From an optimization exercise on the open Yosys and OpenROAD flow, aimed at small area and a short achievable clock period; shortcuts taken in it are not production practice. At most, simulation tests tie the RTL to the original design; equivalence was not proved. Not every run is shown, and edits may drop behaviour that the tests do not exercise. For runs 9, 23 and 24, only the layout was checked, not whether the RTL still works.

[flow/design.v]
module mk_mac(CLK,
	      RST_N,
	      put_inp_A_a,
	      EN_put_inp_A,
	      RDY_put_inp_A,
	      put_inp_B_b,
	      EN_put_inp_B,
	      RDY_put_inp_B,
	      put_inp_C_c,
	      EN_put_inp_C,
	      RDY_put_inp_C,
	      put_inp_sel_sel,
	      EN_put_inp_sel,
	      RDY_put_inp_sel,
	      get_mac_op,
	      RDY_get_mac_op);
  input  CLK;
  input  RST_N;
  input  [15 : 0] put_inp_A_a;
  input  EN_put_inp_A;
  output RDY_put_inp_A;
  input  [15 : 0] put_inp_B_b;
  input  EN_put_inp_B;
  output RDY_put_inp_B;
  input  [31 : 0] put_inp_C_c;
  input  EN_put_inp_C;
  output RDY_put_inp_C;
  input  put_inp_sel_sel;
  input  EN_put_inp_sel;
  output RDY_put_inp_sel;
  output [31 : 0] get_mac_op;
  output RDY_get_mac_op;
  assign RDY_put_inp_A = 1'd1;
  assign RDY_put_inp_B = 1'd1;
  assign RDY_put_inp_C = 1'd1;
  assign RDY_put_inp_sel = 1'd1;
  assign RDY_get_mac_op = 1'd1;
  reg [15:0] rg_A, rg_B;
  reg [31:0] rg_C;
  reg        rg_sel;
  always @(posedge CLK) begin
    if (EN_put_inp_A)   rg_A   <= put_inp_A_a;
    if (EN_put_inp_B)   rg_B   <= put_inp_B_b;
    if (EN_put_inp_C)   rg_C   <= put_inp_C_c;
    if (EN_put_inp_sel) rg_sel <= put_inp_sel_sel;
  end
  reg [6:0] vld;     
  always @(posedge CLK) begin
    if (!RST_N) vld <= 7'd0;
    else        vld <= {vld[5:0], ~rg_sel};
  end
  wire [7:0] eA = rg_A[14:7];
  wire [7:0] eB = rg_B[14:7];
  wire zA = (eA == 8'd0), zB = (eB == 8'd0);
  wire iA = (eA == 8'd255), iB = (eB == 8'd255);
  wire cls_zi = (iA & zB) | (zA & iB);
  wire [1:0] cls_in = cls_zi ? 2'd0 : (zA | zB) ? 2'd1 : (iA | iB) ? 2'd2 : 2'd3;
  reg [1:0] lc;
  always @(posedge CLK)
    if (!rg_sel) lc <= cls_in;
  wire [7:0] e_sum = (eA + eB + 8'd1) ^ 8'h80;     
  wire [7:0] e_clamp = (e_sum[7:1] != 7'd0 && e_sum[7:1] != 7'h7f) ? e_sum : 8'd0;
  wire [7:0] exp_add = cls_zi ? 8'd255 : (zA | zB) ? 8'd0 : (iA | iB) ? 8'd255 : e_clamp;
  wire nx_sel = EN_put_inp_sel ? put_inp_sel_sel : rg_sel;
  wire nx_a7  = EN_put_inp_A ? put_inp_A_a[7] : rg_A[7];
  wire nx_b7  = EN_put_inp_B ? put_inp_B_b[7] : rg_B[7];
  reg md_i8, md_ua, md_va, md_ub, md_vb, md_w;
  always @(posedge CLK) begin
    md_i8 <= nx_sel;
    md_ua <= nx_sel & ~nx_a7;
    md_va <= nx_sel & nx_a7;
    md_ub <= nx_sel & ~nx_b7;
    md_vb <= nx_sel & nx_b7;
    md_w  <= ~nx_sel | (nx_a7 & nx_b7);
  end
  wire mt_1 = (md_i8 & rg_C[5]) ^ (rg_A[0] & rg_B[5]);
  wire mt_2 = (md_i8 & rg_C[5]) & (rg_A[0] & rg_B[5]);
  wire mt_3 = (md_i8 & rg_C[6]) ^ (rg_A[0] & rg_B[6]) ^ (rg_A[1] & rg_B[5]);
  wire mt_4 = ((md_i8 & rg_C[6]) & (rg_A[0] & rg_B[6])) | ((md_i8 & rg_C[6]) & (rg_A[1] & rg_B[5])) | ((rg_A[0] & rg_B[6]) & (rg_A[1] & rg_B[5]));
  wire mt_5 = (rg_A[2] & rg_B[4]) ^ (rg_A[3] & rg_B[3]);
  wire mt_6 = (rg_A[2] & rg_B[4]) & (rg_A[3] & rg_B[3]);
  wire mt_7 = (md_i8 & rg_C[7]) ^ (rg_A[1] & rg_B[6]) ^ (rg_A[2] & rg_B[5]);
  wire mt_8 = ((md_i8 & rg_C[7]) & (rg_A[1] & rg_B[6])) | ((md_i8 & rg_C[7]) & (rg_A[2] & rg_B[5])) | ((rg_A[1] & rg_B[6]) & (rg_A[2] & rg_B[5]));
  wire mt_9 = (rg_A[3] & rg_B[4]) ^ (rg_A[4] & rg_B[3]) ^ (rg_A[5] & rg_B[2]);
  wire mt_10 = ((rg_A[3] & rg_B[4]) & (rg_A[4] & rg_B[3])) | ((rg_A[3] & rg_B[4]) & (rg_A[5] & rg_B[2])) | ((rg_A[4] & rg_B[3]) & (rg_A[5] & rg_B[2]));
  wire mt_11 = (rg_A[6] & rg_B[1]) ^ (md_ua | (rg_B[0] ^ md_va));
  wire mt_12 = (rg_A[6] & rg_B[1]) & (md_ua | (rg_B[0] ^ md_va));
  wire mt_13 = (md_i8 & rg_C[8]) ^ (rg_A[2] & rg_B[6]) ^ (rg_A[3] & rg_B[5]);
  wire mt_14 = ((md_i8 & rg_C[8]) & (rg_A[2] & rg_B[6])) | ((md_i8 & rg_C[8]) & (rg_A[3] & rg_B[5])) | ((rg_A[2] & rg_B[6]) & (rg_A[3] & rg_B[5]));
  wire mt_15 = (rg_A[4] & rg_B[4]) ^ (rg_A[5] & rg_B[3]) ^ (rg_A[6] & rg_B[2]);
  wire mt_16 = ((rg_A[4] & rg_B[4]) & (rg_A[5] & rg_B[3])) | ((rg_A[4] & rg_B[4]) & (rg_A[6] & rg_B[2])) | ((rg_A[5] & rg_B[3]) & (rg_A[6] & rg_B[2]));
  wire mt_17 = md_i8 ^ (md_ua | (rg_B[1] ^ md_va)) ^ (md_ub | (rg_A[1] ^ md_vb));
  wire mt_18 = (md_i8 & (md_ua | (rg_B[1] ^ md_va))) | (md_i8 & (md_ub | (rg_A[1] ^ md_vb))) | ((md_ua | (rg_B[1] ^ md_va)) & (md_ub | (rg_A[1] ^ md_vb)));
  wire mt_19 = (md_i8 & rg_C[9]) ^ (rg_A[3] & rg_B[6]) ^ (rg_A[4] & rg_B[5]);
  wire mt_20 = ((md_i8 & rg_C[9]) & (rg_A[3] & rg_B[6])) | ((md_i8 & rg_C[9]) & (rg_A[4] & rg_B[5])) | ((rg_A[3] & rg_B[6]) & (rg_A[4] & rg_B[5]));
  wire mt_21 = (rg_A[5] & rg_B[4]) ^ (rg_A[6] & rg_B[3]) ^ (md_ua | (rg_B[2] ^ md_va));
  wire mt_22 = ((rg_A[5] & rg_B[4]) & (rg_A[6] & rg_B[3])) | ((rg_A[5] & rg_B[4]) & (md_ua | (rg_B[2] ^ md_va))) | ((rg_A[6] & rg_B[3]) & (md_ua | (rg_B[2] ^ md_va)));
  wire mt_23 = (md_i8 & rg_C[10]) ^ (rg_A[4] & rg_B[6]) ^ (rg_A[5] & rg_B[5]);
  wire mt_24 = ((md_i8 & rg_C[10]) & (rg_A[4] & rg_B[6])) | ((md_i8 & rg_C[10]) & (rg_A[5] & rg_B[5])) | ((rg_A[4] & rg_B[6]) & (rg_A[5] & rg_B[5]));
  wire mt_25 = (md_i8 & rg_C[3]) ^ (rg_A[0] & rg_B[3]);
  wire mt_26 = (md_i8 & rg_C[3]) & (rg_A[0] & rg_B[3]);
  wire mt_27 = (md_i8 & rg_C[4]) ^ (rg_A[0] & rg_B[4]) ^ (rg_A[1] & rg_B[3]);
  wire mt_28 = ((md_i8 & rg_C[4]) & (rg_A[0] & rg_B[4])) | ((md_i8 & rg_C[4]) & (rg_A[1] & rg_B[3])) | ((rg_A[0] & rg_B[4]) & (rg_A[1] & rg_B[3]));
  wire mt_29 = (rg_A[2] & rg_B[2]) ^ (rg_A[3] & rg_B[1]);
  wire mt_30 = (rg_A[2] & rg_B[2]) & (rg_A[3] & rg_B[1]);
  wire mt_31 = (rg_A[1] & rg_B[4]) ^ (rg_A[2] & rg_B[3]) ^ (rg_A[3] & rg_B[2]);
  wire mt_32 = ((rg_A[1] & rg_B[4]) & (rg_A[2] & rg_B[3])) | ((rg_A[1] & rg_B[4]) & (rg_A[3] & rg_B[2])) | ((rg_A[2] & rg_B[3]) & (rg_A[3] & rg_B[2]));
  wire mt_33 = (rg_A[4] & rg_B[1]) ^ (rg_A[5] & rg_B[0]) ^ mt_1;
  wire mt_34 = ((rg_A[4] & rg_B[1]) & (rg_A[5] & rg_B[0])) | ((rg_A[4] & rg_B[1]) & mt_1) | ((rg_A[5] & rg_B[0]) & mt_1);
  wire mt_35 = (rg_A[4] & rg_B[2]) ^ (rg_A[5] & rg_B[1]) ^ (rg_A[6] & rg_B[0]);
  wire mt_36 = ((rg_A[4] & rg_B[2]) & (rg_A[5] & rg_B[1])) | ((rg_A[4] & rg_B[2]) & (rg_A[6] & rg_B[0])) | ((rg_A[5] & rg_B[1]) & (rg_A[6] & rg_B[0]));
  wire mt_37 = mt_2 ^ mt_5 ^ mt_3;
  wire mt_38 = (mt_2 & mt_5) | (mt_2 & mt_3) | (mt_5 & mt_3);
  wire mt_39 = (md_ub | (rg_A[0] ^ md_vb)) ^ mt_6 ^ mt_11;
  wire mt_40 = ((md_ub | (rg_A[0] ^ md_vb)) & mt_6) | ((md_ub | (rg_A[0] ^ md_vb)) & mt_11) | (mt_6 & mt_11);
  wire mt_41 = mt_4 ^ mt_7 ^ mt_9;
  wire mt_42 = (mt_4 & mt_7) | (mt_4 & mt_9) | (mt_7 & mt_9);
  wire mt_43 = mt_12 ^ mt_10 ^ mt_8;
  wire mt_44 = (mt_12 & mt_10) | (mt_12 & mt_8) | (mt_10 & mt_8);
  wire mt_45 = mt_13 ^ mt_15 ^ mt_17;
  wire mt_46 = (mt_13 & mt_15) | (mt_13 & mt_17) | (mt_15 & mt_17);
  wire mt_47 = (md_ub | (rg_A[2] ^ md_vb)) ^ mt_14 ^ mt_16;
  wire mt_48 = ((md_ub | (rg_A[2] ^ md_vb)) & mt_14) | ((md_ub | (rg_A[2] ^ md_vb)) & mt_16) | (mt_14 & mt_16);
  wire mt_49 = mt_19 ^ mt_18 ^ mt_21;
  wire mt_50 = (mt_19 & mt_18) | (mt_19 & mt_21) | (mt_18 & mt_21);
  wire mt_51 = (rg_A[6] & rg_B[4]) ^ (md_ua | (rg_B[3] ^ md_va)) ^ (md_ub | (rg_A[3] ^ md_vb));
  wire mt_52 = ((rg_A[6] & rg_B[4]) & (md_ua | (rg_B[3] ^ md_va))) | ((rg_A[6] & rg_B[4]) & (md_ub | (rg_A[3] ^ md_vb))) | ((md_ua | (rg_B[3] ^ md_va)) & (md_ub | (rg_A[3] ^ md_vb)));
  wire mt_53 = mt_20 ^ mt_23 ^ mt_22;
  wire mt_54 = (mt_20 & mt_23) | (mt_20 & mt_22) | (mt_23 & mt_22);
  wire mt_55 = (md_i8 & rg_C[11]) ^ (rg_A[5] & rg_B[6]) ^ (rg_A[6] & rg_B[5]);
  wire mt_56 = ((md_i8 & rg_C[11]) & (rg_A[5] & rg_B[6])) | ((md_i8 & rg_C[11]) & (rg_A[6] & rg_B[5])) | ((rg_A[5] & rg_B[6]) & (rg_A[6] & rg_B[5]));
  wire mt_57 = (md_ua | (rg_B[4] ^ md_va)) ^ (md_ub | (rg_A[4] ^ md_vb)) ^ mt_24;
  wire mt_58 = ((md_ua | (rg_B[4] ^ md_va)) & (md_ub | (rg_A[4] ^ md_vb))) | ((md_ua | (rg_B[4] ^ md_va)) & mt_24) | ((md_ub | (rg_A[4] ^ md_vb)) & mt_24);
  wire mt_59 = (md_i8 & rg_C[12]) ^ (rg_A[6] & rg_B[6]) ^ (md_ua | (rg_B[5] ^ md_va));
  wire mt_60 = ((md_i8 & rg_C[12]) & (rg_A[6] & rg_B[6])) | ((md_i8 & rg_C[12]) & (md_ua | (rg_B[5] ^ md_va))) | ((rg_A[6] & rg_B[6]) & (md_ua | (rg_B[5] ^ md_va)));
  wire mt_61 = (md_i8 & rg_C[2]) ^ (rg_A[0] & rg_B[2]);
  wire mt_62 = (md_i8 & rg_C[2]) & (rg_A[0] & rg_B[2]);
  wire mt_63 = (rg_A[1] & rg_B[2]) ^ (rg_A[2] & rg_B[1]) ^ (rg_A[3] & rg_B[0]);
  wire mt_64 = ((rg_A[1] & rg_B[2]) & (rg_A[2] & rg_B[1])) | ((rg_A[1] & rg_B[2]) & (rg_A[3] & rg_B[0])) | ((rg_A[2] & rg_B[1]) & (rg_A[3] & rg_B[0]));
  wire mt_65 = (rg_A[4] & rg_B[0]) ^ mt_26 ^ mt_29;
  wire mt_66 = ((rg_A[4] & rg_B[0]) & mt_26) | ((rg_A[4] & rg_B[0]) & mt_29) | (mt_26 & mt_29);
  wire mt_67 = mt_30 ^ mt_28 ^ mt_31;
  wire mt_68 = (mt_30 & mt_28) | (mt_30 & mt_31) | (mt_28 & mt_31);
  wire mt_69 = mt_32 ^ mt_35 ^ mt_34;
  wire mt_70 = (mt_32 & mt_35) | (mt_32 & mt_34) | (mt_35 & mt_34);
  wire mt_71 = mt_36 ^ mt_38 ^ mt_39;
  wire mt_72 = (mt_36 & mt_38) | (mt_36 & mt_39) | (mt_38 & mt_39);
  wire mt_73 = mt_40 ^ mt_42 ^ mt_43;
  wire mt_74 = (mt_40 & mt_42) | (mt_40 & mt_43) | (mt_42 & mt_43);
  wire mt_75 = mt_44 ^ mt_47 ^ mt_46;
  wire mt_76 = (mt_44 & mt_47) | (mt_44 & mt_46) | (mt_47 & mt_46);
  wire mt_77 = mt_51 ^ mt_48 ^ mt_50;
  wire mt_78 = (mt_51 & mt_48) | (mt_51 & mt_50) | (mt_48 & mt_50);
  wire mt_79 = mt_55 ^ mt_52 ^ mt_57;
  wire mt_80 = (mt_55 & mt_52) | (mt_55 & mt_57) | (mt_52 & mt_57);
  wire mt_81 = (md_ub | (rg_A[5] ^ md_vb)) ^ mt_56 ^ mt_59;
  wire mt_82 = ((md_ub | (rg_A[5] ^ md_vb)) & mt_56) | ((md_ub | (rg_A[5] ^ md_vb)) & mt_59) | (mt_56 & mt_59);
  wire mt_83 = (md_i8 & rg_C[13]) ^ (md_ua | (rg_B[6] ^ md_va)) ^ (md_ub | (rg_A[6] ^ md_vb));
  wire mt_84 = ((md_i8 & rg_C[13]) & (md_ua | (rg_B[6] ^ md_va))) | ((md_i8 & rg_C[13]) & (md_ub | (rg_A[6] ^ md_vb))) | ((md_ua | (rg_B[6] ^ md_va)) & (md_ub | (rg_A[6] ^ md_vb)));
  wire mt_85 = (md_i8 & rg_C[1]) ^ (rg_A[0] & rg_B[1]);
  wire mt_86 = (md_i8 & rg_C[1]) & (rg_A[0] & rg_B[1]);
  wire mt_87 = (rg_A[1] & rg_B[1]) ^ (rg_A[2] & rg_B[0]) ^ mt_61;
  wire mt_88 = ((rg_A[1] & rg_B[1]) & (rg_A[2] & rg_B[0])) | ((rg_A[1] & rg_B[1]) & mt_61) | ((rg_A[2] & rg_B[0]) & mt_61);
  wire mt_89 = mt_62 ^ mt_25 ^ mt_63;
  wire mt_90 = (mt_62 & mt_25) | (mt_62 & mt_63) | (mt_25 & mt_63);
  wire mt_91 = mt_64 ^ mt_27 ^ mt_65;
  wire mt_92 = (mt_64 & mt_27) | (mt_64 & mt_65) | (mt_27 & mt_65);
  wire mt_93 = mt_66 ^ mt_33 ^ mt_67;
  wire mt_94 = (mt_66 & mt_33) | (mt_66 & mt_67) | (mt_33 & mt_67);
  wire mt_95 = mt_68 ^ mt_37 ^ mt_69;
  wire mt_96 = (mt_68 & mt_37) | (mt_68 & mt_69) | (mt_37 & mt_69);
  wire mt_97 = mt_41 ^ mt_70 ^ mt_71;
  wire mt_98 = (mt_41 & mt_70) | (mt_41 & mt_71) | (mt_70 & mt_71);
  wire mt_99 = mt_45 ^ mt_72 ^ mt_73;
  wire mt_100 = (mt_45 & mt_72) | (mt_45 & mt_73) | (mt_72 & mt_73);
  wire mt_101 = mt_49 ^ mt_74 ^ mt_75;
  wire mt_102 = (mt_49 & mt_74) | (mt_49 & mt_75) | (mt_74 & mt_75);
  wire mt_103 = mt_53 ^ mt_76 ^ mt_77;
  wire mt_104 = (mt_53 & mt_76) | (mt_53 & mt_77) | (mt_76 & mt_77);
  wire mt_105 = mt_54 ^ mt_79 ^ mt_78;
  wire mt_106 = (mt_54 & mt_79) | (mt_54 & mt_78) | (mt_79 & mt_78);
  wire mt_107 = mt_58 ^ mt_81 ^ mt_80;
  wire mt_108 = (mt_58 & mt_81) | (mt_58 & mt_80) | (mt_81 & mt_80);
  wire mt_109 = mt_60 ^ mt_83 ^ mt_82;
  wire mt_110 = (mt_60 & mt_83) | (mt_60 & mt_82) | (mt_83 & mt_82);
  wire mt_111 = (md_i8 & rg_C[14]) ^ md_w ^ mt_84;
  wire mt_112 = ((md_i8 & rg_C[14]) & md_w) | ((md_i8 & rg_C[14]) & mt_84) | (md_w & mt_84);
  wire mt_113 = (md_i8 & rg_C[15]) ^ md_i8;
  wire mt_114 = (md_i8 & rg_C[15]) & md_i8;
  wire [17:0] mt_r0 = {1'b0, mt_114, mt_112, mt_110, mt_108, mt_106, mt_104, mt_102, mt_100, mt_98, mt_96, mt_94, mt_92, mt_90, mt_88, mt_86, mt_85, (md_i8 & rg_C[0])};
  wire [17:0] mt_r1 = {1'b0, 1'b0, mt_113, mt_111, mt_109, mt_107, mt_105, mt_103, mt_101, mt_99, mt_97, mt_95, mt_93, mt_91, mt_89, mt_87, (rg_A[1] & rg_B[0]), (rg_A[0] & rg_B[0])};
  reg        t0_s;
  reg [7:0]  t0_e;
  reg [17:0] t0_r0, t0_r1;
  reg [31:0] t0_c;
  always @(posedge CLK) begin
    t0_s  <= rg_A[15] ^ rg_B[15];
    t0_e  <= exp_add;
    t0_r0 <= mt_r0;
    t0_r1 <= mt_r1;
    t0_c  <= rg_C;
  end
  wire ca_g1 = t0_r0[0] & t0_r1[0];
  wire ca_x2 = t0_r0[0] ^ t0_r1[0];
  wire ca_g3 = t0_r0[1] & t0_r1[1];
  wire ca_x4 = t0_r0[1] ^ t0_r1[1];
  wire ca_g5 = t0_r0[2] & t0_r1[2];
  wire ca_x6 = t0_r0[2] ^ t0_r1[2];
  wire ca_g7 = t0_r0[3] & t0_r1[3];
  wire ca_x8 = t0_r0[3] ^ t0_r1[3];
  wire ca_g9 = t0_r0[4] & t0_r1[4];
  wire ca_x10 = t0_r0[4] ^ t0_r1[4];
  wire ca_g11 = t0_r0[5] & t0_r1[5];
  wire ca_x12 = t0_r0[5] ^ t0_r1[5];
  wire ca_g13 = t0_r0[6] & t0_r1[6];
  wire ca_x14 = t0_r0[6] ^ t0_r1[6];
  wire ca_g15 = t0_r0[7] & t0_r1[7];
  wire ca_x16 = t0_r0[7] ^ t0_r1[7];
  wire ca_g17 = t0_r0[8] & t0_r1[8];
  wire ca_x18 = t0_r0[8] ^ t0_r1[8];
  wire ca_g19 = t0_r0[9] & t0_r1[9];
  wire ca_x20 = t0_r0[9] ^ t0_r1[9];
  wire ca_g21 = t0_r0[10] & t0_r1[10];
  wire ca_x22 = t0_r0[10] ^ t0_r1[10];
  wire ca_g23 = t0_r0[11] & t0_r1[11];
  wire ca_x24 = t0_r0[11] ^ t0_r1[11];
  wire ca_g25 = t0_r0[12] & t0_r1[12];
  wire ca_x26 = t0_r0[12] ^ t0_r1[12];
  wire ca_g27 = t0_r0[13] & t0_r1[13];
  wire ca_x28 = t0_r0[13] ^ t0_r1[13];
  wire ca_g29 = t0_r0[14] & t0_r1[14];
  wire ca_x30 = t0_r0[14] ^ t0_r1[14];
  wire ca_g31 = t0_r0[15] & t0_r1[15];
  wire ca_x32 = t0_r0[15] ^ t0_r1[15];
  wire ca_g33 = t0_r0[16] & t0_r1[16];
  wire ca_x34 = t0_r0[16] ^ t0_r1[16];
  wire ca_g35 = t0_r0[17] & t0_r1[17];
  wire ca_x36 = t0_r0[17] ^ t0_r1[17];
  wire ca_g37 = ca_g3 | (ca_x4 & ca_g1);
  wire ca_p38 = ca_x4 & ca_x2;
  wire ca_g39 = ca_g7 | (ca_x8 & ca_g5);
  wire ca_p40 = ca_x8 & ca_x6;
  wire ca_g41 = ca_g11 | (ca_x12 & ca_g9);
  wire ca_p42 = ca_x12 & ca_x10;
  wire ca_g43 = ca_g15 | (ca_x16 & ca_g13);
  wire ca_p44 = ca_x16 & ca_x14;
  wire ca_g45 = ca_g19 | (ca_x20 & ca_g17);
  wire ca_p46 = ca_x20 & ca_x18;
  wire ca_g47 = ca_g23 | (ca_x24 & ca_g21);
  wire ca_p48 = ca_x24 & ca_x22;
  wire ca_g49 = ca_g27 | (ca_x28 & ca_g25);
  wire ca_p50 = ca_x28 & ca_x26;
  wire ca_g51 = ca_g31 | (ca_x32 & ca_g29);
  wire ca_p52 = ca_x32 & ca_x30;
  wire ca_g53 = ca_g35 | (ca_x36 & ca_g33);
  wire ca_p54 = ca_x36 & ca_x34;
  wire ca_g55 = ca_g5 | (ca_x6 & ca_g37);
  wire ca_p56 = ca_x6 & ca_p38;
  wire ca_g57 = ca_g39 | (ca_p40 & ca_g37);
  wire ca_p58 = ca_p40 & ca_p38;
  wire ca_g59 = ca_g13 | (ca_x14 & ca_g41);
  wire ca_p60 = ca_x14 & ca_p42;
  wire ca_g61 = ca_g43 | (ca_p44 & ca_g41);
  wire ca_p62 = ca_p44 & ca_p42;
  wire ca_g63 = ca_g21 | (ca_x22 & ca_g45);
  wire ca_p64 = ca_x22 & ca_p46;
  wire ca_g65 = ca_g47 | (ca_p48 & ca_g45);
  wire ca_p66 = ca_p48 & ca_p46;
  wire ca_g67 = ca_g29 | (ca_x30 & ca_g49);
  wire ca_p68 = ca_x30 & ca_p50;
  wire ca_g69 = ca_g51 | (ca_p52 & ca_g49);
  wire ca_p70 = ca_p52 & ca_p50;
  wire ca_g71 = ca_g9 | (ca_x10 & ca_g57);
  wire ca_p72 = ca_x10 & ca_p58;
  wire ca_g73 = ca_g41 | (ca_p42 & ca_g57);
  wire ca_p74 = ca_p42 & ca_p58;
  wire ca_g75 = ca_g59 | (ca_p60 & ca_g57);
  wire ca_p76 = ca_p60 & ca_p58;
  wire ca_g77 = ca_g61 | (ca_p62 & ca_g57);
  wire ca_p78 = ca_p62 & ca_p58;
  wire ca_g79 = ca_g25 | (ca_x26 & ca_g65);
  wire ca_p80 = ca_x26 & ca_p66;
  wire ca_g81 = ca_g49 | (ca_p50 & ca_g65);
  wire ca_p82 = ca_p50 & ca_p66;
  wire ca_g83 = ca_g67 | (ca_p68 & ca_g65);
  wire ca_p84 = ca_p68 & ca_p66;
  wire ca_g85 = ca_g69 | (ca_p70 & ca_g65);
  wire ca_p86 = ca_p70 & ca_p66;
  wire ca_g87 = ca_g17 | (ca_x18 & ca_g77);
  wire ca_p88 = ca_x18 & ca_p78;
  wire ca_g89 = ca_g45 | (ca_p46 & ca_g77);
  wire ca_p90 = ca_p46 & ca_p78;
  wire ca_g91 = ca_g63 | (ca_p64 & ca_g77);
  wire ca_p92 = ca_p64 & ca_p78;
  wire ca_g93 = ca_g65 | (ca_p66 & ca_g77);
  wire ca_p94 = ca_p66 & ca_p78;
  wire ca_g95 = ca_g79 | (ca_p80 & ca_g77);
  wire ca_p96 = ca_p80 & ca_p78;
  wire ca_g97 = ca_g81 | (ca_p82 & ca_g77);
  wire ca_p98 = ca_p82 & ca_p78;
  wire ca_g99 = ca_g83 | (ca_p84 & ca_g77);
  wire ca_p100 = ca_p84 & ca_p78;
  wire ca_g101 = ca_g85 | (ca_p86 & ca_g77);
  wire ca_p102 = ca_p86 & ca_p78;
  wire ca_g103 = ca_g33 | (ca_x34 & ca_g101);
  wire ca_p104 = ca_x34 & ca_p102;
  wire ca_g105 = ca_g53 | (ca_p54 & ca_g101);
  wire ca_p106 = ca_p54 & ca_p102;
  wire ca_s107 = ca_x2;
  wire ca_s108 = ca_x4 ^ ca_g1;
  wire ca_s109 = ca_x6 ^ ca_g37;
  wire ca_s110 = ca_x8 ^ ca_g55;
  wire ca_s111 = ca_x10 ^ ca_g57;
  wire ca_s112 = ca_x12 ^ ca_g71;
  wire ca_s113 = ca_x14 ^ ca_g73;
  wire ca_s114 = ca_x16 ^ ca_g75;
  wire ca_s115 = ca_x18 ^ ca_g77;
  wire ca_s116 = ca_x20 ^ ca_g87;
  wire ca_s117 = ca_x22 ^ ca_g89;
  wire ca_s118 = ca_x24 ^ ca_g91;
  wire ca_s119 = ca_x26 ^ ca_g93;
  wire ca_s120 = ca_x28 ^ ca_g95;
  wire ca_s121 = ca_x30 ^ ca_g97;
  wire ca_s122 = ca_x32 ^ ca_g99;
  wire ca_s123 = ca_x34 ^ ca_g101;
  wire ca_s124 = ca_x36 ^ ca_g103;
  wire [17:0] t0_sum = {ca_s124, ca_s123, ca_s122, ca_s121, ca_s120, ca_s119, ca_s118, ca_s117, ca_s116, ca_s115, ca_s114, ca_s113, ca_s112, ca_s111, ca_s110, ca_s109, ca_s108, ca_s107};
  reg        t1_s;
  reg [7:0]  t1_e;
  reg [15:0] t1_p;
  reg [1:0]  t1_q;
  reg [31:0] t1_c;
  always @(posedge CLK) begin
    t1_s <= t0_s;
    t1_e <= t0_e;
    t1_p <= t0_sum[15:0];
    t1_q <= t0_sum[17:16];
    t1_c <= t0_c;
  end
  wire co_p1 = t1_c[17] & t1_c[16];
  wire co_p2 = t1_c[19] & t1_c[18];
  wire co_p3 = t1_c[21] & t1_c[20];
  wire co_p4 = t1_c[23] & t1_c[22];
  wire co_p5 = t1_c[25] & t1_c[24];
  wire co_p6 = t1_c[27] & t1_c[26];
  wire co_p7 = t1_c[29] & t1_c[28];
  wire co_p8 = t1_c[31] & t1_c[30];
  wire co_p9 = t1_c[18] & co_p1;
  wire co_p10 = co_p2 & co_p1;
  wire co_p11 = t1_c[22] & co_p3;
  wire co_p12 = co_p4 & co_p3;
  wire co_p13 = t1_c[26] & co_p5;
  wire co_p14 = co_p6 & co_p5;
  wire co_p15 = t1_c[30] & co_p7;
  wire co_p16 = co_p8 & co_p7;
  wire co_p17 = t1_c[20] & co_p10;
  wire co_p18 = co_p3 & co_p10;
  wire co_p19 = co_p11 & co_p10;
  wire co_p20 = co_p12 & co_p10;
  wire co_p21 = t1_c[28] & co_p14;
  wire co_p22 = co_p7 & co_p14;
  wire co_p23 = co_p15 & co_p14;
  wire co_p24 = co_p16 & co_p14;
  wire co_p25 = t1_c[24] & co_p20;
  wire co_p26 = co_p5 & co_p20;
  wire co_p27 = co_p13 & co_p20;
  wire co_p28 = co_p14 & co_p20;
  wire co_p29 = co_p21 & co_p20;
  wire co_p30 = co_p22 & co_p20;
  wire co_p31 = co_p23 & co_p20;
  wire co_p32 = co_p24 & co_p20;
  wire cz_p1 = ~t1_c[17] & ~t1_c[16];
  wire cz_p2 = ~t1_c[19] & ~t1_c[18];
  wire cz_p3 = ~t1_c[21] & ~t1_c[20];
  wire cz_p4 = ~t1_c[23] & ~t1_c[22];
  wire cz_p5 = ~t1_c[25] & ~t1_c[24];
  wire cz_p6 = ~t1_c[27] & ~t1_c[26];
  wire cz_p7 = ~t1_c[29] & ~t1_c[28];
  wire cz_p8 = ~t1_c[31] & ~t1_c[30];
  wire cz_p9 = ~t1_c[18] & cz_p1;
  wire cz_p10 = cz_p2 & cz_p1;
  wire cz_p11 = ~t1_c[22] & cz_p3;
  wire cz_p12 = cz_p4 & cz_p3;
  wire cz_p13 = ~t1_c[26] & cz_p5;
  wire cz_p14 = cz_p6 & cz_p5;
  wire cz_p15 = ~t1_c[30] & cz_p7;
  wire cz_p16 = cz_p8 & cz_p7;
  wire cz_p17 = ~t1_c[20] & cz_p10;
  wire cz_p18 = cz_p3 & cz_p10;
  wire cz_p19 = cz_p11 & cz_p10;
  wire cz_p20 = cz_p12 & cz_p10;
  wire cz_p21 = ~t1_c[28] & cz_p14;
  wire cz_p22 = cz_p7 & cz_p14;
  wire cz_p23 = cz_p15 & cz_p14;
  wire cz_p24 = cz_p16 & cz_p14;
  wire cz_p25 = ~t1_c[24] & cz_p20;
  wire cz_p26 = cz_p5 & cz_p20;
  wire cz_p27 = cz_p13 & cz_p20;
  wire cz_p28 = cz_p14 & cz_p20;
  wire cz_p29 = cz_p21 & cz_p20;
  wire cz_p30 = cz_p22 & cz_p20;
  wire cz_p31 = cz_p23 & cz_p20;
  wire cz_p32 = cz_p24 & cz_p20;
  wire [15:0] c_o = {co_p31, co_p30, co_p29, co_p28, co_p27, co_p26, co_p25, co_p20, co_p19, co_p18, co_p17, co_p10, co_p9, co_p1, t1_c[16], 1'b1};
  wire [15:0] c_z = {cz_p31, cz_p30, cz_p29, cz_p28, cz_p27, cz_p26, cz_p25, cz_p20, cz_p19, cz_p18, cz_p17, cz_p10, cz_p9, cz_p1, ~t1_c[16], 1'b1};
  wire [15:0] c_fl = ({16{t1_q[1]}} & c_o) | ({16{~t1_q[1] & ~t1_q[0]}} & c_z);
  reg [31:0] i8_res;
  always @(posedge CLK)
    if (!vld[1]) i8_res <= {t1_c[31:16] ^ c_fl, t1_p};
  wire [7:0] m1 = t1_p[15] ? t1_p[15:8] : t1_p[14:7];
  wire g1 = t1_p[15] ? t1_p[8] : t1_p[7];
  wire r1 = t1_p[15] ? t1_p[7] : t1_p[6];
  wire st1 = t1_p[15] ? (t1_p[6:0] != 7'd0) : (t1_p[5:0] != 6'd0);
  wire rnd1 = r1 & (g1 | st1);
  wire [8:0] m9 = {1'b0, m1} + {8'd0, rnd1};
  wire [7:0] e1p1 = t1_e + 8'd1;
  wire [7:0] e1p2 = t1_e + 8'd2;
  wire       mcy = rnd1 & (m1 == 8'hff);
  wire [7:0] e1 = (t1_p[15] & mcy) ? e1p2 : (t1_p[15] | mcy) ? e1p1 : t1_e;
  wire       e1max = (t1_p[15] & mcy) ? (t1_e == 8'd253) :
                     (t1_p[15] | mcy) ? (t1_e == 8'd254) : (t1_e == 8'd255);
  wire [6:0] f1 = e1max ? 7'd0 : m9[6:0];
  reg        t2_s;
  reg [7:0]  t2_e;
  reg [6:0]  t2_f;
  reg [31:0] t2_c;
  always @(posedge CLK) begin
    t2_s <= t1_s;
    t2_e <= e1;
    t2_f <= f1;
    t2_c <= t1_c;
  end
  wire [1:0] k3 = rg_sel ? lc : cls_in;
  wire [7:0] ce2 = t2_c[30:23];
  wire       cz2 = (ce2 == 8'd0);
  wire       ci2 = (ce2 == 8'd255);
  wire       nswp = t2_e < ce2;
  wire [7:0] npc = t2_e - ce2;
  wire [7:0] ncp = ce2 - t2_e;
  wire [7:0] ndif = nswp ? ncp : npc;
  wire       nexc = (t2_e == 8'd255) | ci2;
  wire       nboth0 = (t2_e == 8'd0) & cz2;
  wire       nule = ~nexc & (nboth0 | ((npc == 8'd0) & (t2_f <= t2_c[22:16])));
  wire       z3 = (k3 == 2'd3) ? nboth0 : (k3 == 2'd1) ? cz2 : 1'b0;
  reg        t3_s, t3_asel, t3_exc, t3_nan;
  reg [4:0]  t3_sh;
  reg [7:0]  t3_e;
  reg [6:0]  t3_f;
  reg [22:0] t3_cf;
  reg        t3_cs;
  always @(posedge CLK) begin
    t3_s  <= t2_s;
    t3_cs <= t2_c[31];
    t3_cf <= z3 ? 23'd0 : t2_c[22:0];
    case (k3)
      2'd3: begin
        t3_f <= nboth0 ? 7'd0 : t2_f; t3_e <= nswp ? ce2 : t2_e; t3_asel <= nswp | nule;
        t3_sh <= (nexc | (ndif[7:5] != 3'd0)) ? 5'd31 : ndif[4:0];
        t3_exc <= nexc; t3_nan <= (t2_c[22:0] != 23'd0) | (t2_f != 7'd0);
      end
      2'd1: begin
        t3_f <= 7'd0; t3_e <= ce2; t3_asel <= 1'b1;
        t3_sh <= (ci2 | (ce2[7:5] != 3'd0)) ? 5'd31 : ce2[4:0];
        t3_exc <= ci2; t3_nan <= (t2_c[22:0] != 23'd0);
      end
      default: begin
        t3_f <= {~k3[1], 6'd0}; t3_e <= 8'd255; t3_asel <= 1'b0;
        t3_sh <= 5'd31;
        t3_exc <= 1'b1; t3_nan <= (t2_c[22:0] != 23'd0) | ~k3[1];
      end
    endcase
  end
  wire        asel = t3_asel;
  wire [22:0] mf3 = {t3_f, 16'd0};
  wire [22:0] af3 = asel ? t3_cf : mf3;
  wire [22:0] bf3 = asel ? mf3 : t3_cf;
  wire [26:0] bm3 = {1'b1, bf3, 3'b0};
  wire        sub3 = t3_s ^ t3_cs;
  wire [26:0] shf3 = (bm3 >> t3_sh) ^ {27{sub3}};
  reg        t4_sub, t4_s, t4_exc, t4_nan;
  reg [7:0]  t4_e;
  reg [22:0] t4_a;
  reg [26:0] t4_b;
  always @(posedge CLK) begin
    t4_sub <= sub3;
    t4_s   <= asel ? t3_cs : t3_s;
    t4_exc <= t3_exc;
    t4_nan <= t3_nan;
    t4_e   <= t3_e + 8'd2;
    t4_a   <= af3;
    t4_b   <= shf3;
  end
  wire ad_g1 = 1'b0 & t4_b[0];
  wire ad_x2 = 1'b0 ^ t4_b[0];
  wire ad_g3 = 1'b0 & t4_b[1];
  wire ad_x4 = 1'b0 ^ t4_b[1];
  wire ad_g5 = 1'b0 & t4_b[2];
  wire ad_x6 = 1'b0 ^ t4_b[2];
  wire ad_g7 = t4_a[0] & t4_b[3];
  wire ad_x8 = t4_a[0] ^ t4_b[3];
  wire ad_g9 = t4_a[1] & t4_b[4];
  wire ad_x10 = t4_a[1] ^ t4_b[4];
  wire ad_g11 = t4_a[2] & t4_b[5];
  wire ad_x12 = t4_a[2] ^ t4_b[5];
  wire ad_g13 = t4_a[3] & t4_b[6];
  wire ad_x14 = t4_a[3] ^ t4_b[6];
  wire ad_g15 = t4_a[4] & t4_b[7];
  wire ad_x16 = t4_a[4] ^ t4_b[7];
  wire ad_g17 = t4_a[5] & t4_b[8];
  wire ad_x18 = t4_a[5] ^ t4_b[8];
  wire ad_g19 = t4_a[6] & t4_b[9];
  wire ad_x20 = t4_a[6] ^ t4_b[9];
  wire ad_g21 = t4_a[7] & t4_b[10];
  wire ad_x22 = t4_a[7] ^ t4_b[10];
  wire ad_g23 = t4_a[8] & t4_b[11];
  wire ad_x24 = t4_a[8] ^ t4_b[11];
  wire ad_g25 = t4_a[9] & t4_b[12];
  wire ad_x26 = t4_a[9] ^ t4_b[12];
  wire ad_g27 = t4_a[10] & t4_b[13];
  wire ad_x28 = t4_a[10] ^ t4_b[13];
  wire ad_g29 = t4_a[11] & t4_b[14];
  wire ad_x30 = t4_a[11] ^ t4_b[14];
  wire ad_g31 = t4_a[12] & t4_b[15];
  wire ad_x32 = t4_a[12] ^ t4_b[15];
  wire ad_g33 = t4_a[13] & t4_b[16];
  wire ad_x34 = t4_a[13] ^ t4_b[16];
  wire ad_g35 = t4_a[14] & t4_b[17];
  wire ad_x36 = t4_a[14] ^ t4_b[17];
  wire ad_g37 = t4_a[15] & t4_b[18];
  wire ad_x38 = t4_a[15] ^ t4_b[18];
  wire ad_g39 = t4_a[16] & t4_b[19];
  wire ad_x40 = t4_a[16] ^ t4_b[19];
  wire ad_g41 = t4_a[17] & t4_b[20];
  wire ad_x42 = t4_a[17] ^ t4_b[20];
  wire ad_g43 = t4_a[18] & t4_b[21];
  wire ad_x44 = t4_a[18] ^ t4_b[21];
  wire ad_g45 = t4_a[19] & t4_b[22];
  wire ad_x46 = t4_a[19] ^ t4_b[22];
  wire ad_g47 = t4_a[20] & t4_b[23];
  wire ad_x48 = t4_a[20] ^ t4_b[23];
  wire ad_g49 = t4_a[21] & t4_b[24];
  wire ad_x50 = t4_a[21] ^ t4_b[24];
  wire ad_g51 = t4_a[22] & t4_b[25];
  wire ad_x52 = t4_a[22] ^ t4_b[25];
  wire ad_g53 = 1'b1 & t4_b[26];
  wire ad_x54 = 1'b1 ^ t4_b[26];
  wire ad_g55 = 1'b0 & t4_sub;
  wire ad_x56 = 1'b0 ^ t4_sub;
  wire ad_g57 = ad_g1 | (ad_x2 & t4_sub);
  wire ad_g58 = ad_g3 | (ad_x4 & ad_g57);
  wire ad_p59 = ad_x4 & ad_x2;
  wire ad_g60 = ad_g7 | (ad_x8 & ad_g5);
  wire ad_p61 = ad_x8 & ad_x6;
  wire ad_g62 = ad_g11 | (ad_x12 & ad_g9);
  wire ad_p63 = ad_x12 & ad_x10;
  wire ad_g64 = ad_g15 | (ad_x16 & ad_g13);
  wire ad_p65 = ad_x16 & ad_x14;
  wire ad_g66 = ad_g19 | (ad_x20 & ad_g17);
  wire ad_p67 = ad_x20 & ad_x18;
  wire ad_g68 = ad_g23 | (ad_x24 & ad_g21);
  wire ad_p69 = ad_x24 & ad_x22;
  wire ad_g70 = ad_g27 | (ad_x28 & ad_g25);
  wire ad_p71 = ad_x28 & ad_x26;
  wire ad_g72 = ad_g31 | (ad_x32 & ad_g29);
  wire ad_p73 = ad_x32 & ad_x30;
  wire ad_g74 = ad_g35 | (ad_x36 & ad_g33);
  wire ad_p75 = ad_x36 & ad_x34;
  wire ad_g76 = ad_g39 | (ad_x40 & ad_g37);
  wire ad_p77 = ad_x40 & ad_x38;
  wire ad_g78 = ad_g43 | (ad_x44 & ad_g41);
  wire ad_p79 = ad_x44 & ad_x42;
  wire ad_g80 = ad_g47 | (ad_x48 & ad_g45);
  wire ad_p81 = ad_x48 & ad_x46;
  wire ad_g82 = ad_g51 | (ad_x52 & ad_g49);
  wire ad_p83 = ad_x52 & ad_x50;
  wire ad_g84 = ad_g55 | (ad_x56 & ad_g53);
  wire ad_p85 = ad_x56 & ad_x54;
  wire ad_g86 = ad_g5 | (ad_x6 & ad_g58);
  wire ad_p87 = ad_x6 & ad_p59;
  wire ad_g88 = ad_g60 | (ad_p61 & ad_g58);
  wire ad_p89 = ad_p61 & ad_p59;
  wire ad_g90 = ad_g13 | (ad_x14 & ad_g62);
  wire ad_p91 = ad_x14 & ad_p63;
  wire ad_g92 = ad_g64 | (ad_p65 & ad_g62);
  wire ad_p93 = ad_p65 & ad_p63;
  wire ad_g94 = ad_g21 | (ad_x22 & ad_g66);
  wire ad_p95 = ad_x22 & ad_p67;
  wire ad_g96 = ad_g68 | (ad_p69 & ad_g66);
  wire ad_p97 = ad_p69 & ad_p67;
  wire ad_g98 = ad_g29 | (ad_x30 & ad_g70);
  wire ad_p99 = ad_x30 & ad_p71;
  wire ad_g100 = ad_g72 | (ad_p73 & ad_g70);
  wire ad_p101 = ad_p73 & ad_p71;
  wire ad_g102 = ad_g37 | (ad_x38 & ad_g74);
  wire ad_p103 = ad_x38 & ad_p75;
  wire ad_g104 = ad_g76 | (ad_p77 & ad_g74);
  wire ad_p105 = ad_p77 & ad_p75;
  wire ad_g106 = ad_g45 | (ad_x46 & ad_g78);
  wire ad_p107 = ad_x46 & ad_p79;
  wire ad_g108 = ad_g80 | (ad_p81 & ad_g78);
  wire ad_p109 = ad_p81 & ad_p79;
  wire ad_g110 = ad_g53 | (ad_x54 & ad_g82);
  wire ad_p111 = ad_x54 & ad_p83;
  wire ad_g112 = ad_g84 | (ad_p85 & ad_g82);
  wire ad_p113 = ad_p85 & ad_p83;
  wire ad_g114 = ad_g9 | (ad_x10 & ad_g88);
  wire ad_p115 = ad_x10 & ad_p89;
  wire ad_g116 = ad_g62 | (ad_p63 & ad_g88);
  wire ad_p117 = ad_p63 & ad_p89;
  wire ad_g118 = ad_g90 | (ad_p91 & ad_g88);
  wire ad_p119 = ad_p91 & ad_p89;
  wire ad_g120 = ad_g92 | (ad_p93 & ad_g88);
  wire ad_p121 = ad_p93 & ad_p89;
  wire ad_g122 = ad_g25 | (ad_x26 & ad_g96);
  wire ad_p123 = ad_x26 & ad_p97;
  wire ad_g124 = ad_g70 | (ad_p71 & ad_g96);
  wire ad_p125 = ad_p71 & ad_p97;
  wire ad_g126 = ad_g98 | (ad_p99 & ad_g96);
  wire ad_p127 = ad_p99 & ad_p97;
  wire ad_g128 = ad_g100 | (ad_p101 & ad_g96);
  wire ad_p129 = ad_p101 & ad_p97;
  wire ad_g130 = ad_g41 | (ad_x42 & ad_g104);
  wire ad_p131 = ad_x42 & ad_p105;
  wire ad_g132 = ad_g78 | (ad_p79 & ad_g104);
  wire ad_p133 = ad_p79 & ad_p105;
  wire ad_g134 = ad_g106 | (ad_p107 & ad_g104);
  wire ad_p135 = ad_p107 & ad_p105;
  wire ad_g136 = ad_g108 | (ad_p109 & ad_g104);
  wire ad_p137 = ad_p109 & ad_p105;
  wire ad_g138 = ad_g17 | (ad_x18 & ad_g120);
  wire ad_p139 = ad_x18 & ad_p121;
  wire ad_g140 = ad_g66 | (ad_p67 & ad_g120);
  wire ad_p141 = ad_p67 & ad_p121;
  wire ad_g142 = ad_g94 | (ad_p95 & ad_g120);
  wire ad_p143 = ad_p95 & ad_p121;
  wire ad_g144 = ad_g96 | (ad_p97 & ad_g120);
  wire ad_p145 = ad_p97 & ad_p121;
  wire ad_g146 = ad_g122 | (ad_p123 & ad_g120);
  wire ad_p147 = ad_p123 & ad_p121;
  wire ad_g148 = ad_g124 | (ad_p125 & ad_g120);
  wire ad_p149 = ad_p125 & ad_p121;
  wire ad_g150 = ad_g126 | (ad_p127 & ad_g120);
  wire ad_p151 = ad_p127 & ad_p121;
  wire ad_g152 = ad_g128 | (ad_p129 & ad_g120);
  wire ad_p153 = ad_p129 & ad_p121;
  wire ad_g154 = ad_g49 | (ad_x50 & ad_g136);
  wire ad_p155 = ad_x50 & ad_p137;
  wire ad_g156 = ad_g82 | (ad_p83 & ad_g136);
  wire ad_p157 = ad_p83 & ad_p137;
  wire ad_g158 = ad_g110 | (ad_p111 & ad_g136);
  wire ad_p159 = ad_p111 & ad_p137;
  wire ad_g160 = ad_g112 | (ad_p113 & ad_g136);
  wire ad_p161 = ad_p113 & ad_p137;
  wire ad_g162 = ad_g33 | (ad_x34 & ad_g152);
  wire ad_p163 = ad_x34 & ad_p153;
  wire ad_g164 = ad_g74 | (ad_p75 & ad_g152);
  wire ad_p165 = ad_p75 & ad_p153;
  wire ad_g166 = ad_g102 | (ad_p103 & ad_g152);
  wire ad_p167 = ad_p103 & ad_p153;
  wire ad_g168 = ad_g104 | (ad_p105 & ad_g152);
  wire ad_p169 = ad_p105 & ad_p153;
  wire ad_g170 = ad_g130 | (ad_p131 & ad_g152);
  wire ad_p171 = ad_p131 & ad_p153;
  wire ad_g172 = ad_g132 | (ad_p133 & ad_g152);
  wire ad_p173 = ad_p133 & ad_p153;
  wire ad_g174 = ad_g134 | (ad_p135 & ad_g152);
  wire ad_p175 = ad_p135 & ad_p153;
  wire ad_g176 = ad_g136 | (ad_p137 & ad_g152);
  wire ad_p177 = ad_p137 & ad_p153;
  wire ad_g178 = ad_g154 | (ad_p155 & ad_g152);
  wire ad_p179 = ad_p155 & ad_p153;
  wire ad_g180 = ad_g156 | (ad_p157 & ad_g152);
  wire ad_p181 = ad_p157 & ad_p153;
  wire ad_g182 = ad_g158 | (ad_p159 & ad_g152);
  wire ad_p183 = ad_p159 & ad_p153;
  wire ad_g184 = ad_g160 | (ad_p161 & ad_g152);
  wire ad_p185 = ad_p161 & ad_p153;
  wire ad_s186 = ad_x2 ^ t4_sub;
  wire ad_s187 = ad_x4 ^ ad_g57;
  wire ad_s188 = ad_x6 ^ ad_g58;
  wire ad_s189 = ad_x8 ^ ad_g86;
  wire ad_s190 = ad_x10 ^ ad_g88;
  wire ad_s191 = ad_x12 ^ ad_g114;
  wire ad_s192 = ad_x14 ^ ad_g116;
  wire ad_s193 = ad_x16 ^ ad_g118;
  wire ad_s194 = ad_x18 ^ ad_g120;
  wire ad_s195 = ad_x20 ^ ad_g138;
  wire ad_s196 = ad_x22 ^ ad_g140;
  wire ad_s197 = ad_x24 ^ ad_g142;
  wire ad_s198 = ad_x26 ^ ad_g144;
  wire ad_s199 = ad_x28 ^ ad_g146;
  wire ad_s200 = ad_x30 ^ ad_g148;
  wire ad_s201 = ad_x32 ^ ad_g150;
  wire ad_s202 = ad_x34 ^ ad_g152;
  wire ad_s203 = ad_x36 ^ ad_g162;
  wire ad_s204 = ad_x38 ^ ad_g164;
  wire ad_s205 = ad_x40 ^ ad_g166;
  wire ad_s206 = ad_x42 ^ ad_g168;
  wire ad_s207 = ad_x44 ^ ad_g170;
  wire ad_s208 = ad_x46 ^ ad_g172;
  wire ad_s209 = ad_x48 ^ ad_g174;
  wire ad_s210 = ad_x50 ^ ad_g176;
  wire ad_s211 = ad_x52 ^ ad_g178;
  wire ad_s212 = ad_x54 ^ ad_g180;
  wire ad_s213 = ad_x56 ^ ad_g182;
  wire [27:0] sum4 = {ad_s213, ad_s212, ad_s211, ad_s210, ad_s209, ad_s208, ad_s207, ad_s206, ad_s205, ad_s204, ad_s203, ad_s202, ad_s201, ad_s200, ad_s199, ad_s198, ad_s197, ad_s196, ad_s195, ad_s194, ad_s193, ad_s192, ad_s191, ad_s190, ad_s189, ad_s188, ad_s187, ad_s186};
  reg        t5_s, t5_exc, t5_nan;
  reg [7:0]  t5_e;
  reg [27:0] t5_m;
  always @(posedge CLK) begin
    t5_s   <= t4_s;
    t5_exc <= t4_exc;
    t5_nan <= t4_nan;
    t5_e   <= t4_e;
    t5_m   <= sum4;
  end
  wire lz_v1 = t5_m[27] | t5_m[26];
  wire lz_c2 = ~t5_m[27];
  wire lz_v3 = t5_m[25] | t5_m[24];
  wire lz_c4 = ~t5_m[25];
  wire lz_v5 = t5_m[23] | t5_m[22];
  wire lz_c6 = ~t5_m[23];
  wire lz_v7 = t5_m[21] | t5_m[20];
  wire lz_c8 = ~t5_m[21];
  wire lz_v9 = t5_m[19] | t5_m[18];
  wire lz_c10 = ~t5_m[19];
  wire lz_v11 = t5_m[17] | t5_m[16];
  wire lz_c12 = ~t5_m[17];
  wire lz_v13 = t5_m[15] | t5_m[14];
  wire lz_c14 = ~t5_m[15];
  wire lz_v15 = t5_m[13] | t5_m[12];
  wire lz_c16 = ~t5_m[13];
  wire lz_v17 = t5_m[11] | t5_m[10];
  wire lz_c18 = ~t5_m[11];
  wire lz_v19 = t5_m[9] | t5_m[8];
  wire lz_c20 = ~t5_m[9];
  wire lz_v21 = t5_m[7] | t5_m[6];
  wire lz_c22 = ~t5_m[7];
  wire lz_v23 = t5_m[5] | t5_m[4];
  wire lz_c24 = ~t5_m[5];
  wire lz_v25 = t5_m[3] | t5_m[2];
  wire lz_c26 = ~t5_m[3];
  wire lz_v27 = t5_m[1] | t5_m[0];
  wire lz_c28 = ~t5_m[1];
  wire lz_v29 = 1'b0 | 1'b0;
  wire lz_c30 = ~1'b0;
  wire lz_v31 = 1'b0 | 1'b0;
  wire lz_c32 = ~1'b0;
  wire lz_v33 = lz_v1 | lz_v3;
  wire lz_c34 = lz_v1 ? lz_c2 : lz_c4;
  wire lz_c35 = ~lz_v1;
  wire lz_v36 = lz_v5 | lz_v7;
  wire lz_c37 = lz_v5 ? lz_c6 : lz_c8;
  wire lz_c38 = ~lz_v5;
  wire lz_v39 = lz_v9 | lz_v11;
  wire lz_c40 = lz_v9 ? lz_c10 : lz_c12;
  wire lz_c41 = ~lz_v9;
  wire lz_v42 = lz_v13 | lz_v15;
  wire lz_c43 = lz_v13 ? lz_c14 : lz_c16;
  wire lz_c44 = ~lz_v13;
  wire lz_v45 = lz_v17 | lz_v19;
  wire lz_c46 = lz_v17 ? lz_c18 : lz_c20;
  wire lz_c47 = ~lz_v17;
  wire lz_v48 = lz_v21 | lz_v23;
  wire lz_c49 = lz_v21 ? lz_c22 : lz_c24;
  wire lz_c50 = ~lz_v21;
  wire lz_v51 = lz_v25 | lz_v27;
  wire lz_c52 = lz_v25 ? lz_c26 : lz_c28;
  wire lz_c53 = ~lz_v25;
  wire lz_v54 = lz_v29 | lz_v31;
  wire lz_c55 = lz_v29 ? lz_c30 : lz_c32;
  wire lz_c56 = ~lz_v29;
  wire lz_v57 = lz_v33 | lz_v36;
  wire lz_c58 = lz_v33 ? lz_c34 : lz_c37;
  wire lz_c59 = lz_v33 ? lz_c35 : lz_c38;
  wire lz_c60 = ~lz_v33;
  wire lz_v61 = lz_v39 | lz_v42;
  wire lz_c62 = lz_v39 ? lz_c40 : lz_c43;
  wire lz_c63 = lz_v39 ? lz_c41 : lz_c44;
  wire lz_c64 = ~lz_v39;
  wire lz_v65 = lz_v45 | lz_v48;
  wire lz_c66 = lz_v45 ? lz_c46 : lz_c49;
  wire lz_c67 = lz_v45 ? lz_c47 : lz_c50;
  wire lz_c68 = ~lz_v45;
  wire lz_v69 = lz_v51 | lz_v54;
  wire lz_c70 = lz_v51 ? lz_c52 : lz_c55;
  wire lz_c71 = lz_v51 ? lz_c53 : lz_c56;
  wire lz_c72 = ~lz_v51;
  wire lz_v73 = lz_v57 | lz_v61;
  wire lz_c74 = lz_v57 ? lz_c58 : lz_c62;
  wire lz_c75 = lz_v57 ? lz_c59 : lz_c63;
  wire lz_c76 = lz_v57 ? lz_c60 : lz_c64;
  wire lz_c77 = ~lz_v57;
  wire lz_v78 = lz_v65 | lz_v69;
  wire lz_c79 = lz_v65 ? lz_c66 : lz_c70;
  wire lz_c80 = lz_v65 ? lz_c67 : lz_c71;
  wire lz_c81 = lz_v65 ? lz_c68 : lz_c72;
  wire lz_c82 = ~lz_v65;
  wire lz_v83 = lz_v73 | lz_v78;
  wire lz_c84 = lz_v73 ? lz_c74 : lz_c79;
  wire lz_c85 = lz_v73 ? lz_c75 : lz_c80;
  wire lz_c86 = lz_v73 ? lz_c76 : lz_c81;
  wire lz_c87 = lz_v73 ? lz_c77 : lz_c82;
  wire lz_c88 = ~lz_v73;
  wire lz_v = lz_v83;
  wire [4:0] lz_c = {lz_c88, lz_c87, lz_c86, lz_c85, lz_c84};
  wire [4:0] lz = lz_v ? lz_c : 5'd2;
  reg        t6_s, t6_exc, t6_nan;
  reg [7:0]  t6_e;
  reg [4:0]  t6_l, t6_ln;          
  reg [27:0] t6_m;
  always @(posedge CLK) begin
    t6_s   <= t5_s;
    t6_exc <= t5_exc;
    t6_nan <= t5_nan;
    t6_e   <= t5_e;                 
    t6_l   <= lz;
    t6_ln  <= ~lz;
    t6_m   <= t5_m;
  end
  wire [27:0] nm = t6_m << t6_l;
  wire v6 = vld[6];
  reg        t7_s, t7_rnd;
  reg [7:0]  t7_e;
  reg [22:0] t7_f;
  always @(posedge CLK) begin
    t7_s   <= v6 & t6_s;
    t7_e   <= ~v6 ? 8'd0 : t6_exc ? 8'd255 : t6_e + {3'b111, t6_ln};    
    t7_f   <= ~v6 ? 23'd0 : t6_exc ? (t6_nan ? 23'h400000 : 23'd0) : nm[26:4];
    t7_rnd <= v6 & ~t6_exc & nm[3] & (nm[4] | (nm[2:0] != 3'd0));
  end
  wire ri_g1 = 1'b0 | (t7_f[1] & (t7_rnd & t7_f[0]));
  wire ri_p2 = t7_f[1] & t7_f[0];
  wire ri_g3 = 1'b0;
  wire ri_p4 = t7_f[3] & t7_f[2];
  wire ri_g5 = 1'b0;
  wire ri_p6 = t7_f[5] & t7_f[4];
  wire ri_g7 = 1'b0;
  wire ri_p8 = t7_f[7] & t7_f[6];
  wire ri_g9 = 1'b0;
  wire ri_p10 = t7_f[9] & t7_f[8];
  wire ri_g11 = 1'b0;
  wire ri_p12 = t7_f[11] & t7_f[10];
  wire ri_g13 = 1'b0;
  wire ri_p14 = t7_f[13] & t7_f[12];
  wire ri_g15 = 1'b0;
  wire ri_p16 = t7_f[15] & t7_f[14];
  wire ri_g17 = 1'b0;
  wire ri_p18 = t7_f[17] & t7_f[16];
  wire ri_g19 = 1'b0;
  wire ri_p20 = t7_f[19] & t7_f[18];
  wire ri_g21 = 1'b0;
  wire ri_p22 = t7_f[21] & t7_f[20];
  wire ri_g23 = 1'b0 | (t7_f[2] & ri_g1);
  wire ri_p24 = t7_f[2] & ri_p2;
  wire ri_g25 = ri_g3 | (ri_p4 & ri_g1);
  wire ri_p26 = ri_p4 & ri_p2;
  wire ri_g27 = 1'b0 | (t7_f[6] & ri_g5);
  wire ri_p28 = t7_f[6] & ri_p6;
  wire ri_g29 = ri_g7 | (ri_p8 & ri_g5);
  wire ri_p30 = ri_p8 & ri_p6;
  wire ri_g31 = 1'b0 | (t7_f[10] & ri_g9);
  wire ri_p32 = t7_f[10] & ri_p10;
  wire ri_g33 = ri_g11 | (ri_p12 & ri_g9);
  wire ri_p34 = ri_p12 & ri_p10;
  wire ri_g35 = 1'b0 | (t7_f[14] & ri_g13);
  wire ri_p36 = t7_f[14] & ri_p14;
  wire ri_g37 = ri_g15 | (ri_p16 & ri_g13);
  wire ri_p38 = ri_p16 & ri_p14;
  wire ri_g39 = 1'b0 | (t7_f[18] & ri_g17);
  wire ri_p40 = t7_f[18] & ri_p18;
  wire ri_g41 = ri_g19 | (ri_p20 & ri_g17);
  wire ri_p42 = ri_p20 & ri_p18;
  wire ri_g43 = 1'b0 | (t7_f[22] & ri_g21);
  wire ri_p44 = t7_f[22] & ri_p22;
  wire ri_g45 = 1'b0 | (t7_f[4] & ri_g25);
  wire ri_p46 = t7_f[4] & ri_p26;
  wire ri_g47 = ri_g5 | (ri_p6 & ri_g25);
  wire ri_p48 = ri_p6 & ri_p26;
  wire ri_g49 = ri_g27 | (ri_p28 & ri_g25);
  wire ri_p50 = ri_p28 & ri_p26;
  wire ri_g51 = ri_g29 | (ri_p30 & ri_g25);
  wire ri_p52 = ri_p30 & ri_p26;
  wire ri_g53 = 1'b0 | (t7_f[12] & ri_g33);
  wire ri_p54 = t7_f[12] & ri_p34;
  wire ri_g55 = ri_g13 | (ri_p14 & ri_g33);
  wire ri_p56 = ri_p14 & ri_p34;
  wire ri_g57 = ri_g35 | (ri_p36 & ri_g33);
  wire ri_p58 = ri_p36 & ri_p34;
  wire ri_g59 = ri_g37 | (ri_p38 & ri_g33);
  wire ri_p60 = ri_p38 & ri_p34;
  wire ri_g61 = 1'b0 | (t7_f[20] & ri_g41);
  wire ri_p62 = t7_f[20] & ri_p42;
  wire ri_g63 = ri_g21 | (ri_p22 & ri_g41);
  wire ri_p64 = ri_p22 & ri_p42;
  wire ri_g65 = ri_g43 | (ri_p44 & ri_g41);
  wire ri_p66 = ri_p44 & ri_p42;
  wire ri_g67 = 1'b0 | (t7_f[8] & ri_g51);
  wire ri_p68 = t7_f[8] & ri_p52;
  wire ri_g69 = ri_g9 | (ri_p10 & ri_g51);
  wire ri_p70 = ri_p10 & ri_p52;
  wire ri_g71 = ri_g31 | (ri_p32 & ri_g51);
  wire ri_p72 = ri_p32 & ri_p52;
  wire ri_g73 = ri_g33 | (ri_p34 & ri_g51);
  wire ri_p74 = ri_p34 & ri_p52;
  wire ri_g75 = ri_g53 | (ri_p54 & ri_g51);
  wire ri_p76 = ri_p54 & ri_p52;
  wire ri_g77 = ri_g55 | (ri_p56 & ri_g51);
  wire ri_p78 = ri_p56 & ri_p52;
  wire ri_g79 = ri_g57 | (ri_p58 & ri_g51);
  wire ri_p80 = ri_p58 & ri_p52;
  wire ri_g81 = ri_g59 | (ri_p60 & ri_g51);
  wire ri_p82 = ri_p60 & ri_p52;
  wire ri_g83 = 1'b0 | (t7_f[16] & ri_g81);
  wire ri_p84 = t7_f[16] & ri_p82;
  wire ri_g85 = ri_g17 | (ri_p18 & ri_g81);
  wire ri_p86 = ri_p18 & ri_p82;
  wire ri_g87 = ri_g39 | (ri_p40 & ri_g81);
  wire ri_p88 = ri_p40 & ri_p82;
  wire ri_g89 = ri_g41 | (ri_p42 & ri_g81);
  wire ri_p90 = ri_p42 & ri_p82;
  wire ri_g91 = ri_g61 | (ri_p62 & ri_g81);
  wire ri_p92 = ri_p62 & ri_p82;
  wire ri_g93 = ri_g63 | (ri_p64 & ri_g81);
  wire ri_p94 = ri_p64 & ri_p82;
  wire ri_g95 = ri_g65 | (ri_p66 & ri_g81);
  wire ri_p96 = ri_p66 & ri_p82;
  wire ri_s97 = t7_f[0] ^ t7_rnd;
  wire ri_s98 = t7_f[1] ^ (t7_rnd & t7_f[0]);
  wire ri_s99 = t7_f[2] ^ ri_g1;
  wire ri_s100 = t7_f[3] ^ ri_g23;
  wire ri_s101 = t7_f[4] ^ ri_g25;
  wire ri_s102 = t7_f[5] ^ ri_g45;
  wire ri_s103 = t7_f[6] ^ ri_g47;
  wire ri_s104 = t7_f[7] ^ ri_g49;
  wire ri_s105 = t7_f[8] ^ ri_g51;
  wire ri_s106 = t7_f[9] ^ ri_g67;
  wire ri_s107 = t7_f[10] ^ ri_g69;
  wire ri_s108 = t7_f[11] ^ ri_g71;
  wire ri_s109 = t7_f[12] ^ ri_g73;
  wire ri_s110 = t7_f[13] ^ ri_g75;
  wire ri_s111 = t7_f[14] ^ ri_g77;
  wire ri_s112 = t7_f[15] ^ ri_g79;
  wire ri_s113 = t7_f[16] ^ ri_g81;
  wire ri_s114 = t7_f[17] ^ ri_g83;
  wire ri_s115 = t7_f[18] ^ ri_g85;
  wire ri_s116 = t7_f[19] ^ ri_g87;
  wire ri_s117 = t7_f[20] ^ ri_g89;
  wire ri_s118 = t7_f[21] ^ ri_g91;
  wire ri_s119 = t7_f[22] ^ ri_g93;
  wire [22:0] f8 = {ri_s119, ri_s118, ri_s117, ri_s116, ri_s115, ri_s114, ri_s113, ri_s112, ri_s111, ri_s110, ri_s109, ri_s108, ri_s107, ri_s106, ri_s105, ri_s104, ri_s103, ri_s102, ri_s101, ri_s100, ri_s99, ri_s98, ri_s97};
  reg [31:0] t8, t9, t10;
  always @(posedge CLK) begin
    t8  <= {t7_s, t7_e, f8};
    t9  <= t8;
    t10 <= t9;
  end
  reg [31:0] rg_out;
  always @(posedge CLK)
    rg_out <= rg_sel ? i8_res : t10;
  assign get_mac_op = rg_out;
endmodule
[flow/flow/run.sh]
#!/bin/bash
# Standard synthesis, then the standard layout steps with faster port
# buffers and a tighter timing-repair target.
set -e
bash standard.sh synth > synth.log 2>&1
bash standard.sh "BUFFER_PORTS_ARGS=-buffer_cell sky130_fd_sc_hd__buf_2" SETUP_SLACK_MARGIN=6 finish > layout.log 2>&1
[flow/standard.sh]
#!/bin/bash
# synth_recipe.tcl (not shown) runs the flow's synth.tcl, then flattens the netlist and writes it again
# the make line also repeats each setting of config.mk as NAME=value (left out here)
make -C /OpenROAD-flow-scripts/flow DESIGN_CONFIG=/design/flow/config.mk WORK_HOME=/design/flow/orfs CLKGATE_MAP_FILE= SYNTH_SCRIPT=/design/flow/synth_recipe.tcl "${@:-finish}"
[flow/config.mk]
export PLATFORM = sky130hd
export DESIGN_NAME = mk_mac
export DESIGN_NICKNAME = mk_mac
export VERILOG_FILES = /design/flow/design.v
export SDC_FILE = /design/flow/constraint.sdc
export NUM_CORES = 8
export LEC_CHECK = 0
export ABC_AREA = 0
export CAP_MARGIN = 20
export CORE_MARGIN = 2
export CORE_UTILIZATION = 65
export CTS_CLUSTER_DIAMETER = 100
export CTS_CLUSTER_SIZE = 30
export PLACE_DENSITY = 0.75
export SLEW_MARGIN = 20
[flow/constraint.sdc]
create_clock -name core_clock -period 9.0 [get_ports {CLK}]
set_input_delay 1.8000 -clock core_clock [delete_from_list [all_inputs] [get_ports {CLK}]]
set_output_delay 1.8000 -clock core_clock [all_outputs]
set_load 0.01 [all_outputs]
Fig. 1: run 1, cell outlines without signal wires
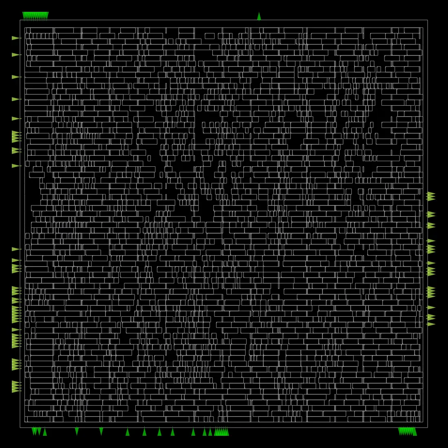
Core Area: 37,700 µm²
fraction of area in registers: 0.518
final core utilization: 0.717
Tapcell Cnt: 511
number of sequential cells: 650

Fig. 2: run 1, I/O nets highlighted
Drawn at 3 px/µm.
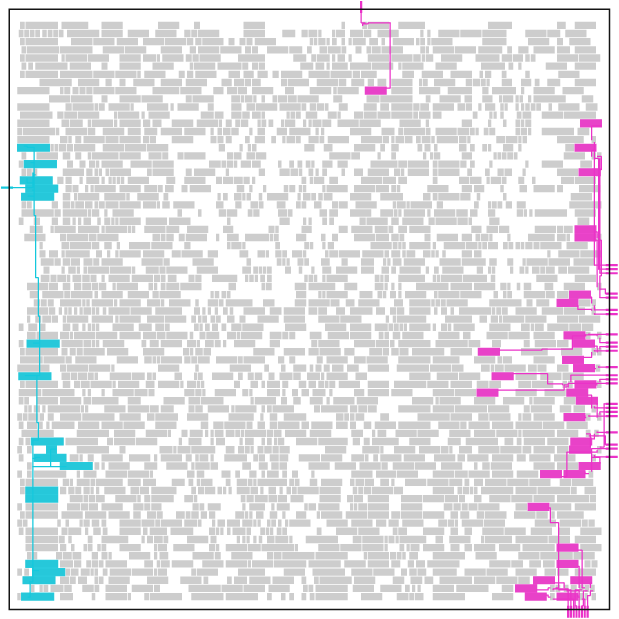
cyan -> EN_put_inp_A  # bits 1, direction input, edge west, end cells 17, buffers 1, wire 212 µm
magenta -> get_mac_op  # bits 32, direction output, edge 23 east, 8 south, 1 north, end cells 32, buffers 32, wire 644 µm

Fig. 3: run 1, met2 routing
Drawn at 2 px/µm. Cells faint in the background.
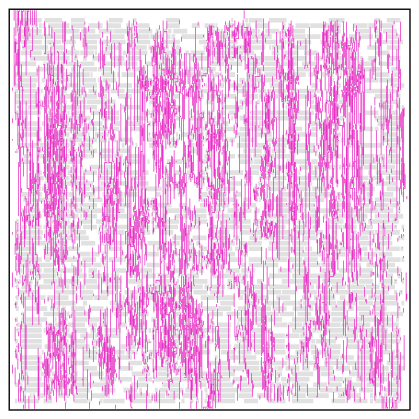
share of all routed wire = 51%
longest straight run = 89.8 µm
met2 usage: 0.453
Routed WL: 49,600 µm
routed vias: 15,300

==> impl_metrics.toml, run 1 <==
[outcome]
status = "finished clean"

[detailed_routing]
viasPerCell = 5.45
top_layer = "met4"
drc = 0
wire_per_inst_um = 17.7

[worst_setup_path]
critical_path_buf_inv_count = 0
end_kind = "register"
critPathKind = "reg -> reg"
cp.required_ns = 9.36

[final_layout]
finalInstanceArea_um2 = 27000
clock_cell_area_share = 0.0265
multi_input_area_um2 = 10200
n_all_buffers = 147
multi_input_area_share = 0.379
area_delta_synth_final_pct = 8.61
fin_cells = 2807
n_fill_cell = 2814

[logic_synthesis]
synth_top_family_by_area = "simple AND/OR/NAND/NOR gates"
synth_common_cells = "dfxtp_1, inv_1, nor2_1, nand2_1, and2_1"

[timing]
period_needed_ns = 3.02
setup_violations = 0

[clock_tree]
htree_levels = 1
cts_setup_buffers = 1

[grt]
grt_most_used_layer = "met2"
grt.met1_usage = 0.320

[floorplan]
rows = 71

[placement]
gp_congestion = 0.922
## Run 2: what changed since run 1
--- a/flow/config.mk
+++ b/flow/config.mk
@@ -7,3 +7,3 @@
 export LEC_CHECK = 0
-export ABC_AREA = 0
+export ABC_AREA = 1
 export CAP_MARGIN = 20
Fig. 4: run 2, selected gate families
Drawn at 2 px/µm.
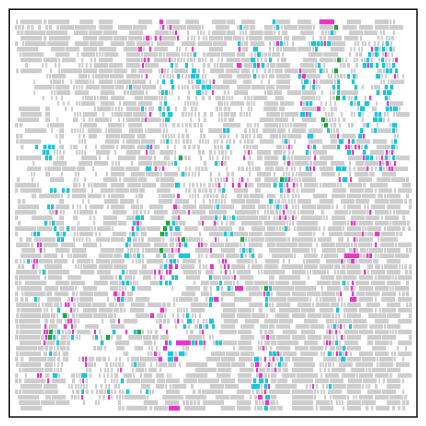
magenta -> nor cells  # cells 215, most used nor2_1, where widely spread
cyan -> aoi and oai cells  # cells 276, most used o21ai_0, where widely spread
green -> and/or cells  # cells 20, most used or2_2, where widely spread

Fig. 5: run 2, cell outlines without signal wires
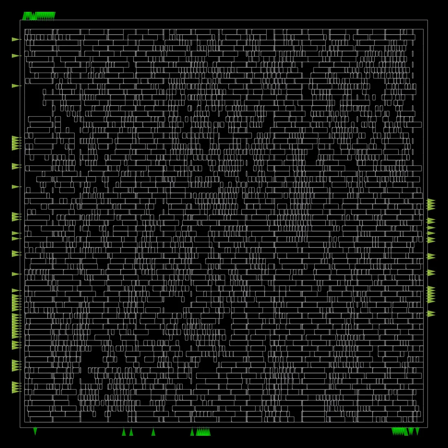
num rows: 72
Finished Layout Cells: 3,453
Filler cells: 2,972
Tapcell Cnt: 518
fraction of area in registers: 0.509

==> run 2 against run 1 <==
Still clean on timing, DRC and antenna. Register-to-register slack gained 0.15 ns. Cell area increased by 1.6%. Non-clock buffer count is 20 lower. Area after synthesis grew 3.6%. Global-route usage increased by 2.2 points. Synthesized cell count increased by 32%. Maximum frequency increased by 4.9%. Critical path depth is 8 lower.
==> impl_metrics.toml, run 2 <==
[grt]
grt.met2_usage = 0.488
grt_most_used_layer = "met2"

[detailed_routing]
top_layer = "met4"
viasPerCell = 5.30
drc = 0
vias = 18300
wire_per_inst_um = 16.2

[worst_setup_path]
end_kind = "output pin"
critical_path_buf_inv_count = 1
critPathKind = "reg -> out"

[timing]
period_needed_ns = 2.88
setup_violations = 0

[final_layout]
area_delta_synth_final_pct = 6.51
multi_input_area_um2 = 10000
finalInstanceArea_um2 = 27500
clock_cell_area_share = 0.0257
final_util = 0.705
n_all_buffers = 127
numSequentialCells = 650

[outcome]
status = "finished clean"

[logic_synthesis]
synth_common_cells = "nand2_1, dfxtp_1, inv_1, nand3_1, nor2_1"
synth_area_um2 = 25800

[placement]
gp_congestion = 0.931

[clock_tree]
htree_levels = 1
cts-root-buf = "clkbuf_16"

[floorplan]
coreArea_um2 = 38900
start_util = 0.662
## Run 3: what changed since run 2
==> flow/flow/run.sh (replaced) <==
#!/bin/bash
# Standard synthesis, then the standard layout steps with faster port
# buffers and a tighter timing-repair target.
set -e
bash standard.sh synth > synth.log 2>&1
bash standard.sh "BUFFER_PORTS_ARGS=-buffer_cell sky130_fd_sc_hd__buf_2" SETUP_SLACK_MARGIN=6.3 finish > layout.log 2>&1
Fig. 6: run 3, selected gate families
Drawn at 2 px/µm.
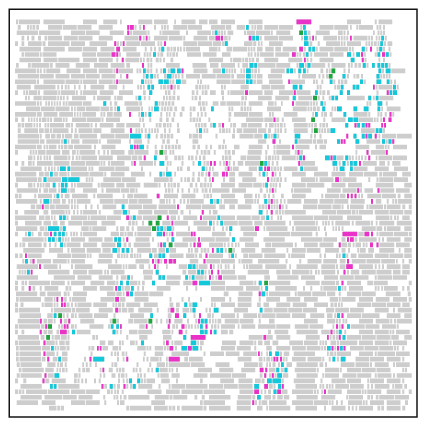
green -> and/or cells  # cells 20, most used or2_2, where widely spread
magenta -> nor cells  # cells 215, most used nor2_1, where widely spread
cyan -> aoi and oai cells  # cells 277, most used o21ai_0, where widely spread
Finished Layout Cells: 3,475
most common cell after layout, fill and taps aside: nand2_1
fraction of area in multi-input gates: 0.364

Fig. 7: run 3, cell outlines without signal wires
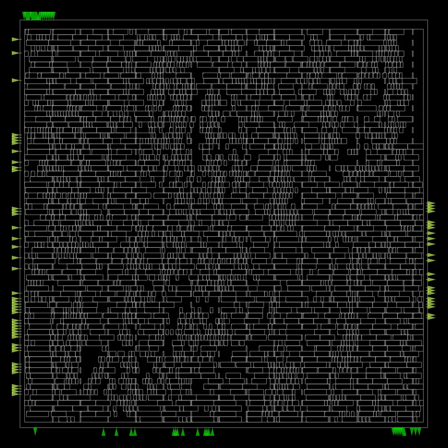
Filler cells: 2,901
final core utilization: 0.717
fraction of area in registers: 0.502

==> run 3 against run 2 <==
Still clean. Synthesized cell count unchanged. Via count grew 0.83%. Routed wire length shrank 1.0%. Worst setup slack better by 0.031 ns. Worst hold slack better by 0.0036 ns. Critical path type unchanged.
==> impl_metrics.toml, run 3 <==
[clock_tree]
cts_setup_buffers = 33
htree_levels = 1
cts-root-buf = "clkbuf_16"

[final_layout]
n_all_buffers = 147
buffer_area_frac = 0.0354
multi_input_area_um2 = 10200
numSequentialCells = 650
clock_cell_area_share = 0.0250
area_delta_synth_final_pct = 8.25
finalInstanceArea_um2 = 27900

[placement]
post-place-cells = 3395

[detailed_routing]
wirelength_um = 55200
vias = 18400
top_layer = "met4"
viasPerCell = 5.31
wire_per_inst_um = 15.9
first_iter_violations = 1459
drc = 0

[outcome]
status = "finished clean"

[timing]
setup_violations = 0
period_needed_ns = 2.85
tns_ns = 0

[worst_setup_path]
crit_start = "rg_out[8]"
cp.required_ns = 7.20
critical_path_buf_inv_count = 1
end_kind = "output pin"

[floorplan]
rows = 72
taps = 518
coreArea_um2 = 38900

[grt]
grt.met1_usage = 0.342
grt_most_used_layer = "met2"
grt.met2_usage = 0.469

[logic_synthesis]
synth_area_um2 = 25800
ys_ff_latch = 650
synth_top_family_by_area = "simple AND/OR/NAND/NOR gates"
synth_common_cells = "nand2_1, dfxtp_1, inv_1, nand3_1, nor2_1"
## Run 4: what changed since run 3
==> flow/flow/run.sh (replaced) <==
#!/bin/bash
# Standard synthesis, then the standard layout steps with faster port
# buffers and a tighter timing-repair target.
set -e
bash standard.sh synth > synth.log 2>&1
bash standard.sh "BUFFER_PORTS_ARGS=-buffer_cell sky130_fd_sc_hd__buf_2" SETUP_SLACK_MARGIN=6.15 finish > layout.log 2>&1
Fig. 8: run 4, routed clock nets over the placement
Drawn at 2 px/µm.
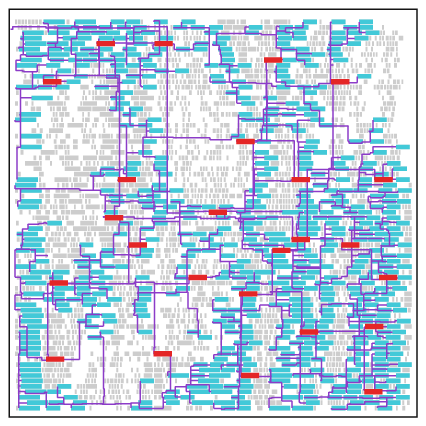
purple -> clock wires  # length 5,770 µm
cyan -> flip-flops  # count 650
red -> clock drivers  # count 25
routed clock nets = 26
Fin Clk Skew: 0.0368 ns
worst-skew pair later-pin latency: 0.62 ns

Fig. 9: run 4, cell outlines without signal wires
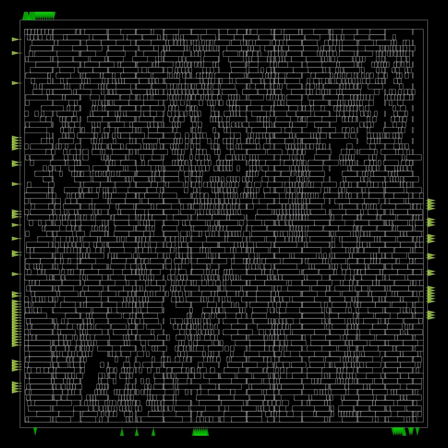
final core utilization: 0.716
Core Area: 38,900 µm²

==> run 4 against run 3 <==
Still clean. Clock-buffer cell count stayed put. Critical path depth is the same. Non-clock buffer count up 9. Worst setup slack worse by 0.0060 ns. Utilization down 0.064 points. Largest cell class unchanged.
==> impl_metrics.toml, run 4 <==
[floorplan]
start_util = 0.662
rows = 72
taps = 518

[final_layout]
multi_input_area_um2 = 10000
n_all_buffers = 156
sh_seq_area = 0.502
buffer_area_frac = 0.0384
fin_cells = 3484
finalInstanceArea_um2 = 27900
clock_cell_area_share = 0.0256
numSequentialCells = 650
multi_input_area_share = 0.360
area_delta_synth_final_pct = 8.15

[detailed_routing]
top_layer = "met4"
first_iter_violations = 1464
wire_per_inst_um = 16.9
viasPerCell = 5.38
wirelength_um = 58800

[worst_setup_path]
critPathKind = "reg -> out"
crit_start = "rg_out[29]"
end_kind = "output pin"
cp.required_ns = 7.20

[grt]
grt.met2_usage = 0.502
grt_most_used_layer = "met2"
grt.met1_usage = 0.351

[timing]
period_needed_ns = 2.86
setup_violations = 0

[outcome]
status = "finished clean"

[logic_synthesis]
synth_area_um2 = 25800
synth_common_cells = "nand2_1, dfxtp_1, inv_1, nand3_1, nor2_1"

[placement]
post-place-cells = 3394

[clock_tree]
cts-root-buf = "clkbuf_16"
## Run 5: what changed since run 4
==> flow/flow/run.sh (replaced) <==
#!/bin/bash
# Standard synthesis, then the standard layout steps with faster port
# buffers and a tighter timing-repair target.
set -e
bash standard.sh synth > synth.log 2>&1
bash standard.sh "BUFFER_PORTS_ARGS=-buffer_cell sky130_fd_sc_hd__buf_2" SETUP_SLACK_MARGIN=6.2 finish > layout.log 2>&1
--- a/flow/config.mk
+++ b/flow/config.mk
@@ -7,3 +7,3 @@
 export LEC_CHECK = 0
-export ABC_AREA = 1
+export ABC_AREA = 0
 export CAP_MARGIN = 20
Fig. 10: run 5, met2 routing
Drawn at 2 px/µm. Cells faint in the background.
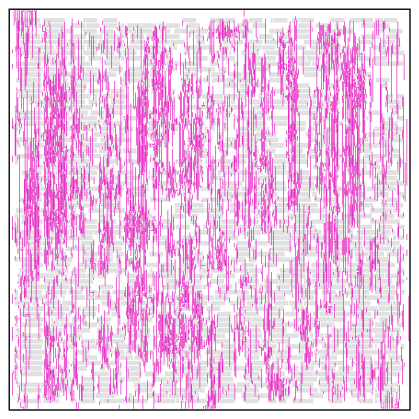
main direction = vertical
wire length on this layer = 24.9 mm
share of all routed wire = 50%
Routed WL: 49,900 µm
met2 usage: 0.452

Fig. 11: run 5, I/O nets highlighted
Drawn at 3 px/µm.
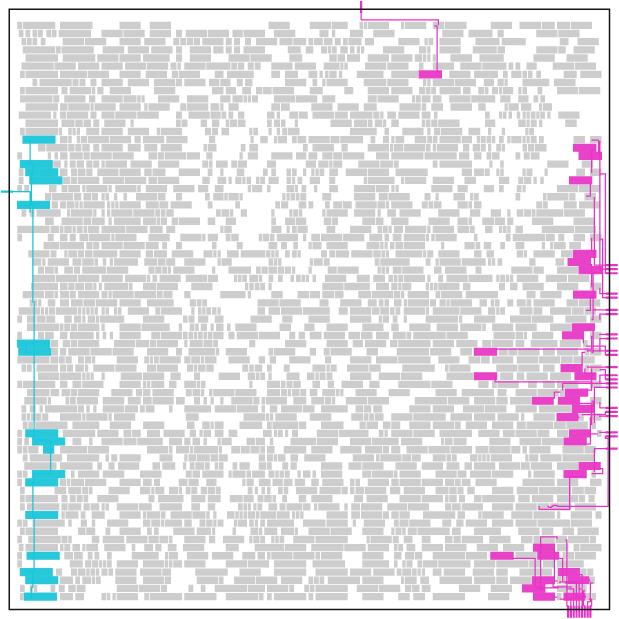
cyan -> EN_put_inp_A  # bits 1, direction input, edge west, end cells 17, buffers 1, wire 200 µm
magenta -> get_mac_op  # bits 32, direction output, edge 22 east, 9 south, 1 north, end cells 32, buffers 32, wire 755 µm

==> run 5 against run 4 <==
Clock skew fell by 0.010 ns. Still clean. Flip-flop and latch count did not move. Sequential share of layout area rose by 0.79 points. Highest routed layer unchanged. Critical path type is now reg -> reg. Routed wire length fell by 15%. Worst hold slack got worse by 0.0082 ns.
==> impl_metrics.toml, run 5 <==
[outcome]
status = "finished clean"

[final_layout]
final_util = 0.730
multi_input_area_share = 0.378
finalInstanceArea_um2 = 27500
buffer_area_frac = 0.0418
fin_cells = 2825
sh_seq_area = 0.510
n_all_buffers = 167
clock_cell_area_share = 0.0258
final_common_cell = "dfxtp_1"

[floorplan]
coreArea_um2 = 37700
taps = 511

[grt]
grt_most_used_layer = "met2"

[clock_tree]
cts-root-buf = "clkbuf_16"
cts_setup_buffers = 36

[detailed_routing]
viasPerCell = 5.49
first_iter_violations = 852
wire_per_inst_um = 17.7
top_layer = "met4"

[logic_synthesis]
ys_ff_latch = 650
synth_common_cells = "dfxtp_1, inv_1, nor2_1, nand2_1, and2_1"
synth_area_um2 = 24900

[timing]
period_needed_ns = 2.89
tns_ns = 0

[worst_setup_path]
critPathKind = "reg -> reg"
critical_path_buf_inv_count = 0
end_kind = "register"
cp.required_ns = 9.35

[placement]
gp_congestion = 0.901
## Run 6: what changed since run 5
==> flow/flow/run.sh (replaced) <==
#!/bin/bash
# Standard synthesis, then the standard layout steps with faster port
# buffers and a tighter timing-repair target.
set -e
bash standard.sh synth > synth.log 2>&1
bash standard.sh "BUFFER_PORTS_ARGS=-buffer_cell sky130_fd_sc_hd__buf_2" SETUP_SLACK_MARGIN=6.0 GPL_TIMING_DRIVEN=1 finish > layout.log 2>&1
Fig. 12: run 6, routed clock nets over the placement
Drawn at 2 px/µm.
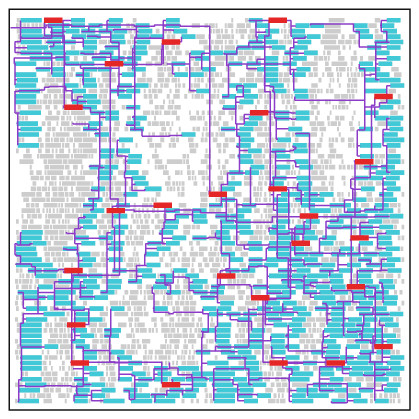
red -> clock drivers  # count 25
cyan -> flip-flops  # count 650
purple -> clock wires  # length 5,600 µm
flops lie = widely spread

Fig. 13: run 6, selected gate families
Drawn at 2 px/µm.
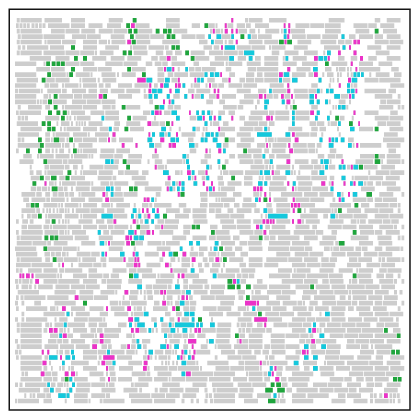
cyan -> aoi and oai cells  # cells 251, most used a21oi_1
magenta -> nor cells  # cells 239, most used nor2_1
green -> and/or cells  # cells 134, most used and2_1, where widely spread

==> run 6 against run 5 <==
Largest cell class unchanged. Flip-flop and latch count unchanged. Register-to-register slack got worse by 0.13 ns. Non-clock buffer count decreased by 20. Highest routed layer unchanged. Final cell count decreased by 0.64%. Utilization decreased by 1.3 points. Synthesized cell count unchanged. Via count decreased by 1.4%. Critical path depth unchanged. Sequential share of layout area increased by 0.78 points. Maximum frequency decreased by 4.4%.
==> impl_metrics.toml, run 6 <==
[logic_synthesis]
synth_top_family_by_area = "simple AND/OR/NAND/NOR gates"
synth_common_cells = "dfxtp_1, inv_1, nor2_1, nand2_1, and2_1"
ys_ff_latch = 650

[floorplan]
taps = 511
rows = 71

[timing]
setup_violations = 0
period_needed_ns = 3.02
tns_ns = 0

[worst_setup_path]
critPathKind = "reg -> reg"
cp.required_ns = 9.36
critical_path_buf_inv_count = 0
end_kind = "register"

[final_layout]
final_common_cell = "dfxtp_1"
clock_cell_area_share = 0.0265
buffer_area_frac = 0.0320
sh_seq_area = 0.518
n_all_buffers = 147
fin_cells = 2807
final_util = 0.717
n_fill_cell = 2814
numSequentialCells = 650
area_delta_synth_final_pct = 8.61
multi_input_area_share = 0.379
multi_input_area_um2 = 10200

[detailed_routing]
top_layer = "met4"
vias = 15300
wirelength_um = 49600
wire_per_inst_um = 17.7
first_iter_violations = 872
drc = 0
viasPerCell = 5.45

[outcome]
status = "finished clean"

[clock_tree]
htree_levels = 1
clk-insertion-delay-late_ns = 0.60
cts-root-buf = "clkbuf_16"

[grt]
grt.met2_usage = 0.453
grt_most_used_layer = "met2"
## Run 7: what changed since run 6
==> flow/flow/run.sh (replaced) <==
#!/bin/bash
# Standard synthesis, then the standard layout steps with faster port
# buffers and a tighter timing-repair target.
set -e
bash standard.sh synth > synth.log 2>&1
bash standard.sh "BUFFER_PORTS_ARGS=-buffer_cell sky130_fd_sc_hd__buf_2" SETUP_SLACK_MARGIN=6 finish > layout.log 2>&1
--- a/flow/config.mk
+++ b/flow/config.mk
@@ -7,9 +7,9 @@
 export LEC_CHECK = 0
-export ABC_AREA = 0
+export ABC_AREA = 1
 export CAP_MARGIN = 20
 export CORE_MARGIN = 2
-export CORE_UTILIZATION = 65
+export CORE_UTILIZATION = 50
 export CTS_CLUSTER_DIAMETER = 100
 export CTS_CLUSTER_SIZE = 30
-export PLACE_DENSITY = 0.75
+export PLACE_DENSITY = 0.6
 export SLEW_MARGIN = 20
Fig. 14: run 7, I/O nets highlighted
Drawn at 3 px/µm.
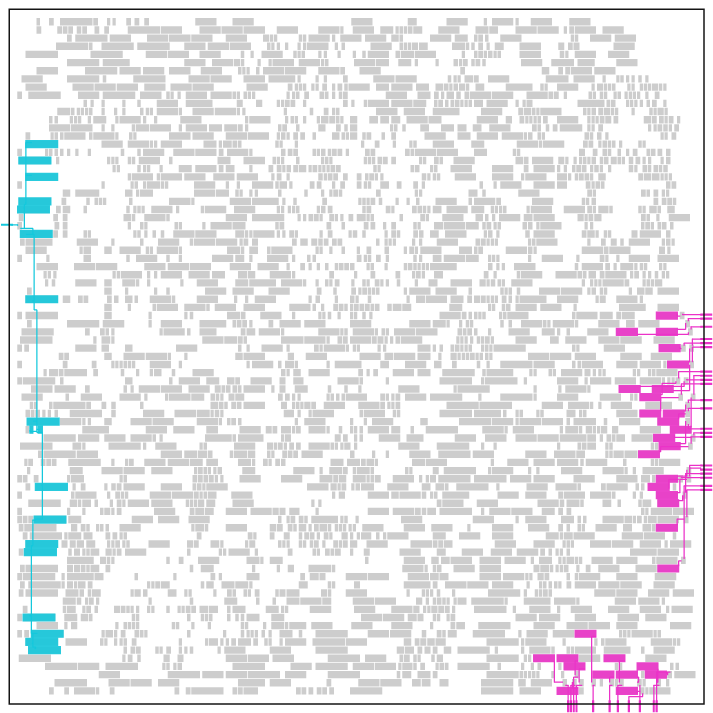
cyan -> EN_put_inp_A  # bits 1, direction input, edge west, end cells 18, buffers 1, wire 199 µm
magenta -> get_mac_op  # bits 32, direction output, edge 21 east, 11 south, end cells 32, buffers 32, wire 472 µm

Fig. 15: run 7, met2 routing
Drawn at 1.5 px/µm. Cells faint in the background.
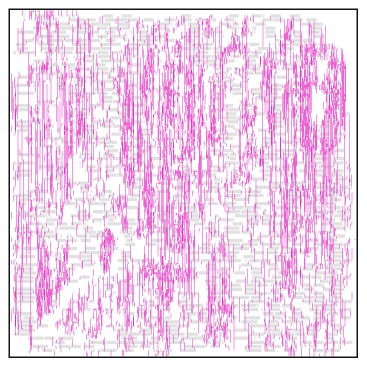
nets with wire on the layer = 2,496
longest straight run = 120 µm
wire length on this layer = 27.4 mm
main direction = vertical
share of all routed wire = 48%
Routed WL: 57,400 µm
met2 usage: 0.374
routed vias: 17,900

==> run 7 against run 6 <==
Utilization down 17 points. Critical path type unchanged. Die area up 34%. Still clean. Cell area increased by 2.9%. Register-to-register slack improved by 0.11 ns.
==> impl_metrics.toml, run 7 <==
[timing]
setup_violations = 0
tns_ns = 0
period_needed_ns = 2.92

[final_layout]
clock_cell_area_share = 0.0324
sh_seq_area = 0.503
numSequentialCells = 650
final_util = 0.544
multi_input_area_share = 0.359
fin_cells = 3622
n_all_buffers = 125
buffer_area_frac = 0.0245
multi_input_area_um2 = 9990
area_delta_synth_final_pct = 7.87

[worst_setup_path]
critPathKind = "reg -> reg"
critical_path_buf_inv_count = 3
end_kind = "register"
cp.required_ns = 9.50

[floorplan]
taps = 680
coreArea_um2 = 51100
rows = 83
start_util = 0.504

[detailed_routing]
top_layer = "met4"
drc = 0
viasPerCell = 4.93
first_iter_violations = 1041

[outcome]
status = "finished clean"

[logic_synthesis]
synth_area_um2 = 25800
ys_ff_latch = 650
synth_common_cells = "nand2_1, dfxtp_1, inv_1, nand3_1, nor2_1"

[placement]
post-place-cells = 3557
gp_congestion = 0.925

[clock_tree]
cts_setup_buffers = 0
htree_levels = 1
cts-root-buf = "clkbuf_16"
## Run 8: what changed since run 7
--- a/flow/config.mk
+++ b/flow/config.mk
@@ -10,6 +10,6 @@
 export CORE_MARGIN = 2
-export CORE_UTILIZATION = 50
+export CORE_UTILIZATION = 75
 export CTS_CLUSTER_DIAMETER = 100
 export CTS_CLUSTER_SIZE = 30
-export PLACE_DENSITY = 0.6
+export PLACE_DENSITY = 0.85
 export SLEW_MARGIN = 20
Fig. 16: run 8, routed clock nets over the placement
Drawn at 2 px/µm.
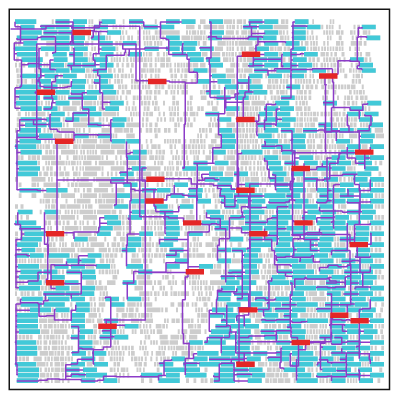
purple -> clock wires  # length 5,570 µm
red -> clock drivers  # count 25
cyan -> flip-flops  # count 650
flops lie = widely spread
worst-skew pair later-pin latency: 0.60 ns

Fig. 17: run 8, I/O nets highlighted
Drawn at 4 px/µm.
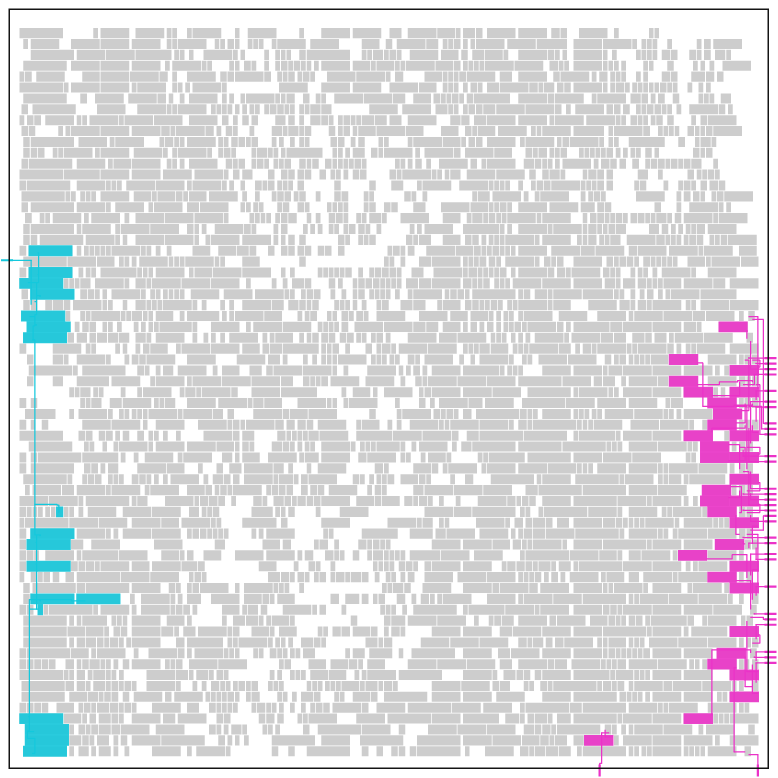
magenta -> get_mac_op  # bits 32, direction output, edge 30 east, 2 south, end cells 32, buffers 32, wire 590 µm
cyan -> EN_put_inp_A  # bits 1, direction input, edge west, end cells 18, buffers 1, wire 184 µm

==> run 8 against run 7 <==
First-iteration DRC count rose by 56%. Via count increased by 6.8%. Still clean. Register-to-register slack better by 0.04 ns. Worst hold slack worse by 0.0068 ns. Die area down 33%. Non-clock buffer count increased by 3. Flip-flop and latch count unchanged. Cell area fell by 1.4%.
==> impl_metrics.toml, run 8 <==
[final_layout]
finalInstanceArea_um2 = 27400
clock_cell_area_share = 0.0272
multi_input_area_um2 = 10000
buffer_area_frac = 0.0258
fin_cells = 3388
n_fill_cell = 2035
area_delta_synth_final_pct = 6.31
sh_seq_area = 0.510
final_util = 0.813
final_common_cell = "nand2_1"
multi_input_area_share = 0.366
n_all_buffers = 128

[detailed_routing]
wire_per_inst_um = 17.7
vias = 19100
drc = 0
first_iter_violations = 1620
top_layer = "met4"

[grt]
grt.met2_usage = 0.606
grt_most_used_layer = "met2"
grt.met1_usage = 0.414
grt_first_pass_wirelength_um = 94600

[timing]
period_needed_ns = 2.88
tns_ns = 0
setup_violations = 0

[floorplan]
chipWidth_um = 189
start_util = 0.765
coreArea_um2 = 33700
rows = 67

[worst_setup_path]
crit_chain = "nand2_1 -> inv_1 -> fa_2 -> fa_1 -> inv_1 -> fa_1 -> inv_1 -> fa_1"
crit_start = "rg_B[5]"
critPathKind = "reg -> reg"
cp.required_ns = 9.48
end_kind = "register"

[logic_synthesis]
ys_ff_latch = 650
synth_common_cells = "nand2_1, dfxtp_1, inv_1, nand3_1, nor2_1"
synth_top_family_by_area = "simple AND/OR/NAND/NOR gates"
synth_area_um2 = 25800

[placement]
post-place-cells = 3324
gp_congestion = 0.965

[clock_tree]
htree_levels = 1
cts-root-buf = "clkbuf_16"
cts_setup_buffers = 0

[outcome]
status = "finished clean"
## Run 9: what changed since run 8
--- a/flow/design.v
+++ b/flow/design.v
@@ -809,3 +809,3 @@
   reg [7:0]  t6_e;
-  reg [4:0]  t6_l, t6_ln;          
+  reg [4:0]  t6_l;
   reg [27:0] t6_m;
@@ -817,3 +817,2 @@
     t6_l   <= lz;
-    t6_ln  <= ~lz;
     t6_m   <= t5_m;
@@ -827,3 +826,3 @@
     t7_s   <= v6 & t6_s;
-    t7_e   <= ~v6 ? 8'd0 : t6_exc ? 8'd255 : t6_e + {3'b111, t6_ln};    
+    t7_e   <= ~v6 ? 8'd0 : t6_exc ? 8'd255 : t6_e + {3'b111, ~t6_l};    
     t7_f   <= ~v6 ? 23'd0 : t6_exc ? (t6_nan ? 23'h400000 : 23'd0) : nm[26:4];
--- a/flow/config.mk
+++ b/flow/config.mk
@@ -10,6 +10,6 @@
 export CORE_MARGIN = 2
-export CORE_UTILIZATION = 75
+export CORE_UTILIZATION = 65
 export CTS_CLUSTER_DIAMETER = 100
 export CTS_CLUSTER_SIZE = 30
-export PLACE_DENSITY = 0.85
+export PLACE_DENSITY = 0.75
 export SLEW_MARGIN = 20
Fig. 18: run 9, I/O nets highlighted
Drawn at 3 px/µm.
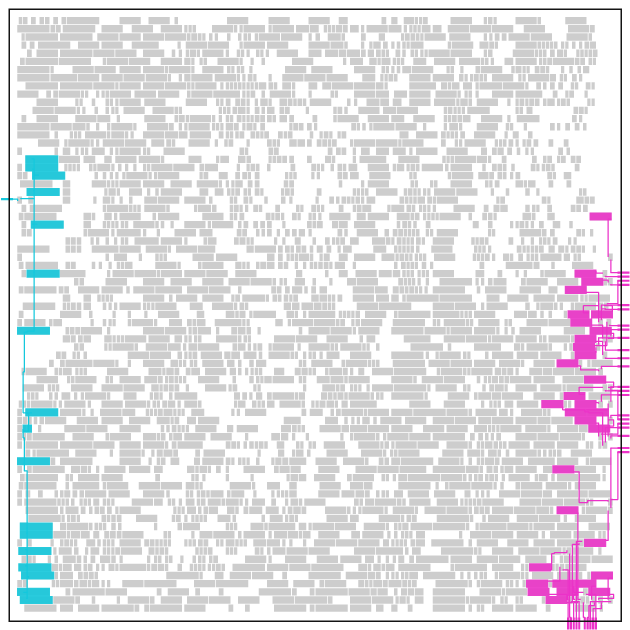
magenta -> get_mac_op  # bits 32, direction output, edge 22 east, 10 south, end cells 32, buffers 32, wire 616 µm
cyan -> EN_put_inp_A  # bits 1, direction input, edge west, end cells 18, buffers 1, wire 174 µm
# IOs: 108
# port buffers: 102

Fig. 19: run 9, routed clock nets over the placement
Drawn at 2 px/µm.
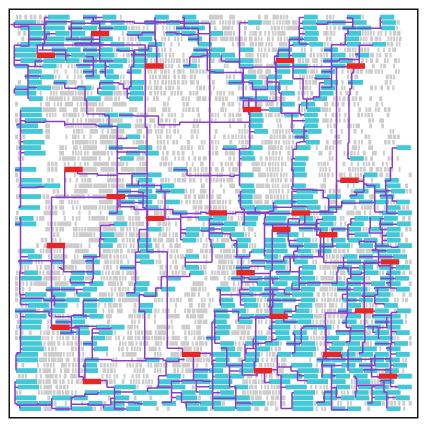
cyan -> flip-flops  # count 645
purple -> clock wires  # length 5,750 µm
red -> clock drivers  # count 25
routed clock nets = 26
flops lie = widely spread

==> run 9 against run 8 <==
First-iteration DRC count decreased by 18%. Via count decreased by 4.6%. Flip-flop and latch count decreased by 5. Critical path type unchanged. Global-route usage decreased by 7.0 points. Worst hold slack improved by 0.0037 ns. Still clean. Final cell count increased by 2.6%. Die area increased by 15%. Area after synthesis increased by 0.33%. Register-to-register slack got worse by 0.03 ns.
==> impl_metrics.toml, run 9 <==
[final_layout]
fin_cells = 3476
final_common_cell = "nand2_1"
final_util = 0.697
numSequentialCells = 645
n_all_buffers = 123
multi_input_area_share = 0.370
n_fill_cell = 3115
finalInstanceArea_um2 = 27500
buffer_area_frac = 0.0249

[worst_setup_path]
crit_chain = "buf_6 -> nand2_1 -> inv_1 -> fa_2 -> fa_1 -> inv_1 -> fa_1 -> inv_1 -> fa_1"
critPathKind = "reg -> reg"
crit_start = "rg_A[1]"
end_kind = "register"
cp.required_ns = 9.54
critical_path_buf_inv_count = 4

[clock_tree]
clk-insertion-delay-late_ns = 0.61
cts-root-buf = "clkbuf_16"
cts_setup_buffers = 0

[timing]
setup_violations = 0
fin_skew_ns = 0.0247
period_needed_ns = 2.91

[detailed_routing]
wire_per_inst_um = 15.7
top_layer = "met4"
viasPerCell = 5.24
first_iter_violations = 1323
vias = 18200
drc = 0

[floorplan]
chipWidth_um = 203
taps = 525

[grt]
grt_first_pass_wirelength_um = 87200
grt.met2_usage = 0.475

[outcome]
status = "finished clean"

[placement]
post-place-cells = 3419
gp_congestion = 0.918

[logic_synthesis]
synth_top_family_by_area = "simple AND/OR/NAND/NOR gates"
## Run 10: what changed since run 9
--- a/flow/design.v
+++ b/flow/design.v
@@ -809,3 +809,3 @@
   reg [7:0]  t6_e;
-  reg [4:0]  t6_l;
+  reg [4:0]  t6_l, t6_ln;          
   reg [27:0] t6_m;
@@ -817,2 +817,3 @@
     t6_l   <= lz;
+    t6_ln  <= ~lz;
     t6_m   <= t5_m;
@@ -826,3 +827,3 @@
     t7_s   <= v6 & t6_s;
-    t7_e   <= ~v6 ? 8'd0 : t6_exc ? 8'd255 : t6_e + {3'b111, ~t6_l};    
+    t7_e   <= ~v6 ? 8'd0 : t6_exc ? 8'd255 : t6_e + {3'b111, t6_ln};    
     t7_f   <= ~v6 ? 23'd0 : t6_exc ? (t6_nan ? 23'h400000 : 23'd0) : nm[26:4];
==> flow/flow/run.sh (replaced) <==
#!/bin/bash
# Standard synthesis, then the standard layout steps with faster port
# buffers and a tighter timing-repair target.
set -e
bash standard.sh synth > synth.log 2>&1
bash standard.sh "BUFFER_PORTS_ARGS=-buffer_cell sky130_fd_sc_hd__buf_2" SETUP_SLACK_MARGIN=6.1 finish > layout.log 2>&1
--- a/flow/config.mk
+++ b/flow/config.mk
@@ -7,3 +7,3 @@
 export LEC_CHECK = 0
-export ABC_AREA = 1
+export ABC_AREA = 0
 export CAP_MARGIN = 20
Fig. 20: run 10, routed clock nets over the placement
Drawn at 2 px/µm.
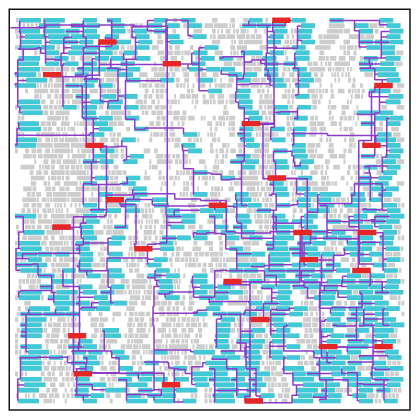
red -> clock drivers  # count 25
purple -> clock wires  # length 5,650 µm
cyan -> flip-flops  # count 650
routed clock nets = 26
flops lie = widely spread
Fin Clk Skew: 0.0276 ns

Fig. 21: run 10, selected gate families
Drawn at 2 px/µm.
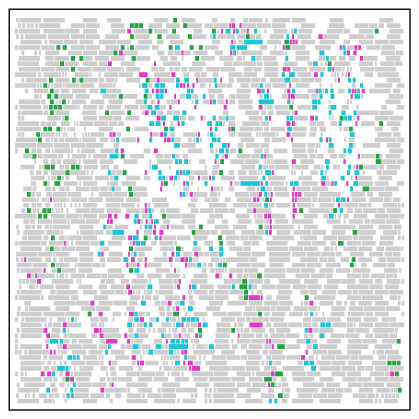
cyan -> aoi and oai cells  # cells 251, most used a21oi_1
green -> and/or cells  # cells 134, most used and2_1, where widely spread
magenta -> nor cells  # cells 239, most used nor2_1

==> run 10 against run 9 <==
Worst setup slack worse by 0.11 ns. Register-to-register slack got worse by 0.11 ns. Clock-buffer cell count up 4. Via count decreased by 15%. Critical endpoint is now i8_res[31]. Highest routed layer unchanged. Still clean on timing, DRC and antenna.
==> impl_metrics.toml, run 10 <==
[outcome]
status = "finished clean"

[final_layout]
fin_cells = 2822
finalInstanceArea_um2 = 27300
buffer_area_frac = 0.0401
multi_input_area_um2 = 10300
n_all_buffers = 162
final_util = 0.725
numSequentialCells = 650
multi_input_area_share = 0.376
area_delta_synth_final_pct = 9.75
final_common_cell = "dfxtp_1"

[clock_tree]
htree_levels = 1
clk-insertion-delay-late_ns = 0.60

[detailed_routing]
drc = 0
vias = 15400
viasPerCell = 5.45
top_layer = "met4"
first_iter_violations = 696

[floorplan]
ios = 108
chipWidth_um = 200
rows = 71
start_util = 0.660

[worst_setup_path]
crit_chain = "or4_4 -> nor3_4 -> nor3b_4 -> nand2_2 -> or3_4 -> or3_4 -> or3_4 -> mux2i_1 -> xor2_1"
cp.required_ns = 9.35
crit_start = "t1_c[16]"

[placement]
portBuffers = 102
post-place-cells = 2728
gp_congestion = 0.917

[timing]
setup_violations = 0
tns_ns = 0
period_needed_ns = 3.02

[logic_synthesis]
synth_common_cells = "dfxtp_1, inv_1, nor2_1, nand2_1, and2_1"
synth_top_family_by_area = "simple AND/OR/NAND/NOR gates"
synth_area_um2 = 24900
ys_ff_latch = 650

[grt]
grt_first_pass_wirelength_um = 78300
## Run 11: what changed since run 10
--- a/flow/design.v
+++ b/flow/design.v
@@ -339,19 +339,27 @@
   end
-  wire co_p1 = t1_c[17] & t1_c[16];
-  wire co_p2 = t1_c[19] & t1_c[18];
-  wire co_p3 = t1_c[21] & t1_c[20];
-  wire co_p4 = t1_c[23] & t1_c[22];
-  wire co_p5 = t1_c[25] & t1_c[24];
-  wire co_p6 = t1_c[27] & t1_c[26];
-  wire co_p7 = t1_c[29] & t1_c[28];
-  wire co_p8 = t1_c[31] & t1_c[30];
-  wire co_p9 = t1_c[18] & co_p1;
+  reg [15:0] i8_lo, i8_ch;
+  reg [1:0]  i8_q;
+  always @(posedge CLK)
+    if (!vld[1]) begin
+      i8_lo <= t1_p;
+      i8_ch <= t1_c[31:16];
+      i8_q  <= t1_q;
+    end
+  wire co_p1 = i8_ch[1] & i8_ch[0];
+  wire co_p2 = i8_ch[3] & i8_ch[2];
+  wire co_p3 = i8_ch[5] & i8_ch[4];
+  wire co_p4 = i8_ch[7] & i8_ch[6];
+  wire co_p5 = i8_ch[9] & i8_ch[8];
+  wire co_p6 = i8_ch[11] & i8_ch[10];
+  wire co_p7 = i8_ch[13] & i8_ch[12];
+  wire co_p8 = i8_ch[15] & i8_ch[14];
+  wire co_p9 = i8_ch[2] & co_p1;
   wire co_p10 = co_p2 & co_p1;
-  wire co_p11 = t1_c[22] & co_p3;
+  wire co_p11 = i8_ch[6] & co_p3;
   wire co_p12 = co_p4 & co_p3;
-  wire co_p13 = t1_c[26] & co_p5;
+  wire co_p13 = i8_ch[10] & co_p5;
   wire co_p14 = co_p6 & co_p5;
-  wire co_p15 = t1_c[30] & co_p7;
+  wire co_p15 = i8_ch[14] & co_p7;
   wire co_p16 = co_p8 & co_p7;
-  wire co_p17 = t1_c[20] & co_p10;
+  wire co_p17 = i8_ch[4] & co_p10;
   wire co_p18 = co_p3 & co_p10;
@@ -359,3 +367,3 @@
   wire co_p20 = co_p12 & co_p10;
-  wire co_p21 = t1_c[28] & co_p14;
+  wire co_p21 = i8_ch[12] & co_p14;
   wire co_p22 = co_p7 & co_p14;
@@ -363,3 +371,3 @@
   wire co_p24 = co_p16 & co_p14;
-  wire co_p25 = t1_c[24] & co_p20;
+  wire co_p25 = i8_ch[8] & co_p20;
   wire co_p26 = co_p5 & co_p20;
@@ -371,19 +379,19 @@
   wire co_p32 = co_p24 & co_p20;
-  wire cz_p1 = ~t1_c[17] & ~t1_c[16];
-  wire cz_p2 = ~t1_c[19] & ~t1_c[18];
-  wire cz_p3 = ~t1_c[21] & ~t1_c[20];
-  wire cz_p4 = ~t1_c[23] & ~t1_c[22];
-  wire cz_p5 = ~t1_c[25] & ~t1_c[24];
-  wire cz_p6 = ~t1_c[27] & ~t1_c[26];
-  wire cz_p7 = ~t1_c[29] & ~t1_c[28];
-  wire cz_p8 = ~t1_c[31] & ~t1_c[30];
-  wire cz_p9 = ~t1_c[18] & cz_p1;
+  wire cz_p1 = ~i8_ch[1] & ~i8_ch[0];
+  wire cz_p2 = ~i8_ch[3] & ~i8_ch[2];
+  wire cz_p3 = ~i8_ch[5] & ~i8_ch[4];
+  wire cz_p4 = ~i8_ch[7] & ~i8_ch[6];
+  wire cz_p5 = ~i8_ch[9] & ~i8_ch[8];
+  wire cz_p6 = ~i8_ch[11] & ~i8_ch[10];
+  wire cz_p7 = ~i8_ch[13] & ~i8_ch[12];
+  wire cz_p8 = ~i8_ch[15] & ~i8_ch[14];
+  wire cz_p9 = ~i8_ch[2] & cz_p1;
   wire cz_p10 = cz_p2 & cz_p1;
-  wire cz_p11 = ~t1_c[22] & cz_p3;
+  wire cz_p11 = ~i8_ch[6] & cz_p3;
   wire cz_p12 = cz_p4 & cz_p3;
-  wire cz_p13 = ~t1_c[26] & cz_p5;
+  wire cz_p13 = ~i8_ch[10] & cz_p5;
   wire cz_p14 = cz_p6 & cz_p5;
-  wire cz_p15 = ~t1_c[30] & cz_p7;
+  wire cz_p15 = ~i8_ch[14] & cz_p7;
   wire cz_p16 = cz_p8 & cz_p7;
-  wire cz_p17 = ~t1_c[20] & cz_p10;
+  wire cz_p17 = ~i8_ch[4] & cz_p10;
   wire cz_p18 = cz_p3 & cz_p10;
@@ -391,3 +399,3 @@
   wire cz_p20 = cz_p12 & cz_p10;
-  wire cz_p21 = ~t1_c[28] & cz_p14;
+  wire cz_p21 = ~i8_ch[12] & cz_p14;
   wire cz_p22 = cz_p7 & cz_p14;
@@ -395,3 +403,3 @@
   wire cz_p24 = cz_p16 & cz_p14;
-  wire cz_p25 = ~t1_c[24] & cz_p20;
+  wire cz_p25 = ~i8_ch[8] & cz_p20;
   wire cz_p26 = cz_p5 & cz_p20;
@@ -403,8 +411,6 @@
   wire cz_p32 = cz_p24 & cz_p20;
-  wire [15:0] c_o = {co_p31, co_p30, co_p29, co_p28, co_p27, co_p26, co_p25, co_p20, co_p19, co_p18, co_p17, co_p10, co_p9, co_p1, t1_c[16], 1'b1};
-  wire [15:0] c_z = {cz_p31, cz_p30, cz_p29, cz_p28, cz_p27, cz_p26, cz_p25, cz_p20, cz_p19, cz_p18, cz_p17, cz_p10, cz_p9, cz_p1, ~t1_c[16], 1'b1};
-  wire [15:0] c_fl = ({16{t1_q[1]}} & c_o) | ({16{~t1_q[1] & ~t1_q[0]}} & c_z);
-  reg [31:0] i8_res;
-  always @(posedge CLK)
-    if (!vld[1]) i8_res <= {t1_c[31:16] ^ c_fl, t1_p};
+  wire [15:0] c_o = {co_p31, co_p30, co_p29, co_p28, co_p27, co_p26, co_p25, co_p20, co_p19, co_p18, co_p17, co_p10, co_p9, co_p1, i8_ch[0], 1'b1};
+  wire [15:0] c_z = {cz_p31, cz_p30, cz_p29, cz_p28, cz_p27, cz_p26, cz_p25, cz_p20, cz_p19, cz_p18, cz_p17, cz_p10, cz_p9, cz_p1, ~i8_ch[0], 1'b1};
+  wire [15:0] c_fl = ({16{i8_q[1]}} & c_o) | ({16{~i8_q[1] & ~i8_q[0]}} & c_z);
+  wire [31:0] i8_res = {i8_ch ^ c_fl, i8_lo};
   wire [7:0] m1 = t1_p[15] ? t1_p[15:8] : t1_p[14:7];
==> flow/flow/run.sh (replaced) <==
#!/bin/bash
# Standard synthesis, then the standard layout steps with faster port
# buffers and a tighter timing-repair target.
set -e
bash standard.sh synth > synth.log 2>&1
bash standard.sh "BUFFER_PORTS_ARGS=-buffer_cell sky130_fd_sc_hd__buf_2" SETUP_SLACK_MARGIN=6 finish > layout.log 2>&1
Fig. 22: run 11, routed clock nets over the placement
Drawn at 2 px/µm.
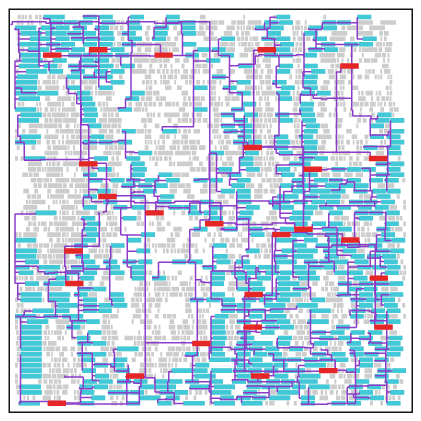
red -> clock drivers  # count 26
purple -> clock wires  # length 5,650 µm
cyan -> flip-flops  # count 652
flops lie = widely spread
Fin Clk Skew: 0.0306 ns
worst-skew pair later-pin latency: 0.59 ns

Fig. 23: run 11, selected gate families
Drawn at 2 px/µm.
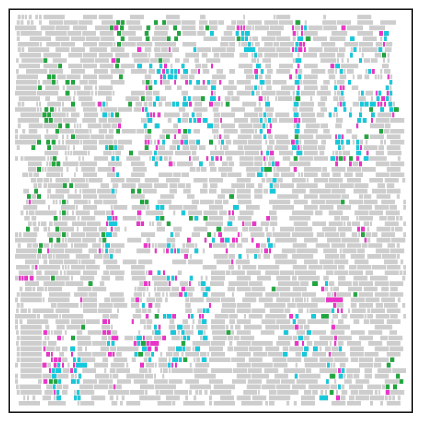
green -> and/or cells  # cells 133, most used and2_1, where widely spread
magenta -> nor cells  # cells 215, most used nor2_1, where widely spread
cyan -> aoi and oai cells  # cells 249, most used o21ai_0, where widely spread

==> run 11 against run 10 <==
Largest cell class unchanged. Still clean on timing, DRC and antenna. Routed wire length fell by 1.1%. Critical endpoint is now t0_r1[9]. Critical path type unchanged. Clock skew rose by 0.0030 ns. Via count fell by 1.4%. Non-clock buffer count fell by 44.
==> impl_metrics.toml, run 11 <==
[floorplan]
taps = 518
rows = 72
chipWidth_um = 201
coreArea_um2 = 38400
start_util = 0.655

[placement]
gp_congestion = 0.937
portBuffers = 102
post-place-cells = 2736

[final_layout]
n_all_buffers = 118
fin_cells = 2785
final_util = 0.704
n_fill_cell = 2839
final_common_cell = "dfxtp_1"
clock_cell_area_share = 0.0288
multi_input_area_um2 = 10400
area_delta_synth_final_pct = 7.46
sh_seq_area = 0.519

[timing]
setup_violations = 0
tns_ns = 0
period_needed_ns = 2.93

[detailed_routing]
wirelength_um = 49700
drc = 0
wire_per_inst_um = 17.8
viasPerCell = 5.44
vias = 15200

[clock_tree]
cts_setup_buffers = 0

[grt]
grt_most_used_layer = "met2"
grt.met2_usage = 0.433
grt.met1_usage = 0.317

[worst_setup_path]
crit_chain = "and2_1 -> fa_1 -> fa_1 -> inv_1 -> fa_1 -> inv_1 -> fa_1"
crit_start = "rg_A[5]"

[logic_synthesis]
ys_ff_latch = 652
synth_common_cells = "dfxtp_1, inv_1, nand2_1, nor2_1, edfxtp_1"

[outcome]
status = "finished clean"
## Run 12: what changed since run 11
--- a/flow/config.mk
+++ b/flow/config.mk
@@ -7,3 +7,3 @@
 export LEC_CHECK = 0
-export ABC_AREA = 0
+export ABC_AREA = 1
 export CAP_MARGIN = 20
Fig. 24: run 12, routed clock nets over the placement
Drawn at 2 px/µm.
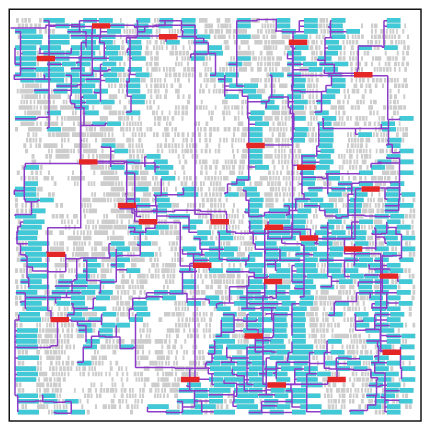
cyan -> flip-flops  # count 652
red -> clock drivers  # count 25
purple -> clock wires  # length 5,550 µm
flops lie = widely spread

Fig. 25: run 12, I/O nets highlighted
Drawn at 3 px/µm.
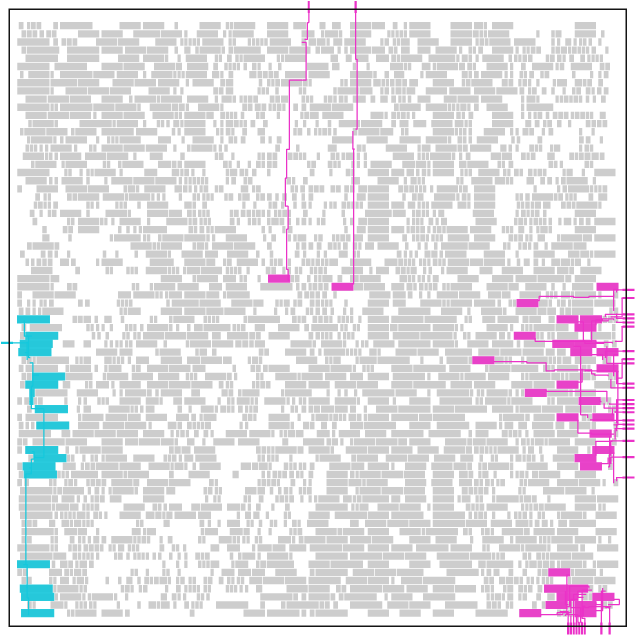
magenta -> get_mac_op  # bits 32, direction output, edge 21 east, 9 south, 2 north, end cells 32, buffers 32, wire 818 µm
cyan -> EN_put_inp_A  # bits 1, direction input, edge west, end cells 18, buffers 1, wire 133 µm

==> run 12 against run 11 <==
Worst setup slack got worse by 0.026 ns. Clock-buffer cell count rose by 1. Critical path type is now reg -> out. Largest cell class unchanged.
==> impl_metrics.toml, run 12 <==
[outcome]
status = "finished clean"

[placement]
portBuffers = 102
post-place-cells = 3498
gp_congestion = 0.934

[logic_synthesis]
ys_ff_latch = 652
synth_top_family_by_area = "simple AND/OR/NAND/NOR gates"
synth_area_um2 = 26300

[clock_tree]
clk-insertion-delay-late_ns = 0.60
postCtsHoldBufs = 0
cts_num_sinks = 652
cts_made_buffers = 25
cts-root-buf = "clkbuf_16"
htree_levels = 1

[worst_setup_path]
end_kind = "output pin"
critPathKind = "reg -> out"
crit_start = "rg_out[13]"
crit_chain = "buf_2"
cp.depth = 1
cp.required_ns = 7.20
critical_path_buf_inv_count = 1

[floorplan]
ios = 108
rows = 73
coreArea_um2 = 39800
chipWidth_um = 205
start_util = 0.660

[final_layout]
finalInstanceArea_um2 = 27800
area_delta_synth_final_pct = 5.84
final_util = 0.699
n_fill_cell = 3132
fin_cells = 3550
n_all_buffers = 118
multi_input_area_share = 0.372
final_common_cell = "nand2_1"
buffer_area_frac = 0.0232

[grt]
grt_most_used_layer = "met2"
grt.met2_usage = 0.489
use_met3 = 0.0243
grt.met1_usage = 0.364

[detailed_routing]
viasPerCell = 5.31
wire_per_inst_um = 16.2
vias = 18800
wirelength_um = 57400

[timing]
fin_skew_ns = 0.0145
## Run 13: what changed since run 12
==> flow/flow/run.sh (replaced) <==
#!/bin/bash
# Standard synthesis, then the standard layout steps with faster port
# buffers and a tighter timing-repair target.
set -e
bash standard.sh synth > synth.log 2>&1
bash standard.sh "BUFFER_PORTS_ARGS=-buffer_cell sky130_fd_sc_hd__buf_2" SETUP_SLACK_MARGIN=6.1 finish > layout.log 2>&1
--- a/flow/config.mk
+++ b/flow/config.mk
@@ -7,3 +7,3 @@
 export LEC_CHECK = 0
-export ABC_AREA = 1
+export ABC_AREA = 0
 export CAP_MARGIN = 20
Fig. 26: run 13, cell outlines without signal wires
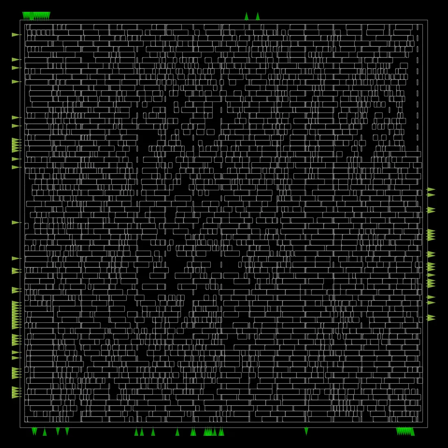
final core utilization: 0.711
fraction of area in registers: 0.515

Fig. 27: run 13, I/O nets highlighted
Drawn at 3 px/µm.
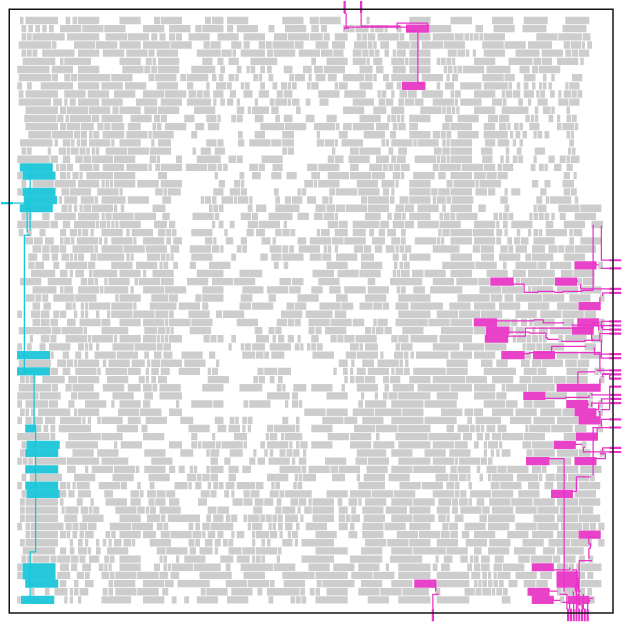
cyan -> EN_put_inp_A  # bits 1, direction input, edge west, end cells 17, buffers 1, wire 178 µm
magenta -> get_mac_op  # bits 32, direction output, edge 21 east, 9 south, 2 north, end cells 32, buffers 32, wire 670 µm

==> run 13 against run 12 <==
Sequential share of layout area rose by 1.1 points. Cell area down 2.0%. Critical endpoint is now t0_r1[8]. Highest routed layer is now met4. Still clean on timing, DRC and antenna. Flip-flop and latch count stayed put. Largest cell class unchanged. Via count fell by 18%.
==> impl_metrics.toml, run 13 <==
[floorplan]
ios = 108
taps = 518
chipWidth_um = 201
rows = 72
start_util = 0.655

[worst_setup_path]
end_kind = "register"
crit_chain = "buf_4 -> and2_1 -> fa_2 -> inv_2 -> fa_2 -> fa_1 -> inv_1 -> fa_1"
cp.depth = 8
critical_path_buf_inv_count = 3

[timing]
period_needed_ns = 2.89
fin_skew_ns = 0.0176
setup_violations = 0
tns_ns = 0

[detailed_routing]
top_layer = "met4"
vias = 15500
first_iter_violations = 844
wire_per_inst_um = 18.5

[grt]
grt.met1_usage = 0.338
grt_most_used_layer = "met2"
grt.met2_usage = 0.448

[clock_tree]
cts_num_sinks = 652
cts-root-buf = "clkbuf_16"
cts_made_buffers = 26
cts_setup_buffers = 10
htree_levels = 1

[final_layout]
n_all_buffers = 140
area_delta_synth_final_pct = 8.47
finalInstanceArea_um2 = 27300
multi_input_area_share = 0.382
final_common_cell = "dfxtp_1"
fin_cells = 2807

[logic_synthesis]
synth_top_family_by_area = "simple AND/OR/NAND/NOR gates"
synth_common_cells = "dfxtp_1, inv_1, nand2_1, nor2_1, edfxtp_1"
synth_area_um2 = 25200

[placement]
post-place-cells = 2737
portBuffers = 102

[outcome]
status = "finished clean"
## Run 14: what changed since run 13
--- a/flow/config.mk
+++ b/flow/config.mk
@@ -8,3 +8,3 @@
 export ABC_AREA = 0
-export CAP_MARGIN = 20
+export CAP_MARGIN = 5
 export CORE_MARGIN = 2
@@ -14,2 +14,2 @@
 export PLACE_DENSITY = 0.75
-export SLEW_MARGIN = 20
+export SLEW_MARGIN = 5
Fig. 28: run 14, selected gate families
Drawn at 2 px/µm.
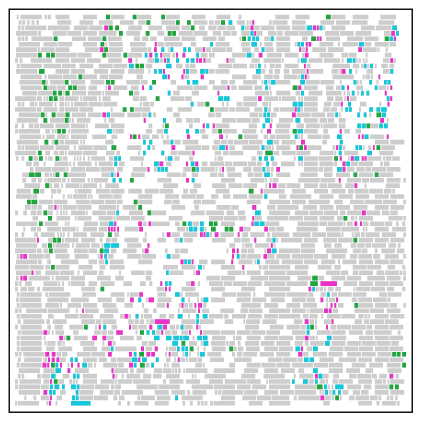
magenta -> nor cells  # cells 215, most used nor2_1, where widely spread
green -> and/or cells  # cells 133, most used and2_1, where widely spread
cyan -> aoi and oai cells  # cells 249, most used o21ai_0, where widely spread

Fig. 29: run 14, I/O nets highlighted
Drawn at 3 px/µm.
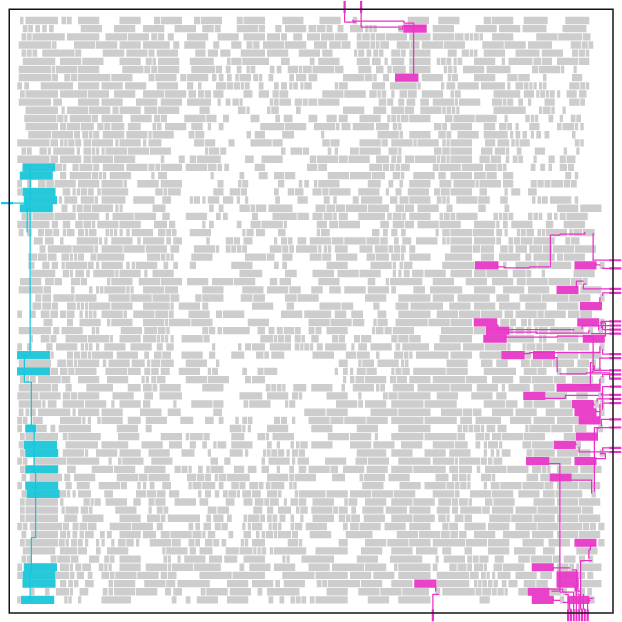
cyan -> EN_put_inp_A  # bits 1, direction input, edge west, end cells 17, buffers 1, wire 178 µm
magenta -> get_mac_op  # bits 32, direction output, edge 21 east, 9 south, 2 north, end cells 32, buffers 32, wire 663 µm

==> run 14 against run 13 <==
Via count decreased by 0.30%. Cell area down 0.16%. Highest routed layer unchanged. Critical path type is now reg -> out. Maximum frequency grew 1.3%. First-iteration DRC count is 10% higher. Worst setup slack improved by 0.036 ns.
==> impl_metrics.toml, run 14 <==
[outcome]
status = "finished clean"

[worst_setup_path]
cp.depth = 1
cp.required_ns = 7.20
crit_start = "rg_out[4]"
critPathKind = "reg -> out"
end_kind = "output pin"

[timing]
tns_ns = 0
setup_violations = 0
period_needed_ns = 2.85
fin_skew_ns = 0.0205

[clock_tree]
postCtsHoldBufs = 0
cts_num_sinks = 652
cts-root-buf = "clkbuf_16"
cts_setup_buffers = 11
cts_made_buffers = 26

[final_layout]
final_util = 0.710
numSequentialCells = 652
multi_input_area_share = 0.382
final_common_cell = "dfxtp_1"
fin_cells = 2805
multi_input_area_um2 = 10400
finalInstanceArea_um2 = 27200
n_all_buffers = 137
area_delta_synth_final_pct = 8.29

[floorplan]
start_util = 0.655
taps = 518
rows = 72
coreArea_um2 = 38400
ios = 108

[grt]
grt.met1_usage = 0.333
grt.met2_usage = 0.445

[detailed_routing]
first_iter_violations = 929
drc = 0
top_layer = "met4"
wire_per_inst_um = 18.4
viasPerCell = 5.49
wirelength_um = 51700

[placement]
gp_congestion = 0.909
portBuffers = 102

[logic_synthesis]
synth_common_cells = "dfxtp_1, inv_1, nand2_1, nor2_1, edfxtp_1"
ys_ff_latch = 652
synth_top_family_by_area = "simple AND/OR/NAND/NOR gates"
## Run 15: what changed since run 14
==> flow/flow/run.sh (replaced) <==
#!/bin/bash
# Standard synthesis, then the standard layout steps with faster port
# buffers and a tighter timing-repair target.
set -e
bash standard.sh synth > synth.log 2>&1
bash standard.sh "BUFFER_PORTS_ARGS=-buffer_cell sky130_fd_sc_hd__buf_2" SETUP_SLACK_MARGIN=6.2 finish > layout.log 2>&1
--- a/flow/config.mk
+++ b/flow/config.mk
@@ -15 +15,2 @@
 export SLEW_MARGIN = 5
+export TNS_END_PERCENT = 5
Fig. 30: run 15, met2 routing
Drawn at 2 px/µm. Cells faint in the background.
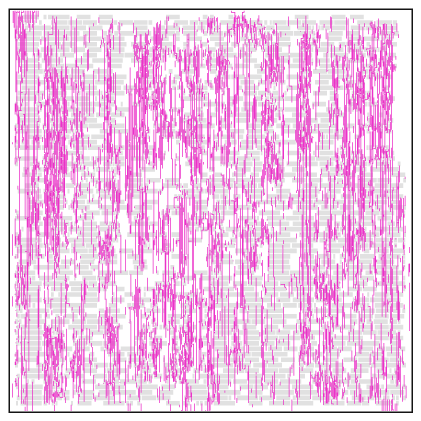
share of all routed wire = 49%
wire length on this layer = 24.6 mm

Fig. 31: run 15, routed clock nets over the placement
Drawn at 2 px/µm.
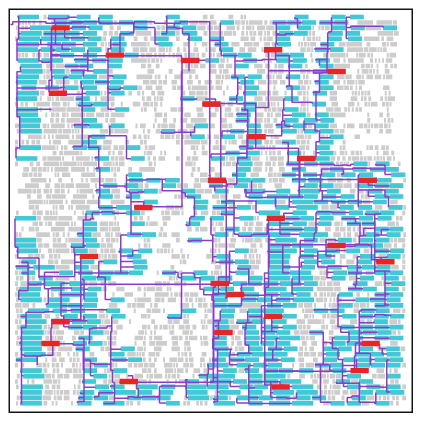
red -> clock drivers  # count 26
purple -> clock wires  # length 5,580 µm
cyan -> flip-flops  # count 652
flops lie = widely spread
worst-skew pair later-pin latency: 0.60 ns

==> run 15 against run 14 <==
Worst setup slack worse by 0.059 ns. Utilization decreased by 0.57 points. Die area stayed put. Via count decreased by 2.2%. Critical path depth increased by 6. Largest cell class unchanged. Final cell count is 0.53% lower. Routed wire length decreased by 3.0%. Global-route usage down 0.18 points. Clock skew increased by 0.0069 ns. Flip-flop and latch count unchanged. Non-clock buffer count is 14 lower.
==> impl_metrics.toml, run 15 <==
[outcome]
status = "finished clean"

[placement]
gp_congestion = 0.944
portBuffers = 102

[clock_tree]
cts_made_buffers = 26
cts-root-buf = "clkbuf_16"
cts_setup_buffers = 6

[logic_synthesis]
synth_area_um2 = 25200
synth_top_family_by_area = "simple AND/OR/NAND/NOR gates"

[final_layout]
area_delta_synth_final_pct = 7.43
multi_input_area_share = 0.384
final_util = 0.704
sh_seq_area = 0.520
multi_input_area_um2 = 10400
n_fill_cell = 2851
buffer_area_frac = 0.0249

[timing]
setup_violations = 0

[detailed_routing]
wirelength_um = 50100
first_iter_violations = 814
wire_per_inst_um = 17.9
drc = 0
top_layer = "met4"
vias = 15100

[worst_setup_path]
critical_path_buf_inv_count = 2
cp.required_ns = 9.54
crit_chain = "and2_1 -> fa_1 -> fa_1 -> inv_1 -> fa_1 -> inv_1 -> fa_1"
critPathKind = "reg -> reg"
crit_start = "rg_B[3]"
cp.depth = 7
end_kind = "register"

[floorplan]
ios = 108
start_util = 0.655
rows = 72
coreArea_um2 = 38400

[grt]
grt_first_pass_wirelength_um = 80100
grt.met1_usage = 0.337
## Run 16: what changed since run 15
--- a/flow/config.mk
+++ b/flow/config.mk
@@ -8,3 +8,3 @@
 export ABC_AREA = 0
-export CAP_MARGIN = 5
+export CAP_MARGIN = 20
 export CORE_MARGIN = 2
@@ -14,3 +14,3 @@
 export PLACE_DENSITY = 0.75
-export SLEW_MARGIN = 5
+export SLEW_MARGIN = 20
 export TNS_END_PERCENT = 5
Fig. 32: run 16, cell outlines without signal wires
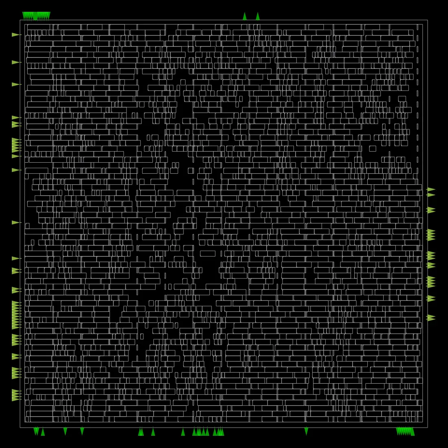
Core Area: 38,400 µm²
Filler cells: 2,844
final core utilization: 0.705
Finished Layout Cells: 2,792

Fig. 33: run 16, met2 routing
Drawn at 2 px/µm. Cells faint in the background.
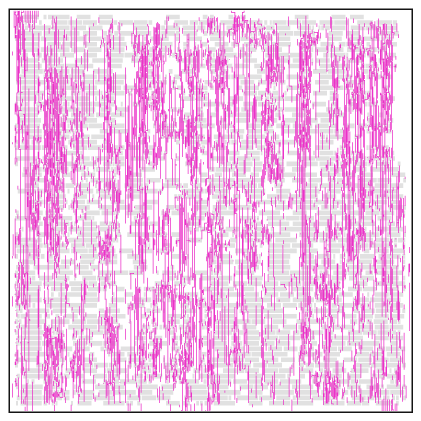
nets with wire on the layer = 2,074
share of all routed wire = 49%
wire length on this layer = 24.5 mm

==> run 16 against run 15 <==
Worst hold slack hardly changed. Highest routed layer unchanged.
==> impl_metrics.toml, run 16 <==
[floorplan]
ios = 108
start_util = 0.655
taps = 518
rows = 72

[grt]
grt_most_used_layer = "met2"
grt_first_pass_wirelength_um = 80100
use_met3 = 0.0263
grt.met1_usage = 0.337

[worst_setup_path]
crit_chain = "and2_1 -> fa_1 -> fa_1 -> inv_1 -> fa_1 -> inv_1 -> fa_1"
cp.depth = 7
crit_start = "rg_A[4]"
critical_path_buf_inv_count = 2
cp.required_ns = 9.54
end_kind = "register"

[clock_tree]
post_cts_resized = 8
htree_levels = 1
postCtsHoldBufs = 0
cts_made_buffers = 26
cts_setup_buffers = 6
cts_num_sinks = 652

[final_layout]
clock_cell_area_share = 0.0279
buffer_area_frac = 0.0261
area_delta_synth_final_pct = 7.58
final_common_cell = "dfxtp_1"
finalInstanceArea_um2 = 27100
numSequentialCells = 652
multi_input_area_um2 = 10400
n_all_buffers = 125
multi_input_area_share = 0.383

[logic_synthesis]
synth_area_um2 = 25200
synth_top_family_by_area = "simple AND/OR/NAND/NOR gates"
ys_ff_latch = 652
syn_inst = 2173
synth.most_common_cell = "dfxtp_1"
synth_common_cells = "dfxtp_1, inv_1, nand2_1, nor2_1, edfxtp_1"

[timing]
tightest_slew_ns = 0.813
setup_violations = 0
tns_ns = 0
period_needed_ns = 2.90
fin_skew_ns = 0.0277

[detailed_routing]
viasPerCell = 5.41
wirelength_um = 50200
wire_per_inst_um = 18.0
drc = 0
top_layer = "met4"
vias = 15100
first_iter_violations = 820

[placement]
portBuffers = 102
gp_congestion = 0.944

[outcome]
status = "finished clean"
## Run 17: what changed since run 16
==> flow/flow/run.sh (replaced) <==
#!/bin/bash
# Standard synthesis, then the standard layout steps with faster port
# buffers and a tighter timing-repair target.
set -e
bash standard.sh synth > synth.log 2>&1
bash standard.sh "BUFFER_PORTS_ARGS=-buffer_cell sky130_fd_sc_hd__buf_2" SETUP_SLACK_MARGIN=6.3 finish > layout.log 2>&1
--- a/flow/config.mk
+++ b/flow/config.mk
@@ -8,3 +8,3 @@
 export ABC_AREA = 0
-export CAP_MARGIN = 20
+export CAP_MARGIN = 0
 export CORE_MARGIN = 2
@@ -14,3 +14,3 @@
 export PLACE_DENSITY = 0.75
-export SLEW_MARGIN = 20
+export SLEW_MARGIN = 0
 export TNS_END_PERCENT = 5
Fig. 34: run 17, cell outlines without signal wires
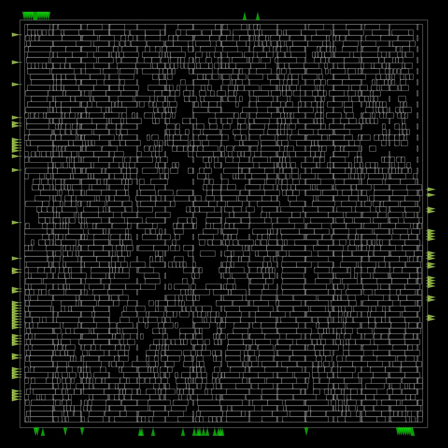
number of sequential cells: 652
fraction of area in registers: 0.516
Filler cells: 2,806

Fig. 35: run 17, routed clock nets over the placement
Drawn at 2 px/µm.
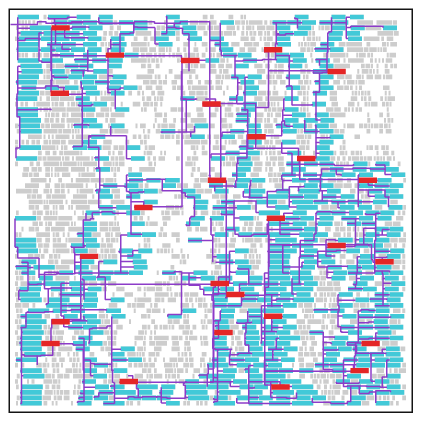
red -> clock drivers  # count 26
purple -> clock wires  # length 5,610 µm
cyan -> flip-flops  # count 652
flops lie = widely spread
routed clock nets = 27
Fin Clk Skew: 0.0272 ns

==> run 17 against run 16 <==
Non-clock buffer count rose by 13. Register-to-register slack better by 0.09 ns. Synthesized cell count unchanged. Routed wire length rose by 0.37%. Final cell count rose by 0.47%. Worst hold slack improved by 0.00080 ns. Clock-buffer cell count unchanged. Maximum frequency up 1.4%. Worst setup slack better by 0.040 ns. Clock skew about the same. Critical path depth shrank 6. Critical path type is now reg -> out.
==> impl_metrics.toml, run 17 <==
[clock_tree]
post_cts_resized = 9
cts_setup_buffers = 6
cts_made_buffers = 26
htree_levels = 1
cts-root-buf = "clkbuf_16"
cts_num_sinks = 652
postCtsHoldBufs = 0

[placement]
gp_congestion = 0.944
portBuffers = 102
post-place-cells = 2738

[detailed_routing]
first_iter_violations = 858
wire_per_inst_um = 17.9
viasPerCell = 5.39
top_layer = "met4"
drc = 0
vias = 15100

[floorplan]
taps = 518
ios = 108
rows = 72
start_util = 0.655
coreArea_um2 = 38400
chipWidth_um = 201

[timing]
tightest_slew_ns = 1.18
tns_ns = 0
setup_violations = 0

[logic_synthesis]
synth.most_common_cell = "dfxtp_1"
synth_common_cells = "dfxtp_1, inv_1, nand2_1, nor2_1, edfxtp_1"
ys_ff_latch = 652
synth_top_family_by_area = "simple AND/OR/NAND/NOR gates"

[final_layout]
multi_input_area_um2 = 10400
clock_cell_area_share = 0.0277
fin_cells = 2805
multi_input_area_share = 0.382
area_delta_synth_final_pct = 8.31
n_all_buffers = 138

[grt]
grt.met2_usage = 0.434
grt.met1_usage = 0.337
use_met3 = 0.0263
grt_most_used_layer = "met2"
grt_first_pass_wirelength_um = 80100

[worst_setup_path]
critical_path_buf_inv_count = 1
crit_chain = "buf_6"
critPathKind = "reg -> out"
end_kind = "output pin"
crit_start = "rg_out[8]"

[outcome]
status = "finished clean"
## Run 18: what changed since run 17
--- a/flow/design.v
+++ b/flow/design.v
@@ -442,4 +442,5 @@
   wire       ci2 = (ce2 == 8'd255);
-  wire       nswp = t2_e < ce2;
-  wire [7:0] npc = t2_e - ce2;
+  wire [8:0] npc9 = {1'b0, t2_e} - {1'b0, ce2};
+  wire       nswp = npc9[8];                     
+  wire [7:0] npc = npc9[7:0];
   wire [7:0] ncp = ce2 - t2_e;
@@ -448,3 +449,4 @@
   wire       nboth0 = (t2_e == 8'd0) & cz2;
-  wire       nule = ~nexc & (nboth0 | ((npc == 8'd0) & (t2_f <= t2_c[22:16])));
+  wire       nasel = nexc ? (ci2 & (t2_e != 8'd255))
+                          : (nboth0 | ({t2_e, t2_f} <= {ce2, t2_c[22:16]}));
   wire       z3 = (k3 == 2'd3) ? nboth0 : (k3 == 2'd1) ? cz2 : 1'b0;
@@ -462,3 +464,3 @@
       2'd3: begin
-        t3_f <= nboth0 ? 7'd0 : t2_f; t3_e <= nswp ? ce2 : t2_e; t3_asel <= nswp | nule;
+        t3_f <= nboth0 ? 7'd0 : t2_f; t3_e <= nswp ? ce2 : t2_e; t3_asel <= nasel;
         t3_sh <= (nexc | (ndif[7:5] != 3'd0)) ? 5'd31 : ndif[4:0];
Fig. 36: run 18, selected gate families
Drawn at 2 px/µm.
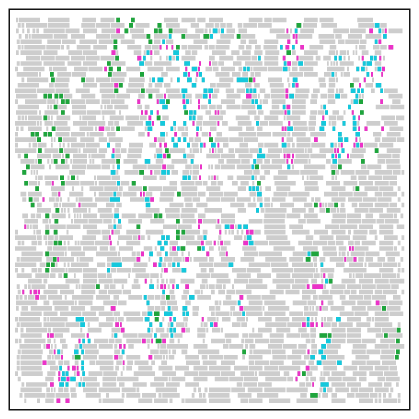
magenta -> nor cells  # cells 200, most used nor2_1, where widely spread
green -> and/or cells  # cells 131, most used and2_1, where widely spread
cyan -> aoi and oai cells  # cells 235, most used a21oi_1

Fig. 37: run 18, cell outlines without signal wires
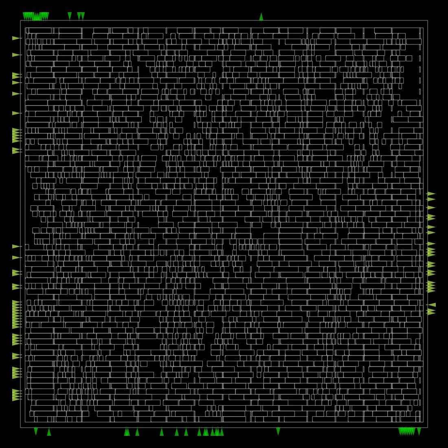
Tapcell Cnt: 511
final core utilization: 0.713
num rows: 71
Filler cells: 2,784

==> run 18 against run 17 <==
Worst hold slack got worse by 0.019 ns. Worst setup slack worse by 0.010 ns. Area after synthesis is 1.2% lower. Maximum frequency shrank 0.35%.
==> impl_metrics.toml, run 18 <==
[outcome]
status = "finished clean"

[final_layout]
final_common_cell = "dfxtp_1"
inv_count = 133
buffer_area_frac = 0.0314
n_all_buffers = 132
numSequentialCells = 652
clock_cell_area_share = 0.0261
area_delta_synth_final_pct = 8.08
finalInstanceArea_um2 = 26800
sh_seq_area = 0.524
multi_input_area_um2 = 10100
multi_input_area_share = 0.376

[worst_setup_path]
cp.required_ns = 7.20
critPathKind = "reg -> out"
crit_chain = "buf_6"
crit_slowest_cell = "dfxtp_2"
cp.depth = 1
critical_path_buf_inv_count = 1
crit_start = "rg_out[26]"

[clock_tree]
clk-insertion-delay-late_ns = 0.61
cts_made_buffers = 25
cts_setup_buffers = 11
post_cts_resized = 17
cts-root-buf = "clkbuf_16"

[detailed_routing]
viasPerCell = 5.43
wirelength_um = 49900
wire_per_inst_um = 18.2
vias = 14800
first_iter_violations = 765
top_layer = "met5"

[placement]
post-place-cells = 2672
gp_congestion = 0.946

[grt]
grt.met2_usage = 0.451
grt.met1_usage = 0.331
use_met3 = 0.0277

[logic_synthesis]
ys_ff_latch = 652
synth_top_family_by_area = "simple AND/OR/NAND/NOR gates"
synth_area_um2 = 24800
synth.most_common_cell = "dfxtp_1"

[floorplan]
ios = 108
chipWidth_um = 199
coreArea_um2 = 37700

[timing]
tightest_slew_ns = 1.13
setup_violations = 0
fin_skew_ns = 0.0368
period_needed_ns = 2.87
## Run 19: what changed since run 18
--- a/flow/design.v
+++ b/flow/design.v
@@ -451,4 +451,6 @@
                           : (nboth0 | ({t2_e, t2_f} <= {ce2, t2_c[22:16]}));
-  wire       z3 = (k3 == 2'd3) ? nboth0 : (k3 == 2'd1) ? cz2 : 1'b0;
-  reg        t3_s, t3_asel, t3_exc, t3_nan;
+  wire       z3   = (k3 == 2'd3) ? nboth0 : (k3 == 2'd1) ? cz2 : 1'b0;
+  wire       exc3 = (k3 == 2'd3) ? nexc : (k3 == 2'd1) ? ci2 : 1'b1;
+  wire       nan3 = (t2_c[22:0] != 23'd0) | ((k3 == 2'd3) ? (t2_f != 7'd0) : (k3 == 2'd0));
+  reg        t3_s, t3_asel;
   reg [4:0]  t3_sh;
@@ -461,18 +463,16 @@
     t3_cs <= t2_c[31];
-    t3_cf <= z3 ? 23'd0 : t2_c[22:0];
+    t3_cf <= exc3 ? {nan3, 22'd0} : z3 ? 23'd0 : t2_c[22:0];
+    t3_f  <= exc3 ? {nan3, 6'd0} : ((k3 == 2'd3) & ~nboth0) ? t2_f : 7'd0;
     case (k3)
       2'd3: begin
-        t3_f <= nboth0 ? 7'd0 : t2_f; t3_e <= nswp ? ce2 : t2_e; t3_asel <= nasel;
+        t3_e <= nswp ? ce2 : t2_e; t3_asel <= nasel;
         t3_sh <= (nexc | (ndif[7:5] != 3'd0)) ? 5'd31 : ndif[4:0];
-        t3_exc <= nexc; t3_nan <= (t2_c[22:0] != 23'd0) | (t2_f != 7'd0);
       end
       2'd1: begin
-        t3_f <= 7'd0; t3_e <= ce2; t3_asel <= 1'b1;
+        t3_e <= ce2; t3_asel <= 1'b1;
         t3_sh <= (ci2 | (ce2[7:5] != 3'd0)) ? 5'd31 : ce2[4:0];
-        t3_exc <= ci2; t3_nan <= (t2_c[22:0] != 23'd0);
       end
       default: begin
-        t3_f <= {~k3[1], 6'd0}; t3_e <= 8'd255; t3_asel <= 1'b0;
+        t3_e <= 8'd255; t3_asel <= 1'b0;
         t3_sh <= 5'd31;
-        t3_exc <= 1'b1; t3_nan <= (t2_c[22:0] != 23'd0) | ~k3[1];
       end
@@ -487,3 +487,3 @@
   wire [26:0] shf3 = (bm3 >> t3_sh) ^ {27{sub3}};
-  reg        t4_sub, t4_s, t4_exc, t4_nan;
+  reg        t4_sub, t4_s;
   reg [7:0]  t4_e;
@@ -494,4 +494,2 @@
     t4_s   <= asel ? t3_cs : t3_s;
-    t4_exc <= t3_exc;
-    t4_nan <= t3_nan;
     t4_e   <= t3_e + 8'd2;
@@ -714,3 +712,3 @@
   wire [27:0] sum4 = {ad_s213, ad_s212, ad_s211, ad_s210, ad_s209, ad_s208, ad_s207, ad_s206, ad_s205, ad_s204, ad_s203, ad_s202, ad_s201, ad_s200, ad_s199, ad_s198, ad_s197, ad_s196, ad_s195, ad_s194, ad_s193, ad_s192, ad_s191, ad_s190, ad_s189, ad_s188, ad_s187, ad_s186};
-  reg        t5_s, t5_exc, t5_nan;
+  reg        t5_s;
   reg [7:0]  t5_e;
@@ -719,4 +717,2 @@
     t5_s   <= t4_s;
-    t5_exc <= t4_exc;
-    t5_nan <= t4_nan;
     t5_e   <= t4_e;
@@ -815,3 +811,3 @@
   wire [4:0] lz = lz_v ? lz_c : 5'd2;
-  reg        t6_s, t6_exc, t6_nan;
+  reg        t6_s;
   reg [7:0]  t6_e;
@@ -821,4 +817,2 @@
     t6_s   <= t5_s;
-    t6_exc <= t5_exc;
-    t6_nan <= t5_nan;
     t6_e   <= t5_e;                 
@@ -835,5 +829,5 @@
     t7_s   <= v6 & t6_s;
-    t7_e   <= ~v6 ? 8'd0 : t6_exc ? 8'd255 : t6_e + {3'b111, t6_ln};    
-    t7_f   <= ~v6 ? 23'd0 : t6_exc ? (t6_nan ? 23'h400000 : 23'd0) : nm[26:4];
-    t7_rnd <= v6 & ~t6_exc & nm[3] & (nm[4] | (nm[2:0] != 3'd0));
+    t7_e   <= ~v6 ? 8'd0 : t6_e + {3'b111, t6_ln};    
+    t7_f   <= ~v6 ? 23'd0 : nm[26:4];
+    t7_rnd <= v6 & nm[3] & (nm[4] | (nm[2:0] != 3'd0));
   end
Fig. 38: run 19, selected gate families
Drawn at 2 px/µm.
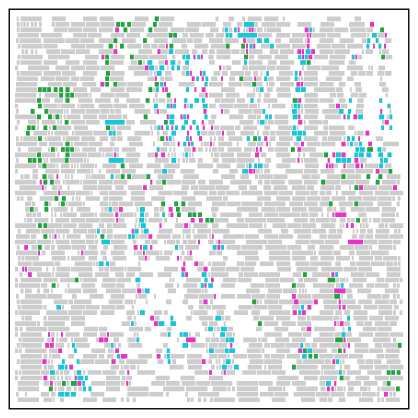
magenta -> nor cells  # cells 212, most used nor2_1, where widely spread
cyan -> aoi and oai cells  # cells 215, most used a21oi_1, where widely spread
green -> and/or cells  # cells 142, most used and2_1, where widely spread

Fig. 39: run 19, cell outlines without signal wires
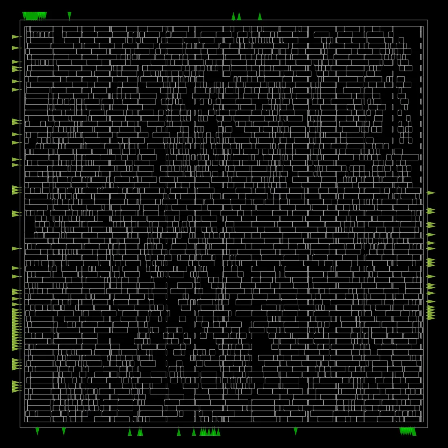
number of sequential cells: 644
final core utilization: 0.709
Finished Layout Cells: 2,720
Filler cells: 2,689
Core Area: 37,600 µm²

==> run 19 against run 18 <==
Still clean. Area after synthesis decreased by 0.55%. Maximum frequency down 1.7%. Largest cell class unchanged.
==> impl_metrics.toml, run 19 <==
[outcome]
status = "finished clean"

[detailed_routing]
viasPerCell = 5.42
first_iter_violations = 781
drc = 0
wirelength_um = 48500
vias = 14700

[final_layout]
final_common_cell = "dfxtp_1"
sh_seq_area = 0.521
area_delta_synth_final_pct = 7.93
inv_count = 144
finalInstanceArea_um2 = 26700
clock_cell_area_share = 0.0285
multi_input_area_share = 0.380
buffer_area_frac = 0.0264
multi_input_area_um2 = 10100

[placement]
post-place-cells = 2669

[clock_tree]
cts_num_sinks = 644
cts_setup_buffers = 10
post_cts_resized = 15
postCtsHoldBufs = 0
htree_levels = 1
clk-insertion-delay-late_ns = 0.60
cts_made_buffers = 25

[logic_synthesis]
synth_area_um2 = 24700
synth_top_family_by_area = "simple AND/OR/NAND/NOR gates"

[grt]
use_met3 = 0.0249
grt.met2_usage = 0.428
grt_most_used_layer = "met2"
grt_first_pass_wirelength_um = 76100
grt.met1_usage = 0.334

[timing]
setup_violations = 0
period_needed_ns = 2.92
fin_skew_ns = 0.0236

[worst_setup_path]
crit_start = "t0_r0[0]"
crit_chain = "ha_2 -> fa_2 -> a21o_1 -> a21o_1 -> a2111oi_4 -> o31ai_4 -> a41o_1 -> a211oi_2 -> o21bai_1 -> a21o_1 -> ha_1"
critPathKind = "reg -> reg"
critical_path_buf_inv_count = 0
cp.depth = 11
cp.required_ns = 9.49

[floorplan]
ios = 108
chipWidth_um = 199
taps = 511
rows = 71
## Run 20: what changed since run 19
==> flow/flow/run.sh (replaced) <==
#!/bin/bash
# Standard synthesis, then the standard layout steps with faster port
# buffers and a tighter timing-repair target.
set -e
bash standard.sh synth > synth.log 2>&1
bash standard.sh "BUFFER_PORTS_ARGS=-buffer_cell sky130_fd_sc_hd__buf_2" SETUP_SLACK_MARGIN=6.15 finish > layout.log 2>&1
--- a/flow/config.mk
+++ b/flow/config.mk
@@ -15,2 +15 @@
 export SLEW_MARGIN = 0
-export TNS_END_PERCENT = 5
Fig. 40: run 20, routed clock nets over the placement
Drawn at 2 px/µm.
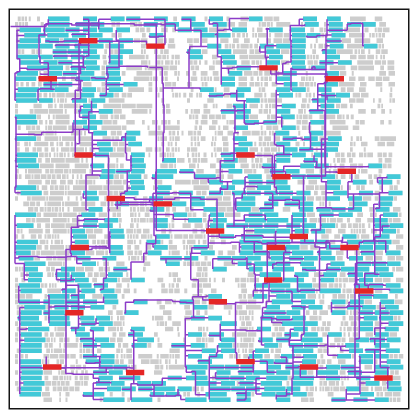
red -> clock drivers  # count 25
cyan -> flip-flops  # count 644
purple -> clock wires  # length 5,570 µm
routed clock nets = 26
flops lie = widely spread
Fin Clk Skew: 0.0282 ns

Fig. 41: run 20, met2 routing
Drawn at 2 px/µm. Cells faint in the background.
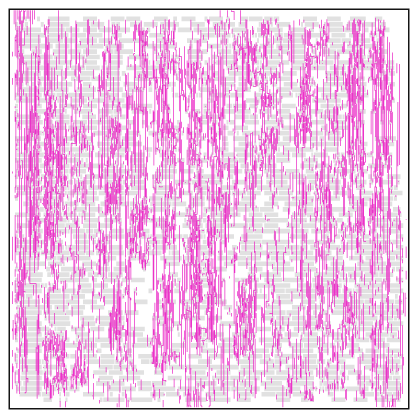
nets with wire on the layer = 2,057
share of all routed wire = 49%

==> run 20 against run 19 <==
Sequential share of layout area fell by 0.58 points. Critical path depth fell by 10. Area after synthesis stayed put. Critical path type is now reg -> out.
==> impl_metrics.toml, run 20 <==
[final_layout]
n_all_buffers = 152
fin_cells = 2749
multi_input_area_share = 0.377
buffer_area_frac = 0.0368
final_common_cell = "dfxtp_1"
finalInstanceArea_um2 = 27000
multi_input_area_um2 = 10200
n_fill_cell = 2654
final_util = 0.719
numSequentialCells = 644
sh_seq_area = 0.515
inv_count = 144

[timing]
setup_violations = 0
tightest_slew_ns = 1.15
period_needed_ns = 2.88

[detailed_routing]
first_iter_violations = 842
wire_per_inst_um = 18.0
viasPerCell = 5.38
vias = 14800
wirelength_um = 49500
top_layer = "met4"

[worst_setup_path]
critical_path_buf_inv_count = 1
critPathKind = "reg -> out"
crit_start = "rg_out[11]"
cp.depth = 1
crit_chain = "buf_6"
cp.required_ns = 7.20
end_kind = "output pin"
crit_slowest_cell = "dfxtp_2"

[logic_synthesis]
synth_top_family_by_area = "simple AND/OR/NAND/NOR gates"
synth.most_common_cell = "dfxtp_1"
ys_ff_latch = 644
synth_common_cells = "dfxtp_1, inv_1, nand2_1, and2_1, nor2_1"

[placement]
post-place-cells = 2668
gp_congestion = 0.897
portBuffers = 102

[outcome]
status = "finished clean"

[floorplan]
ios = 108
taps = 511
rows = 71
coreArea_um2 = 37600

[grt]
use_met3 = 0.0258
grt.met2_usage = 0.440
grt_most_used_layer = "met2"
grt.met1_usage = 0.335

[clock_tree]
postCtsHoldBufs = 0
post_cts_resized = 31
clock_path_buffers = 3
cts-root-buf = "clkbuf_16"
htree_levels = 1
cts_setup_buffers = 16
## Run 21: what changed since run 20
==> flow/flow/run.sh (replaced) <==
#!/bin/bash
# Standard synthesis, then the standard layout steps with faster port
# buffers and a tighter timing-repair target.
set -e
bash standard.sh synth > synth.log 2>&1
bash standard.sh "BUFFER_PORTS_ARGS=-buffer_cell sky130_fd_sc_hd__buf_2" SETUP_SLACK_MARGIN=6.25 finish > layout.log 2>&1
--- a/flow/config.mk
+++ b/flow/config.mk
@@ -15 +15,2 @@
 export SLEW_MARGIN = 0
+export TNS_END_PERCENT = 30
Fig. 42: run 21, selected gate families
Drawn at 2 px/µm.
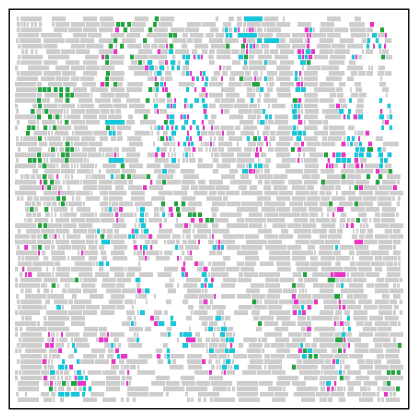
magenta -> nor cells  # cells 212, most used nor2_1, where widely spread
green -> and/or cells  # cells 142, most used and2_1, where widely spread
cyan -> aoi and oai cells  # cells 215, most used a21oi_1, where widely spread

Fig. 43: run 21, I/O nets highlighted
Drawn at 3 px/µm.
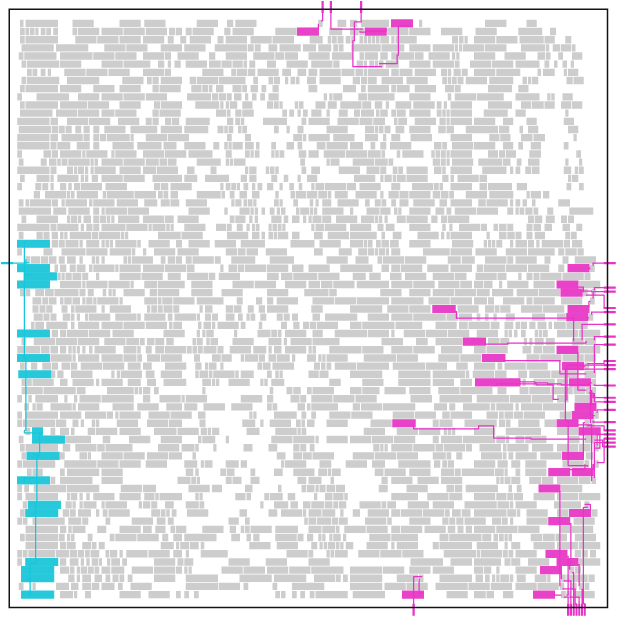
cyan -> EN_put_inp_A  # bits 1, direction input, edge west, end cells 17, buffers 1, wire 150 µm
magenta -> get_mac_op  # bits 32, direction output, edge 21 east, 8 south, 3 north, end cells 32, buffers 32, wire 814 µm

==> run 21 against run 20 <==
Critical path depth is 10 higher. Highest routed layer unchanged. Utilization is 0.31 points lower. Clock-buffer cell count is 3 lower. Routed wire length is 0.35% higher. Clock skew is 0.0026 ns lower. Worst hold slack better by 0.0022 ns. Final cell count is 0.44% lower.
==> impl_metrics.toml, run 21 <==
[outcome]
status = "finished clean"

[worst_setup_path]
end_kind = "register"
critical_path_buf_inv_count = 0
critPathKind = "reg -> reg"

[final_layout]
buffer_area_frac = 0.0331
clock_cell_area_share = 0.0282
final_common_cell = "dfxtp_1"
n_fill_cell = 2652
sh_seq_area = 0.516
finalInstanceArea_um2 = 26900
inv_count = 144
multi_input_area_um2 = 10200
numSequentialCells = 644

[floorplan]
coreArea_um2 = 37600
rows = 71

[placement]
gp_congestion = 0.916

[logic_synthesis]
synth_top_family_by_area = "simple AND/OR/NAND/NOR gates"

[grt]
use_met3 = 0.0249

[timing]
tns_ns = 0

[clock_tree]
clock_path_buffers = 3
cts-root-buf = "clkbuf_16"
cts_setup_buffers = 18
postCtsHoldBufs = 0

[detailed_routing]
viasPerCell = 5.45
first_iter_violations = 881
## Run 22: what changed since run 21
==> flow/flow/run.sh (replaced) <==
#!/bin/bash
# Standard synthesis, then the standard layout steps with faster port
# buffers and a tighter timing-repair target.
set -e
bash standard.sh synth > synth.log 2>&1
bash standard.sh "BUFFER_PORTS_ARGS=-buffer_cell sky130_fd_sc_hd__buf_2" SETUP_SLACK_MARGIN=6.2 finish > layout.log 2>&1
--- a/flow/config.mk
+++ b/flow/config.mk
@@ -15,2 +15,2 @@
 export SLEW_MARGIN = 0
-export TNS_END_PERCENT = 30
+export TNS_END_PERCENT = 10
Fig. 44: run 22, selected gate families
Drawn at 2 px/µm.
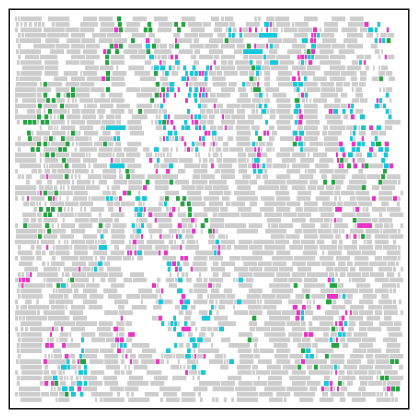
magenta -> nor cells  # cells 212, most used nor2_1, where widely spread
cyan -> aoi and oai cells  # cells 215, most used a21oi_1, where widely spread
green -> and/or cells  # cells 142, most used and2_1, where widely spread
most common cell after layout, fill and taps aside: dfxtp_1
fraction of area in multi-input gates: 0.379

Fig. 45: run 22, met2 routing
Drawn at 2 px/µm. Cells faint in the background.
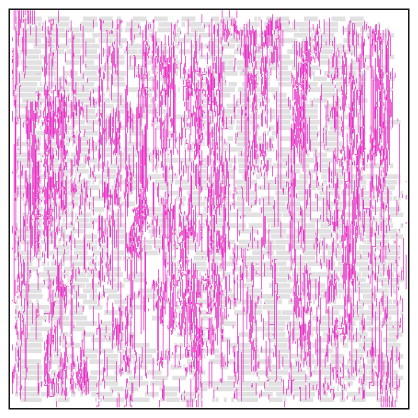
longest straight run = 89.1 µm
wire length on this layer = 23.4 mm
met2 usage: 0.429
routed vias: 14,700
Routed WL: 48,700 µm

==> run 22 against run 21 <==
Still clean. Synthesized cell count stayed put. Die area did not move. Global-route usage fell by 0.35 points. Sequential share of layout area increased by 0.18 points. Cell area is 0.40% lower. Worst hold slack got worse by 0.0078 ns. Clock skew barely moved. Final cell count about the same. Critical path depth unchanged. Largest cell class unchanged. Highest routed layer unchanged.
==> impl_metrics.toml, run 22 <==
[detailed_routing]
drc = 0
wire_per_inst_um = 17.8
viasPerCell = 5.39
top_layer = "met4"

[clock_tree]
clk-insertion-delay-late_ns = 0.61
clock_path_buffers = 3
post_cts_resized = 17
cts-root-buf = "clkbuf_16"
htree_levels = 1
cts_made_buffers = 25
cts_num_sinks = 644

[grt]
grt.met1_usage = 0.337
grt_first_pass_wirelength_um = 76300
grt_most_used_layer = "met2"

[logic_synthesis]
synth.most_common_cell = "dfxtp_1"
synth_common_cells = "dfxtp_1, inv_1, nand2_1, and2_1, nor2_1"
ys_ff_latch = 644
syn_inst = 2108
synth_top_family_by_area = "simple AND/OR/NAND/NOR gates"

[final_layout]
multi_input_area_um2 = 10200
finalInstanceArea_um2 = 26800
area_delta_synth_final_pct = 8.52
final_util = 0.713
fin_cells = 2735
buffer_area_frac = 0.0314

[worst_setup_path]
crit_start = "t0_r0[0]"
critical_path_buf_inv_count = 0
critPathKind = "reg -> reg"
crit_chain = "ha_2 -> fa_2 -> a21o_1 -> a21o_1 -> a2111oi_4 -> o31ai_4 -> a41o_1 -> a211oi_2 -> o21bai_1 -> a21o_1 -> ha_1"
cp.depth = 11

[floorplan]
rows = 71
start_util = 0.657
ios = 108
coreArea_um2 = 37600

[timing]
tns_ns = 0
fin_skew_ns = 0.0256
setup_violations = 0

[placement]
portBuffers = 102
post-place-cells = 2669

[outcome]
status = "finished clean"
## Run 23: what changed since run 22
--- a/flow/design.v
+++ b/flow/design.v
@@ -813,3 +813,5 @@
   reg [7:0]  t6_e;
-  reg [4:0]  t6_l, t6_ln;          
+  wire       z16 = (t5_m[27:12] == 16'd0);
+  reg [3:0]  t6_l;
+  reg [4:0]  t6_ln;                
   reg [27:0] t6_m;
@@ -818,5 +820,5 @@
     t6_e   <= t5_e;                 
-    t6_l   <= lz;
+    t6_l   <= lz[3:0];
     t6_ln  <= ~lz;
-    t6_m   <= t5_m;
+    t6_m   <= z16 ? {t5_m[11:0], 16'd0} : t5_m;
   end
==> flow/flow/run.sh (replaced) <==
#!/bin/bash
# Standard synthesis, then the standard layout steps with faster port
# buffers and a tighter timing-repair target.
set -e
bash standard.sh synth > synth.log 2>&1
bash standard.sh "BUFFER_PORTS_ARGS=-buffer_cell sky130_fd_sc_hd__buf_2" SETUP_SLACK_MARGIN=6.15 finish > layout.log 2>&1
--- a/flow/config.mk
+++ b/flow/config.mk
@@ -15,2 +15 @@
 export SLEW_MARGIN = 0
-export TNS_END_PERCENT = 10
Fig. 46: run 23, selected gate families
Drawn at 2 px/µm.
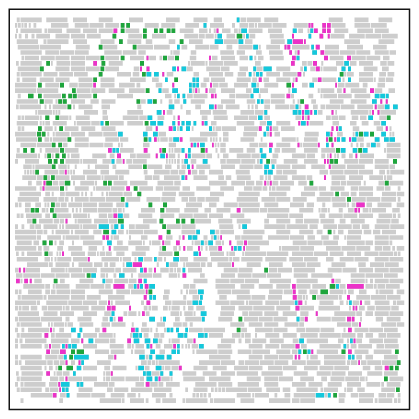
green -> and/or cells  # cells 144, most used and2_1, where widely spread
cyan -> aoi and oai cells  # cells 236, most used a21oi_1
magenta -> nor cells  # cells 209, most used nor2_1, where widely spread

Fig. 47: run 23, I/O nets highlighted
Drawn at 3 px/µm.
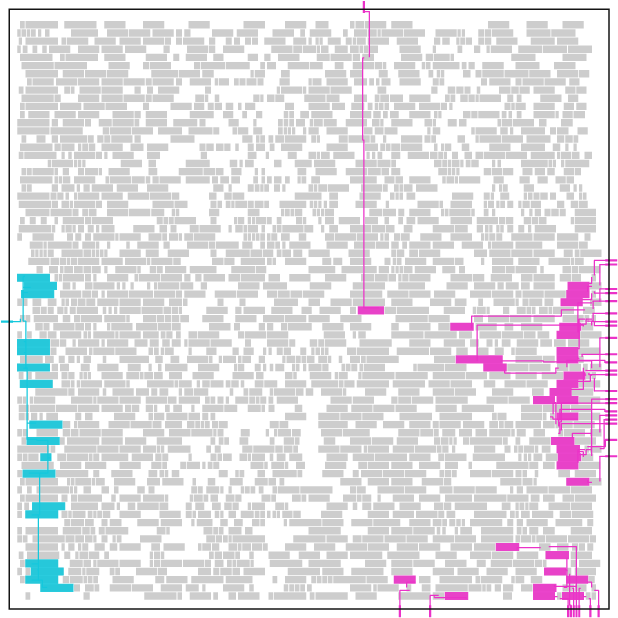
cyan -> EN_put_inp_A  # bits 1, direction input, edge west, end cells 17, buffers 1, wire 144 µm
magenta -> get_mac_op  # bits 32, direction output, edge 22 east, 9 south, 1 north, end cells 32, buffers 32, wire 759 µm

==> run 23 against run 22 <==
Largest cell class unchanged. Via count rose by 1.9%. Sequential share of layout area fell by 0.39 points. Cell area rose by 0.77%.
==> impl_metrics.toml, run 23 <==
[timing]
setup_violations = 0
tns_ns = 0
fin_skew_ns = 0.0203
tightest_slew_ns = 1.10
period_needed_ns = 2.88

[logic_synthesis]
synth_top_family_by_area = "simple AND/OR/NAND/NOR gates"
synth.most_common_cell = "dfxtp_1"
synth_area_um2 = 24800
synth_common_cells = "dfxtp_1, inv_1, nor2_1, nand2_1, and2_1"
syn_inst = 2111

[grt]
use_met3 = 0.0282
grt_most_used_layer = "met2"
grt_first_pass_wirelength_um = 78000
grt.met2_usage = 0.443
grt.met1_usage = 0.337

[worst_setup_path]
crit_start = "rg_out[0]"
end_kind = "output pin"
critPathKind = "reg -> out"
crit_chain = "buf_6"
cp.depth = 1
crit_slowest_cell = "dfxtp_4"

[placement]
portBuffers = 102
gp_congestion = 0.933
post-place-cells = 2666

[final_layout]
inv_count = 126
n_all_buffers = 140
buffer_area_frac = 0.0341
area_delta_synth_final_pct = 8.83
final_common_cell = "dfxtp_1"
n_fill_cell = 2737
multi_input_area_um2 = 10300
multi_input_area_share = 0.383
final_util = 0.717
finalInstanceArea_um2 = 27000

[floorplan]
coreArea_um2 = 37700
rows = 71
chipWidth_um = 199
taps = 511
start_util = 0.659
ios = 108

[clock_tree]
cts_num_sinks = 643
cts_made_buffers = 25
clk-insertion-delay-late_ns = 0.60
post_cts_resized = 31
cts-root-buf = "clkbuf_16"
htree_levels = 1
postCtsHoldBufs = 0

[detailed_routing]
wirelength_um = 50500
viasPerCell = 5.49
vias = 15000
top_layer = "met4"

[outcome]
status = "finished clean"
## Run 24: what changed since run 23
==> flow/flow/run.sh (replaced) <==
#!/bin/bash
# Standard synthesis, then the standard layout steps with faster port
# buffers and a tighter timing-repair target.
set -e
bash standard.sh synth > synth.log 2>&1
bash standard.sh "BUFFER_PORTS_ARGS=-buffer_cell sky130_fd_sc_hd__buf_2" SETUP_SLACK_MARGIN=6.3 finish > layout.log 2>&1
--- a/flow/config.mk
+++ b/flow/config.mk
@@ -15 +15,2 @@
 export SLEW_MARGIN = 0
+export TNS_END_PERCENT = 5
Fig. 48: run 24, I/O nets highlighted
Drawn at 3 px/µm.
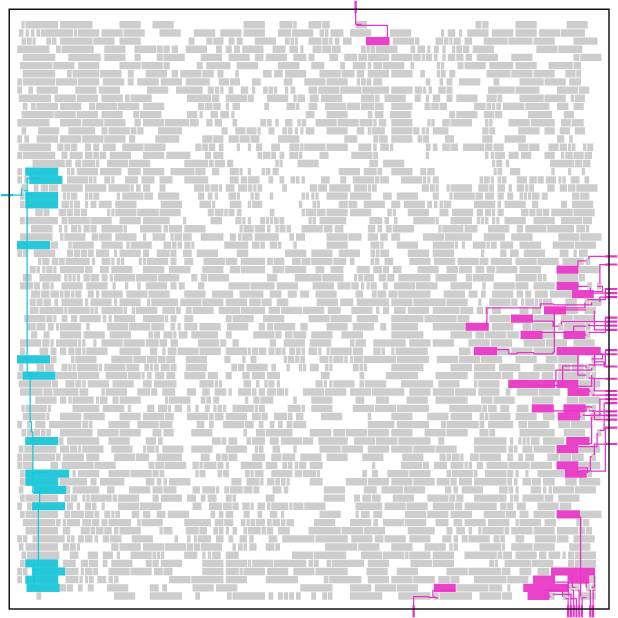
magenta -> get_mac_op  # bits 32, direction output, edge 22 east, 9 south, 1 north, end cells 32, buffers 32, wire 610 µm
cyan -> EN_put_inp_A  # bits 1, direction input, edge west, end cells 17, buffers 1, wire 171 µm

Fig. 49: run 24, cell outlines without signal wires
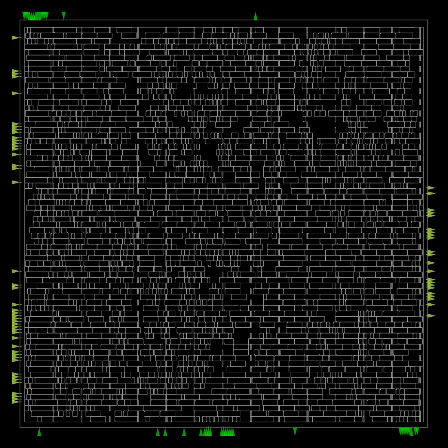
Core Area: 37,700 µm²
Filler cells: 2,725
Finished Layout Cells: 2,727
number of sequential cells: 643

==> run 24 against run 23 <==
Area after synthesis is the same. Final cell count shrank 0.26%. Register-to-register slack barely moved. Highest routed layer unchanged. Global-route usage increased by 0.60 points. First-iteration DRC count shrank 11%. Sequential share of layout area up 0.23 points. Utilization decreased by 0.39 points. Maximum frequency up 0.72%.
==> impl_metrics.toml, run 24 <==
[final_layout]
clock_cell_area_share = 0.0265
buffer_area_frac = 0.0304
finalInstanceArea_um2 = 26900
n_all_buffers = 133
multi_input_area_um2 = 10300
sh_seq_area = 0.516
area_delta_synth_final_pct = 8.24
final_util = 0.713

[worst_setup_path]
end_kind = "output pin"
critPathKind = "reg -> out"
cp.required_ns = 7.20
crit_chain = "buf_6"
critical_path_buf_inv_count = 1

[grt]
grt_first_pass_wirelength_um = 79700
grt.met1_usage = 0.348
use_met3 = 0.0311
grt_most_used_layer = "met2"

[clock_tree]
clk-insertion-delay-late_ns = 0.60
cts_setup_buffers = 4
cts-root-buf = "clkbuf_16"
cts_num_sinks = 643
post_cts_resized = 21
clock_path_buffers = 3
postCtsHoldBufs = 0

[floorplan]
taps = 511
rows = 71
ios = 108
start_util = 0.659

[detailed_routing]
vias = 14900
drc = 0
wire_per_inst_um = 18.5
wirelength_um = 50500

[placement]
gp_congestion = 0.955
post-place-cells = 2664
portBuffers = 102

[outcome]
status = "finished clean"

[timing]
period_needed_ns = 2.86
fin_skew_ns = 0.0316
tightest_slew_ns = 1.12

[logic_synthesis]
synth_area_um2 = 24800
synth.most_common_cell = "dfxtp_1"
ys_ff_latch = 643
syn_inst = 2111
synth_common_cells = "dfxtp_1, inv_1, nor2_1, nand2_1, and2_1"

[separate check: timing with driven ports]
No port has a modelled driver above. Below, the same layouts with a new extraction and two added sets of constraints. Step 1: set_driving_cell puts a clkbuf_16 on CLK and a buf_2 on each other input, an assumption about the parent block. Step 2 adds t to the input delays and takes it off the output delays; t is the mean of the earliest and latest rising clock arrival at the registers after step 1. Input paths then give back, and output paths get back, about the clock's delay inside the block. a / b / c = ideal ports / drivers / drivers and shift; a / b = the first two.
run | t, ns | setup slack, ns | hold slack, ns | worst setup path at the end
run 1 | 0.649 | 5.975 / 5.975 / 5.975 | 0.330 / 0.330 / 0.330 | register to register
run 2 | 0.657 | 6.116 / 6.057 / 6.132 | 0.329 / 0.329 / 0.329 | register to register
run 3 | 0.647 | 6.147 / 6.092 / 6.131 | 0.333 / 0.333 / 0.333 | input to register
run 4 | 0.655 | 6.141 / 6.082 / 6.152 | 0.325 / 0.325 / 0.325 | input to register
run 5 | 0.639 | 6.109 / 6.094 / 6.109 | 0.317 / 0.317 / 0.317 | register to register
run 6 | 0.649 | 5.975 / 5.975 / 5.975 | 0.330 / 0.330 / 0.330 | register to register
run 7 | 0.661 | 6.082 / 6.064 / 6.082 | 0.330 / 0.330 / 0.330 | register to register
run 8 | 0.649 | 6.121 / 6.075 / 6.121 | 0.324 / 0.324 / 0.324 | register to register
run 9 | 0.653 | 6.092 / 6.069 / 6.092 | 0.327 / 0.327 / 0.327 | register to register
run 10 | 0.643 | 5.984 / 5.984 / 5.984 | 0.328 / 0.328 / 0.328 | register to register
run 11 | 0.637 | 6.072 / 6.062 / 6.072 | 0.315 / 0.315 / 0.315 | register to register
run 12 | 0.649 | 6.046 / 5.989 / 6.060 | 0.332 / 0.332 / 0.332 | register to register
run 13 | 0.646 | 6.111 / 6.073 / 6.111 | 0.328 / 0.328 / 0.328 | register to register
run 14 | 0.641 | 6.147 / 6.090 / 6.159 | 0.316 / 0.316 / 0.316 | register to register
run 15 | 0.640 | 6.088 / 6.060 / 6.088 | 0.323 / 0.323 / 0.323 | register to register
run 16 | 0.641 | 6.103 / 6.058 / 6.103 | 0.323 / 0.323 / 0.323 | register to register
run 17 | 0.639 | 6.144 / 6.089 / 6.177 | 0.324 / 0.324 / 0.324 | input to register
run 18 | 0.649 | 6.134 / 6.078 / 6.124 | 0.305 / 0.305 / 0.305 | input to register
run 19 | 0.647 | 6.084 / 6.050 / 6.084 | 0.328 / 0.328 / 0.328 | register to register
run 20 | 0.646 | 6.123 / 6.064 / 6.165 | 0.326 / 0.326 / 0.326 | input to register
run 21 | 0.647 | 5.997 / 5.997 / 5.997 | 0.328 / 0.328 / 0.328 | register to register
run 22 | 0.649 | 6.038 / 6.026 / 6.038 | 0.320 / 0.320 / 0.320 | register to register
run 23 | 0.641 | 6.117 / 6.064 / 6.144 | 0.328 / 0.328 / 0.328 | input to register
run 24 | 0.633 | 6.138 / 6.086 / 6.156 | 0.328 / 0.328 / 0.328 | input to register
After both steps setup and hold are still met in every run listed. For run 3, which loses most, drivers alone change the setup slack by -0.055 ns; drivers and shift together by -0.016 ns.
